Background: an optimization exercise with open tools, aiming at small area, a short achievable clock period and few clock cycles per item. Do not read the settings as production practice. The RTL was checked by simulation tests, not by an equivalence proof against the original design. Some runs may be left out. An edit can pass the tests and still lose a function that they never use.

$ cat flow/constraint.sdc
create_clock -name core_clock -period 100.0 [get_ports {clk}]
set_input_delay 20.0000 -clock core_clock [delete_from_list [all_inputs] [get_ports {clk}]]
set_output_delay 20.0000 -clock core_clock [all_outputs]
set_load 0.01 [all_outputs]
$ cat flow/design.v
`timescale 1ns / 1ps
module FA(input a, input b, input c, output s, output co);
assign s  = a ^ b ^ c;
assign co = (a & b) | (a & c) | (b & c);
endmodule
module HAN(input a, input b, output s, output co);
assign s  = ~(a ^ b);
assign co = a | b;
endmodule
module HAS(input a, input b, output s, output co);
assign s  = a ^ ~b;
assign co = a & ~b;
endmodule
module AO22(input a1, input a2, input b1, input b2, output y);
assign y = (a1 & a2) | (b1 & b2);
endmodule
module Norm24(input [23:0] x, output reg [27:0] y);    
integer k;
reg [4:0] z;
reg found;
always @* begin
    z = 5'd0; found = 1'b0;
    for (k = 23; k >= 0; k = k - 1)
        if (!found && x[k]) begin z = 23 - k; found = 1'b1; end
    if (!found || z == 5'd19)
        y = 28'd0;
    else
        y = {z, x[22:0] << z};
end
endmodule
module NAND2(input a, input b, output y);
assign y = ~(a & b);
endmodule
module MulTree(input [23:0] a, input [23:0] b, output [47:0] xn, output [47:0] yn);
wire [575:0] ppn;
genvar gi, gj;
generate for (gi = 0; gi < 24; gi = gi + 1) begin : ppi
  for (gj = 0; gj < 24; gj = gj + 1) begin : ppj
    NAND2 u(.a(a[gi]), .b(b[gj]), .y(ppn[gi*24+gj]));
  end
end endgenerate
wire t1, t2; HAN ut1 (.a(ppn[19]), .b(ppn[42]), .s(t1), .co(t2));
wire t3, t4; FA ut3 (.a(ppn[20]), .b(ppn[43]), .c(ppn[66]), .s(t3), .co(t4));
wire t5, t6; HAN ut5 (.a(ppn[89]), .b(ppn[112]), .s(t5), .co(t6));
wire t7, t8; FA ut7 (.a(ppn[21]), .b(ppn[44]), .c(ppn[67]), .s(t7), .co(t8));
wire t9, t10; FA ut9 (.a(ppn[90]), .b(ppn[113]), .c(ppn[136]), .s(t9), .co(t10));
wire t11, t12; HAN ut11 (.a(ppn[159]), .b(ppn[182]), .s(t11), .co(t12));
wire t13, t14; FA ut13 (.a(ppn[22]), .b(ppn[45]), .c(ppn[68]), .s(t13), .co(t14));
wire t15, t16; FA ut15 (.a(ppn[91]), .b(ppn[114]), .c(ppn[137]), .s(t15), .co(t16));
wire t17, t18; FA ut17 (.a(ppn[160]), .b(ppn[183]), .c(ppn[206]), .s(t17), .co(t18));
wire t19, t20; HAN ut19 (.a(ppn[229]), .b(ppn[252]), .s(t19), .co(t20));
wire t21, t22; FA ut21 (.a(ppn[23]), .b(ppn[46]), .c(ppn[69]), .s(t21), .co(t22));
wire t23, t24; FA ut23 (.a(ppn[92]), .b(ppn[115]), .c(ppn[138]), .s(t23), .co(t24));
wire t25, t26; FA ut25 (.a(ppn[161]), .b(ppn[184]), .c(ppn[207]), .s(t25), .co(t26));
wire t27, t28; FA ut27 (.a(ppn[230]), .b(ppn[253]), .c(ppn[276]), .s(t27), .co(t28));
wire t29, t30; HAN ut29 (.a(ppn[299]), .b(ppn[322]), .s(t29), .co(t30));
wire t31, t32; FA ut31 (.a(ppn[47]), .b(ppn[70]), .c(ppn[93]), .s(t31), .co(t32));
wire t33, t34; FA ut33 (.a(ppn[116]), .b(ppn[139]), .c(ppn[162]), .s(t33), .co(t34));
wire t35, t36; FA ut35 (.a(ppn[185]), .b(ppn[208]), .c(ppn[231]), .s(t35), .co(t36));
wire t37, t38; FA ut37 (.a(ppn[254]), .b(ppn[277]), .c(ppn[300]), .s(t37), .co(t38));
wire t39, t40; HAN ut39 (.a(ppn[323]), .b(ppn[346]), .s(t39), .co(t40));
wire t41, t42; FA ut41 (.a(ppn[71]), .b(ppn[94]), .c(ppn[117]), .s(t41), .co(t42));
wire t43, t44; FA ut43 (.a(ppn[140]), .b(ppn[163]), .c(ppn[186]), .s(t43), .co(t44));
wire t45, t46; FA ut45 (.a(ppn[209]), .b(ppn[232]), .c(ppn[255]), .s(t45), .co(t46));
wire t47, t48; FA ut47 (.a(ppn[278]), .b(ppn[301]), .c(ppn[324]), .s(t47), .co(t48));
wire t49, t50; FA ut49 (.a(ppn[95]), .b(ppn[118]), .c(ppn[141]), .s(t49), .co(t50));
wire t51, t52; FA ut51 (.a(ppn[164]), .b(ppn[187]), .c(ppn[210]), .s(t51), .co(t52));
wire t53, t54; FA ut53 (.a(ppn[233]), .b(ppn[256]), .c(ppn[279]), .s(t53), .co(t54));
wire t55, t56; FA ut55 (.a(ppn[119]), .b(ppn[142]), .c(ppn[165]), .s(t55), .co(t56));
wire t57, t58; FA ut57 (.a(ppn[188]), .b(ppn[211]), .c(ppn[234]), .s(t57), .co(t58));
wire t59, t60; FA ut59 (.a(ppn[143]), .b(ppn[166]), .c(ppn[189]), .s(t59), .co(t60));
wire t61, t62; HAN ut61 (.a(ppn[13]), .b(ppn[36]), .s(t61), .co(t62));
wire t63, t64; FA ut63 (.a(ppn[14]), .b(ppn[37]), .c(ppn[60]), .s(t63), .co(t64));
wire t65, t66; HAN ut65 (.a(ppn[83]), .b(ppn[106]), .s(t65), .co(t66));
wire t67, t68; FA ut67 (.a(ppn[15]), .b(ppn[38]), .c(ppn[61]), .s(t67), .co(t68));
wire t69, t70; FA ut69 (.a(ppn[84]), .b(ppn[107]), .c(ppn[130]), .s(t69), .co(t70));
wire t71, t72; HAN ut71 (.a(ppn[153]), .b(ppn[176]), .s(t71), .co(t72));
wire t73, t74; FA ut73 (.a(ppn[16]), .b(ppn[39]), .c(ppn[62]), .s(t73), .co(t74));
wire t75, t76; FA ut75 (.a(ppn[85]), .b(ppn[108]), .c(ppn[131]), .s(t75), .co(t76));
wire t77, t78; FA ut77 (.a(ppn[154]), .b(ppn[177]), .c(ppn[200]), .s(t77), .co(t78));
wire t79, t80; HAN ut79 (.a(ppn[223]), .b(ppn[246]), .s(t79), .co(t80));
wire t81, t82; FA ut81 (.a(ppn[17]), .b(ppn[40]), .c(ppn[63]), .s(t81), .co(t82));
wire t83, t84; FA ut83 (.a(ppn[86]), .b(ppn[109]), .c(ppn[132]), .s(t83), .co(t84));
wire t85, t86; FA ut85 (.a(ppn[155]), .b(ppn[178]), .c(ppn[201]), .s(t85), .co(t86));
wire t87, t88; FA ut87 (.a(ppn[224]), .b(ppn[247]), .c(ppn[270]), .s(t87), .co(t88));
wire t89, t90; HAN ut89 (.a(ppn[293]), .b(ppn[316]), .s(t89), .co(t90));
wire t91, t92; FA ut91 (.a(ppn[18]), .b(ppn[41]), .c(ppn[64]), .s(t91), .co(t92));
wire t93, t94; FA ut93 (.a(ppn[87]), .b(ppn[110]), .c(ppn[133]), .s(t93), .co(t94));
wire t95, t96; FA ut95 (.a(ppn[156]), .b(ppn[179]), .c(ppn[202]), .s(t95), .co(t96));
wire t97, t98; FA ut97 (.a(ppn[225]), .b(ppn[248]), .c(ppn[271]), .s(t97), .co(t98));
wire t99, t100; FA ut99 (.a(ppn[294]), .b(ppn[317]), .c(ppn[340]), .s(t99), .co(t100));
wire t101, t102; HAN ut101 (.a(ppn[363]), .b(ppn[386]), .s(t101), .co(t102));
wire t103, t104; FA ut103 (.a(t1), .b(ppn[65]), .c(ppn[88]), .s(t103), .co(t104));
wire t105, t106; FA ut105 (.a(ppn[111]), .b(ppn[134]), .c(ppn[157]), .s(t105), .co(t106));
wire t107, t108; FA ut107 (.a(ppn[180]), .b(ppn[203]), .c(ppn[226]), .s(t107), .co(t108));
wire t109, t110; FA ut109 (.a(ppn[249]), .b(ppn[272]), .c(ppn[295]), .s(t109), .co(t110));
wire t111, t112; FA ut111 (.a(ppn[318]), .b(ppn[341]), .c(ppn[364]), .s(t111), .co(t112));
wire t113, t114; FA ut113 (.a(ppn[387]), .b(ppn[410]), .c(ppn[433]), .s(t113), .co(t114));
wire t115, t116; FA ut115 (.a(t2), .b(t3), .c(t5), .s(t115), .co(t116));
wire t117, t118; FA ut117 (.a(ppn[135]), .b(ppn[158]), .c(ppn[181]), .s(t117), .co(t118));
wire t119, t120; FA ut119 (.a(ppn[204]), .b(ppn[227]), .c(ppn[250]), .s(t119), .co(t120));
wire t121, t122; FA ut121 (.a(ppn[273]), .b(ppn[296]), .c(ppn[319]), .s(t121), .co(t122));
wire t123, t124; FA ut123 (.a(ppn[342]), .b(ppn[365]), .c(ppn[388]), .s(t123), .co(t124));
wire t125, t126; FA ut125 (.a(ppn[411]), .b(ppn[434]), .c(ppn[457]), .s(t125), .co(t126));
wire t127, t128; FA ut127 (.a(t4), .b(t6), .c(t7), .s(t127), .co(t128));
wire t129, t130; FA ut129 (.a(t9), .b(t11), .c(ppn[205]), .s(t129), .co(t130));
wire t131, t132; FA ut131 (.a(ppn[228]), .b(ppn[251]), .c(ppn[274]), .s(t131), .co(t132));
wire t133, t134; FA ut133 (.a(ppn[297]), .b(ppn[320]), .c(ppn[343]), .s(t133), .co(t134));
wire t135, t136; FA ut135 (.a(ppn[366]), .b(ppn[389]), .c(ppn[412]), .s(t135), .co(t136));
wire t137, t138; FA ut137 (.a(ppn[435]), .b(ppn[458]), .c(ppn[481]), .s(t137), .co(t138));
wire t139, t140; FA ut139 (.a(t8), .b(t10), .c(t12), .s(t139), .co(t140));
wire t141, t142; FA ut141 (.a(t13), .b(t15), .c(t17), .s(t141), .co(t142));
wire t143, t144; FA ut143 (.a(t19), .b(ppn[275]), .c(ppn[298]), .s(t143), .co(t144));
wire t145, t146; FA ut145 (.a(ppn[321]), .b(ppn[344]), .c(ppn[367]), .s(t145), .co(t146));
wire t147, t148; FA ut147 (.a(ppn[390]), .b(ppn[413]), .c(ppn[436]), .s(t147), .co(t148));
wire t149, t150; FA ut149 (.a(ppn[459]), .b(ppn[482]), .c(ppn[505]), .s(t149), .co(t150));
wire t151, t152; FA ut151 (.a(t14), .b(t16), .c(t18), .s(t151), .co(t152));
wire t153, t154; FA ut153 (.a(t20), .b(t21), .c(t23), .s(t153), .co(t154));
wire t155, t156; FA ut155 (.a(t25), .b(t27), .c(t29), .s(t155), .co(t156));
wire t157, t158; FA ut157 (.a(ppn[345]), .b(ppn[368]), .c(ppn[391]), .s(t157), .co(t158));
wire t159, t160; FA ut159 (.a(ppn[414]), .b(ppn[437]), .c(ppn[460]), .s(t159), .co(t160));
wire t161, t162; FA ut161 (.a(ppn[483]), .b(ppn[506]), .c(ppn[529]), .s(t161), .co(t162));
wire t163, t164; FA ut163 (.a(t22), .b(t24), .c(t26), .s(t163), .co(t164));
wire t165, t166; FA ut165 (.a(t28), .b(t30), .c(t31), .s(t165), .co(t166));
wire t167, t168; FA ut167 (.a(t33), .b(t35), .c(t37), .s(t167), .co(t168));
wire t169, t170; FA ut169 (.a(t39), .b(ppn[369]), .c(ppn[392]), .s(t169), .co(t170));
wire t171, t172; FA ut171 (.a(ppn[415]), .b(ppn[438]), .c(ppn[461]), .s(t171), .co(t172));
wire t173, t174; FA ut173 (.a(ppn[484]), .b(ppn[507]), .c(ppn[530]), .s(t173), .co(t174));
wire t175, t176; FA ut175 (.a(t32), .b(t34), .c(t36), .s(t175), .co(t176));
wire t177, t178; FA ut177 (.a(t38), .b(t40), .c(t41), .s(t177), .co(t178));
wire t179, t180; FA ut179 (.a(t43), .b(t45), .c(t47), .s(t179), .co(t180));
wire t181, t182; FA ut181 (.a(ppn[347]), .b(ppn[370]), .c(ppn[393]), .s(t181), .co(t182));
wire t183, t184; FA ut183 (.a(ppn[416]), .b(ppn[439]), .c(ppn[462]), .s(t183), .co(t184));
wire t185, t186; FA ut185 (.a(ppn[485]), .b(ppn[508]), .c(ppn[531]), .s(t185), .co(t186));
wire t187, t188; FA ut187 (.a(t42), .b(t44), .c(t46), .s(t187), .co(t188));
wire t189, t190; FA ut189 (.a(t48), .b(t49), .c(t51), .s(t189), .co(t190));
wire t191, t192; FA ut191 (.a(t53), .b(ppn[302]), .c(ppn[325]), .s(t191), .co(t192));
wire t193, t194; FA ut193 (.a(ppn[348]), .b(ppn[371]), .c(ppn[394]), .s(t193), .co(t194));
wire t195, t196; FA ut195 (.a(ppn[417]), .b(ppn[440]), .c(ppn[463]), .s(t195), .co(t196));
wire t197, t198; FA ut197 (.a(ppn[486]), .b(ppn[509]), .c(ppn[532]), .s(t197), .co(t198));
wire t199, t200; FA ut199 (.a(t50), .b(t52), .c(t54), .s(t199), .co(t200));
wire t201, t202; FA ut201 (.a(t55), .b(t57), .c(ppn[257]), .s(t201), .co(t202));
wire t203, t204; FA ut203 (.a(ppn[280]), .b(ppn[303]), .c(ppn[326]), .s(t203), .co(t204));
wire t205, t206; FA ut205 (.a(ppn[349]), .b(ppn[372]), .c(ppn[395]), .s(t205), .co(t206));
wire t207, t208; FA ut207 (.a(ppn[418]), .b(ppn[441]), .c(ppn[464]), .s(t207), .co(t208));
wire t209, t210; FA ut209 (.a(ppn[487]), .b(ppn[510]), .c(ppn[533]), .s(t209), .co(t210));
wire t211, t212; FA ut211 (.a(t56), .b(t58), .c(t59), .s(t211), .co(t212));
wire t213, t214; FA ut213 (.a(ppn[212]), .b(ppn[235]), .c(ppn[258]), .s(t213), .co(t214));
wire t215, t216; FA ut215 (.a(ppn[281]), .b(ppn[304]), .c(ppn[327]), .s(t215), .co(t216));
wire t217, t218; FA ut217 (.a(ppn[350]), .b(ppn[373]), .c(ppn[396]), .s(t217), .co(t218));
wire t219, t220; FA ut219 (.a(ppn[419]), .b(ppn[442]), .c(ppn[465]), .s(t219), .co(t220));
wire t221, t222; FA ut221 (.a(ppn[488]), .b(ppn[511]), .c(ppn[534]), .s(t221), .co(t222));
wire t223, t224; FA ut223 (.a(t60), .b(ppn[167]), .c(ppn[190]), .s(t223), .co(t224));
wire t225, t226; FA ut225 (.a(ppn[213]), .b(ppn[236]), .c(ppn[259]), .s(t225), .co(t226));
wire t227, t228; FA ut227 (.a(ppn[282]), .b(ppn[305]), .c(ppn[328]), .s(t227), .co(t228));
wire t229, t230; FA ut229 (.a(ppn[351]), .b(ppn[374]), .c(ppn[397]), .s(t229), .co(t230));
wire t231, t232; FA ut231 (.a(ppn[420]), .b(ppn[443]), .c(ppn[466]), .s(t231), .co(t232));
wire t233, t234; FA ut233 (.a(ppn[489]), .b(ppn[512]), .c(ppn[535]), .s(t233), .co(t234));
wire t235, t236; FA ut235 (.a(ppn[191]), .b(ppn[214]), .c(ppn[237]), .s(t235), .co(t236));
wire t237, t238; FA ut237 (.a(ppn[260]), .b(ppn[283]), .c(ppn[306]), .s(t237), .co(t238));
wire t239, t240; FA ut239 (.a(ppn[329]), .b(ppn[352]), .c(ppn[375]), .s(t239), .co(t240));
wire t241, t242; FA ut241 (.a(ppn[398]), .b(ppn[421]), .c(ppn[444]), .s(t241), .co(t242));
wire t243, t244; FA ut243 (.a(ppn[467]), .b(ppn[490]), .c(ppn[513]), .s(t243), .co(t244));
wire t245, t246; FA ut245 (.a(ppn[215]), .b(ppn[238]), .c(ppn[261]), .s(t245), .co(t246));
wire t247, t248; FA ut247 (.a(ppn[284]), .b(ppn[307]), .c(ppn[330]), .s(t247), .co(t248));
wire t249, t250; FA ut249 (.a(ppn[353]), .b(ppn[376]), .c(ppn[399]), .s(t249), .co(t250));
wire t251, t252; FA ut251 (.a(ppn[422]), .b(ppn[445]), .c(ppn[468]), .s(t251), .co(t252));
wire t253, t254; FA ut253 (.a(ppn[239]), .b(ppn[262]), .c(ppn[285]), .s(t253), .co(t254));
wire t255, t256; FA ut255 (.a(ppn[308]), .b(ppn[331]), .c(ppn[354]), .s(t255), .co(t256));
wire t257, t258; FA ut257 (.a(ppn[377]), .b(ppn[400]), .c(ppn[423]), .s(t257), .co(t258));
wire t259, t260; FA ut259 (.a(ppn[263]), .b(ppn[286]), .c(ppn[309]), .s(t259), .co(t260));
wire t261, t262; FA ut261 (.a(ppn[332]), .b(ppn[355]), .c(ppn[378]), .s(t261), .co(t262));
wire t263, t264; FA ut263 (.a(ppn[287]), .b(ppn[310]), .c(ppn[333]), .s(t263), .co(t264));
wire t265, t266; HAN ut265 (.a(ppn[9]), .b(ppn[32]), .s(t265), .co(t266));
wire t267, t268; FA ut267 (.a(ppn[10]), .b(ppn[33]), .c(ppn[56]), .s(t267), .co(t268));
wire t269, t270; HAN ut269 (.a(ppn[79]), .b(ppn[102]), .s(t269), .co(t270));
wire t271, t272; FA ut271 (.a(ppn[11]), .b(ppn[34]), .c(ppn[57]), .s(t271), .co(t272));
wire t273, t274; FA ut273 (.a(ppn[80]), .b(ppn[103]), .c(ppn[126]), .s(t273), .co(t274));
wire t275, t276; HAN ut275 (.a(ppn[149]), .b(ppn[172]), .s(t275), .co(t276));
wire t277, t278; FA ut277 (.a(ppn[12]), .b(ppn[35]), .c(ppn[58]), .s(t277), .co(t278));
wire t279, t280; FA ut279 (.a(ppn[81]), .b(ppn[104]), .c(ppn[127]), .s(t279), .co(t280));
wire t281, t282; FA ut281 (.a(ppn[150]), .b(ppn[173]), .c(ppn[196]), .s(t281), .co(t282));
wire t283, t284; HAN ut283 (.a(ppn[219]), .b(ppn[242]), .s(t283), .co(t284));
wire t285, t286; FA ut285 (.a(t61), .b(ppn[59]), .c(ppn[82]), .s(t285), .co(t286));
wire t287, t288; FA ut287 (.a(ppn[105]), .b(ppn[128]), .c(ppn[151]), .s(t287), .co(t288));
wire t289, t290; FA ut289 (.a(ppn[174]), .b(ppn[197]), .c(ppn[220]), .s(t289), .co(t290));
wire t291, t292; FA ut291 (.a(ppn[243]), .b(ppn[266]), .c(ppn[289]), .s(t291), .co(t292));
wire t293, t294; FA ut293 (.a(t62), .b(t63), .c(t65), .s(t293), .co(t294));
wire t295, t296; FA ut295 (.a(ppn[129]), .b(ppn[152]), .c(ppn[175]), .s(t295), .co(t296));
wire t297, t298; FA ut297 (.a(ppn[198]), .b(ppn[221]), .c(ppn[244]), .s(t297), .co(t298));
wire t299, t300; FA ut299 (.a(ppn[267]), .b(ppn[290]), .c(ppn[313]), .s(t299), .co(t300));
wire t301, t302; FA ut301 (.a(t64), .b(t66), .c(t67), .s(t301), .co(t302));
wire t303, t304; FA ut303 (.a(t69), .b(t71), .c(ppn[199]), .s(t303), .co(t304));
wire t305, t306; FA ut305 (.a(ppn[222]), .b(ppn[245]), .c(ppn[268]), .s(t305), .co(t306));
wire t307, t308; FA ut307 (.a(ppn[291]), .b(ppn[314]), .c(ppn[337]), .s(t307), .co(t308));
wire t309, t310; FA ut309 (.a(t68), .b(t70), .c(t72), .s(t309), .co(t310));
wire t311, t312; FA ut311 (.a(t73), .b(t75), .c(t77), .s(t311), .co(t312));
wire t313, t314; FA ut313 (.a(t79), .b(ppn[269]), .c(ppn[292]), .s(t313), .co(t314));
wire t315, t316; FA ut315 (.a(ppn[315]), .b(ppn[338]), .c(ppn[361]), .s(t315), .co(t316));
wire t317, t318; FA ut317 (.a(t74), .b(t76), .c(t78), .s(t317), .co(t318));
wire t319, t320; FA ut319 (.a(t80), .b(t81), .c(t83), .s(t319), .co(t320));
wire t321, t322; FA ut321 (.a(t85), .b(t87), .c(t89), .s(t321), .co(t322));
wire t323, t324; FA ut323 (.a(ppn[339]), .b(ppn[362]), .c(ppn[385]), .s(t323), .co(t324));
wire t325, t326; FA ut325 (.a(t82), .b(t84), .c(t86), .s(t325), .co(t326));
wire t327, t328; FA ut327 (.a(t88), .b(t90), .c(t91), .s(t327), .co(t328));
wire t329, t330; FA ut329 (.a(t93), .b(t95), .c(t97), .s(t329), .co(t330));
wire t331, t332; FA ut331 (.a(t99), .b(t101), .c(ppn[409]), .s(t331), .co(t332));
wire t333, t334; FA ut333 (.a(t92), .b(t94), .c(t96), .s(t333), .co(t334));
wire t335, t336; FA ut335 (.a(t98), .b(t100), .c(t102), .s(t335), .co(t336));
wire t337, t338; FA ut337 (.a(t103), .b(t105), .c(t107), .s(t337), .co(t338));
wire t339, t340; FA ut339 (.a(t109), .b(t111), .c(t113), .s(t339), .co(t340));
wire t341, t342; FA ut341 (.a(t104), .b(t106), .c(t108), .s(t341), .co(t342));
wire t343, t344; FA ut343 (.a(t110), .b(t112), .c(t114), .s(t343), .co(t344));
wire t345, t346; FA ut345 (.a(t115), .b(t117), .c(t119), .s(t345), .co(t346));
wire t347, t348; FA ut347 (.a(t121), .b(t123), .c(t125), .s(t347), .co(t348));
wire t349, t350; FA ut349 (.a(t116), .b(t118), .c(t120), .s(t349), .co(t350));
wire t351, t352; FA ut351 (.a(t122), .b(t124), .c(t126), .s(t351), .co(t352));
wire t353, t354; FA ut353 (.a(t127), .b(t129), .c(t131), .s(t353), .co(t354));
wire t355, t356; FA ut355 (.a(t133), .b(t135), .c(t137), .s(t355), .co(t356));
wire t357, t358; FA ut357 (.a(t128), .b(t130), .c(t132), .s(t357), .co(t358));
wire t359, t360; FA ut359 (.a(t134), .b(t136), .c(t138), .s(t359), .co(t360));
wire t361, t362; FA ut361 (.a(t139), .b(t141), .c(t143), .s(t361), .co(t362));
wire t363, t364; FA ut363 (.a(t145), .b(t147), .c(t149), .s(t363), .co(t364));
wire t365, t366; FA ut365 (.a(t140), .b(t142), .c(t144), .s(t365), .co(t366));
wire t367, t368; FA ut367 (.a(t146), .b(t148), .c(t150), .s(t367), .co(t368));
wire t369, t370; FA ut369 (.a(t151), .b(t153), .c(t155), .s(t369), .co(t370));
wire t371, t372; FA ut371 (.a(t157), .b(t159), .c(t161), .s(t371), .co(t372));
wire t373, t374; FA ut373 (.a(t152), .b(t154), .c(t156), .s(t373), .co(t374));
wire t375, t376; FA ut375 (.a(t158), .b(t160), .c(t162), .s(t375), .co(t376));
wire t377, t378; FA ut377 (.a(t163), .b(t165), .c(t167), .s(t377), .co(t378));
wire t379, t380; FA ut379 (.a(t169), .b(t171), .c(t173), .s(t379), .co(t380));
wire t381, t382; FA ut381 (.a(t164), .b(t166), .c(t168), .s(t381), .co(t382));
wire t383, t384; FA ut383 (.a(t170), .b(t172), .c(t174), .s(t383), .co(t384));
wire t385, t386; FA ut385 (.a(t175), .b(t177), .c(t179), .s(t385), .co(t386));
wire t387, t388; FA ut387 (.a(t181), .b(t183), .c(t185), .s(t387), .co(t388));
wire t389, t390; FA ut389 (.a(t176), .b(t178), .c(t180), .s(t389), .co(t390));
wire t391, t392; FA ut391 (.a(t182), .b(t184), .c(t186), .s(t391), .co(t392));
wire t393, t394; FA ut393 (.a(t187), .b(t189), .c(t191), .s(t393), .co(t394));
wire t395, t396; FA ut395 (.a(t193), .b(t195), .c(t197), .s(t395), .co(t396));
wire t397, t398; FA ut397 (.a(t188), .b(t190), .c(t192), .s(t397), .co(t398));
wire t399, t400; FA ut399 (.a(t194), .b(t196), .c(t198), .s(t399), .co(t400));
wire t401, t402; FA ut401 (.a(t199), .b(t201), .c(t203), .s(t401), .co(t402));
wire t403, t404; FA ut403 (.a(t205), .b(t207), .c(t209), .s(t403), .co(t404));
wire t405, t406; FA ut405 (.a(t200), .b(t202), .c(t204), .s(t405), .co(t406));
wire t407, t408; FA ut407 (.a(t206), .b(t208), .c(t210), .s(t407), .co(t408));
wire t409, t410; FA ut409 (.a(t211), .b(t213), .c(t215), .s(t409), .co(t410));
wire t411, t412; FA ut411 (.a(t217), .b(t219), .c(t221), .s(t411), .co(t412));
wire t413, t414; FA ut413 (.a(t212), .b(t214), .c(t216), .s(t413), .co(t414));
wire t415, t416; FA ut415 (.a(t218), .b(t220), .c(t222), .s(t415), .co(t416));
wire t417, t418; FA ut417 (.a(t223), .b(t225), .c(t227), .s(t417), .co(t418));
wire t419, t420; FA ut419 (.a(t229), .b(t231), .c(t233), .s(t419), .co(t420));
wire t421, t422; FA ut421 (.a(t224), .b(t226), .c(t228), .s(t421), .co(t422));
wire t423, t424; FA ut423 (.a(t230), .b(t232), .c(t234), .s(t423), .co(t424));
wire t425, t426; FA ut425 (.a(t235), .b(t237), .c(t239), .s(t425), .co(t426));
wire t427, t428; FA ut427 (.a(t241), .b(t243), .c(ppn[536]), .s(t427), .co(t428));
wire t429, t430; FA ut429 (.a(t236), .b(t238), .c(t240), .s(t429), .co(t430));
wire t431, t432; FA ut431 (.a(t242), .b(t244), .c(t245), .s(t431), .co(t432));
wire t433, t434; FA ut433 (.a(t247), .b(t249), .c(t251), .s(t433), .co(t434));
wire t435, t436; FA ut435 (.a(ppn[491]), .b(ppn[514]), .c(ppn[537]), .s(t435), .co(t436));
wire t437, t438; FA ut437 (.a(t246), .b(t248), .c(t250), .s(t437), .co(t438));
wire t439, t440; FA ut439 (.a(t252), .b(t253), .c(t255), .s(t439), .co(t440));
wire t441, t442; FA ut441 (.a(t257), .b(ppn[446]), .c(ppn[469]), .s(t441), .co(t442));
wire t443, t444; FA ut443 (.a(ppn[492]), .b(ppn[515]), .c(ppn[538]), .s(t443), .co(t444));
wire t445, t446; FA ut445 (.a(t254), .b(t256), .c(t258), .s(t445), .co(t446));
wire t447, t448; FA ut447 (.a(t259), .b(t261), .c(ppn[401]), .s(t447), .co(t448));
wire t449, t450; FA ut449 (.a(ppn[424]), .b(ppn[447]), .c(ppn[470]), .s(t449), .co(t450));
wire t451, t452; FA ut451 (.a(ppn[493]), .b(ppn[516]), .c(ppn[539]), .s(t451), .co(t452));
wire t453, t454; FA ut453 (.a(t260), .b(t262), .c(t263), .s(t453), .co(t454));
wire t455, t456; FA ut455 (.a(ppn[356]), .b(ppn[379]), .c(ppn[402]), .s(t455), .co(t456));
wire t457, t458; FA ut457 (.a(ppn[425]), .b(ppn[448]), .c(ppn[471]), .s(t457), .co(t458));
wire t459, t460; FA ut459 (.a(ppn[494]), .b(ppn[517]), .c(ppn[540]), .s(t459), .co(t460));
wire t461, t462; FA ut461 (.a(t264), .b(ppn[311]), .c(ppn[334]), .s(t461), .co(t462));
wire t463, t464; FA ut463 (.a(ppn[357]), .b(ppn[380]), .c(ppn[403]), .s(t463), .co(t464));
wire t465, t466; FA ut465 (.a(ppn[426]), .b(ppn[449]), .c(ppn[472]), .s(t465), .co(t466));
wire t467, t468; FA ut467 (.a(ppn[495]), .b(ppn[518]), .c(ppn[541]), .s(t467), .co(t468));
wire t469, t470; FA ut469 (.a(ppn[335]), .b(ppn[358]), .c(ppn[381]), .s(t469), .co(t470));
wire t471, t472; FA ut471 (.a(ppn[404]), .b(ppn[427]), .c(ppn[450]), .s(t471), .co(t472));
wire t473, t474; FA ut473 (.a(ppn[473]), .b(ppn[496]), .c(ppn[519]), .s(t473), .co(t474));
wire t475, t476; FA ut475 (.a(ppn[359]), .b(ppn[382]), .c(ppn[405]), .s(t475), .co(t476));
wire t477, t478; FA ut477 (.a(ppn[428]), .b(ppn[451]), .c(ppn[474]), .s(t477), .co(t478));
wire t479, t480; FA ut479 (.a(ppn[383]), .b(ppn[406]), .c(ppn[429]), .s(t479), .co(t480));
wire t481, t482; HAN ut481 (.a(ppn[6]), .b(ppn[29]), .s(t481), .co(t482));
wire t483, t484; FA ut483 (.a(ppn[7]), .b(ppn[30]), .c(ppn[53]), .s(t483), .co(t484));
wire t485, t486; HAN ut485 (.a(ppn[76]), .b(ppn[99]), .s(t485), .co(t486));
wire t487, t488; FA ut487 (.a(ppn[8]), .b(ppn[31]), .c(ppn[54]), .s(t487), .co(t488));
wire t489, t490; FA ut489 (.a(ppn[77]), .b(ppn[100]), .c(ppn[123]), .s(t489), .co(t490));
wire t491, t492; HAN ut491 (.a(ppn[146]), .b(ppn[169]), .s(t491), .co(t492));
wire t493, t494; FA ut493 (.a(t265), .b(ppn[55]), .c(ppn[78]), .s(t493), .co(t494));
wire t495, t496; FA ut495 (.a(ppn[101]), .b(ppn[124]), .c(ppn[147]), .s(t495), .co(t496));
wire t497, t498; FA ut497 (.a(ppn[170]), .b(ppn[193]), .c(ppn[216]), .s(t497), .co(t498));
wire t499, t500; FA ut499 (.a(t266), .b(t267), .c(t269), .s(t499), .co(t500));
wire t501, t502; FA ut501 (.a(ppn[125]), .b(ppn[148]), .c(ppn[171]), .s(t501), .co(t502));
wire t503, t504; FA ut503 (.a(ppn[194]), .b(ppn[217]), .c(ppn[240]), .s(t503), .co(t504));
wire t505, t506; FA ut505 (.a(t268), .b(t270), .c(t271), .s(t505), .co(t506));
wire t507, t508; FA ut507 (.a(t273), .b(t275), .c(ppn[195]), .s(t507), .co(t508));
wire t509, t510; FA ut509 (.a(ppn[218]), .b(ppn[241]), .c(ppn[264]), .s(t509), .co(t510));
wire t511, t512; FA ut511 (.a(t272), .b(t274), .c(t276), .s(t511), .co(t512));
wire t513, t514; FA ut513 (.a(t277), .b(t279), .c(t281), .s(t513), .co(t514));
wire t515, t516; FA ut515 (.a(t283), .b(ppn[265]), .c(ppn[288]), .s(t515), .co(t516));
wire t517, t518; FA ut517 (.a(t278), .b(t280), .c(t282), .s(t517), .co(t518));
wire t519, t520; FA ut519 (.a(t284), .b(t285), .c(t287), .s(t519), .co(t520));
wire t521, t522; FA ut521 (.a(t289), .b(t291), .c(ppn[312]), .s(t521), .co(t522));
wire t523, t524; FA ut523 (.a(t286), .b(t288), .c(t290), .s(t523), .co(t524));
wire t525, t526; FA ut525 (.a(t292), .b(t293), .c(t295), .s(t525), .co(t526));
wire t527, t528; FA ut527 (.a(t297), .b(t299), .c(ppn[336]), .s(t527), .co(t528));
wire t529, t530; FA ut529 (.a(t294), .b(t296), .c(t298), .s(t529), .co(t530));
wire t531, t532; FA ut531 (.a(t300), .b(t301), .c(t303), .s(t531), .co(t532));
wire t533, t534; FA ut533 (.a(t305), .b(t307), .c(ppn[360]), .s(t533), .co(t534));
wire t535, t536; FA ut535 (.a(t302), .b(t304), .c(t306), .s(t535), .co(t536));
wire t537, t538; FA ut537 (.a(t308), .b(t309), .c(t311), .s(t537), .co(t538));
wire t539, t540; FA ut539 (.a(t313), .b(t315), .c(ppn[384]), .s(t539), .co(t540));
wire t541, t542; FA ut541 (.a(t310), .b(t312), .c(t314), .s(t541), .co(t542));
wire t543, t544; FA ut543 (.a(t316), .b(t317), .c(t319), .s(t543), .co(t544));
wire t545, t546; FA ut545 (.a(t321), .b(t323), .c(ppn[408]), .s(t545), .co(t546));
wire t547, t548; FA ut547 (.a(t318), .b(t320), .c(t322), .s(t547), .co(t548));
wire t549, t550; FA ut549 (.a(t324), .b(t325), .c(t327), .s(t549), .co(t550));
wire t551, t552; FA ut551 (.a(t329), .b(t331), .c(ppn[432]), .s(t551), .co(t552));
wire t553, t554; FA ut553 (.a(t326), .b(t328), .c(t330), .s(t553), .co(t554));
wire t555, t556; FA ut555 (.a(t332), .b(t333), .c(t335), .s(t555), .co(t556));
wire t557, t558; FA ut557 (.a(t337), .b(t339), .c(ppn[456]), .s(t557), .co(t558));
wire t559, t560; FA ut559 (.a(t334), .b(t336), .c(t338), .s(t559), .co(t560));
wire t561, t562; FA ut561 (.a(t340), .b(t341), .c(t343), .s(t561), .co(t562));
wire t563, t564; FA ut563 (.a(t345), .b(t347), .c(ppn[480]), .s(t563), .co(t564));
wire t565, t566; FA ut565 (.a(t342), .b(t344), .c(t346), .s(t565), .co(t566));
wire t567, t568; FA ut567 (.a(t348), .b(t349), .c(t351), .s(t567), .co(t568));
wire t569, t570; FA ut569 (.a(t353), .b(t355), .c(ppn[504]), .s(t569), .co(t570));
wire t571, t572; FA ut571 (.a(t350), .b(t352), .c(t354), .s(t571), .co(t572));
wire t573, t574; FA ut573 (.a(t356), .b(t357), .c(t359), .s(t573), .co(t574));
wire t575, t576; FA ut575 (.a(t361), .b(t363), .c(ppn[528]), .s(t575), .co(t576));
wire t577, t578; FA ut577 (.a(t358), .b(t360), .c(t362), .s(t577), .co(t578));
wire t579, t580; FA ut579 (.a(t364), .b(t365), .c(t367), .s(t579), .co(t580));
wire t581, t582; FA ut581 (.a(t369), .b(t371), .c(ppn[552]), .s(t581), .co(t582));
wire t583, t584; FA ut583 (.a(t366), .b(t368), .c(t370), .s(t583), .co(t584));
wire t585, t586; FA ut585 (.a(t372), .b(t373), .c(t375), .s(t585), .co(t586));
wire t587, t588; FA ut587 (.a(t377), .b(t379), .c(ppn[553]), .s(t587), .co(t588));
wire t589, t590; FA ut589 (.a(t374), .b(t376), .c(t378), .s(t589), .co(t590));
wire t591, t592; FA ut591 (.a(t380), .b(t381), .c(t383), .s(t591), .co(t592));
wire t593, t594; FA ut593 (.a(t385), .b(t387), .c(ppn[554]), .s(t593), .co(t594));
wire t595, t596; FA ut595 (.a(t382), .b(t384), .c(t386), .s(t595), .co(t596));
wire t597, t598; FA ut597 (.a(t388), .b(t389), .c(t391), .s(t597), .co(t598));
wire t599, t600; FA ut599 (.a(t393), .b(t395), .c(ppn[555]), .s(t599), .co(t600));
wire t601, t602; FA ut601 (.a(t390), .b(t392), .c(t394), .s(t601), .co(t602));
wire t603, t604; FA ut603 (.a(t396), .b(t397), .c(t399), .s(t603), .co(t604));
wire t605, t606; FA ut605 (.a(t401), .b(t403), .c(ppn[556]), .s(t605), .co(t606));
wire t607, t608; FA ut607 (.a(t398), .b(t400), .c(t402), .s(t607), .co(t608));
wire t609, t610; FA ut609 (.a(t404), .b(t405), .c(t407), .s(t609), .co(t610));
wire t611, t612; FA ut611 (.a(t409), .b(t411), .c(ppn[557]), .s(t611), .co(t612));
wire t613, t614; FA ut613 (.a(t406), .b(t408), .c(t410), .s(t613), .co(t614));
wire t615, t616; FA ut615 (.a(t412), .b(t413), .c(t415), .s(t615), .co(t616));
wire t617, t618; FA ut617 (.a(t417), .b(t419), .c(ppn[558]), .s(t617), .co(t618));
wire t619, t620; FA ut619 (.a(t414), .b(t416), .c(t418), .s(t619), .co(t620));
wire t621, t622; FA ut621 (.a(t420), .b(t421), .c(t423), .s(t621), .co(t622));
wire t623, t624; FA ut623 (.a(t425), .b(t427), .c(ppn[559]), .s(t623), .co(t624));
wire t625, t626; FA ut625 (.a(t422), .b(t424), .c(t426), .s(t625), .co(t626));
wire t627, t628; FA ut627 (.a(t428), .b(t429), .c(t431), .s(t627), .co(t628));
wire t629, t630; FA ut629 (.a(t433), .b(t435), .c(ppn[560]), .s(t629), .co(t630));
wire t631, t632; FA ut631 (.a(t430), .b(t432), .c(t434), .s(t631), .co(t632));
wire t633, t634; FA ut633 (.a(t436), .b(t437), .c(t439), .s(t633), .co(t634));
wire t635, t636; FA ut635 (.a(t441), .b(t443), .c(ppn[561]), .s(t635), .co(t636));
wire t637, t638; FA ut637 (.a(t438), .b(t440), .c(t442), .s(t637), .co(t638));
wire t639, t640; FA ut639 (.a(t444), .b(t445), .c(t447), .s(t639), .co(t640));
wire t641, t642; FA ut641 (.a(t449), .b(t451), .c(ppn[562]), .s(t641), .co(t642));
wire t643, t644; FA ut643 (.a(t446), .b(t448), .c(t450), .s(t643), .co(t644));
wire t645, t646; FA ut645 (.a(t452), .b(t453), .c(t455), .s(t645), .co(t646));
wire t647, t648; FA ut647 (.a(t457), .b(t459), .c(ppn[563]), .s(t647), .co(t648));
wire t649, t650; FA ut649 (.a(t454), .b(t456), .c(t458), .s(t649), .co(t650));
wire t651, t652; FA ut651 (.a(t460), .b(t461), .c(t463), .s(t651), .co(t652));
wire t653, t654; FA ut653 (.a(t465), .b(t467), .c(ppn[564]), .s(t653), .co(t654));
wire t655, t656; FA ut655 (.a(t462), .b(t464), .c(t466), .s(t655), .co(t656));
wire t657, t658; FA ut657 (.a(t468), .b(t469), .c(t471), .s(t657), .co(t658));
wire t659, t660; FA ut659 (.a(t473), .b(ppn[542]), .c(ppn[565]), .s(t659), .co(t660));
wire t661, t662; FA ut661 (.a(t470), .b(t472), .c(t474), .s(t661), .co(t662));
wire t663, t664; FA ut663 (.a(t475), .b(t477), .c(ppn[497]), .s(t663), .co(t664));
wire t665, t666; FA ut665 (.a(ppn[520]), .b(ppn[543]), .c(ppn[566]), .s(t665), .co(t666));
wire t667, t668; FA ut667 (.a(t476), .b(t478), .c(t479), .s(t667), .co(t668));
wire t669, t670; FA ut669 (.a(ppn[452]), .b(ppn[475]), .c(ppn[498]), .s(t669), .co(t670));
wire t671, t672; FA ut671 (.a(ppn[521]), .b(ppn[544]), .c(ppn[567]), .s(t671), .co(t672));
wire t673, t674; FA ut673 (.a(t480), .b(ppn[407]), .c(ppn[430]), .s(t673), .co(t674));
wire t675, t676; FA ut675 (.a(ppn[453]), .b(ppn[476]), .c(ppn[499]), .s(t675), .co(t676));
wire t677, t678; FA ut677 (.a(ppn[522]), .b(ppn[545]), .c(ppn[568]), .s(t677), .co(t678));
wire t679, t680; FA ut679 (.a(ppn[431]), .b(ppn[454]), .c(ppn[477]), .s(t679), .co(t680));
wire t681, t682; FA ut681 (.a(ppn[500]), .b(ppn[523]), .c(ppn[546]), .s(t681), .co(t682));
wire t683, t684; FA ut683 (.a(ppn[455]), .b(ppn[478]), .c(ppn[501]), .s(t683), .co(t684));
wire t685, t686; HAN ut685 (.a(ppn[4]), .b(ppn[27]), .s(t685), .co(t686));
wire t687, t688; FA ut687 (.a(ppn[5]), .b(ppn[28]), .c(ppn[51]), .s(t687), .co(t688));
wire t689, t690; HAN ut689 (.a(ppn[74]), .b(ppn[97]), .s(t689), .co(t690));
wire t691, t692; FA ut691 (.a(t481), .b(ppn[52]), .c(ppn[75]), .s(t691), .co(t692));
wire t693, t694; FA ut693 (.a(ppn[98]), .b(ppn[121]), .c(ppn[144]), .s(t693), .co(t694));
wire t695, t696; FA ut695 (.a(t482), .b(t483), .c(t485), .s(t695), .co(t696));
wire t697, t698; FA ut697 (.a(ppn[122]), .b(ppn[145]), .c(ppn[168]), .s(t697), .co(t698));
wire t699, t700; FA ut699 (.a(t484), .b(t486), .c(t487), .s(t699), .co(t700));
wire t701, t702; FA ut701 (.a(t489), .b(t491), .c(ppn[192]), .s(t701), .co(t702));
wire t703, t704; FA ut703 (.a(t488), .b(t490), .c(t492), .s(t703), .co(t704));
wire t705, t706; FA ut705 (.a(t493), .b(t495), .c(t497), .s(t705), .co(t706));
wire t707, t708; FA ut707 (.a(t494), .b(t496), .c(t498), .s(t707), .co(t708));
wire t709, t710; FA ut709 (.a(t499), .b(t501), .c(t503), .s(t709), .co(t710));
wire t711, t712; FA ut711 (.a(t500), .b(t502), .c(t504), .s(t711), .co(t712));
wire t713, t714; FA ut713 (.a(t505), .b(t507), .c(t509), .s(t713), .co(t714));
wire t715, t716; FA ut715 (.a(t506), .b(t508), .c(t510), .s(t715), .co(t716));
wire t717, t718; FA ut717 (.a(t511), .b(t513), .c(t515), .s(t717), .co(t718));
wire t719, t720; FA ut719 (.a(t512), .b(t514), .c(t516), .s(t719), .co(t720));
wire t721, t722; FA ut721 (.a(t517), .b(t519), .c(t521), .s(t721), .co(t722));
wire t723, t724; FA ut723 (.a(t518), .b(t520), .c(t522), .s(t723), .co(t724));
wire t725, t726; FA ut725 (.a(t523), .b(t525), .c(t527), .s(t725), .co(t726));
wire t727, t728; FA ut727 (.a(t524), .b(t526), .c(t528), .s(t727), .co(t728));
wire t729, t730; FA ut729 (.a(t529), .b(t531), .c(t533), .s(t729), .co(t730));
wire t731, t732; FA ut731 (.a(t530), .b(t532), .c(t534), .s(t731), .co(t732));
wire t733, t734; FA ut733 (.a(t535), .b(t537), .c(t539), .s(t733), .co(t734));
wire t735, t736; FA ut735 (.a(t536), .b(t538), .c(t540), .s(t735), .co(t736));
wire t737, t738; FA ut737 (.a(t541), .b(t543), .c(t545), .s(t737), .co(t738));
wire t739, t740; FA ut739 (.a(t542), .b(t544), .c(t546), .s(t739), .co(t740));
wire t741, t742; FA ut741 (.a(t547), .b(t549), .c(t551), .s(t741), .co(t742));
wire t743, t744; FA ut743 (.a(t548), .b(t550), .c(t552), .s(t743), .co(t744));
wire t745, t746; FA ut745 (.a(t553), .b(t555), .c(t557), .s(t745), .co(t746));
wire t747, t748; FA ut747 (.a(t554), .b(t556), .c(t558), .s(t747), .co(t748));
wire t749, t750; FA ut749 (.a(t559), .b(t561), .c(t563), .s(t749), .co(t750));
wire t751, t752; FA ut751 (.a(t560), .b(t562), .c(t564), .s(t751), .co(t752));
wire t753, t754; FA ut753 (.a(t565), .b(t567), .c(t569), .s(t753), .co(t754));
wire t755, t756; FA ut755 (.a(t566), .b(t568), .c(t570), .s(t755), .co(t756));
wire t757, t758; FA ut757 (.a(t571), .b(t573), .c(t575), .s(t757), .co(t758));
wire t759, t760; FA ut759 (.a(t572), .b(t574), .c(t576), .s(t759), .co(t760));
wire t761, t762; FA ut761 (.a(t577), .b(t579), .c(t581), .s(t761), .co(t762));
wire t763, t764; FA ut763 (.a(t578), .b(t580), .c(t582), .s(t763), .co(t764));
wire t765, t766; FA ut765 (.a(t583), .b(t585), .c(t587), .s(t765), .co(t766));
wire t767, t768; FA ut767 (.a(t584), .b(t586), .c(t588), .s(t767), .co(t768));
wire t769, t770; FA ut769 (.a(t589), .b(t591), .c(t593), .s(t769), .co(t770));
wire t771, t772; FA ut771 (.a(t590), .b(t592), .c(t594), .s(t771), .co(t772));
wire t773, t774; FA ut773 (.a(t595), .b(t597), .c(t599), .s(t773), .co(t774));
wire t775, t776; FA ut775 (.a(t596), .b(t598), .c(t600), .s(t775), .co(t776));
wire t777, t778; FA ut777 (.a(t601), .b(t603), .c(t605), .s(t777), .co(t778));
wire t779, t780; FA ut779 (.a(t602), .b(t604), .c(t606), .s(t779), .co(t780));
wire t781, t782; FA ut781 (.a(t607), .b(t609), .c(t611), .s(t781), .co(t782));
wire t783, t784; FA ut783 (.a(t608), .b(t610), .c(t612), .s(t783), .co(t784));
wire t785, t786; FA ut785 (.a(t613), .b(t615), .c(t617), .s(t785), .co(t786));
wire t787, t788; FA ut787 (.a(t614), .b(t616), .c(t618), .s(t787), .co(t788));
wire t789, t790; FA ut789 (.a(t619), .b(t621), .c(t623), .s(t789), .co(t790));
wire t791, t792; FA ut791 (.a(t620), .b(t622), .c(t624), .s(t791), .co(t792));
wire t793, t794; FA ut793 (.a(t625), .b(t627), .c(t629), .s(t793), .co(t794));
wire t795, t796; FA ut795 (.a(t626), .b(t628), .c(t630), .s(t795), .co(t796));
wire t797, t798; FA ut797 (.a(t631), .b(t633), .c(t635), .s(t797), .co(t798));
wire t799, t800; FA ut799 (.a(t632), .b(t634), .c(t636), .s(t799), .co(t800));
wire t801, t802; FA ut801 (.a(t637), .b(t639), .c(t641), .s(t801), .co(t802));
wire t803, t804; FA ut803 (.a(t638), .b(t640), .c(t642), .s(t803), .co(t804));
wire t805, t806; FA ut805 (.a(t643), .b(t645), .c(t647), .s(t805), .co(t806));
wire t807, t808; FA ut807 (.a(t644), .b(t646), .c(t648), .s(t807), .co(t808));
wire t809, t810; FA ut809 (.a(t649), .b(t651), .c(t653), .s(t809), .co(t810));
wire t811, t812; FA ut811 (.a(t650), .b(t652), .c(t654), .s(t811), .co(t812));
wire t813, t814; FA ut813 (.a(t655), .b(t657), .c(t659), .s(t813), .co(t814));
wire t815, t816; FA ut815 (.a(t656), .b(t658), .c(t660), .s(t815), .co(t816));
wire t817, t818; FA ut817 (.a(t661), .b(t663), .c(t665), .s(t817), .co(t818));
wire t819, t820; FA ut819 (.a(t662), .b(t664), .c(t666), .s(t819), .co(t820));
wire t821, t822; FA ut821 (.a(t667), .b(t669), .c(t671), .s(t821), .co(t822));
wire t823, t824; FA ut823 (.a(t668), .b(t670), .c(t672), .s(t823), .co(t824));
wire t825, t826; FA ut825 (.a(t673), .b(t675), .c(t677), .s(t825), .co(t826));
wire t827, t828; FA ut827 (.a(t674), .b(t676), .c(t678), .s(t827), .co(t828));
wire t829, t830; FA ut829 (.a(t679), .b(t681), .c(ppn[569]), .s(t829), .co(t830));
wire t831, t832; FA ut831 (.a(t680), .b(t682), .c(t683), .s(t831), .co(t832));
wire t833, t834; FA ut833 (.a(ppn[524]), .b(ppn[547]), .c(ppn[570]), .s(t833), .co(t834));
wire t835, t836; FA ut835 (.a(t684), .b(ppn[479]), .c(ppn[502]), .s(t835), .co(t836));
wire t837, t838; FA ut837 (.a(ppn[525]), .b(ppn[548]), .c(ppn[571]), .s(t837), .co(t838));
wire t839, t840; FA ut839 (.a(ppn[503]), .b(ppn[526]), .c(ppn[549]), .s(t839), .co(t840));
wire t841, t842; HAN ut841 (.a(ppn[3]), .b(ppn[26]), .s(t841), .co(t842));
wire t843, t844; FA ut843 (.a(t685), .b(ppn[50]), .c(ppn[73]), .s(t843), .co(t844));
wire t845, t846; FA ut845 (.a(t686), .b(t687), .c(t689), .s(t845), .co(t846));
wire t847, t848; FA ut847 (.a(t688), .b(t690), .c(t691), .s(t847), .co(t848));
wire t849, t850; FA ut849 (.a(t692), .b(t694), .c(t695), .s(t849), .co(t850));
wire t851, t852; FA ut851 (.a(t696), .b(t698), .c(t699), .s(t851), .co(t852));
wire t853, t854; FA ut853 (.a(t700), .b(t702), .c(t703), .s(t853), .co(t854));
wire t855, t856; FA ut855 (.a(t704), .b(t706), .c(t707), .s(t855), .co(t856));
wire t857, t858; FA ut857 (.a(t708), .b(t710), .c(t711), .s(t857), .co(t858));
wire t859, t860; FA ut859 (.a(t712), .b(t714), .c(t715), .s(t859), .co(t860));
wire t861, t862; FA ut861 (.a(t716), .b(t718), .c(t719), .s(t861), .co(t862));
wire t863, t864; FA ut863 (.a(t720), .b(t722), .c(t723), .s(t863), .co(t864));
wire t865, t866; FA ut865 (.a(t724), .b(t726), .c(t727), .s(t865), .co(t866));
wire t867, t868; FA ut867 (.a(t728), .b(t730), .c(t731), .s(t867), .co(t868));
wire t869, t870; FA ut869 (.a(t732), .b(t734), .c(t735), .s(t869), .co(t870));
wire t871, t872; FA ut871 (.a(t736), .b(t738), .c(t739), .s(t871), .co(t872));
wire t873, t874; FA ut873 (.a(t740), .b(t742), .c(t743), .s(t873), .co(t874));
wire t875, t876; FA ut875 (.a(t744), .b(t746), .c(t747), .s(t875), .co(t876));
wire t877, t878; FA ut877 (.a(t748), .b(t750), .c(t751), .s(t877), .co(t878));
wire t879, t880; FA ut879 (.a(t752), .b(t754), .c(t755), .s(t879), .co(t880));
wire t881, t882; FA ut881 (.a(t756), .b(t758), .c(t759), .s(t881), .co(t882));
wire t883, t884; FA ut883 (.a(t760), .b(t762), .c(t763), .s(t883), .co(t884));
wire t885, t886; FA ut885 (.a(t764), .b(t766), .c(t767), .s(t885), .co(t886));
wire t887, t888; FA ut887 (.a(t768), .b(t770), .c(t771), .s(t887), .co(t888));
wire t889, t890; FA ut889 (.a(t772), .b(t774), .c(t775), .s(t889), .co(t890));
wire t891, t892; FA ut891 (.a(t776), .b(t778), .c(t779), .s(t891), .co(t892));
wire t893, t894; FA ut893 (.a(t780), .b(t782), .c(t783), .s(t893), .co(t894));
wire t895, t896; FA ut895 (.a(t784), .b(t786), .c(t787), .s(t895), .co(t896));
wire t897, t898; FA ut897 (.a(t788), .b(t790), .c(t791), .s(t897), .co(t898));
wire t899, t900; FA ut899 (.a(t792), .b(t794), .c(t795), .s(t899), .co(t900));
wire t901, t902; FA ut901 (.a(t796), .b(t798), .c(t799), .s(t901), .co(t902));
wire t903, t904; FA ut903 (.a(t800), .b(t802), .c(t803), .s(t903), .co(t904));
wire t905, t906; FA ut905 (.a(t804), .b(t806), .c(t807), .s(t905), .co(t906));
wire t907, t908; FA ut907 (.a(t808), .b(t810), .c(t811), .s(t907), .co(t908));
wire t909, t910; FA ut909 (.a(t812), .b(t814), .c(t815), .s(t909), .co(t910));
wire t911, t912; FA ut911 (.a(t816), .b(t818), .c(t819), .s(t911), .co(t912));
wire t913, t914; FA ut913 (.a(t820), .b(t822), .c(t823), .s(t913), .co(t914));
wire t915, t916; FA ut915 (.a(t824), .b(t826), .c(t827), .s(t915), .co(t916));
wire t917, t918; FA ut917 (.a(t828), .b(t830), .c(t831), .s(t917), .co(t918));
wire t919, t920; FA ut919 (.a(t832), .b(t834), .c(t835), .s(t919), .co(t920));
wire t921, t922; FA ut921 (.a(t836), .b(t838), .c(t839), .s(t921), .co(t922));
wire t923, t924; FA ut923 (.a(t840), .b(ppn[527]), .c(ppn[550]), .s(t923), .co(t924));
wire t925, t926; HAN ut925 (.a(ppn[2]), .b(ppn[25]), .s(t925), .co(t926));
wire t927, t928; FA ut927 (.a(t841), .b(ppn[49]), .c(ppn[72]), .s(t927), .co(t928));
wire t929, t930; FA ut929 (.a(t842), .b(t843), .c(ppn[96]), .s(t929), .co(t930));
wire t931, t932; FA ut931 (.a(t844), .b(t845), .c(ppn[120]), .s(t931), .co(t932));
wire t933, t934; FA ut933 (.a(t846), .b(t847), .c(t693), .s(t933), .co(t934));
wire t935, t936; FA ut935 (.a(t848), .b(t849), .c(t697), .s(t935), .co(t936));
wire t937, t938; FA ut937 (.a(t850), .b(t851), .c(t701), .s(t937), .co(t938));
wire t939, t940; FA ut939 (.a(t852), .b(t853), .c(t705), .s(t939), .co(t940));
wire t941, t942; FA ut941 (.a(t854), .b(t855), .c(t709), .s(t941), .co(t942));
wire t943, t944; FA ut943 (.a(t856), .b(t857), .c(t713), .s(t943), .co(t944));
wire t945, t946; FA ut945 (.a(t858), .b(t859), .c(t717), .s(t945), .co(t946));
wire t947, t948; FA ut947 (.a(t860), .b(t861), .c(t721), .s(t947), .co(t948));
wire t949, t950; FA ut949 (.a(t862), .b(t863), .c(t725), .s(t949), .co(t950));
wire t951, t952; FA ut951 (.a(t864), .b(t865), .c(t729), .s(t951), .co(t952));
wire t953, t954; FA ut953 (.a(t866), .b(t867), .c(t733), .s(t953), .co(t954));
wire t955, t956; FA ut955 (.a(t868), .b(t869), .c(t737), .s(t955), .co(t956));
wire t957, t958; FA ut957 (.a(t870), .b(t871), .c(t741), .s(t957), .co(t958));
wire t959, t960; FA ut959 (.a(t872), .b(t873), .c(t745), .s(t959), .co(t960));
wire t961, t962; FA ut961 (.a(t874), .b(t875), .c(t749), .s(t961), .co(t962));
wire t963, t964; FA ut963 (.a(t876), .b(t877), .c(t753), .s(t963), .co(t964));
wire t965, t966; FA ut965 (.a(t878), .b(t879), .c(t757), .s(t965), .co(t966));
wire t967, t968; FA ut967 (.a(t880), .b(t881), .c(t761), .s(t967), .co(t968));
wire t969, t970; FA ut969 (.a(t882), .b(t883), .c(t765), .s(t969), .co(t970));
wire t971, t972; FA ut971 (.a(t884), .b(t885), .c(t769), .s(t971), .co(t972));
wire t973, t974; FA ut973 (.a(t886), .b(t887), .c(t773), .s(t973), .co(t974));
wire t975, t976; FA ut975 (.a(t888), .b(t889), .c(t777), .s(t975), .co(t976));
wire t977, t978; FA ut977 (.a(t890), .b(t891), .c(t781), .s(t977), .co(t978));
wire t979, t980; FA ut979 (.a(t892), .b(t893), .c(t785), .s(t979), .co(t980));
wire t981, t982; FA ut981 (.a(t894), .b(t895), .c(t789), .s(t981), .co(t982));
wire t983, t984; FA ut983 (.a(t896), .b(t897), .c(t793), .s(t983), .co(t984));
wire t985, t986; FA ut985 (.a(t898), .b(t899), .c(t797), .s(t985), .co(t986));
wire t987, t988; FA ut987 (.a(t900), .b(t901), .c(t801), .s(t987), .co(t988));
wire t989, t990; FA ut989 (.a(t902), .b(t903), .c(t805), .s(t989), .co(t990));
wire t991, t992; FA ut991 (.a(t904), .b(t905), .c(t809), .s(t991), .co(t992));
wire t993, t994; FA ut993 (.a(t906), .b(t907), .c(t813), .s(t993), .co(t994));
wire t995, t996; FA ut995 (.a(t908), .b(t909), .c(t817), .s(t995), .co(t996));
wire t997, t998; FA ut997 (.a(t910), .b(t911), .c(t821), .s(t997), .co(t998));
wire t999, t1000; FA ut999 (.a(t912), .b(t913), .c(t825), .s(t999), .co(t1000));
wire t1001, t1002; FA ut1001 (.a(t914), .b(t915), .c(t829), .s(t1001), .co(t1002));
wire t1003, t1004; FA ut1003 (.a(t916), .b(t917), .c(t833), .s(t1003), .co(t1004));
wire t1005, t1006; FA ut1005 (.a(t918), .b(t919), .c(t837), .s(t1005), .co(t1006));
wire t1007, t1008; FA ut1007 (.a(t920), .b(t921), .c(ppn[572]), .s(t1007), .co(t1008));
wire t1009, t1010; FA ut1009 (.a(t922), .b(t923), .c(ppn[573]), .s(t1009), .co(t1010));
wire t1011, t1012; FA ut1011 (.a(t924), .b(ppn[551]), .c(ppn[574]), .s(t1011), .co(t1012));
assign xn = {1'b1, t1012, t1010, t1008, t1006, t1004, t1002, t1000, t998, t996, t994, t992, t990, t988, t986, t984, t982, t980, t978, t976, t974, t972, t970, t968, t966, t964, t962, t960, t958, t956, t954, t952, t950, t948, t946, t944, t942, t940, t938, t936, t934, t932, t930, t928, t926, t925, ppn[1], ppn[0]};
assign yn = {1'b1, ppn[575], t1011, t1009, t1007, t1005, t1003, t1001, t999, t997, t995, t993, t991, t989, t987, t985, t983, t981, t979, t977, t975, t973, t971, t969, t967, t965, t963, t961, t959, t957, t955, t953, t951, t949, t947, t945, t943, t941, t939, t937, t935, t933, t931, t929, t927, ppn[48], ppn[24], 1'b1};
endmodule
module Mul24(input [23:0] a, input [23:0] b, output [47:0] p);
wire [47:0] xn, yn;
MulTree T(.a(a), .b(b), .xn(xn), .yn(yn));
assign p = ~(xn + yn + 48'd1);
endmodule
`timescale 1ns / 1ps
module SrtStep(input [26:1] s2, input [26:1] c2, input [22:0] dm, input [22:0] dmn,
               output [26:0] so, output [26:2] cm, output p, output n);
wire [3:0] t  = s2[26:23] ^ c2[26:23];
wire [3:0] g  = s2[26:23] & c2[26:23];
wire       c3 = g[2] | (t[2] & g[1]) | (t[2] & t[1] & g[0]);
wire       y3 = t[3] ^ c3;
assign p = ~y3;
assign n = y3 & ~&t;
wire [26:1] a;
genvar i;
AO22 s0(.a1(p), .a2(dmn[0]), .b1(n), .b2(dm[0]), .y(so[0]));
generate for (i = 1; i < 23; i = i + 1) begin : sel
    AO22 u(.a1(p), .a2(dmn[i]), .b1(n), .b2(dm[i]), .y(a[i]));
end endgenerate
assign a[23] = n;
assign a[26:24] = {3{p}};
wire unused_c27;
generate for (i = 1; i < 26; i = i + 1) begin : fa
    FA u(.a(s2[i]), .b(c2[i]), .c(a[i]), .s(so[i]), .co(cm[i+1]));
end endgenerate
FA f26(.a(s2[26]), .b(c2[26]), .c(a[26]), .s(so[26]), .co(unused_c27));
endmodule
module SrtFirst(input [22:0] xm, input [22:0] dm, output [22:0] s, output [22:0] c);
genvar i;
generate for (i = 0; i < 23; i = i + 1) begin : hs
    HAS u(.a(xm[i]), .b(dm[i]), .s(s[i]), .co(c[i]));
end endgenerate
endmodule
`timescale 1ns / 1ps
module FloatALUUnit(
    input             clk,
    input             rst,
    input             in_valid,
    output            in_ready,
    input      [1:0]  oper,
    input      [31:0] n1,
    input      [31:0] n2,
    output reg        out_valid,
    output reg [31:0] result,
    output reg        LessThan,
    output reg        Overflow,
    output reg        Underflow,
    output reg        Exception
    );
localparam N1 = 7, N2 = 7, N3 = 7, N4 = 4;    
reg        v1, st1, nst1, lts1;
reg [1:0]  op1;
reg [31:0] a1, b1;
reg [4:0]  k1, k2;
wire       rdy1 = a1[22] | ~|a1[22:0];
wire       rdy2 = b1[22] | ~|b1[22:0];
wire       irdy1 = n1[22] | ~|n1[22:0];
wire       irdy2 = n2[22] | ~|n2[22:0];
assign in_ready = ~st1;
always @(posedge clk) begin
    if (st1) begin
        st1  <= ~rst & ~((rdy1 | a1[21]) & (rdy2 | b1[21]));
        v1   <= ~rst & v1;
        if (!rdy1) begin a1[22:0] <= {a1[21:0], 1'b0}; k1 <= k1 + 5'd1; end
        if (!rdy2) begin b1[22:0] <= {b1[21:0], 1'b0}; k2 <= k2 + 5'd1; end
        nst1 <= 1'b1;
        if (!nst1) lts1 <= lt;
    end else begin
        st1  <= ~rst & in_valid & (oper == 2'd3) & ~|n1[30:23] & ~(irdy1 & irdy2);
        v1   <= ~rst & in_valid;
        op1  <= oper;
        a1   <= n1;
        b1   <= n2;
        k1   <= 5'd0;
        k2   <= 5'd0;
        nst1 <= 1'b0;
    end
end
wire        sa = a1[31], sb = b1[31];
wire [7:0]  e1 = a1[30:23], e2 = b1[30:23];
wire        h  = |e1;
wire [23:0] A  = {h, a1[22:0]};
wire [23:0] B  = {h, b1[22:0]};
wire        exc_ab = (&e1) | (&e2);
wire [8:0]  ediff = {1'b0, e1} - {1'b0, e2};
wire        isGT  = ~ediff[8];
wire [7:0]  ad    = isGT ? ediff[7:0] : (8'd0 - ediff[7:0]);
wire [7:0]  Ebig  = isGT ? e1 : e2;
wire [23:0] big   = isGT ? A : B;
wire [23:0] sml   = isGT ? B : A;
wire [23:0] shd   = sml >> ad;
wire [24:0] asum  = {1'b0, big} + {1'b0, shd};
wire [24:0] adif  = {1'b0, big} - {1'b0, shd};
wire [23:0] adifn = shd - big;
wire        bge   = ~adif[24];
wire        deq   = (adif[23:0] == 24'd0);
wire        mcmp  = isGT ? bge : (~bge | deq);       
wire [23:0] aabs  = bge ? adif[23:0] : adifn;
wire        ro    = op1[0] ^ sa ^ sb;
wire        acar  = ~ro & asum[24];
wire [23:0] ax    = ro ? aabs : asum[23:0];
wire [27:0] anrm;
Norm24 NA(.x(ax), .y(anrm));
wire [22:0] acM   = asum[23:1] + {22'd0, asum[0]};
wire [22:0] aM    = acar ? acM : anrm[22:0];
wire [4:0]  ash   = acar ? 5'd0 : anrm[27:23];
wire [7:0]  anE   = acar ? Ebig + 8'd1 : Ebig;
wire [8:0]  aE    = {1'b0, anE} - {4'd0, ash};
wire        aUf   = aE[8];
wire        aOv   = (Ebig == 8'd254) & (ash == 5'd0);
wire        asg   = ro ? (sa ~^ mcmp) : sa;
wire        lt    = (sa ^ sb) ? sa : (sa ~^ mcmp);
wire [47:0] P;
Mul24 MT(.a(A), .b(B), .p(P));
wire        p47  = P[47];
wire        mrnd = p47 ? |P[23:0] : |P[22:0];
wire [22:0] mM   = (p47 ? P[46:24] : P[45:23]) + {22'd0, mrnd};
wire [9:0]  mEs  = {2'd0, e1} + {2'd0, e2} + {9'd0, p47};
wire [9:0]  mEf  = mEs - 10'd127;
wire        mUf  = mEf[9];
wire        mOv  = ~mEf[9] & mEf[8];
wire        ismul = op1 == 2'd2;
wire        isdiv = op1 == 2'd3;
wire [31:0] r4  = ismul ? {sa ^ sb, mEf[7:0], mM} : {asg, aE[7:0], aM};
wire        fOv = ismul ? mOv : aOv;
wire        fUf = ismul ? mUf : aUf;
wire        fEx = exc_ab;
wire [31:0] nres = fOv ? {r4[31], 8'hff, 23'd0} :
                   fUf ? {r4[31], 31'd0} :
                   fEx ? 32'hffffffff : r4;
wire        dExc = exc_ab | ~|b1[30:0];
wire [7:0]  subE = e1 - e2;
wire        zq1  = ~|a1[22:0] | (k1 == 5'd18);
wire        zq2  = ~|b1[22:0] | (k2 == 5'd18);
wire [27:0] dn1  = h ? {5'd0, a1[22:0]} : zq1 ? 28'd0 : {k1 + 5'd1, a1[21:0], 1'b0};
wire [27:0] dn2  = h ? {5'd0, b1[22:0]} : zq2 ? 28'd0 : {k2 + 5'd1, b1[21:0], 1'b0};
wire [7:0]  tE1  = subE + 8'd127 - {3'd0, dn1[27:23]};
wire [8:0]  tE2  = {1'b0, tE1} + {4'd0, dn2[27:23]};
wire [26:0] s_1, c_1;
wire [N1-1:0] qp_1, qn_1;
wire [26:0] sv1 [0:N1-1];
wire [26:0] cv1 [0:N1-1];
wire [22:0] dmn1 = ~dn2[22:0];
wire [22:0] fs1, fc1;
SrtFirst F1(.xm(dn1[22:0]), .dm(dn2[22:0]), .s(fs1), .c(fc1));
assign sv1[0] = {4'b1111, fs1};
assign cv1[0] = {3'b000, fc1, 1'b1};
assign qp_1[N1-1] = 1'b1;
assign qn_1[N1-1] = 1'b0;
genvar g1;
generate for (g1 = 1; g1 < N1; g1 = g1 + 1) begin : ch1
    wire [26:2] cm;
    wire [26:1] si, ci;
    assign si = sv1[g1-1][25:0];
    assign ci = cv1[g1-1][25:0];
    SrtStep S(.s2(si), .c2(ci), .dm(dn2[22:0]), .dmn(dmn1), .so(sv1[g1]), .cm(cm),
              .p(qp_1[N1-1-g1]), .n(qn_1[N1-1-g1]));
    assign cv1[g1] = {cm, 1'b0, qp_1[N1-1-g1]};
end endgenerate
assign s_1 = sv1[N1-1];
assign c_1 = cv1[N1-1];
reg        v2, isd2, lt2;
reg [26:0] s2r, c2r;
reg [22:0] dm2;
reg [N1-1:0] qp2, qn2;
reg [8:0]  tE2r2;
reg        dsg2, dex2;
always @(posedge clk) begin
    v2    <= ~rst & v1 & ~st1;
    isd2  <= isdiv;
    lt2   <= nst1 ? lts1 : lt;
    s2r   <= s_1;
    c2r   <= c_1;
    dm2   <= isdiv ? dn2[22:0] : nres[22:0];
    tE2r2 <= isdiv ? tE2 : nres[31:23];
    dsg2  <= sa ^ sb;
    dex2  <= dExc;
    qp2   <= isdiv ? qp_1 : {fOv, fUf, fEx, {(N1-3){1'b0}}};
    qn2   <= qn_1;
end
wire [26:0] s_2, c_2;
wire [N2-1:0] qp_2, qn_2;
wire [26:0] sv2 [0:N2-1];
wire [26:0] cv2 [0:N2-1];
wire [22:0] dmn2 = ~dm2;
genvar g2;
generate for (g2 = 0; g2 < N2; g2 = g2 + 1) begin : ch2
    wire [26:2] cm;
    wire [26:1] si, ci;
    if (g2 == 0) begin : in
        assign si = s2r[25:0];
        assign ci = c2r[25:0];
    end else begin : mid
        assign si = sv2[g2-1][25:0];
        assign ci = cv2[g2-1][25:0];
    end
    SrtStep S(.s2(si), .c2(ci), .dm(dm2), .dmn(dmn2), .so(sv2[g2]), .cm(cm),
              .p(qp_2[N2-1-g2]), .n(qn_2[N2-1-g2]));
    assign cv2[g2] = {cm, 1'b0, qp_2[N2-1-g2]};
end endgenerate
assign s_2 = sv2[N2-1];
assign c_2 = cv2[N2-1];
reg        v3, isd3, lt3;
reg [26:0] s3r, c3r;
reg [22:0] dm3;
reg [N1+N2-1:0] qp3, qn3;
reg [8:0]  tE2r3;
reg        dsg3, dex3;
always @(posedge clk) begin
    v3 <= rst ? 1'b0 : v2;
    isd3 <= isd2; lt3 <= lt2;
    s3r <= s_2; c3r <= c_2; dm3 <= dm2;
    qp3 <= {qp2, qp_2}; qn3 <= {qn2, qn_2};
    tE2r3 <= tE2r2; dsg3 <= dsg2; dex3 <= dex2;
end
wire [26:0] s_3, c_3;
wire [N3-1:0] qp_3, qn_3;
wire [26:0] sv3 [0:N3-1];
wire [26:0] cv3 [0:N3-1];
wire [22:0] dmn3 = ~dm3;
genvar g3;
generate for (g3 = 0; g3 < N3; g3 = g3 + 1) begin : ch3
    wire [26:2] cm;
    wire [26:1] si, ci;
    if (g3 == 0) begin : in
        assign si = s3r[25:0];
        assign ci = c3r[25:0];
    end else begin : mid
        assign si = sv3[g3-1][25:0];
        assign ci = cv3[g3-1][25:0];
    end
    SrtStep S(.s2(si), .c2(ci), .dm(dm3), .dmn(dmn3), .so(sv3[g3]), .cm(cm),
              .p(qp_3[N3-1-g3]), .n(qn_3[N3-1-g3]));
    assign cv3[g3] = {cm, 1'b0, qp_3[N3-1-g3]};
end endgenerate
assign s_3 = sv3[N3-1];
assign c_3 = cv3[N3-1];
reg        v4, isd4, lt4;
reg [26:0] s4r, c4r;
reg [22:0] dm4;
reg [N1+N2+N3-1:0] qp4, qn4;
reg [8:0]  tE2r4;
reg        dsg4, dex4;
always @(posedge clk) begin
    v4 <= rst ? 1'b0 : v3;
    isd4 <= isd3; lt4 <= lt3;
    s4r <= s_3; c4r <= c_3; dm4 <= dm3;
    qp4 <= {qp3, qp_3}; qn4 <= {qn3, qn_3};
    tE2r4 <= tE2r3; dsg4 <= dsg3; dex4 <= dex3;
end
wire [26:0] s_4, c_4;
wire [N4-1:0] qp_4, qn_4;
wire [26:0] sv4 [0:N4-1];
wire [26:0] cv4 [0:N4-1];
wire [22:0] dmn4 = ~dm4;
genvar g4;
generate for (g4 = 0; g4 < N4; g4 = g4 + 1) begin : ch4
    wire [26:2] cm;
    wire [26:1] si, ci;
    if (g4 == 0) begin : in
        assign si = s4r[25:0];
        assign ci = c4r[25:0];
    end else begin : mid
        assign si = sv4[g4-1][25:0];
        assign ci = cv4[g4-1][25:0];
    end
    SrtStep S(.s2(si), .c2(ci), .dm(dm4), .dmn(dmn4), .so(sv4[g4]), .cm(cm),
              .p(qp_4[N4-1-g4]), .n(qn_4[N4-1-g4]));
    assign cv4[g4] = {cm, 1'b0, qp_4[N4-1-g4]};
end endgenerate
assign s_4 = sv4[N4-1];
assign c_4 = cv4[N4-1];
wire [26:0] wfin = s_4 + c_4;
wire        wneg = wfin[26];
wire [24:0] Qp   = {qp4, qp_4};
wire [24:0] Qn   = {qn4, qn_4};
wire [24:0] Q    = Qp - Qn - {24'd0, wneg};
wire        q24  = Q[24];
wire [22:0] dM   = q24 ? Q[23:1] : Q[22:0];
wire [7:0]  E3   = tE2r4[7:0] - 8'd1;
wire        E3c  = |tE2r4[7:0];
wire [7:0]  dE   = q24 ? tE2r4[7:0] : E3;
wire        dOv  = q24 ? 1'b0 : (tE2r4[8] & E3c);
wire        dUf  = q24 ? ~tE2r4[8] : ~(tE2r4[8] | E3c);
wire [31:0] dres = dOv ? {dsg4, 8'hff, 23'd0} :
                   dUf ? {dsg4, 31'd0} :
                   dex4 ? 32'hffffffff : {dsg4, dE, dM};
localparam QT = N1 + N2 + N3 - 1;
always @(posedge clk) begin
    out_valid <= rst ? 1'b0 : v4;
    LessThan  <= lt4;
    if (isd4) begin
        result <= dres; Overflow <= dOv; Underflow <= dUf; Exception <= dex4;
    end else begin
        result <= {tE2r4, dm4}; Overflow <= qp4[QT]; Underflow <= qp4[QT-1];
        Exception <= qp4[QT-2];
    end
end
endmodule
$ cat flow/run.sh
#!/bin/bash
# synth_recipe.tcl (not shown) runs the flow's synth.tcl, then flattens the netlist and writes it again
# the make line also repeats each setting of config.mk as NAME=value (left out here)
make -C /OpenROAD-flow-scripts/flow DESIGN_CONFIG=/design/flow/config.mk WORK_HOME=/design/flow/orfs CLKGATE_MAP_FILE= SYNTH_SCRIPT=/design/flow/synth_recipe.tcl finish
$ cat flow/config.mk
export PLATFORM = sky130hd
export DESIGN_NAME = FloatALUUnit
export DESIGN_NICKNAME = FloatALUUnit
export VERILOG_FILES = /design/flow/design.v
export SDC_FILE = /design/flow/constraint.sdc
export NUM_CORES = 4
export LEC_CHECK = 0
export CAP_MARGIN = 20
export CORE_MARGIN = 2
export CORE_UTILIZATION = 40
export SLEW_MARGIN = 20
export SYNTH_HIERARCHICAL = 1
Fig. 1: run 1, clock distribution
Scale: 1.5 px per um.
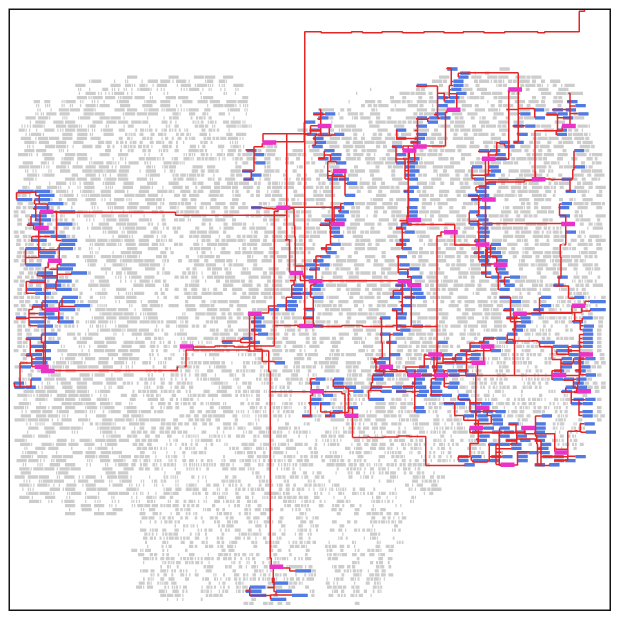
Key: magenta = clock-net drivers [count 50]; blue = flip-flops [count 460]; red = clock wires [length 6480 um]
There are 51 routed clock nets.
clock latency (worst-skew pair): 660 ps

Fig. 2: run 1, metal 1
Scale: 1 px per um.
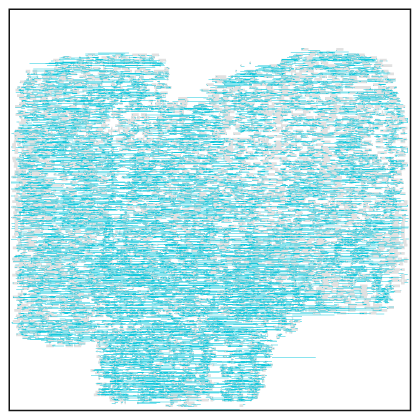
The layer carries 86.4 mm of wire. The longest straight run is 65.3 um. The wires run mostly horizontal.
drt total wl: 202000 um
via count: 50000
global routing usage on met1: 34.5%

Fig. 3: run 1, the clock tree on the layout
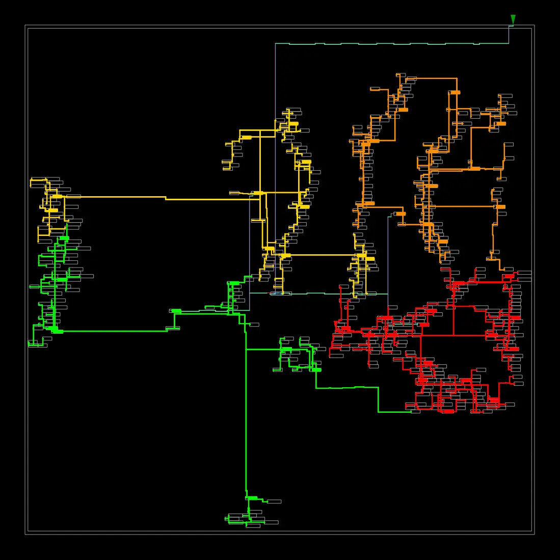
H-Tree Depth: 2
flip-flop and latch count: 460
clock buffer count from CTS: 50

==> flow_summary.ini, run 1 <==
[cts]
clk_path_buf_depth = 3
cts_resized = 0

[final_layout]
area_growth_pct = 9.18
layout-drive-gt1-share_pct = 6.86
multi_input_area_share_pct = 73.6
seq_share_pct = 14.4
num-fill-cells = 14900
buf_share_pct = 3.13
mostFrequentLayoutCells = fa_1, nand2_1, a22o_1
multiInputGateArea_um2 = 50300
biggestCellCategory = multi-input gates
num-multi-input-gates = 5124

[sta]
fin_hold_ws_ps = 315
setup_ws_ps = 78030
min_period_ps = 21970
fmax_mhz = 45.5

[setup_path]
cp-endpoint = in_ready
path_max_fanout = 7
r2r_cells = 57
r2r_start = s4r[23]$_DFF_P_

[job]
drv_cap = 0

[global_route]
grt_pass1_wl_um = 311000
busiest_layer = met2
use_met3_pct = 3.99

[place]
dpl.hpwl_um = 155000
port_buffers = 106

[hold_path]
worst_hold_path_type = flop to flop

[detailed_routing]
drtIter0Drc = 4444
detail_route.wl_per_cell_um = 24.0
drcViolationCount = 0

[floorplanning]
die_w_um = 400
taps = 2058
num_rows = 145

[yosys]
synth_cells = 6238

[status]
status = no timing/DRC/antenna violations
Testbench counts for the RTL of run 1, summed over its fixed seeds: cycles 32,040, items 32,000.
Fig. 4: run 1, zoomed window
Window x 85 to 115, y 85 to 115 um. Cells in gray, sequential cells in the stronger gray; small squares are vias.
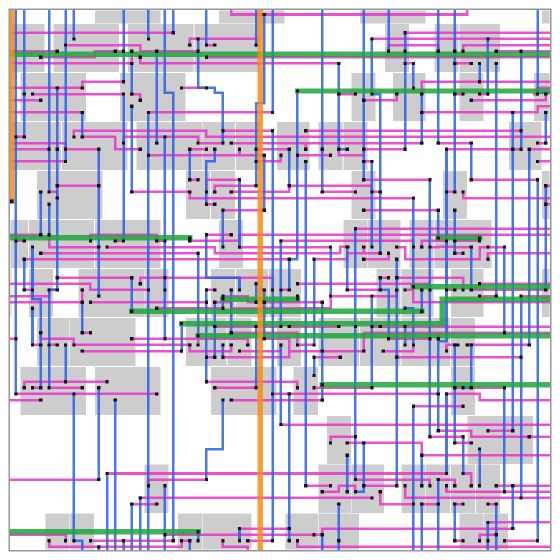

==> run 1 -> run 2 <==
==> flow/flow/run.sh (new file) <==
#!/bin/bash
# The standard layout, with the port buffers made plain buf_2 cells rather
# than the delay buffers buffer_ports picks by default.
set -euo pipefail
export BUFFER_PORTS_ARGS="-buffer_cell sky130_fd_sc_hd__buf_2"
bash standard.sh > make_flow.log 2>&1
==> flow/standard.sh (new file) <==
#!/bin/bash
# synth_recipe.tcl (not shown) runs the flow's synth.tcl, then flattens the netlist and writes it again
# the make line also repeats each setting of config.mk as NAME=value (left out here)
make -C /OpenROAD-flow-scripts/flow DESIGN_CONFIG=/design/flow/config.mk WORK_HOME=/design/flow/orfs CLKGATE_MAP_FILE= SYNTH_SCRIPT=/design/flow/synth_recipe.tcl "${@:-finish}"
removed: flow/run.sh
Fig. 5: run 2, zoomed window
Window x 85 to 115, y 85 to 115 um. Cells in gray, sequential cells in the stronger gray; small squares are vias.
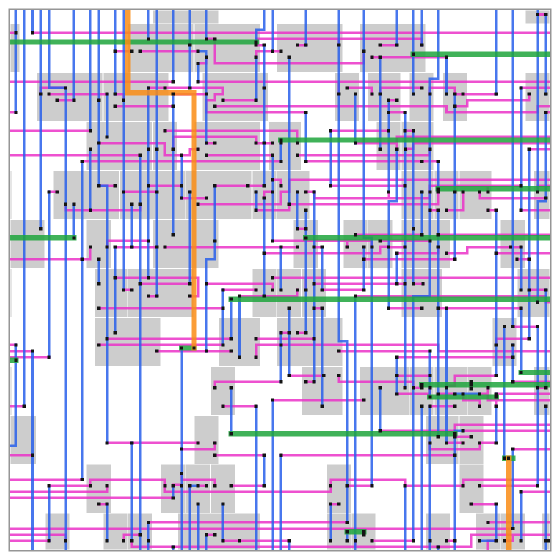
Key: magenta = M1; orange = M4; blue = M2; green = M3
69 logic cells have their middle in the window. Sequential cells in the window: 0. Most frequent: nand2_1 (33), mux2i_1 (16).

Fig. 6: run 2, metal 1
Scale: 1 px per um.
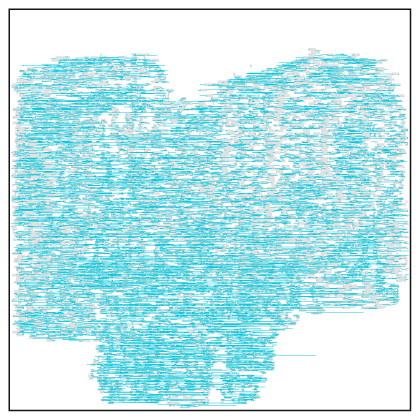
The layer carries 86.7 mm of wire. The layer holds 43% of the routed length. The wires run mostly horizontal.

==> flow_summary.ini, run 2 <==
[final_layout]
seq_cells = 460
multiInputGateArea_um2 = 50300
mostFrequentLayoutCells = fa_1, nand2_1, a22o_1
biggestCellCategory = multi-input gates
seq_share_pct = 14.6
multi_input_area_share_pct = 74.3

[floorplanning]
num_rows = 145
die_w_um = 400

[cts]
clk_latency_ps = 690

[setup_path]
cp-endpoint = in_ready

[place]
dpl.hpwl_um = 155000
port_buffers = 106

[detailed_routing]
drtIter0Drc = 4168
wl_um = 202000
routed-via-count = 50300
drcViolationCount = 0

[status]
status = no timing/DRC/antenna violations

[global_route]
grt_pass1_wl_um = 312000
use_met3_pct = 3.81
grt_use_met1_pct = 34.6

[sta]
fmax_mhz = 45.4
min_period_ps = 22050
setup_ws_ps = 77950

[job]
drv_cap = 0

[yosys]
synth_cells = 6238
==> run 2 -> run 3 <==
--- a/flow/design.v
+++ b/flow/design.v
@@ -32,5 +32,18 @@
 assign y = ~(a & b);
 endmodule
-module MulTree(input [23:0] a, input [23:0] b, output [47:0] xn, output [47:0] yn);
+module AOI22(input a1, input a2, input b1, input b2, output y);
+assign y = ~((a1 & a2) | (b1 & b2));
+endmodule
+module HASN(input a, input b, output s, output co);
+assign s  = a ^ b;
+assign co = ~a | b;
+endmodule
+module HA(input a, input b, output s, output co);
+assign s  = a ^ b;
+assign co = a & b;
+endmodule
+`timescale 1ns / 1ps
+module Mul24(input [23:0] a, input [23:0] b, output [47:23] ph, output lz);
+wire [47:0] xn, yn;
 wire [575:0] ppn;
 genvar gi, gj;
@@ -548,12 +561,17 @@
 assign xn = {1'b1, t1012, t1010, t1008, t1006, t1004, t1002, t1000, t998, t996, t994, t992, t990, t988, t986, t984, t982, t980, t978, t976, t974, t972, t970, t968, t966, t964, t962, t960, t958, t956, t954, t952, t950, t948, t946, t944, t942, t940, t938, t936, t934, t932, t930, t928, t926, t925, ppn[1], ppn[0]};
 assign yn = {1'b1, ppn[575], t1011, t1009, t1007, t1005, t1003, t1001, t999, t997, t995, t993, t991, t989, t987, t985, t983, t981, t979, t977, t975, t973, t971, t969, t967, t965, t963, t961, t959, t957, t955, t953, t951, t949, t947, t945, t943, t941, t939, t937, t935, t933, t931, t929, t927, ppn[48], ppn[24], 1'b1};
-endmodule
-module Mul24(input [23:0] a, input [23:0] b, output [47:0] p);
-wire [47:0] xn, yn;
-MulTree T(.a(a), .b(b), .xn(xn), .yn(yn));
-assign p = ~(xn + yn + 48'd1);
+wire [23:0] cl;
+wire [22:0] tl;
+assign cl[0] = 1'b1;
+genvar i;
+generate for (i = 0; i < 23; i = i + 1) begin : lo
+    FA u(.a(xn[i]), .b(yn[i]), .c(cl[i]), .s(tl[i]), .co(cl[i+1]));
+end endgenerate
+wire [24:0] th = xn[47:23] + yn[47:23] + {24'd0, cl[23]};
+assign ph = ~th;
+assign lz = &tl;
 endmodule
 `timescale 1ns / 1ps
-module SrtStep(input [26:1] s2, input [26:1] c2, input [22:0] dm, input [22:0] dmn,
+module SrtStep #(parameter C2Z = 1) (input [26:1] s2, input [26:1] c2, input [22:0] dm, input [22:0] dmn,
                output [26:0] so, output [26:2] cm, output p, output n);
 wire [3:0] t  = s2[26:23] ^ c2[26:23];
@@ -573,5 +591,9 @@
 wire unused_c27;
 generate for (i = 1; i < 26; i = i + 1) begin : fa
-    FA u(.a(s2[i]), .b(c2[i]), .c(a[i]), .s(so[i]), .co(cm[i+1]));
+    if (i == 2 && C2Z) begin : h
+        HA u(.a(s2[i]), .b(a[i]), .s(so[i]), .co(cm[i+1]));
+    end else begin : f
+        FA u(.a(s2[i]), .b(c2[i]), .c(a[i]), .s(so[i]), .co(cm[i+1]));
+    end
 end endgenerate
 FA f26(.a(s2[26]), .b(c2[26]), .c(a[26]), .s(so[26]), .co(unused_c27));
@@ -600,5 +622,5 @@
     );
 localparam N1 = 7, N2 = 7, N3 = 7, N4 = 4;    
-reg        v1, st1, nst1, lts1;
+reg        v1, st1, nst1, lts1, irq;    
 reg [1:0]  op1;
 reg [31:0] a1, b1;
@@ -608,8 +630,11 @@
 wire       irdy1 = n1[22] | ~|n1[22:0];
 wire       irdy2 = n2[22] | ~|n2[22:0];
-assign in_ready = ~st1;
+assign in_ready = irq;
+wire st1_hold = ~((rdy1 | a1[21]) & (rdy2 | b1[21]));
+wire st1_new  = in_valid & (oper == 2'd3) & ~|n1[30:23] & ~(irdy1 & irdy2);
 always @(posedge clk) begin
     if (st1) begin
-        st1  <= ~rst & ~((rdy1 | a1[21]) & (rdy2 | b1[21]));
+        st1  <= ~rst & st1_hold;
+        irq  <= rst | ~st1_hold;
         v1   <= ~rst & v1;
         if (!rdy1) begin a1[22:0] <= {a1[21:0], 1'b0}; k1 <= k1 + 5'd1; end
@@ -618,5 +643,6 @@
         if (!nst1) lts1 <= lt;
     end else begin
-        st1  <= ~rst & in_valid & (oper == 2'd3) & ~|n1[30:23] & ~(irdy1 & irdy2);
+        st1  <= ~rst & st1_new;
+        irq  <= rst | ~st1_new;
         v1   <= ~rst & in_valid;
         op1  <= oper;
@@ -641,18 +667,14 @@
 wire [23:0] sml   = isGT ? B : A;
 wire [23:0] shd   = sml >> ad;
-wire [24:0] asum  = {1'b0, big} + {1'b0, shd};
-wire [24:0] adif  = {1'b0, big} - {1'b0, shd};
-wire [23:0] adifn = shd - big;
-wire        bge   = ~adif[24];
-wire        deq   = (adif[23:0] == 24'd0);
-wire        mcmp  = isGT ? bge : (~bge | deq);       
-wire [23:0] aabs  = bge ? adif[23:0] : adifn;
-wire        ro    = op1[0] ^ sa ^ sb;
-wire        acar  = ~ro & asum[24];
-wire [23:0] ax    = ro ? aabs : asum[23:0];
+wire        ro    = op1[0] ^ sa ^ sb;              
+wire [24:0] ares  = {1'b0, big} + {1'b0, ro ? ~shd : shd} + {24'd0, ro};
+wire        cge   = big >= shd;
+wire        ceq   = big == shd;
+wire        mcmp  = isGT ? cge : (~cge | ceq);       
+wire        acar  = ~ro & ares[24];
+wire        aneg  = ro & ~ares[24];
+wire [23:0] ax    = aneg ? 24'd0 - ares[23:0] : ares[23:0];
 wire [27:0] anrm;
 Norm24 NA(.x(ax), .y(anrm));
-wire [22:0] acM   = asum[23:1] + {22'd0, asum[0]};
-wire [22:0] aM    = acar ? acM : anrm[22:0];
 wire [4:0]  ash   = acar ? 5'd0 : anrm[27:23];
 wire [7:0]  anE   = acar ? Ebig + 8'd1 : Ebig;
@@ -662,9 +684,9 @@
 wire        asg   = ro ? (sa ~^ mcmp) : sa;
 wire        lt    = (sa ^ sb) ? sa : (sa ~^ mcmp);
-wire [47:0] P;
-Mul24 MT(.a(A), .b(B), .p(P));
+wire [47:23] P;
+wire        plz;
+Mul24 MT(.a(A), .b(B), .ph(P), .lz(plz));
 wire        p47  = P[47];
-wire        mrnd = p47 ? |P[23:0] : |P[22:0];
-wire [22:0] mM   = (p47 ? P[46:24] : P[45:23]) + {22'd0, mrnd};
+wire        mrnd = ~plz | (p47 & P[23]);
 wire [9:0]  mEs  = {2'd0, e1} + {2'd0, e2} + {9'd0, p47};
 wire [9:0]  mEf  = mEs - 10'd127;
@@ -673,5 +695,7 @@
 wire        ismul = op1 == 2'd2;
 wire        isdiv = op1 == 2'd3;
-wire [31:0] r4  = ismul ? {sa ^ sb, mEf[7:0], mM} : {asg, aE[7:0], aM};
+wire [22:0] incr = (ismul ? (p47 ? P[46:24] : P[45:23]) : ares[23:1]) + {22'd0, ismul ? mrnd : ares[0]};
+wire [22:0] r4M = (ismul | acar) ? incr : anrm[22:0];
+wire [31:0] r4  = ismul ? {sa ^ sb, mEf[7:0], r4M} : {asg, aE[7:0], r4M};
 wire        fOv = ismul ? mOv : aOv;
 wire        fUf = ismul ? mUf : aUf;
@@ -705,5 +729,5 @@
     assign si = sv1[g1-1][25:0];
     assign ci = cv1[g1-1][25:0];
-    SrtStep S(.s2(si), .c2(ci), .dm(dn2[22:0]), .dmn(dmn1), .so(sv1[g1]), .cm(cm),
+    SrtStep #(.C2Z(g1 > 1)) S(.s2(si), .c2(ci), .dm(dn2[22:0]), .dmn(dmn1), .so(sv1[g1]), .cm(cm),
               .p(qp_1[N1-1-g1]), .n(qn_1[N1-1-g1]));
     assign cv1[g1] = {cm, 1'b0, qp_1[N1-1-g1]};
==> flow_summary.ini, run 3 <==
[cts]
cts_buffers = 51
cts_hold_buf = 0
clk_latency_ps = 680
htreeDepth = 2
clk_path_buf_depth = 3
cts_resized = 0
root_buffer = clkbuf_16

[floorplanning]
die_area_um2 = 151000
die_w_um = 389
initial_core_util_pct = 40.2
taps = 1930
core-area_um2 = 147000

[place]
dpl.hpwl_um = 139000
place_area_um2 = 63100
port_buffers = 106

[setup_path]
path_max_fanout = 1
r2r_start = a1[0]$_SDFFCE_PP0P_
path_cells = buf_2
r2r_cells = 53
worstSetupStartpointType = flop
cp-endpoint = result[0]

[global_route]
grt_pass1_wl_um = 295000
use_met3_pct = 4.13
grt_util_met2_pct = 41.4
grt_use_met1_pct = 32.3
busiest_layer = met2

[final_layout]
num-fill-cells = 14000
multi_input_area_share_pct = 73.6
biggestCellCategory = multi-input gates
buf_share_pct = 2.41
seq_share_pct = 15.2
mostFrequentLayoutCells = fa_1, nand2_1, a22o_1
multiInputGateArea_um2 = 47800
num-multi-input-gates = 4713
seq_cells = 461
post-route-util_pct = 44.1
layout-drive-gt1-share_pct = 9.01
final_common_cell = fa_1

[detailed_routing]
detail_route.wl_per_cell_um = 23.5
first_pass_iters = 8
drcViolationCount = 0
wl_um = 184000
routed-via-count = 46700
drtIter0Drc = 3721

[yosys]
synth_cells = 5673
netlist_area_um2 = 59200
ys_warn_count = 8

[sta]
hold_violations = 0
fmax_mhz = 47.3
fin_hold_ws_ps = 289
min_period_ps = 21120

[hold_path]
worst_hold_path_type = flop to flop

[job]
drv_cap = 0

[status]
status = no timing/DRC/antenna violations
Testbench counts for the RTL of run 3, summed over its fixed seeds: cycles 32,040, items 32,000.
Fig. 7: run 3, sizing map
Scale: 1.5 px per um.
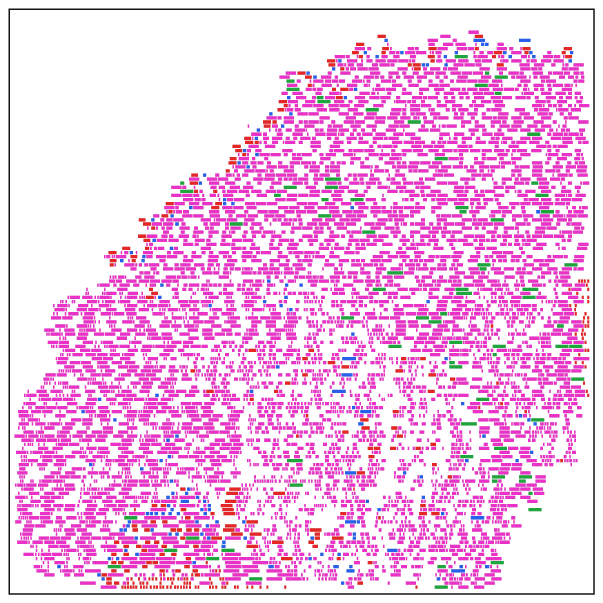
Key: red = x2 [cells 293, most used buf_2]; green = x6 and larger [cells 76, most used clkbuf_16]; blue = x3 and x4 [cells 162, most used buf_4]; magenta = x1 and smaller [cells 5361, most used fa_1]
post-route cell area: 64900 um^2
final setup margin: 78880 ps
Area Growth Syn to Fin: 9.60%
Non-clk bufs: 244

Fig. 8: run 3, clock distribution
Scale: 1.5 px per um.
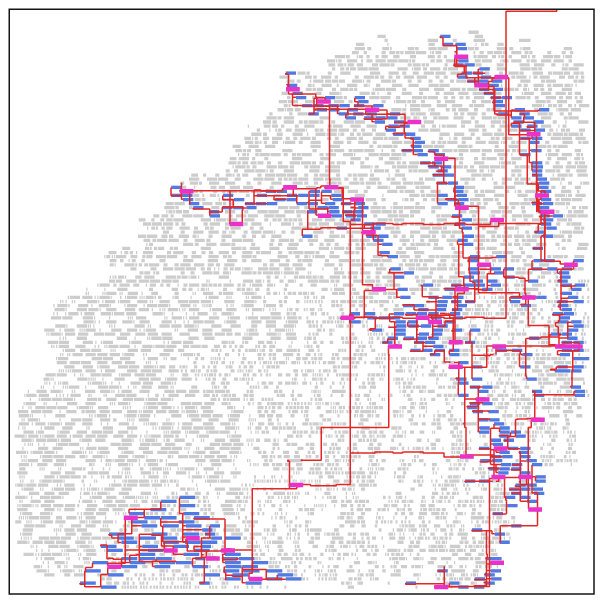
Key: magenta = clock-net drivers [count 51]; blue = flip-flops [count 461]; red = clock wires [length 6340 um]
There are 52 routed clock nets.

==> run 3 -> run 4 <==
--- a/flow/design.v
+++ b/flow/design.v
@@ -623,4 +623,6 @@
 localparam N1 = 7, N2 = 7, N3 = 7, N4 = 4;    
 reg        v1, st1, nst1, lts1, irq;    
+reg        cf1;                         
+reg        v2, isd2;
 reg [1:0]  op1;
 reg [31:0] a1, b1;
@@ -633,8 +635,11 @@
 wire st1_hold = ~((rdy1 | a1[21]) & (rdy2 | b1[21]));
 wire st1_new  = in_valid & (oper == 2'd3) & ~|n1[30:23] & ~(irdy1 & irdy2);
+wire cf1_new  = in_valid & (oper == 2'd3) & v2 & isd2;     
+wire cf1_hold = v1 & (op1 == 2'd3) & v2 & isd2;            
 always @(posedge clk) begin
     if (st1) begin
         st1  <= ~rst & st1_hold;
-        irq  <= rst | ~st1_hold;
+        cf1  <= ~rst & cf1_hold;
+        irq  <= rst | ~(st1_hold | cf1_hold);
         v1   <= ~rst & v1;
         if (!rdy1) begin a1[22:0] <= {a1[21:0], 1'b0}; k1 <= k1 + 5'd1; end
@@ -642,7 +647,12 @@
         nst1 <= 1'b1;
         if (!nst1) lts1 <= lt;
+    end else if (cf1) begin
+        cf1  <= ~rst & cf1_hold;
+        irq  <= rst | ~cf1_hold;
+        v1   <= ~rst & v1;
     end else begin
         st1  <= ~rst & st1_new;
-        irq  <= rst | ~st1_new;
+        cf1  <= ~rst & cf1_new;
+        irq  <= rst | ~(st1_new | cf1_new);
         v1   <= ~rst & in_valid;
         op1  <= oper;
@@ -712,142 +722,95 @@
 wire [7:0]  tE1  = subE + 8'd127 - {3'd0, dn1[27:23]};
 wire [8:0]  tE2  = {1'b0, tE1} + {4'd0, dn2[27:23]};
-wire [26:0] s_1, c_1;
-wire [N1-1:0] qp_1, qn_1;
-wire [26:0] sv1 [0:N1-1];
-wire [26:0] cv1 [0:N1-1];
-wire [22:0] dmn1 = ~dn2[22:0];
+reg        v3, isd3, v4, isd4;
+reg [26:0] s2r, c2r, s3r, c3r, s4r, c4r;
+reg [22:0] dm2, dm3, dm4;
+wire       selX = v3 & isd3;
 wire [22:0] fs1, fc1;
 SrtFirst F1(.xm(dn1[22:0]), .dm(dn2[22:0]), .s(fs1), .c(fc1));
-assign sv1[0] = {4'b1111, fs1};
-assign cv1[0] = {3'b000, fc1, 1'b1};
-assign qp_1[N1-1] = 1'b1;
-assign qn_1[N1-1] = 1'b0;
+wire [26:2] g0cm;
+wire [26:0] g0s;
+wire        g0p, g0n;
+wire [22:0] dmn3 = ~dm3;
+SrtStep G0(.s2(s3r[25:0]), .c2(c3r[25:0]), .dm(dm3), .dmn(dmn3), .so(g0s), .cm(g0cm), .p(g0p), .n(g0n));
+wire [22:0] dmX  = selX ? dm3 : dn2[22:0];
+wire [22:0] dmnX = ~dmX;
+wire [26:0] sv1 [0:6];
+wire [26:0] cv1 [0:6];
+wire [5:0]  qpX, qnX;
+assign sv1[0] = selX ? g0s : {4'b1111, fs1};
+assign cv1[0] = selX ? {g0cm, 1'b0, g0p} : {3'b000, fc1, 1'b1};
 genvar g1;
-generate for (g1 = 1; g1 < N1; g1 = g1 + 1) begin : ch1
+generate for (g1 = 1; g1 < 7; g1 = g1 + 1) begin : chx
+    wire [26:2] cm;
+    SrtStep #(.C2Z(g1 > 1)) S(.s2(sv1[g1-1][25:0]), .c2(cv1[g1-1][25:0]), .dm(dmX), .dmn(dmnX),
+              .so(sv1[g1]), .cm(cm), .p(qpX[6-g1]), .n(qnX[6-g1]));
+    assign cv1[g1] = {cm, 1'b0, qpX[6-g1]};
+end endgenerate
+wire        selY = v4 & isd4;
+wire [26:0] sY0  = selY ? s4r : s2r;
+wire [26:0] cY0  = selY ? c4r : c2r;
+wire [22:0] dmY  = selY ? dm4 : dm2;
+wire [22:0] dmnY = ~dmY;
+wire [26:0] sv2 [0:6];
+wire [26:0] cv2 [0:6];
+wire [6:0]  qpY, qnY;
+genvar g2;
+generate for (g2 = 0; g2 < 7; g2 = g2 + 1) begin : chy
     wire [26:2] cm;
     wire [26:1] si, ci;
-    assign si = sv1[g1-1][25:0];
-    assign ci = cv1[g1-1][25:0];
-    SrtStep #(.C2Z(g1 > 1)) S(.s2(si), .c2(ci), .dm(dn2[22:0]), .dmn(dmn1), .so(sv1[g1]), .cm(cm),
-              .p(qp_1[N1-1-g1]), .n(qn_1[N1-1-g1]));
-    assign cv1[g1] = {cm, 1'b0, qp_1[N1-1-g1]};
+    if (g2 == 0) begin : in
+        assign si = sY0[25:0];
+        assign ci = cY0[25:0];
+    end else begin : mid
+        assign si = sv2[g2-1][25:0];
+        assign ci = cv2[g2-1][25:0];
+    end
+    SrtStep S(.s2(si), .c2(ci), .dm(dmY), .dmn(dmnY), .so(sv2[g2]), .cm(cm),
+              .p(qpY[6-g2]), .n(qnY[6-g2]));
+    assign cv2[g2] = {cm, 1'b0, qpY[6-g2]};
 end endgenerate
-assign s_1 = sv1[N1-1];
-assign c_1 = cv1[N1-1];
-reg        v2, isd2, lt2;
-reg [26:0] s2r, c2r;
-reg [22:0] dm2;
-reg [N1-1:0] qp2, qn2;
+reg        lt2;
+reg [6:0]  qp2, qn2;
 reg [8:0]  tE2r2;
 reg        dsg2, dex2;
 always @(posedge clk) begin
-    v2    <= ~rst & v1 & ~st1;
+    v2    <= ~rst & v1 & ~st1 & ~cf1;
     isd2  <= isdiv;
     lt2   <= nst1 ? lts1 : lt;
-    s2r   <= s_1;
-    c2r   <= c_1;
+    s2r   <= sv1[6];
+    c2r   <= cv1[6];
     dm2   <= isdiv ? dn2[22:0] : nres[22:0];
     tE2r2 <= isdiv ? tE2 : nres[31:23];
     dsg2  <= sa ^ sb;
     dex2  <= dExc;
-    qp2   <= isdiv ? qp_1 : {fOv, fUf, fEx, {(N1-3){1'b0}}};
-    qn2   <= qn_1;
+    qp2   <= isdiv ? {1'b1, qpX} : {fOv, fUf, fEx, 4'b0000};
+    qn2   <= {1'b0, qnX};
 end
-wire [26:0] s_2, c_2;
-wire [N2-1:0] qp_2, qn_2;
-wire [26:0] sv2 [0:N2-1];
-wire [26:0] cv2 [0:N2-1];
-wire [22:0] dmn2 = ~dm2;
-genvar g2;
-generate for (g2 = 0; g2 < N2; g2 = g2 + 1) begin : ch2
-    wire [26:2] cm;
-    wire [26:1] si, ci;
-    if (g2 == 0) begin : in
-        assign si = s2r[25:0];
-        assign ci = c2r[25:0];
-    end else begin : mid
-        assign si = sv2[g2-1][25:0];
-        assign ci = cv2[g2-1][25:0];
-    end
-    SrtStep S(.s2(si), .c2(ci), .dm(dm2), .dmn(dmn2), .so(sv2[g2]), .cm(cm),
-              .p(qp_2[N2-1-g2]), .n(qn_2[N2-1-g2]));
-    assign cv2[g2] = {cm, 1'b0, qp_2[N2-1-g2]};
-end endgenerate
-assign s_2 = sv2[N2-1];
-assign c_2 = cv2[N2-1];
-reg        v3, isd3, lt3;
-reg [26:0] s3r, c3r;
-reg [22:0] dm3;
-reg [N1+N2-1:0] qp3, qn3;
+reg        lt3;
+reg [13:0] qp3, qn3;
 reg [8:0]  tE2r3;
 reg        dsg3, dex3;
 always @(posedge clk) begin
-    v3 <= rst ? 1'b0 : v2;
+    v3 <= ~rst & v2;
     isd3 <= isd2; lt3 <= lt2;
-    s3r <= s_2; c3r <= c_2; dm3 <= dm2;
-    qp3 <= {qp2, qp_2}; qn3 <= {qn2, qn_2};
+    s3r <= sv2[6]; c3r <= cv2[6]; dm3 <= dm2;
+    qp3 <= {qp2, qpY}; qn3 <= {qn2, qnY};
     tE2r3 <= tE2r2; dsg3 <= dsg2; dex3 <= dex2;
 end
-wire [26:0] s_3, c_3;
-wire [N3-1:0] qp_3, qn_3;
-wire [26:0] sv3 [0:N3-1];
-wire [26:0] cv3 [0:N3-1];
-wire [22:0] dmn3 = ~dm3;
-genvar g3;
-generate for (g3 = 0; g3 < N3; g3 = g3 + 1) begin : ch3
-    wire [26:2] cm;
-    wire [26:1] si, ci;
-    if (g3 == 0) begin : in
-        assign si = s3r[25:0];
-        assign ci = c3r[25:0];
-    end else begin : mid
-        assign si = sv3[g3-1][25:0];
-        assign ci = cv3[g3-1][25:0];
-    end
-    SrtStep S(.s2(si), .c2(ci), .dm(dm3), .dmn(dmn3), .so(sv3[g3]), .cm(cm),
-              .p(qp_3[N3-1-g3]), .n(qn_3[N3-1-g3]));
-    assign cv3[g3] = {cm, 1'b0, qp_3[N3-1-g3]};
-end endgenerate
-assign s_3 = sv3[N3-1];
-assign c_3 = cv3[N3-1];
-reg        v4, isd4, lt4;
-reg [26:0] s4r, c4r;
-reg [22:0] dm4;
-reg [N1+N2+N3-1:0] qp4, qn4;
+reg        lt4;
+reg [20:0] qp4, qn4;
 reg [8:0]  tE2r4;
 reg        dsg4, dex4;
 always @(posedge clk) begin
-    v4 <= rst ? 1'b0 : v3;
+    v4 <= ~rst & v3;
     isd4 <= isd3; lt4 <= lt3;
-    s4r <= s_3; c4r <= c_3; dm4 <= dm3;
-    qp4 <= {qp3, qp_3}; qn4 <= {qn3, qn_3};
+    s4r <= sv1[6]; c4r <= cv1[6]; dm4 <= dm3;
+    qp4 <= {qp3, g0p, qpX}; qn4 <= {qn3, g0n, qnX};
     tE2r4 <= tE2r3; dsg4 <= dsg3; dex4 <= dex3;
 end
-wire [26:0] s_4, c_4;
-wire [N4-1:0] qp_4, qn_4;
-wire [26:0] sv4 [0:N4-1];
-wire [26:0] cv4 [0:N4-1];
-wire [22:0] dmn4 = ~dm4;
-genvar g4;
-generate for (g4 = 0; g4 < N4; g4 = g4 + 1) begin : ch4
-    wire [26:2] cm;
-    wire [26:1] si, ci;
-    if (g4 == 0) begin : in
-        assign si = s4r[25:0];
-        assign ci = c4r[25:0];
-    end else begin : mid
-        assign si = sv4[g4-1][25:0];
-        assign ci = cv4[g4-1][25:0];
-    end
-    SrtStep S(.s2(si), .c2(ci), .dm(dm4), .dmn(dmn4), .so(sv4[g4]), .cm(cm),
-              .p(qp_4[N4-1-g4]), .n(qn_4[N4-1-g4]));
-    assign cv4[g4] = {cm, 1'b0, qp_4[N4-1-g4]};
-end endgenerate
-assign s_4 = sv4[N4-1];
-assign c_4 = cv4[N4-1];
-wire [26:0] wfin = s_4 + c_4;
+wire [26:0] wfin = sv2[3] + cv2[3];
 wire        wneg = wfin[26];
-wire [24:0] Qp   = {qp4, qp_4};
-wire [24:0] Qn   = {qn4, qn_4};
+wire [24:0] Qp   = {qp4, qpY[6:3]};
+wire [24:0] Qn   = {qn4, qnY[6:3]};
 wire [24:0] Q    = Qp - Qn - {24'd0, wneg};
 wire        q24  = Q[24];
@@ -861,13 +824,12 @@
                    dUf ? {dsg4, 31'd0} :
                    dex4 ? 32'hffffffff : {dsg4, dE, dM};
-localparam QT = N1 + N2 + N3 - 1;
 always @(posedge clk) begin
-    out_valid <= rst ? 1'b0 : v4;
+    out_valid <= ~rst & v4;
     LessThan  <= lt4;
     if (isd4) begin
         result <= dres; Overflow <= dOv; Underflow <= dUf; Exception <= dex4;
     end else begin
-        result <= {tE2r4, dm4}; Overflow <= qp4[QT]; Underflow <= qp4[QT-1];
-        Exception <= qp4[QT-2];
+        result <= {tE2r4, dm4}; Overflow <= qp4[20]; Underflow <= qp4[19];
+        Exception <= qp4[18];
     end
 end
--- a/flow/config.mk
+++ b/flow/config.mk
@@ -6,7 +6,7 @@
 export NUM_CORES = 4
 export LEC_CHECK = 0
-export CAP_MARGIN = 20
+export CAP_MARGIN = 0
 export CORE_MARGIN = 2
 export CORE_UTILIZATION = 40
-export SLEW_MARGIN = 20
+export SLEW_MARGIN = 0
 export SYNTH_HIERARCHICAL = 1
==> flow_summary.ini, run 4 <==
[status]
status = no timing/DRC/antenna violations

[cts]
cts_hold_buf = 0
clk_latency_ps = 670
cts_resized = 0
clk_path_buf_depth = 3

[place]
port_buffers = 106
dpl.hpwl_um = 135000

[setup_path]
path_cells = buf_2 > or4_1 > nor4_1 > o22ai_1 > nand4b_1 > nor2_1 > o21ba_2
r2r_cells = 56
cp-endpoint = st1$_DFF_P_
r2r_start = b1[3]$_DFFE_PP_

[final_layout]
num-fill-cells = 12200
num-multi-input-gates = 4233
stdcell_area_um2 = 56500
area_growth_pct = 9.78
post-route-util_pct = 44.3
multiInputGateArea_um2 = 40800
seq_share_pct = 15.7
buf_share_pct = 2.86
final_common_cell = nand2_1
nNonClkBuffers = 251

[detailed_routing]
routed-via-count = 42300
wl_um = 180000
detail_route.wl_per_cell_um = 25.6

[floorplanning]
taps = 1662
core-area_um2 = 128000
die_area_um2 = 132000
num_rows = 131
initial_core_util_pct = 40.3

[global_route]
busiest_layer = met2
grt_util_met2_pct = 43.0

[sta]
min_period_ps = 21120
setup_ws_ps = 78880
fmax_mhz = 47.3
fin_hold_ws_ps = 319

[hold_path]
worst_hold_path_type = flop to flop

[yosys]
netlist_area_um2 = 51500
Testbench counts for the RTL of run 4, summed over its fixed seeds: cycles 34,437, items 32,000.
Fig. 9: run 4, zoomed window
Window x 76 to 106, y 76 to 106 um. Cells in gray, sequential cells in the stronger gray; small squares are vias.
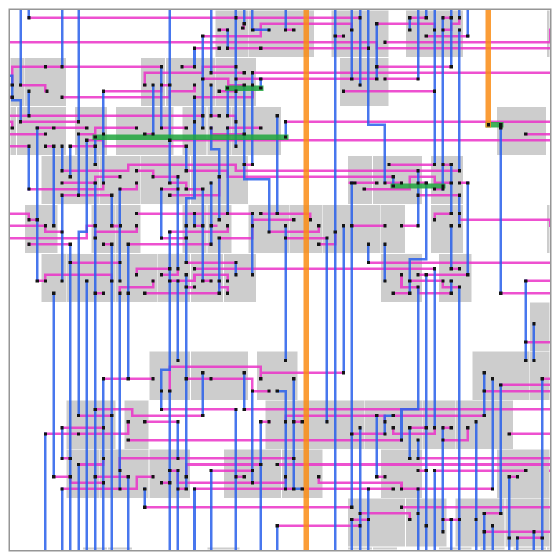
Key: blue = M2; orange = M4; magenta = M1; green = M3
Sequential cells in the window: 0. 62 logic cells have their middle in the window. Most frequent: xor2_1 (8), nor2_1 (6), a31oi_1 (5).

Fig. 10: run 4, the clock tree on the layout
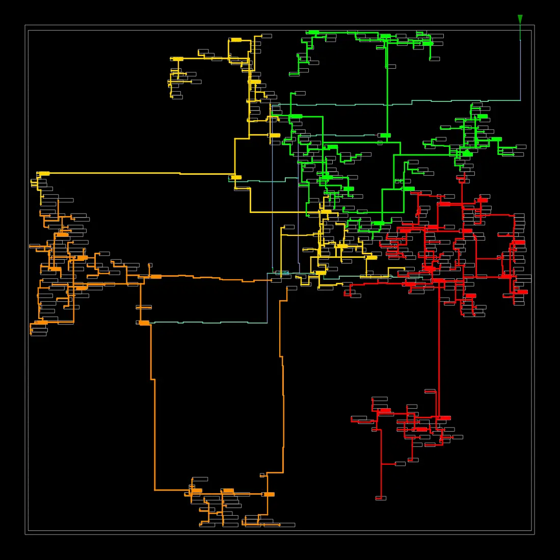
flip-flop and latch count: 405
clock buffer count from CTS: 49
Root Buffer: clkbuf_16
CTS Sinks: 405

Fig. 11: run 4, sizing map
Scale: 2 px per um.
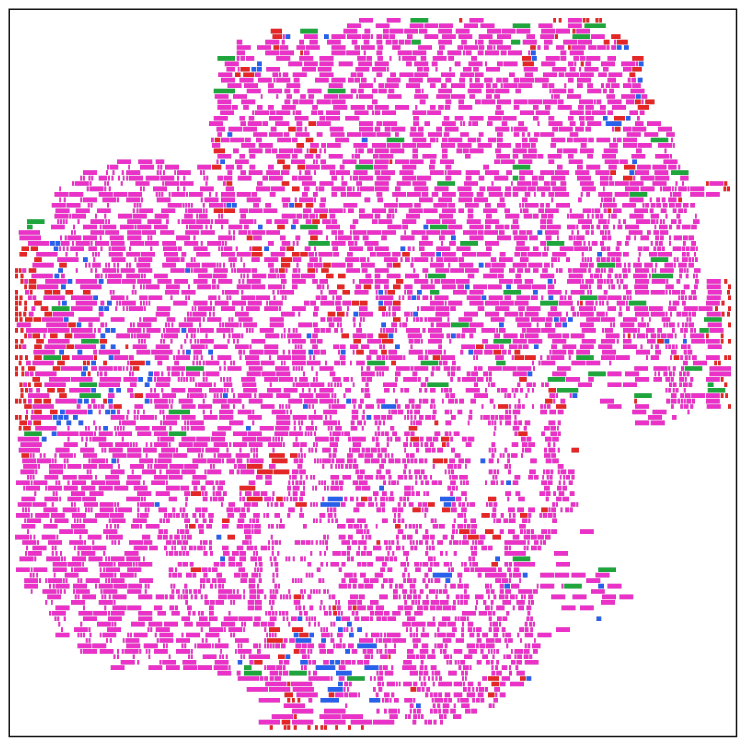

==> run 4 -> run 5 <==
--- a/flow/config.mk
+++ b/flow/config.mk
@@ -6,7 +6,7 @@
 export NUM_CORES = 4
 export LEC_CHECK = 0
-export CAP_MARGIN = 0
+export CAP_MARGIN = 20
 export CORE_MARGIN = 2
 export CORE_UTILIZATION = 40
-export SLEW_MARGIN = 0
+export SLEW_MARGIN = 20
 export SYNTH_HIERARCHICAL = 1
Fig. 12: run 5, sizing map
Scale: 2 px per um.
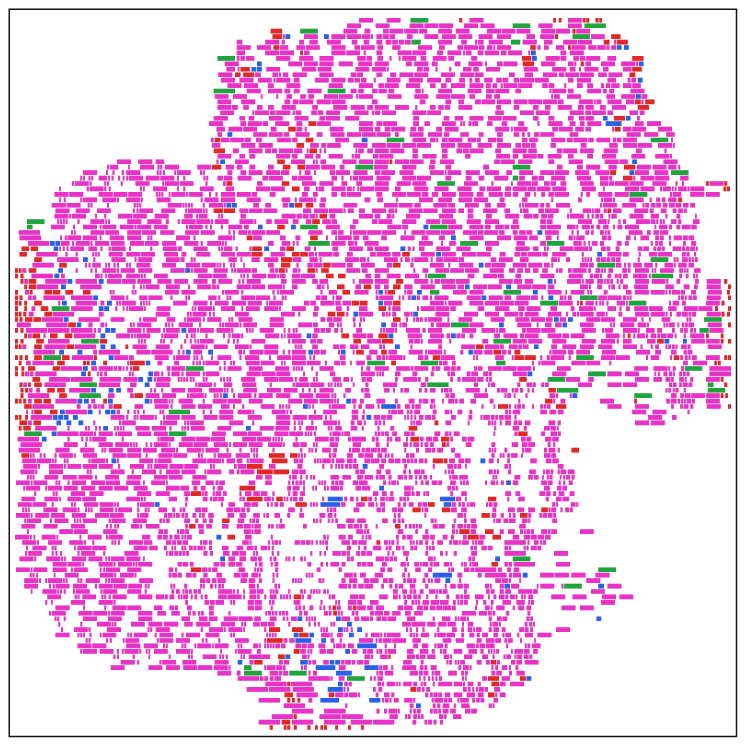
Key: magenta = x1 and smaller [cells 4815, most used nand2_1]; blue = x3 and x4 [cells 170, most used buf_4]; green = x6 and larger [cells 66, most used clkbuf_16]; red = x2 [cells 317, most used buf_2]
Area Growth Syn to Fin: 9.81%
final setup margin: 78860 ps
post-route cell area: 56600 um^2
Non-clk bufs: 252

==> flow_summary.ini, run 5 <==
[cts]
clk_path_buf_depth = 3
htreeDepth = 2
root_buffer = clkbuf_16
cts_hold_buf = 0
clock_sinks = 405

[place]
place_area_um2 = 54900
dpl.hpwl_um = 135000

[sta]
fin_hold_ws_ps = 320
hold_violations = 0

[status]
status = no timing/DRC/antenna violations

[setup_path]
r2r_cells = 56
path_max_fanout = 2
r2r_start = b1[3]$_DFFE_PP_
path_cells = buf_2 > or4_1 > nor4_1 > o22ai_1 > nand4b_1 > nor2_1 > o21ba_2

[final_layout]
layout-drive-gt1-share_pct = 10.3
num-multi-input-gates = 4233
multiInputGateArea_um2 = 40800
final_common_cell = nand2_1
buf_share_pct = 2.88
seq_share_pct = 15.7
multi_input_area_share_pct = 72.2

[detailed_routing]
first_pass_iters = 6
routed-via-count = 42300
detail_route.wl_per_cell_um = 25.6

[yosys]
netlist_area_um2 = 51500

[floorplanning]
taps = 1662
num_rows = 131

[power_and_ir_drop]
Fig. 13: run 5, clock distribution
Scale: 1.5 px per um.
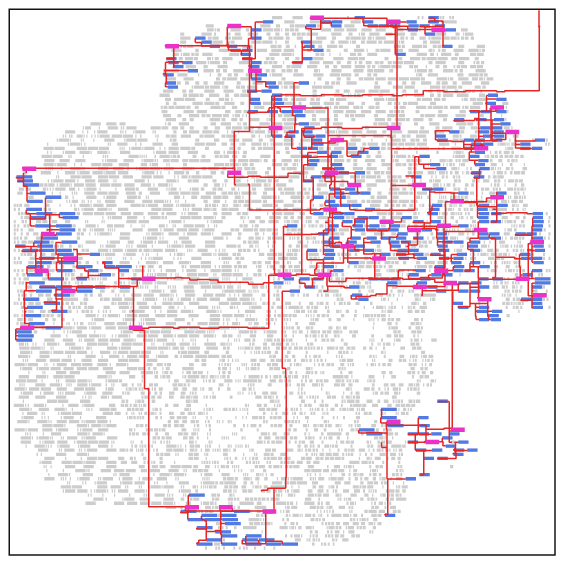
Key: blue = flip-flops [count 405]; red = clock wires [length 6540 um]; magenta = clock-net drivers [count 49]
There are 50 routed clock nets. Position of the flops: all over the die.
Worst Clk Skew: 32.2 ps
clock latency (worst-skew pair): 670 ps

Fig. 14: run 5, metal 1
Scale: 1 px per um.
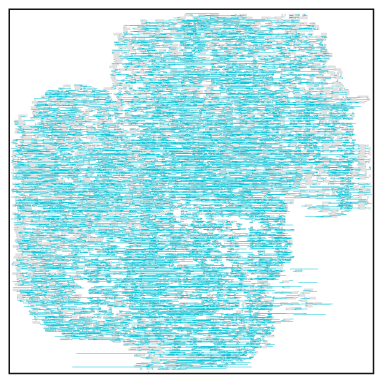

==> run 5 -> run 6 <==
--- a/flow/design.v
+++ b/flow/design.v
@@ -4,8 +4,4 @@
 assign co = (a & b) | (a & c) | (b & c);
 endmodule
-module HAN(input a, input b, output s, output co);
-assign s  = ~(a ^ b);
-assign co = a | b;
-endmodule
 module HAS(input a, input b, output s, output co);
 assign s  = a ^ ~b;
@@ -15,28 +11,23 @@
 assign y = (a1 & a2) | (b1 & b2);
 endmodule
-module Norm24(input [23:0] x, output reg [27:0] y);    
-integer k;
-reg [4:0] z;
-reg found;
-always @* begin
-    z = 5'd0; found = 1'b0;
-    for (k = 23; k >= 0; k = k - 1)
-        if (!found && x[k]) begin z = 23 - k; found = 1'b1; end
-    if (!found || z == 5'd19)
-        y = 28'd0;
-    else
-        y = {z, x[22:0] << z};
-end
+module Norm24(input [23:0] x, output [27:0] y);    
+wire        z4 = ~|x[23:8];
+wire [23:0] x1 = z4 ? {x[7:0], 16'd0} : x;
+wire        z3 = ~|x1[23:16];
+wire [23:0] x2 = z3 ? {x1[15:0], 8'd0} : x1;
+wire        z2 = ~|x2[23:20];
+wire [23:0] x3 = z2 ? {x2[19:0], 4'd0} : x2;
+wire        z1 = ~|x3[23:22];
+wire [23:0] x4 = z1 ? {x3[21:0], 2'd0} : x3;
+wire        z0 = ~x4[23];
+wire [22:0] x5 = z0 ? {x4[21:0], 1'b0} : x4[22:0];
+wire [4:0]  z  = {z4, z3, z2, z1, z0};
+wire        q19 = (z == 5'd19);
+wire        nz  = ~(z4 & z3);                   
+assign y = {z & {5{nz & ~q19}}, x5 & {23{~q19}}};
 endmodule
 module NAND2(input a, input b, output y);
 assign y = ~(a & b);
 endmodule
-module AOI22(input a1, input a2, input b1, input b2, output y);
-assign y = ~((a1 & a2) | (b1 & b2));
-endmodule
-module HASN(input a, input b, output s, output co);
-assign s  = a ^ b;
-assign co = ~a | b;
-endmodule
 module HA(input a, input b, output s, output co);
 assign s  = a ^ b;
@@ -53,24 +44,24 @@
   end
 end endgenerate
-wire t1, t2; HAN ut1 (.a(ppn[19]), .b(ppn[42]), .s(t1), .co(t2));
+wire t1, t2; FA ut1 (.a(ppn[19]), .b(ppn[42]), .c(1'b1), .s(t1), .co(t2));
 wire t3, t4; FA ut3 (.a(ppn[20]), .b(ppn[43]), .c(ppn[66]), .s(t3), .co(t4));
-wire t5, t6; HAN ut5 (.a(ppn[89]), .b(ppn[112]), .s(t5), .co(t6));
+wire t5, t6; FA ut5 (.a(ppn[89]), .b(ppn[112]), .c(1'b1), .s(t5), .co(t6));
 wire t7, t8; FA ut7 (.a(ppn[21]), .b(ppn[44]), .c(ppn[67]), .s(t7), .co(t8));
 wire t9, t10; FA ut9 (.a(ppn[90]), .b(ppn[113]), .c(ppn[136]), .s(t9), .co(t10));
-wire t11, t12; HAN ut11 (.a(ppn[159]), .b(ppn[182]), .s(t11), .co(t12));
+wire t11, t12; FA ut11 (.a(ppn[159]), .b(ppn[182]), .c(1'b1), .s(t11), .co(t12));
 wire t13, t14; FA ut13 (.a(ppn[22]), .b(ppn[45]), .c(ppn[68]), .s(t13), .co(t14));
 wire t15, t16; FA ut15 (.a(ppn[91]), .b(ppn[114]), .c(ppn[137]), .s(t15), .co(t16));
 wire t17, t18; FA ut17 (.a(ppn[160]), .b(ppn[183]), .c(ppn[206]), .s(t17), .co(t18));
-wire t19, t20; HAN ut19 (.a(ppn[229]), .b(ppn[252]), .s(t19), .co(t20));
+wire t19, t20; FA ut19 (.a(ppn[229]), .b(ppn[252]), .c(1'b1), .s(t19), .co(t20));
 wire t21, t22; FA ut21 (.a(ppn[23]), .b(ppn[46]), .c(ppn[69]), .s(t21), .co(t22));
 wire t23, t24; FA ut23 (.a(ppn[92]), .b(ppn[115]), .c(ppn[138]), .s(t23), .co(t24));
 wire t25, t26; FA ut25 (.a(ppn[161]), .b(ppn[184]), .c(ppn[207]), .s(t25), .co(t26));
 wire t27, t28; FA ut27 (.a(ppn[230]), .b(ppn[253]), .c(ppn[276]), .s(t27), .co(t28));
-wire t29, t30; HAN ut29 (.a(ppn[299]), .b(ppn[322]), .s(t29), .co(t30));
+wire t29, t30; FA ut29 (.a(ppn[299]), .b(ppn[322]), .c(1'b1), .s(t29), .co(t30));
 wire t31, t32; FA ut31 (.a(ppn[47]), .b(ppn[70]), .c(ppn[93]), .s(t31), .co(t32));
 wire t33, t34; FA ut33 (.a(ppn[116]), .b(ppn[139]), .c(ppn[162]), .s(t33), .co(t34));
 wire t35, t36; FA ut35 (.a(ppn[185]), .b(ppn[208]), .c(ppn[231]), .s(t35), .co(t36));
 wire t37, t38; FA ut37 (.a(ppn[254]), .b(ppn[277]), .c(ppn[300]), .s(t37), .co(t38));
-wire t39, t40; HAN ut39 (.a(ppn[323]), .b(ppn[346]), .s(t39), .co(t40));
+wire t39, t40; FA ut39 (.a(ppn[323]), .b(ppn[346]), .c(1'b1), .s(t39), .co(t40));
 wire t41, t42; FA ut41 (.a(ppn[71]), .b(ppn[94]), .c(ppn[117]), .s(t41), .co(t42));
 wire t43, t44; FA ut43 (.a(ppn[140]), .b(ppn[163]), .c(ppn[186]), .s(t43), .co(t44));
@@ -83,19 +74,19 @@
 wire t57, t58; FA ut57 (.a(ppn[188]), .b(ppn[211]), .c(ppn[234]), .s(t57), .co(t58));
 wire t59, t60; FA ut59 (.a(ppn[143]), .b(ppn[166]), .c(ppn[189]), .s(t59), .co(t60));
-wire t61, t62; HAN ut61 (.a(ppn[13]), .b(ppn[36]), .s(t61), .co(t62));
+wire t61, t62; FA ut61 (.a(ppn[13]), .b(ppn[36]), .c(1'b1), .s(t61), .co(t62));
 wire t63, t64; FA ut63 (.a(ppn[14]), .b(ppn[37]), .c(ppn[60]), .s(t63), .co(t64));
-wire t65, t66; HAN ut65 (.a(ppn[83]), .b(ppn[106]), .s(t65), .co(t66));
+wire t65, t66; FA ut65 (.a(ppn[83]), .b(ppn[106]), .c(1'b1), .s(t65), .co(t66));
 wire t67, t68; FA ut67 (.a(ppn[15]), .b(ppn[38]), .c(ppn[61]), .s(t67), .co(t68));
 wire t69, t70; FA ut69 (.a(ppn[84]), .b(ppn[107]), .c(ppn[130]), .s(t69), .co(t70));
-wire t71, t72; HAN ut71 (.a(ppn[153]), .b(ppn[176]), .s(t71), .co(t72));
+wire t71, t72; FA ut71 (.a(ppn[153]), .b(ppn[176]), .c(1'b1), .s(t71), .co(t72));
 wire t73, t74; FA ut73 (.a(ppn[16]), .b(ppn[39]), .c(ppn[62]), .s(t73), .co(t74));
 wire t75, t76; FA ut75 (.a(ppn[85]), .b(ppn[108]), .c(ppn[131]), .s(t75), .co(t76));
 wire t77, t78; FA ut77 (.a(ppn[154]), .b(ppn[177]), .c(ppn[200]), .s(t77), .co(t78));
-wire t79, t80; HAN ut79 (.a(ppn[223]), .b(ppn[246]), .s(t79), .co(t80));
+wire t79, t80; FA ut79 (.a(ppn[223]), .b(ppn[246]), .c(1'b1), .s(t79), .co(t80));
 wire t81, t82; FA ut81 (.a(ppn[17]), .b(ppn[40]), .c(ppn[63]), .s(t81), .co(t82));
 wire t83, t84; FA ut83 (.a(ppn[86]), .b(ppn[109]), .c(ppn[132]), .s(t83), .co(t84));
 wire t85, t86; FA ut85 (.a(ppn[155]), .b(ppn[178]), .c(ppn[201]), .s(t85), .co(t86));
 wire t87, t88; FA ut87 (.a(ppn[224]), .b(ppn[247]), .c(ppn[270]), .s(t87), .co(t88));
-wire t89, t90; HAN ut89 (.a(ppn[293]), .b(ppn[316]), .s(t89), .co(t90));
+wire t89, t90; FA ut89 (.a(ppn[293]), .b(ppn[316]), .c(1'b1), .s(t89), .co(t90));
 wire t91, t92; FA ut91 (.a(ppn[18]), .b(ppn[41]), .c(ppn[64]), .s(t91), .co(t92));
 wire t93, t94; FA ut93 (.a(ppn[87]), .b(ppn[110]), .c(ppn[133]), .s(t93), .co(t94));
@@ -103,5 +94,5 @@
 wire t97, t98; FA ut97 (.a(ppn[225]), .b(ppn[248]), .c(ppn[271]), .s(t97), .co(t98));
 wire t99, t100; FA ut99 (.a(ppn[294]), .b(ppn[317]), .c(ppn[340]), .s(t99), .co(t100));
-wire t101, t102; HAN ut101 (.a(ppn[363]), .b(ppn[386]), .s(t101), .co(t102));
+wire t101, t102; FA ut101 (.a(ppn[363]), .b(ppn[386]), .c(1'b1), .s(t101), .co(t102));
 wire t103, t104; FA ut103 (.a(t1), .b(ppn[65]), .c(ppn[88]), .s(t103), .co(t104));
 wire t105, t106; FA ut105 (.a(ppn[111]), .b(ppn[134]), .c(ppn[157]), .s(t105), .co(t106));
@@ -185,14 +176,14 @@
 wire t261, t262; FA ut261 (.a(ppn[332]), .b(ppn[355]), .c(ppn[378]), .s(t261), .co(t262));
 wire t263, t264; FA ut263 (.a(ppn[287]), .b(ppn[310]), .c(ppn[333]), .s(t263), .co(t264));
-wire t265, t266; HAN ut265 (.a(ppn[9]), .b(ppn[32]), .s(t265), .co(t266));
+wire t265, t266; FA ut265 (.a(ppn[9]), .b(ppn[32]), .c(1'b1), .s(t265), .co(t266));
 wire t267, t268; FA ut267 (.a(ppn[10]), .b(ppn[33]), .c(ppn[56]), .s(t267), .co(t268));
-wire t269, t270; HAN ut269 (.a(ppn[79]), .b(ppn[102]), .s(t269), .co(t270));
+wire t269, t270; FA ut269 (.a(ppn[79]), .b(ppn[102]), .c(1'b1), .s(t269), .co(t270));
 wire t271, t272; FA ut271 (.a(ppn[11]), .b(ppn[34]), .c(ppn[57]), .s(t271), .co(t272));
 wire t273, t274; FA ut273 (.a(ppn[80]), .b(ppn[103]), .c(ppn[126]), .s(t273), .co(t274));
-wire t275, t276; HAN ut275 (.a(ppn[149]), .b(ppn[172]), .s(t275), .co(t276));
+wire t275, t276; FA ut275 (.a(ppn[149]), .b(ppn[172]), .c(1'b1), .s(t275), .co(t276));
 wire t277, t278; FA ut277 (.a(ppn[12]), .b(ppn[35]), .c(ppn[58]), .s(t277), .co(t278));
 wire t279, t280; FA ut279 (.a(ppn[81]), .b(ppn[104]), .c(ppn[127]), .s(t279), .co(t280));
 wire t281, t282; FA ut281 (.a(ppn[150]), .b(ppn[173]), .c(ppn[196]), .s(t281), .co(t282));
-wire t283, t284; HAN ut283 (.a(ppn[219]), .b(ppn[242]), .s(t283), .co(t284));
+wire t283, t284; FA ut283 (.a(ppn[219]), .b(ppn[242]), .c(1'b1), .s(t283), .co(t284));
 wire t285, t286; FA ut285 (.a(t61), .b(ppn[59]), .c(ppn[82]), .s(t285), .co(t286));
 wire t287, t288; FA ut287 (.a(ppn[105]), .b(ppn[128]), .c(ppn[151]), .s(t287), .co(t288));
@@ -293,10 +284,10 @@
 wire t477, t478; FA ut477 (.a(ppn[428]), .b(ppn[451]), .c(ppn[474]), .s(t477), .co(t478));
 wire t479, t480; FA ut479 (.a(ppn[383]), .b(ppn[406]), .c(ppn[429]), .s(t479), .co(t480));
-wire t481, t482; HAN ut481 (.a(ppn[6]), .b(ppn[29]), .s(t481), .co(t482));
+wire t481, t482; FA ut481 (.a(ppn[6]), .b(ppn[29]), .c(1'b1), .s(t481), .co(t482));
 wire t483, t484; FA ut483 (.a(ppn[7]), .b(ppn[30]), .c(ppn[53]), .s(t483), .co(t484));
-wire t485, t486; HAN ut485 (.a(ppn[76]), .b(ppn[99]), .s(t485), .co(t486));
+wire t485, t486; FA ut485 (.a(ppn[76]), .b(ppn[99]), .c(1'b1), .s(t485), .co(t486));
 wire t487, t488; FA ut487 (.a(ppn[8]), .b(ppn[31]), .c(ppn[54]), .s(t487), .co(t488));
 wire t489, t490; FA ut489 (.a(ppn[77]), .b(ppn[100]), .c(ppn[123]), .s(t489), .co(t490));
-wire t491, t492; HAN ut491 (.a(ppn[146]), .b(ppn[169]), .s(t491), .co(t492));
+wire t491, t492; FA ut491 (.a(ppn[146]), .b(ppn[169]), .c(1'b1), .s(t491), .co(t492));
 wire t493, t494; FA ut493 (.a(t265), .b(ppn[55]), .c(ppn[78]), .s(t493), .co(t494));
 wire t495, t496; FA ut495 (.a(ppn[101]), .b(ppn[124]), .c(ppn[147]), .s(t495), .co(t496));
@@ -395,7 +386,7 @@
 wire t681, t682; FA ut681 (.a(ppn[500]), .b(ppn[523]), .c(ppn[546]), .s(t681), .co(t682));
 wire t683, t684; FA ut683 (.a(ppn[455]), .b(ppn[478]), .c(ppn[501]), .s(t683), .co(t684));
-wire t685, t686; HAN ut685 (.a(ppn[4]), .b(ppn[27]), .s(t685), .co(t686));
+wire t685, t686; FA ut685 (.a(ppn[4]), .b(ppn[27]), .c(1'b1), .s(t685), .co(t686));
 wire t687, t688; FA ut687 (.a(ppn[5]), .b(ppn[28]), .c(ppn[51]), .s(t687), .co(t688));
-wire t689, t690; HAN ut689 (.a(ppn[74]), .b(ppn[97]), .s(t689), .co(t690));
+wire t689, t690; FA ut689 (.a(ppn[74]), .b(ppn[97]), .c(1'b1), .s(t689), .co(t690));
 wire t691, t692; FA ut691 (.a(t481), .b(ppn[52]), .c(ppn[75]), .s(t691), .co(t692));
 wire t693, t694; FA ut693 (.a(ppn[98]), .b(ppn[121]), .c(ppn[144]), .s(t693), .co(t694));
@@ -473,5 +464,5 @@
 wire t837, t838; FA ut837 (.a(ppn[525]), .b(ppn[548]), .c(ppn[571]), .s(t837), .co(t838));
 wire t839, t840; FA ut839 (.a(ppn[503]), .b(ppn[526]), .c(ppn[549]), .s(t839), .co(t840));
-wire t841, t842; HAN ut841 (.a(ppn[3]), .b(ppn[26]), .s(t841), .co(t842));
+wire t841, t842; FA ut841 (.a(ppn[3]), .b(ppn[26]), .c(1'b1), .s(t841), .co(t842));
 wire t843, t844; FA ut843 (.a(t685), .b(ppn[50]), .c(ppn[73]), .s(t843), .co(t844));
 wire t845, t846; FA ut845 (.a(t686), .b(t687), .c(t689), .s(t845), .co(t846));
@@ -515,5 +506,5 @@
 wire t921, t922; FA ut921 (.a(t836), .b(t838), .c(t839), .s(t921), .co(t922));
 wire t923, t924; FA ut923 (.a(t840), .b(ppn[527]), .c(ppn[550]), .s(t923), .co(t924));
-wire t925, t926; HAN ut925 (.a(ppn[2]), .b(ppn[25]), .s(t925), .co(t926));
+wire t925, t926; FA ut925 (.a(ppn[2]), .b(ppn[25]), .c(1'b1), .s(t925), .co(t926));
 wire t927, t928; FA ut927 (.a(t841), .b(ppn[49]), .c(ppn[72]), .s(t927), .co(t928));
 wire t929, t930; FA ut929 (.a(t842), .b(t843), .c(ppn[96]), .s(t929), .co(t930));
@@ -630,9 +621,7 @@
 wire       rdy1 = a1[22] | ~|a1[22:0];
 wire       rdy2 = b1[22] | ~|b1[22:0];
-wire       irdy1 = n1[22] | ~|n1[22:0];
-wire       irdy2 = n2[22] | ~|n2[22:0];
 assign in_ready = irq;
 wire st1_hold = ~((rdy1 | a1[21]) & (rdy2 | b1[21]));
-wire st1_new  = in_valid & (oper == 2'd3) & ~|n1[30:23] & ~(irdy1 & irdy2);
+wire st1_new  = in_valid & (oper == 2'd3) & ~|n1[30:23];   
 wire cf1_new  = in_valid & (oper == 2'd3) & v2 & isd2;     
 wire cf1_hold = v1 & (op1 == 2'd3) & v2 & isd2;            
@@ -676,5 +665,10 @@
 wire [23:0] big   = isGT ? A : B;
 wire [23:0] sml   = isGT ? B : A;
-wire [23:0] shd   = sml >> ad;
+wire [23:0] sh0   = |ad[7:5] ? 24'd0 : sml;
+wire [23:0] sh1   = ad[4] ? {16'd0, sh0[23:16]} : sh0;
+wire [23:0] sh2   = ad[3] ? {8'd0, sh1[23:8]} : sh1;
+wire [23:0] sh3   = ad[2] ? {4'd0, sh2[23:4]} : sh2;
+wire [23:0] sh4   = ad[1] ? {2'd0, sh3[23:2]} : sh3;
+wire [23:0] shd   = ad[0] ? {1'd0, sh4[23:1]} : sh4;       
 wire        ro    = op1[0] ^ sa ^ sb;              
 wire [24:0] ares  = {1'b0, big} + {1'b0, ro ? ~shd : shd} + {24'd0, ro};
@@ -813,5 +807,5 @@
 wire [24:0] Qp   = {qp4, qpY[6:3]};
 wire [24:0] Qn   = {qn4, qnY[6:3]};
-wire [24:0] Q    = Qp - Qn - {24'd0, wneg};
+wire [24:0] Q    = Qp + ~Qn + {24'd0, ~wneg};    
 wire        q24  = Q[24];
 wire [22:0] dM   = q24 ? Q[23:1] : Q[22:0];
Fig. 15: run 6, metal 1
Scale: 1 px per um.
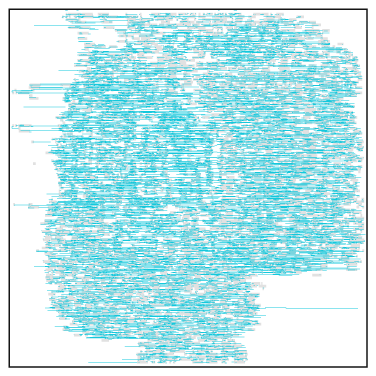
The wires run mostly horizontal. The longest straight run is 93.4 um.

Fig. 16: run 6, clock distribution
Scale: 1.5 px per um.
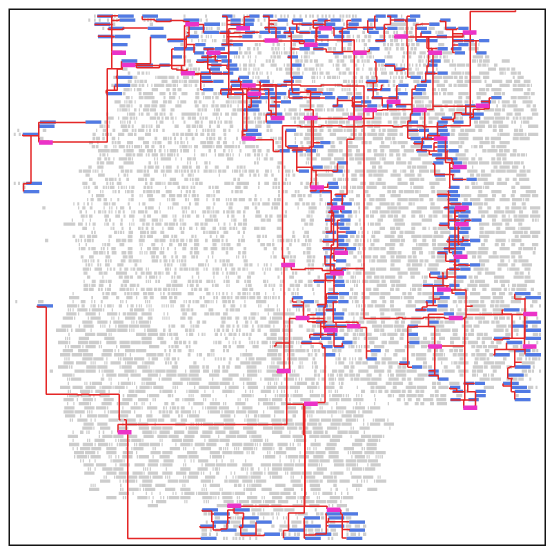
Key: magenta = clock-net drivers [count 48]; blue = flip-flops [count 405]; red = clock wires [length 6230 um]
There are 49 routed clock nets.

==> flow_summary.ini, run 6 <==
[status]
status = no timing/DRC/antenna violations

[detailed_routing]
routed-via-count = 39700
drcViolationCount = 0
detail_route.wl_per_cell_um = 25.1

[global_route]
busiest_layer = met2
grt_use_met1_pct = 36.1

[floorplanning]
die_area_um2 = 127000
taps = 1637
core-area_um2 = 123000

[final_layout]
area_growth_pct = 10.6
post-route-util_pct = 44.5
num-multi-input-gates = 4107
stdcell_area_um2 = 54900
final_common_cell = fa_1
multi_input_area_share_pct = 72.4
multiInputGateArea_um2 = 39800
seq_cells = 405
seq_share_pct = 16.2
mostFrequentLayoutCells = fa_1, nand2_1, a22o_1
biggestCellCategory = multi-input gates
buf_share_pct = 3.10

[sta]
fmax_mhz = 47.4
setup_ws_ps = 78920
hold_violations = 0
min_period_ps = 21080
final.setup_skew_ps = 53.7

[yosys]
netlist_area_um2 = 49600

[setup_path]
cp-endpoint = result[17]
path_max_fanout = 1
worstSetupStartpointType = flop
r2r_cells = 54

[place]
dpl.hpwl_um = 129000
port_buffers = 106

[hold_path]
worst_hold_path_type = flop to flop

[job]
drv_cap = 0

[cts]
cts_buffers = 48
htreeDepth = 2
Testbench counts for the RTL of run 6, summed over its fixed seeds: cycles 34,437, items 32,000.
Fig. 17: run 6, the clock tree on the layout
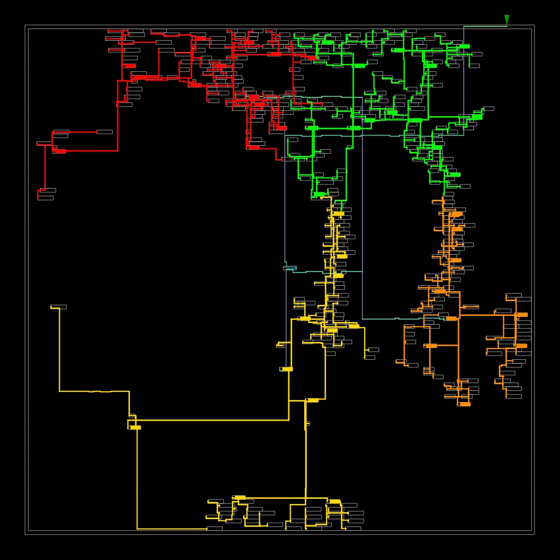

==> run 6 -> run 7 <==
--- a/flow/config.mk
+++ b/flow/config.mk
@@ -9,4 +9,6 @@
 export CORE_MARGIN = 2
 export CORE_UTILIZATION = 40
+export CTS_CLUSTER_DIAMETER = 100
+export CTS_CLUSTER_SIZE = 30
 export SLEW_MARGIN = 20
 export SYNTH_HIERARCHICAL = 1
Fig. 18: run 7, the clock tree on the layout
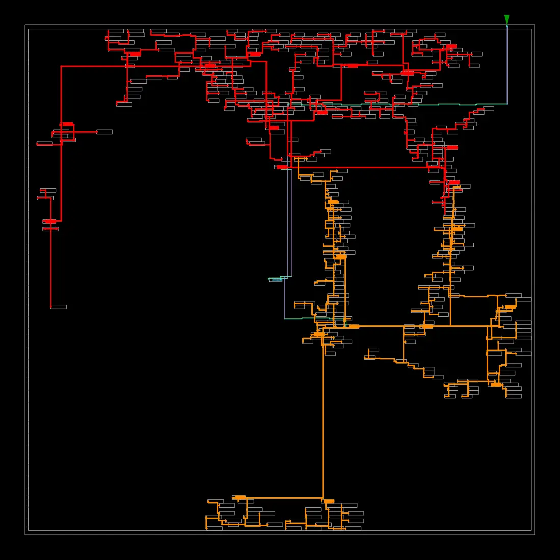
H-Tree Depth: 1
clock buffer count from CTS: 24

==> flow_summary.ini, run 7 <==
[cts]
clk_latency_ps = 640
root_buffer = clkbuf_16
clk_path_buf_depth = 3
cts_hold_buf = 0

[hold_path]
min-delay-start = qn3[10]$_DFF_P_
worst_hold_path_type = flop to flop

[setup_path]
worstSetupStartpointType = flop
r2r_cells = 54
path_max_fanout = 1
crit_required_ps = 80000
path_cells = buf_2
r2r_start = a1[0]$_SDFFCE_PP0P_
cp-endpoint = result[17]

[sta]
final.setup_skew_ps = 36.6
fmax_mhz = 47.4
hold_violations = 0
min_period_ps = 21110
fin_hold_ws_ps = 328

[detailed_routing]
routed-via-count = 39400
first_pass_iters = 7
detail_route.wl_per_cell_um = 25.0
wl_um = 167000
drcViolationCount = 0

[global_route]
grt_pass1_wl_um = 257000
grt_use_met1_pct = 35.9
grt_util_met2_pct = 42.4
use_met3_pct = 4.51
busiest_layer = met2

[final_layout]
num-multi-input-gates = 4107
layout-drive-gt1-share_pct = 10.2
num-fill-cells = 11900
biggestCellCategory = multi-input gates
mostFrequentLayoutCells = fa_1, nand2_1, a22o_1
final_common_cell = fa_1
seq_share_pct = 16.4
seq_cells = 405
buf_share_pct = 3.14
multiInputGateArea_um2 = 39800
multi_input_area_share_pct = 73.5

[job]
drv_cap = 0

[place]
port_buffers = 106
dpl.hpwl_um = 129000
place_area_um2 = 53200

[yosys]
synth_cells = 4840
ys_warn_count = 7
netlist_area_um2 = 49600

[status]
status = no timing/DRC/antenna violations

[floorplanning]
die_area_um2 = 127000
initial_core_util_pct = 40.2
die_w_um = 356
num_rows = 129
taps = 1637
Fig. 19: run 7, sizing map
Scale: 2 px per um.
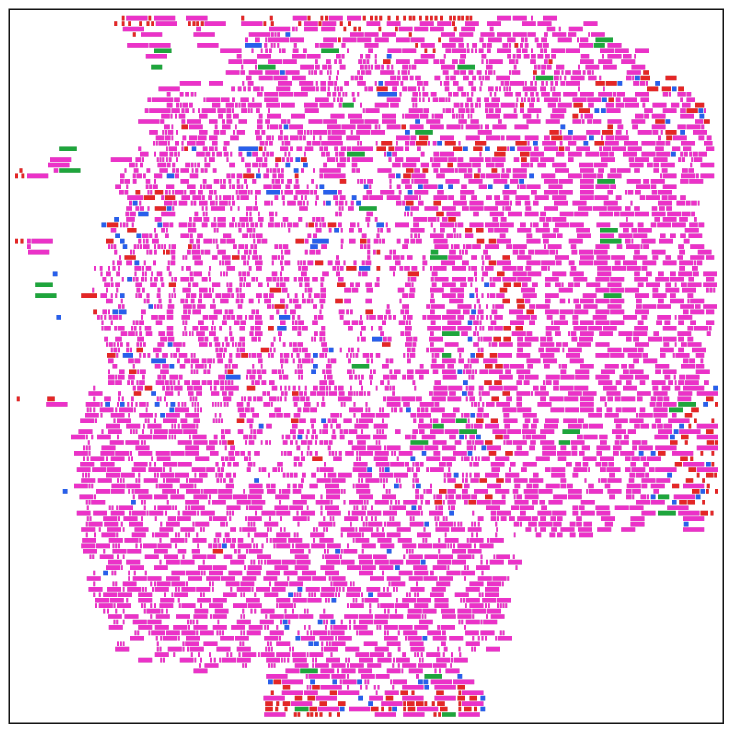
Key: magenta = x1 and smaller [cells 4518, most used fa_1]; green = x6 and larger [cells 39, most used clkbuf_16]; blue = x3 and x4 [cells 176, most used buf_4]; red = x2 [cells 299, most used buf_2]
post-route cell area: 54100 um^2
Non-clk bufs: 262
final setup margin: 78890 ps
Area Growth Syn to Fin: 8.99%

==> run 7 -> run 8 <==
--- a/flow/config.mk
+++ b/flow/config.mk
@@ -10,5 +10,5 @@
 export CORE_UTILIZATION = 40
 export CTS_CLUSTER_DIAMETER = 100
-export CTS_CLUSTER_SIZE = 30
+export CTS_CLUSTER_SIZE = 24
 export SLEW_MARGIN = 20
 export SYNTH_HIERARCHICAL = 1
==> flow_summary.ini, run 8 <==
[sta]
final.setup_skew_ps = 48.9
setup_ws_ps = 78890
fin_hold_ws_ps = 324
min_period_ps = 21110
fmax_mhz = 47.4

[global_route]
busiest_layer = met2
grt_pass1_wl_um = 257000

[setup_path]
r2r_cells = 54
cp-endpoint = result[17]
worstSetupStartpointType = flop
r2r_start = a1[0]$_SDFFCE_PP0P_
path_max_fanout = 1
path_cells = buf_2

[place]
dpl.hpwl_um = 129000
port_buffers = 106

[cts]
clock_sinks = 405
root_buffer = clkbuf_16
htreeDepth = 1
cts_resized = 0
clk_path_buf_depth = 3
cts_hold_buf = 0
cts_buffers = 27

[final_layout]
num-multi-input-gates = 4107
nNonClkBuffers = 262
buf_share_pct = 3.14
num-fill-cells = 11900
multiInputGateArea_um2 = 39800
stdcell_area_um2 = 54200
layout-drive-gt1-share_pct = 10.3
post-route-util_pct = 43.9
multi_input_area_share_pct = 73.4
mostFrequentLayoutCells = fa_1, nand2_1, a22o_1

[status]
status = no timing/DRC/antenna violations

[floorplanning]
die_w_um = 356
core-area_um2 = 123000
taps = 1637
num_rows = 129

[hold_path]
min-delay-start = tE2r2[4]$_DFF_P_

[yosys]
synth_cells = 4840
ys_warn_count = 7
netlist_area_um2 = 49600

[detailed_routing]
first_pass_iters = 8
drcViolationCount = 0

[job]
drv_cap = 0
Fig. 20: run 8, metal 1
Scale: 1 px per um.
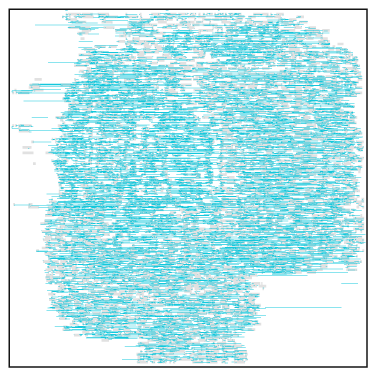
The layer holds 42% of the routed length. The longest straight run is 92.5 um. The layer carries 70.3 mm of wire. The wires run mostly horizontal. 5633 nets have wire on it.
via count: 39500
drt total wl: 167000 um
global routing usage on met1: 35.9%

Fig. 21: run 8, zoomed window
Window x 74 to 104, y 74 to 104 um. Cells in gray, sequential cells in the stronger gray; small squares are vias.
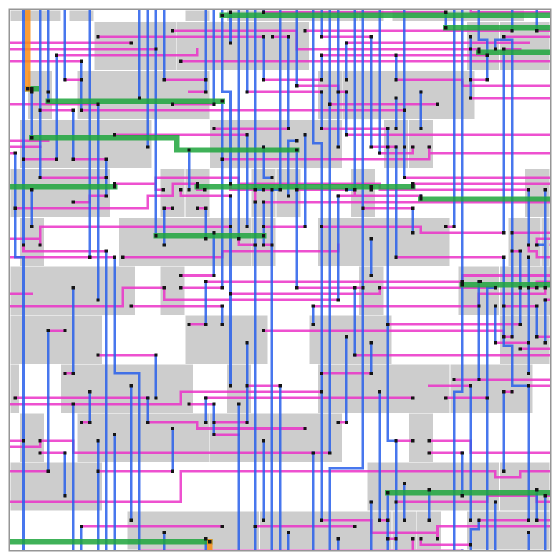
Key: orange = M4; green = M3; blue = M2; magenta = M1
Most frequent: fa_1 (19), nand2_1 (18), ha_1 (4). 46 logic cells have their middle in the window. Sequential cells in the window: 0.

==> run 8 -> run 9 <==
--- a/flow/config.mk
+++ b/flow/config.mk
@@ -8,7 +8,8 @@
 export CAP_MARGIN = 20
 export CORE_MARGIN = 2
-export CORE_UTILIZATION = 40
+export CORE_UTILIZATION = 55
 export CTS_CLUSTER_DIAMETER = 100
 export CTS_CLUSTER_SIZE = 24
+export GPL_TIMING_DRIVEN = 0
 export SLEW_MARGIN = 20
 export SYNTH_HIERARCHICAL = 1
==> flow_summary.ini, run 9 <==
[detailed_routing]
detail_route.wl_per_cell_um = 27.0
drcViolationCount = 0
first_pass_iters = 5

[final_layout]
biggestCellCategory = multi-input gates
nNonClkBuffers = 376
multi_input_area_share_pct = 71.8
num-fill-cells = 7529
multiInputGateArea_um2 = 40000
buf_share_pct = 6.70

[status]
status = no timing/DRC/antenna violations

[floorplanning]
die_area_um2 = 92700
initial_core_util_pct = 55.3
core-area_um2 = 89700
num_rows = 110

[yosys]
netlist_area_um2 = 49600
synth_cells = 4840

[sta]
fmax_mhz = 47.2
setup_ws_ps = 78790

[global_route]
use_met3_pct = 6.17
grt_util_met2_pct = 60.0
busiest_layer = met2

[setup_path]
crit_required_ps = 100520

[job]
drv_cap = 0

[cts]
clk_latency_ps = 640
cts_hold_buf = 0
clock_sinks = 405

[place]
place_area_um2 = 54900

[hold_path]
min-delay-start = qp3[3]$_DFF_P_
Fig. 22: run 9, metal 1
Scale: 1 px per um.
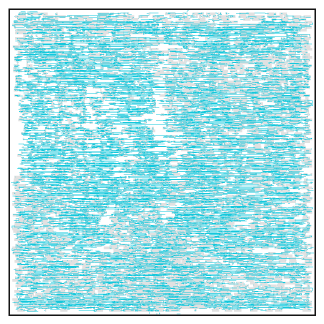
The layer carries 68.1 mm of wire. The layer holds 40% of the routed length. The wires run mostly horizontal.
global routing usage on met1: 49.9%
drt total wl: 171000 um
via count: 40600

Fig. 23: run 9, clock distribution
Scale: 2 px per um.
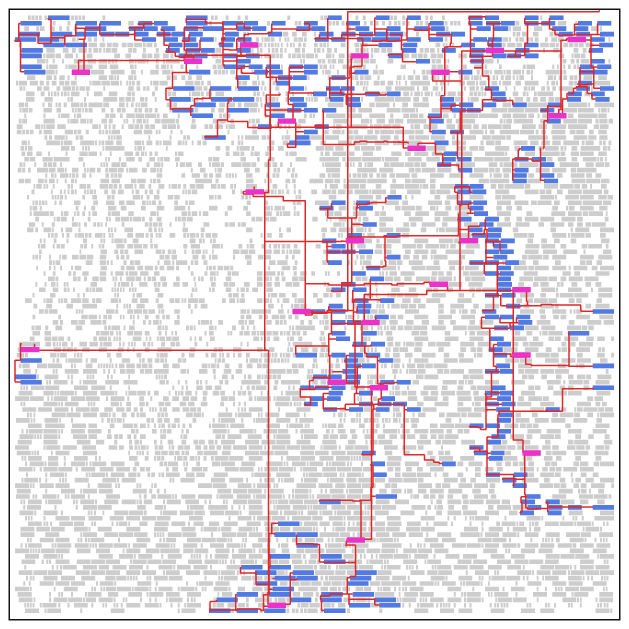
Key: blue = flip-flops [count 405]; magenta = clock-net drivers [count 24]; red = clock wires [length 5220 um]
There are 25 routed clock nets.

Fig. 24: run 9, the clock tree on the layout
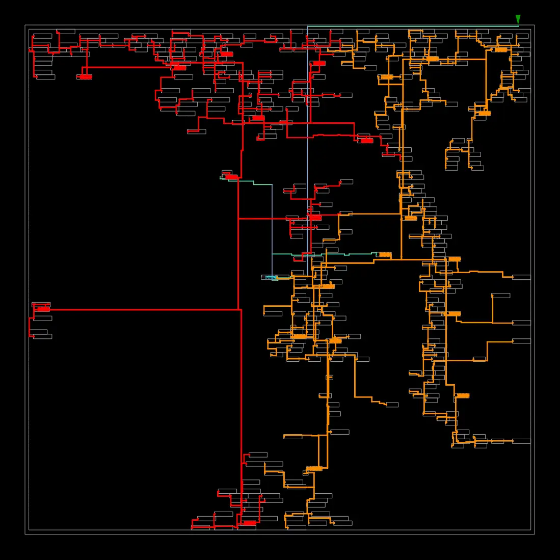

==> run 9 -> run 10 <==
--- a/flow/design.v
+++ b/flow/design.v
@@ -672,11 +672,13 @@
 wire [23:0] shd   = ad[0] ? {1'd0, sh4[23:1]} : sh4;       
 wire        ro    = op1[0] ^ sa ^ sb;              
-wire [24:0] ares  = {1'b0, big} + {1'b0, ro ? ~shd : shd} + {24'd0, ro};
 wire        cge   = big >= shd;
+wire        sw    = ro & ~cge;                      
+wire [23:0] opA   = sw ? shd : big;
+wire [23:0] opB   = sw ? big : shd;
+wire [24:0] ares  = {1'b0, opA} + {1'b0, ro ? ~opB : opB} + {24'd0, ro};
 wire        ceq   = big == shd;
 wire        mcmp  = isGT ? cge : (~cge | ceq);       
 wire        acar  = ~ro & ares[24];
-wire        aneg  = ro & ~ares[24];
-wire [23:0] ax    = aneg ? 24'd0 - ares[23:0] : ares[23:0];
+wire [23:0] ax    = ares[23:0];
 wire [27:0] anrm;
 Norm24 NA(.x(ax), .y(anrm));
--- a/flow/config.mk
+++ b/flow/config.mk
@@ -8,8 +8,7 @@
 export CAP_MARGIN = 20
 export CORE_MARGIN = 2
-export CORE_UTILIZATION = 55
+export CORE_UTILIZATION = 40
 export CTS_CLUSTER_DIAMETER = 100
 export CTS_CLUSTER_SIZE = 24
-export GPL_TIMING_DRIVEN = 0
 export SLEW_MARGIN = 20
 export SYNTH_HIERARCHICAL = 1
Fig. 25: run 10, the clock tree on the layout
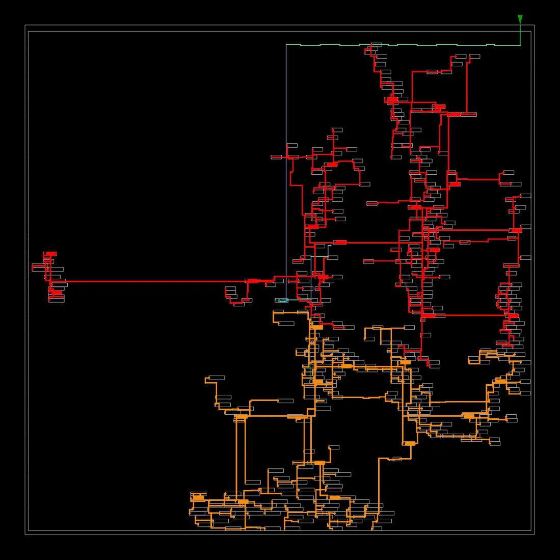
clock buffer count from CTS: 29

==> flow_summary.ini, run 10 <==
[final_layout]
num-multi-input-gates = 4121
area_growth_pct = 8.72
buf_share_pct = 2.75
multi_input_area_share_pct = 73.3
mostFrequentLayoutCells = fa_1, nand2_1, a22o_1
nNonClkBuffers = 235
post-route-util_pct = 44.0
seq_cells = 405
multiInputGateArea_um2 = 40000
stdcell_area_um2 = 54500
num-fill-cells = 11900
layout-drive-gt1-share_pct = 9.94
final_common_cell = fa_1
biggestCellCategory = multi-input gates

[floorplanning]
core-area_um2 = 124000
die_w_um = 358
taps = 1637
die_area_um2 = 128000
initial_core_util_pct = 40.4

[setup_path]
crit_required_ps = 80000
r2r_start = a1[1]$_DFFE_PP_
worstSetupStartpointType = flop
cp-endpoint = in_ready

[sta]
hold_violations = 0
fmax_mhz = 46.7
final.setup_skew_ps = 66.5
fin_hold_ws_ps = 326
min_period_ps = 21420

[yosys]
netlist_area_um2 = 50100
ys_warn_count = 7

[cts]
root_buffer = clkbuf_16
htreeDepth = 1
cts_hold_buf = 0
clock_sinks = 405

[global_route]
busiest_layer = met2
use_met3_pct = 5.51
grt_pass1_wl_um = 266000
grt_util_met2_pct = 43.4

[status]
status = no timing/DRC/antenna violations

[detailed_routing]
first_pass_iters = 6
detail_route.wl_per_cell_um = 25.9

[hold_path]
min-delay-start = qn3[11]$_DFF_P_
worst_hold_path_type = flop to flop

[place]
place_area_um2 = 53400
port_buffers = 106

[job]
drv_cap = 0
Testbench counts for the RTL of run 10, summed over its fixed seeds: cycles 34,437, items 32,000.
Fig. 26: run 10, metal 1
Scale: 1 px per um.
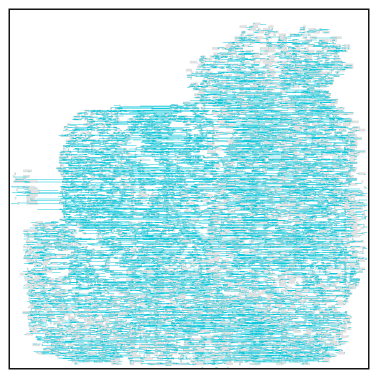
The longest straight run is 108 um. The wires run mostly horizontal. The layer carries 72.0 mm of wire. The layer holds 41% of the routed length. 5623 nets have wire on it.
via count: 40200
global routing usage on met1: 36.6%
drt total wl: 174000 um

separate check: timing with driven ports:
No port has a modelled driver above. Below, the same layouts with a new extraction and two added sets of constraints. Step 1: set_driving_cell puts a clkbuf_16 on clk and a buf_2 on each other input, an assumption about the parent block. Step 2, shift: input delay + t, output delay - t, t = (earliest + latest rising clock arrival at the registers) / 2. This alone moves slack from input paths to output paths. Three values: no drivers, after step 1, after step 2; two values: the first two.
| run | t, ns | setup WS [ns] | slew at the worst register clock pin (ns) |
|---|---|---|---|
| run 1 | 0.724 | 78.030 / 77.947 / 77.934 | 0.07 / 0.07 |
| run 2 | 0.750 | 77.949 / 77.853 / 78.400 | 0.07 / 0.07 |
| run 3 | 0.736 | 78.876 / 78.795 / 78.316 | 0.07 / 0.07 |
| run 4 | 0.735 | 78.875 / 78.808 / 78.203 | 0.08 / 0.08 |
| run 5 | 0.740 | 78.858 / 78.805 / 78.181 | 0.08 / 0.08 |
| run 6 | 0.707 | 78.916 / 78.839 / 78.367 | 0.08 / 0.08 |
| run 7 | 0.706 | 78.895 / 78.813 / 78.390 | 0.11 / 0.11 |
| run 8 | 0.711 | 78.886 / 78.809 / 78.401 | 0.10 / 0.10 |
| run 9 | 0.700 | 78.792 / 78.803 / 78.136 | 0.10 / 0.10 |
| run 10 | 0.718 | 78.583 / 78.504 / 77.969 | 0.10 / 0.10 |
After both steps setup and hold are still met in every run listed. The setup slack of run 5, which loses most, moves by -0.053 ns with the drivers and by -0.677 ns with both steps.
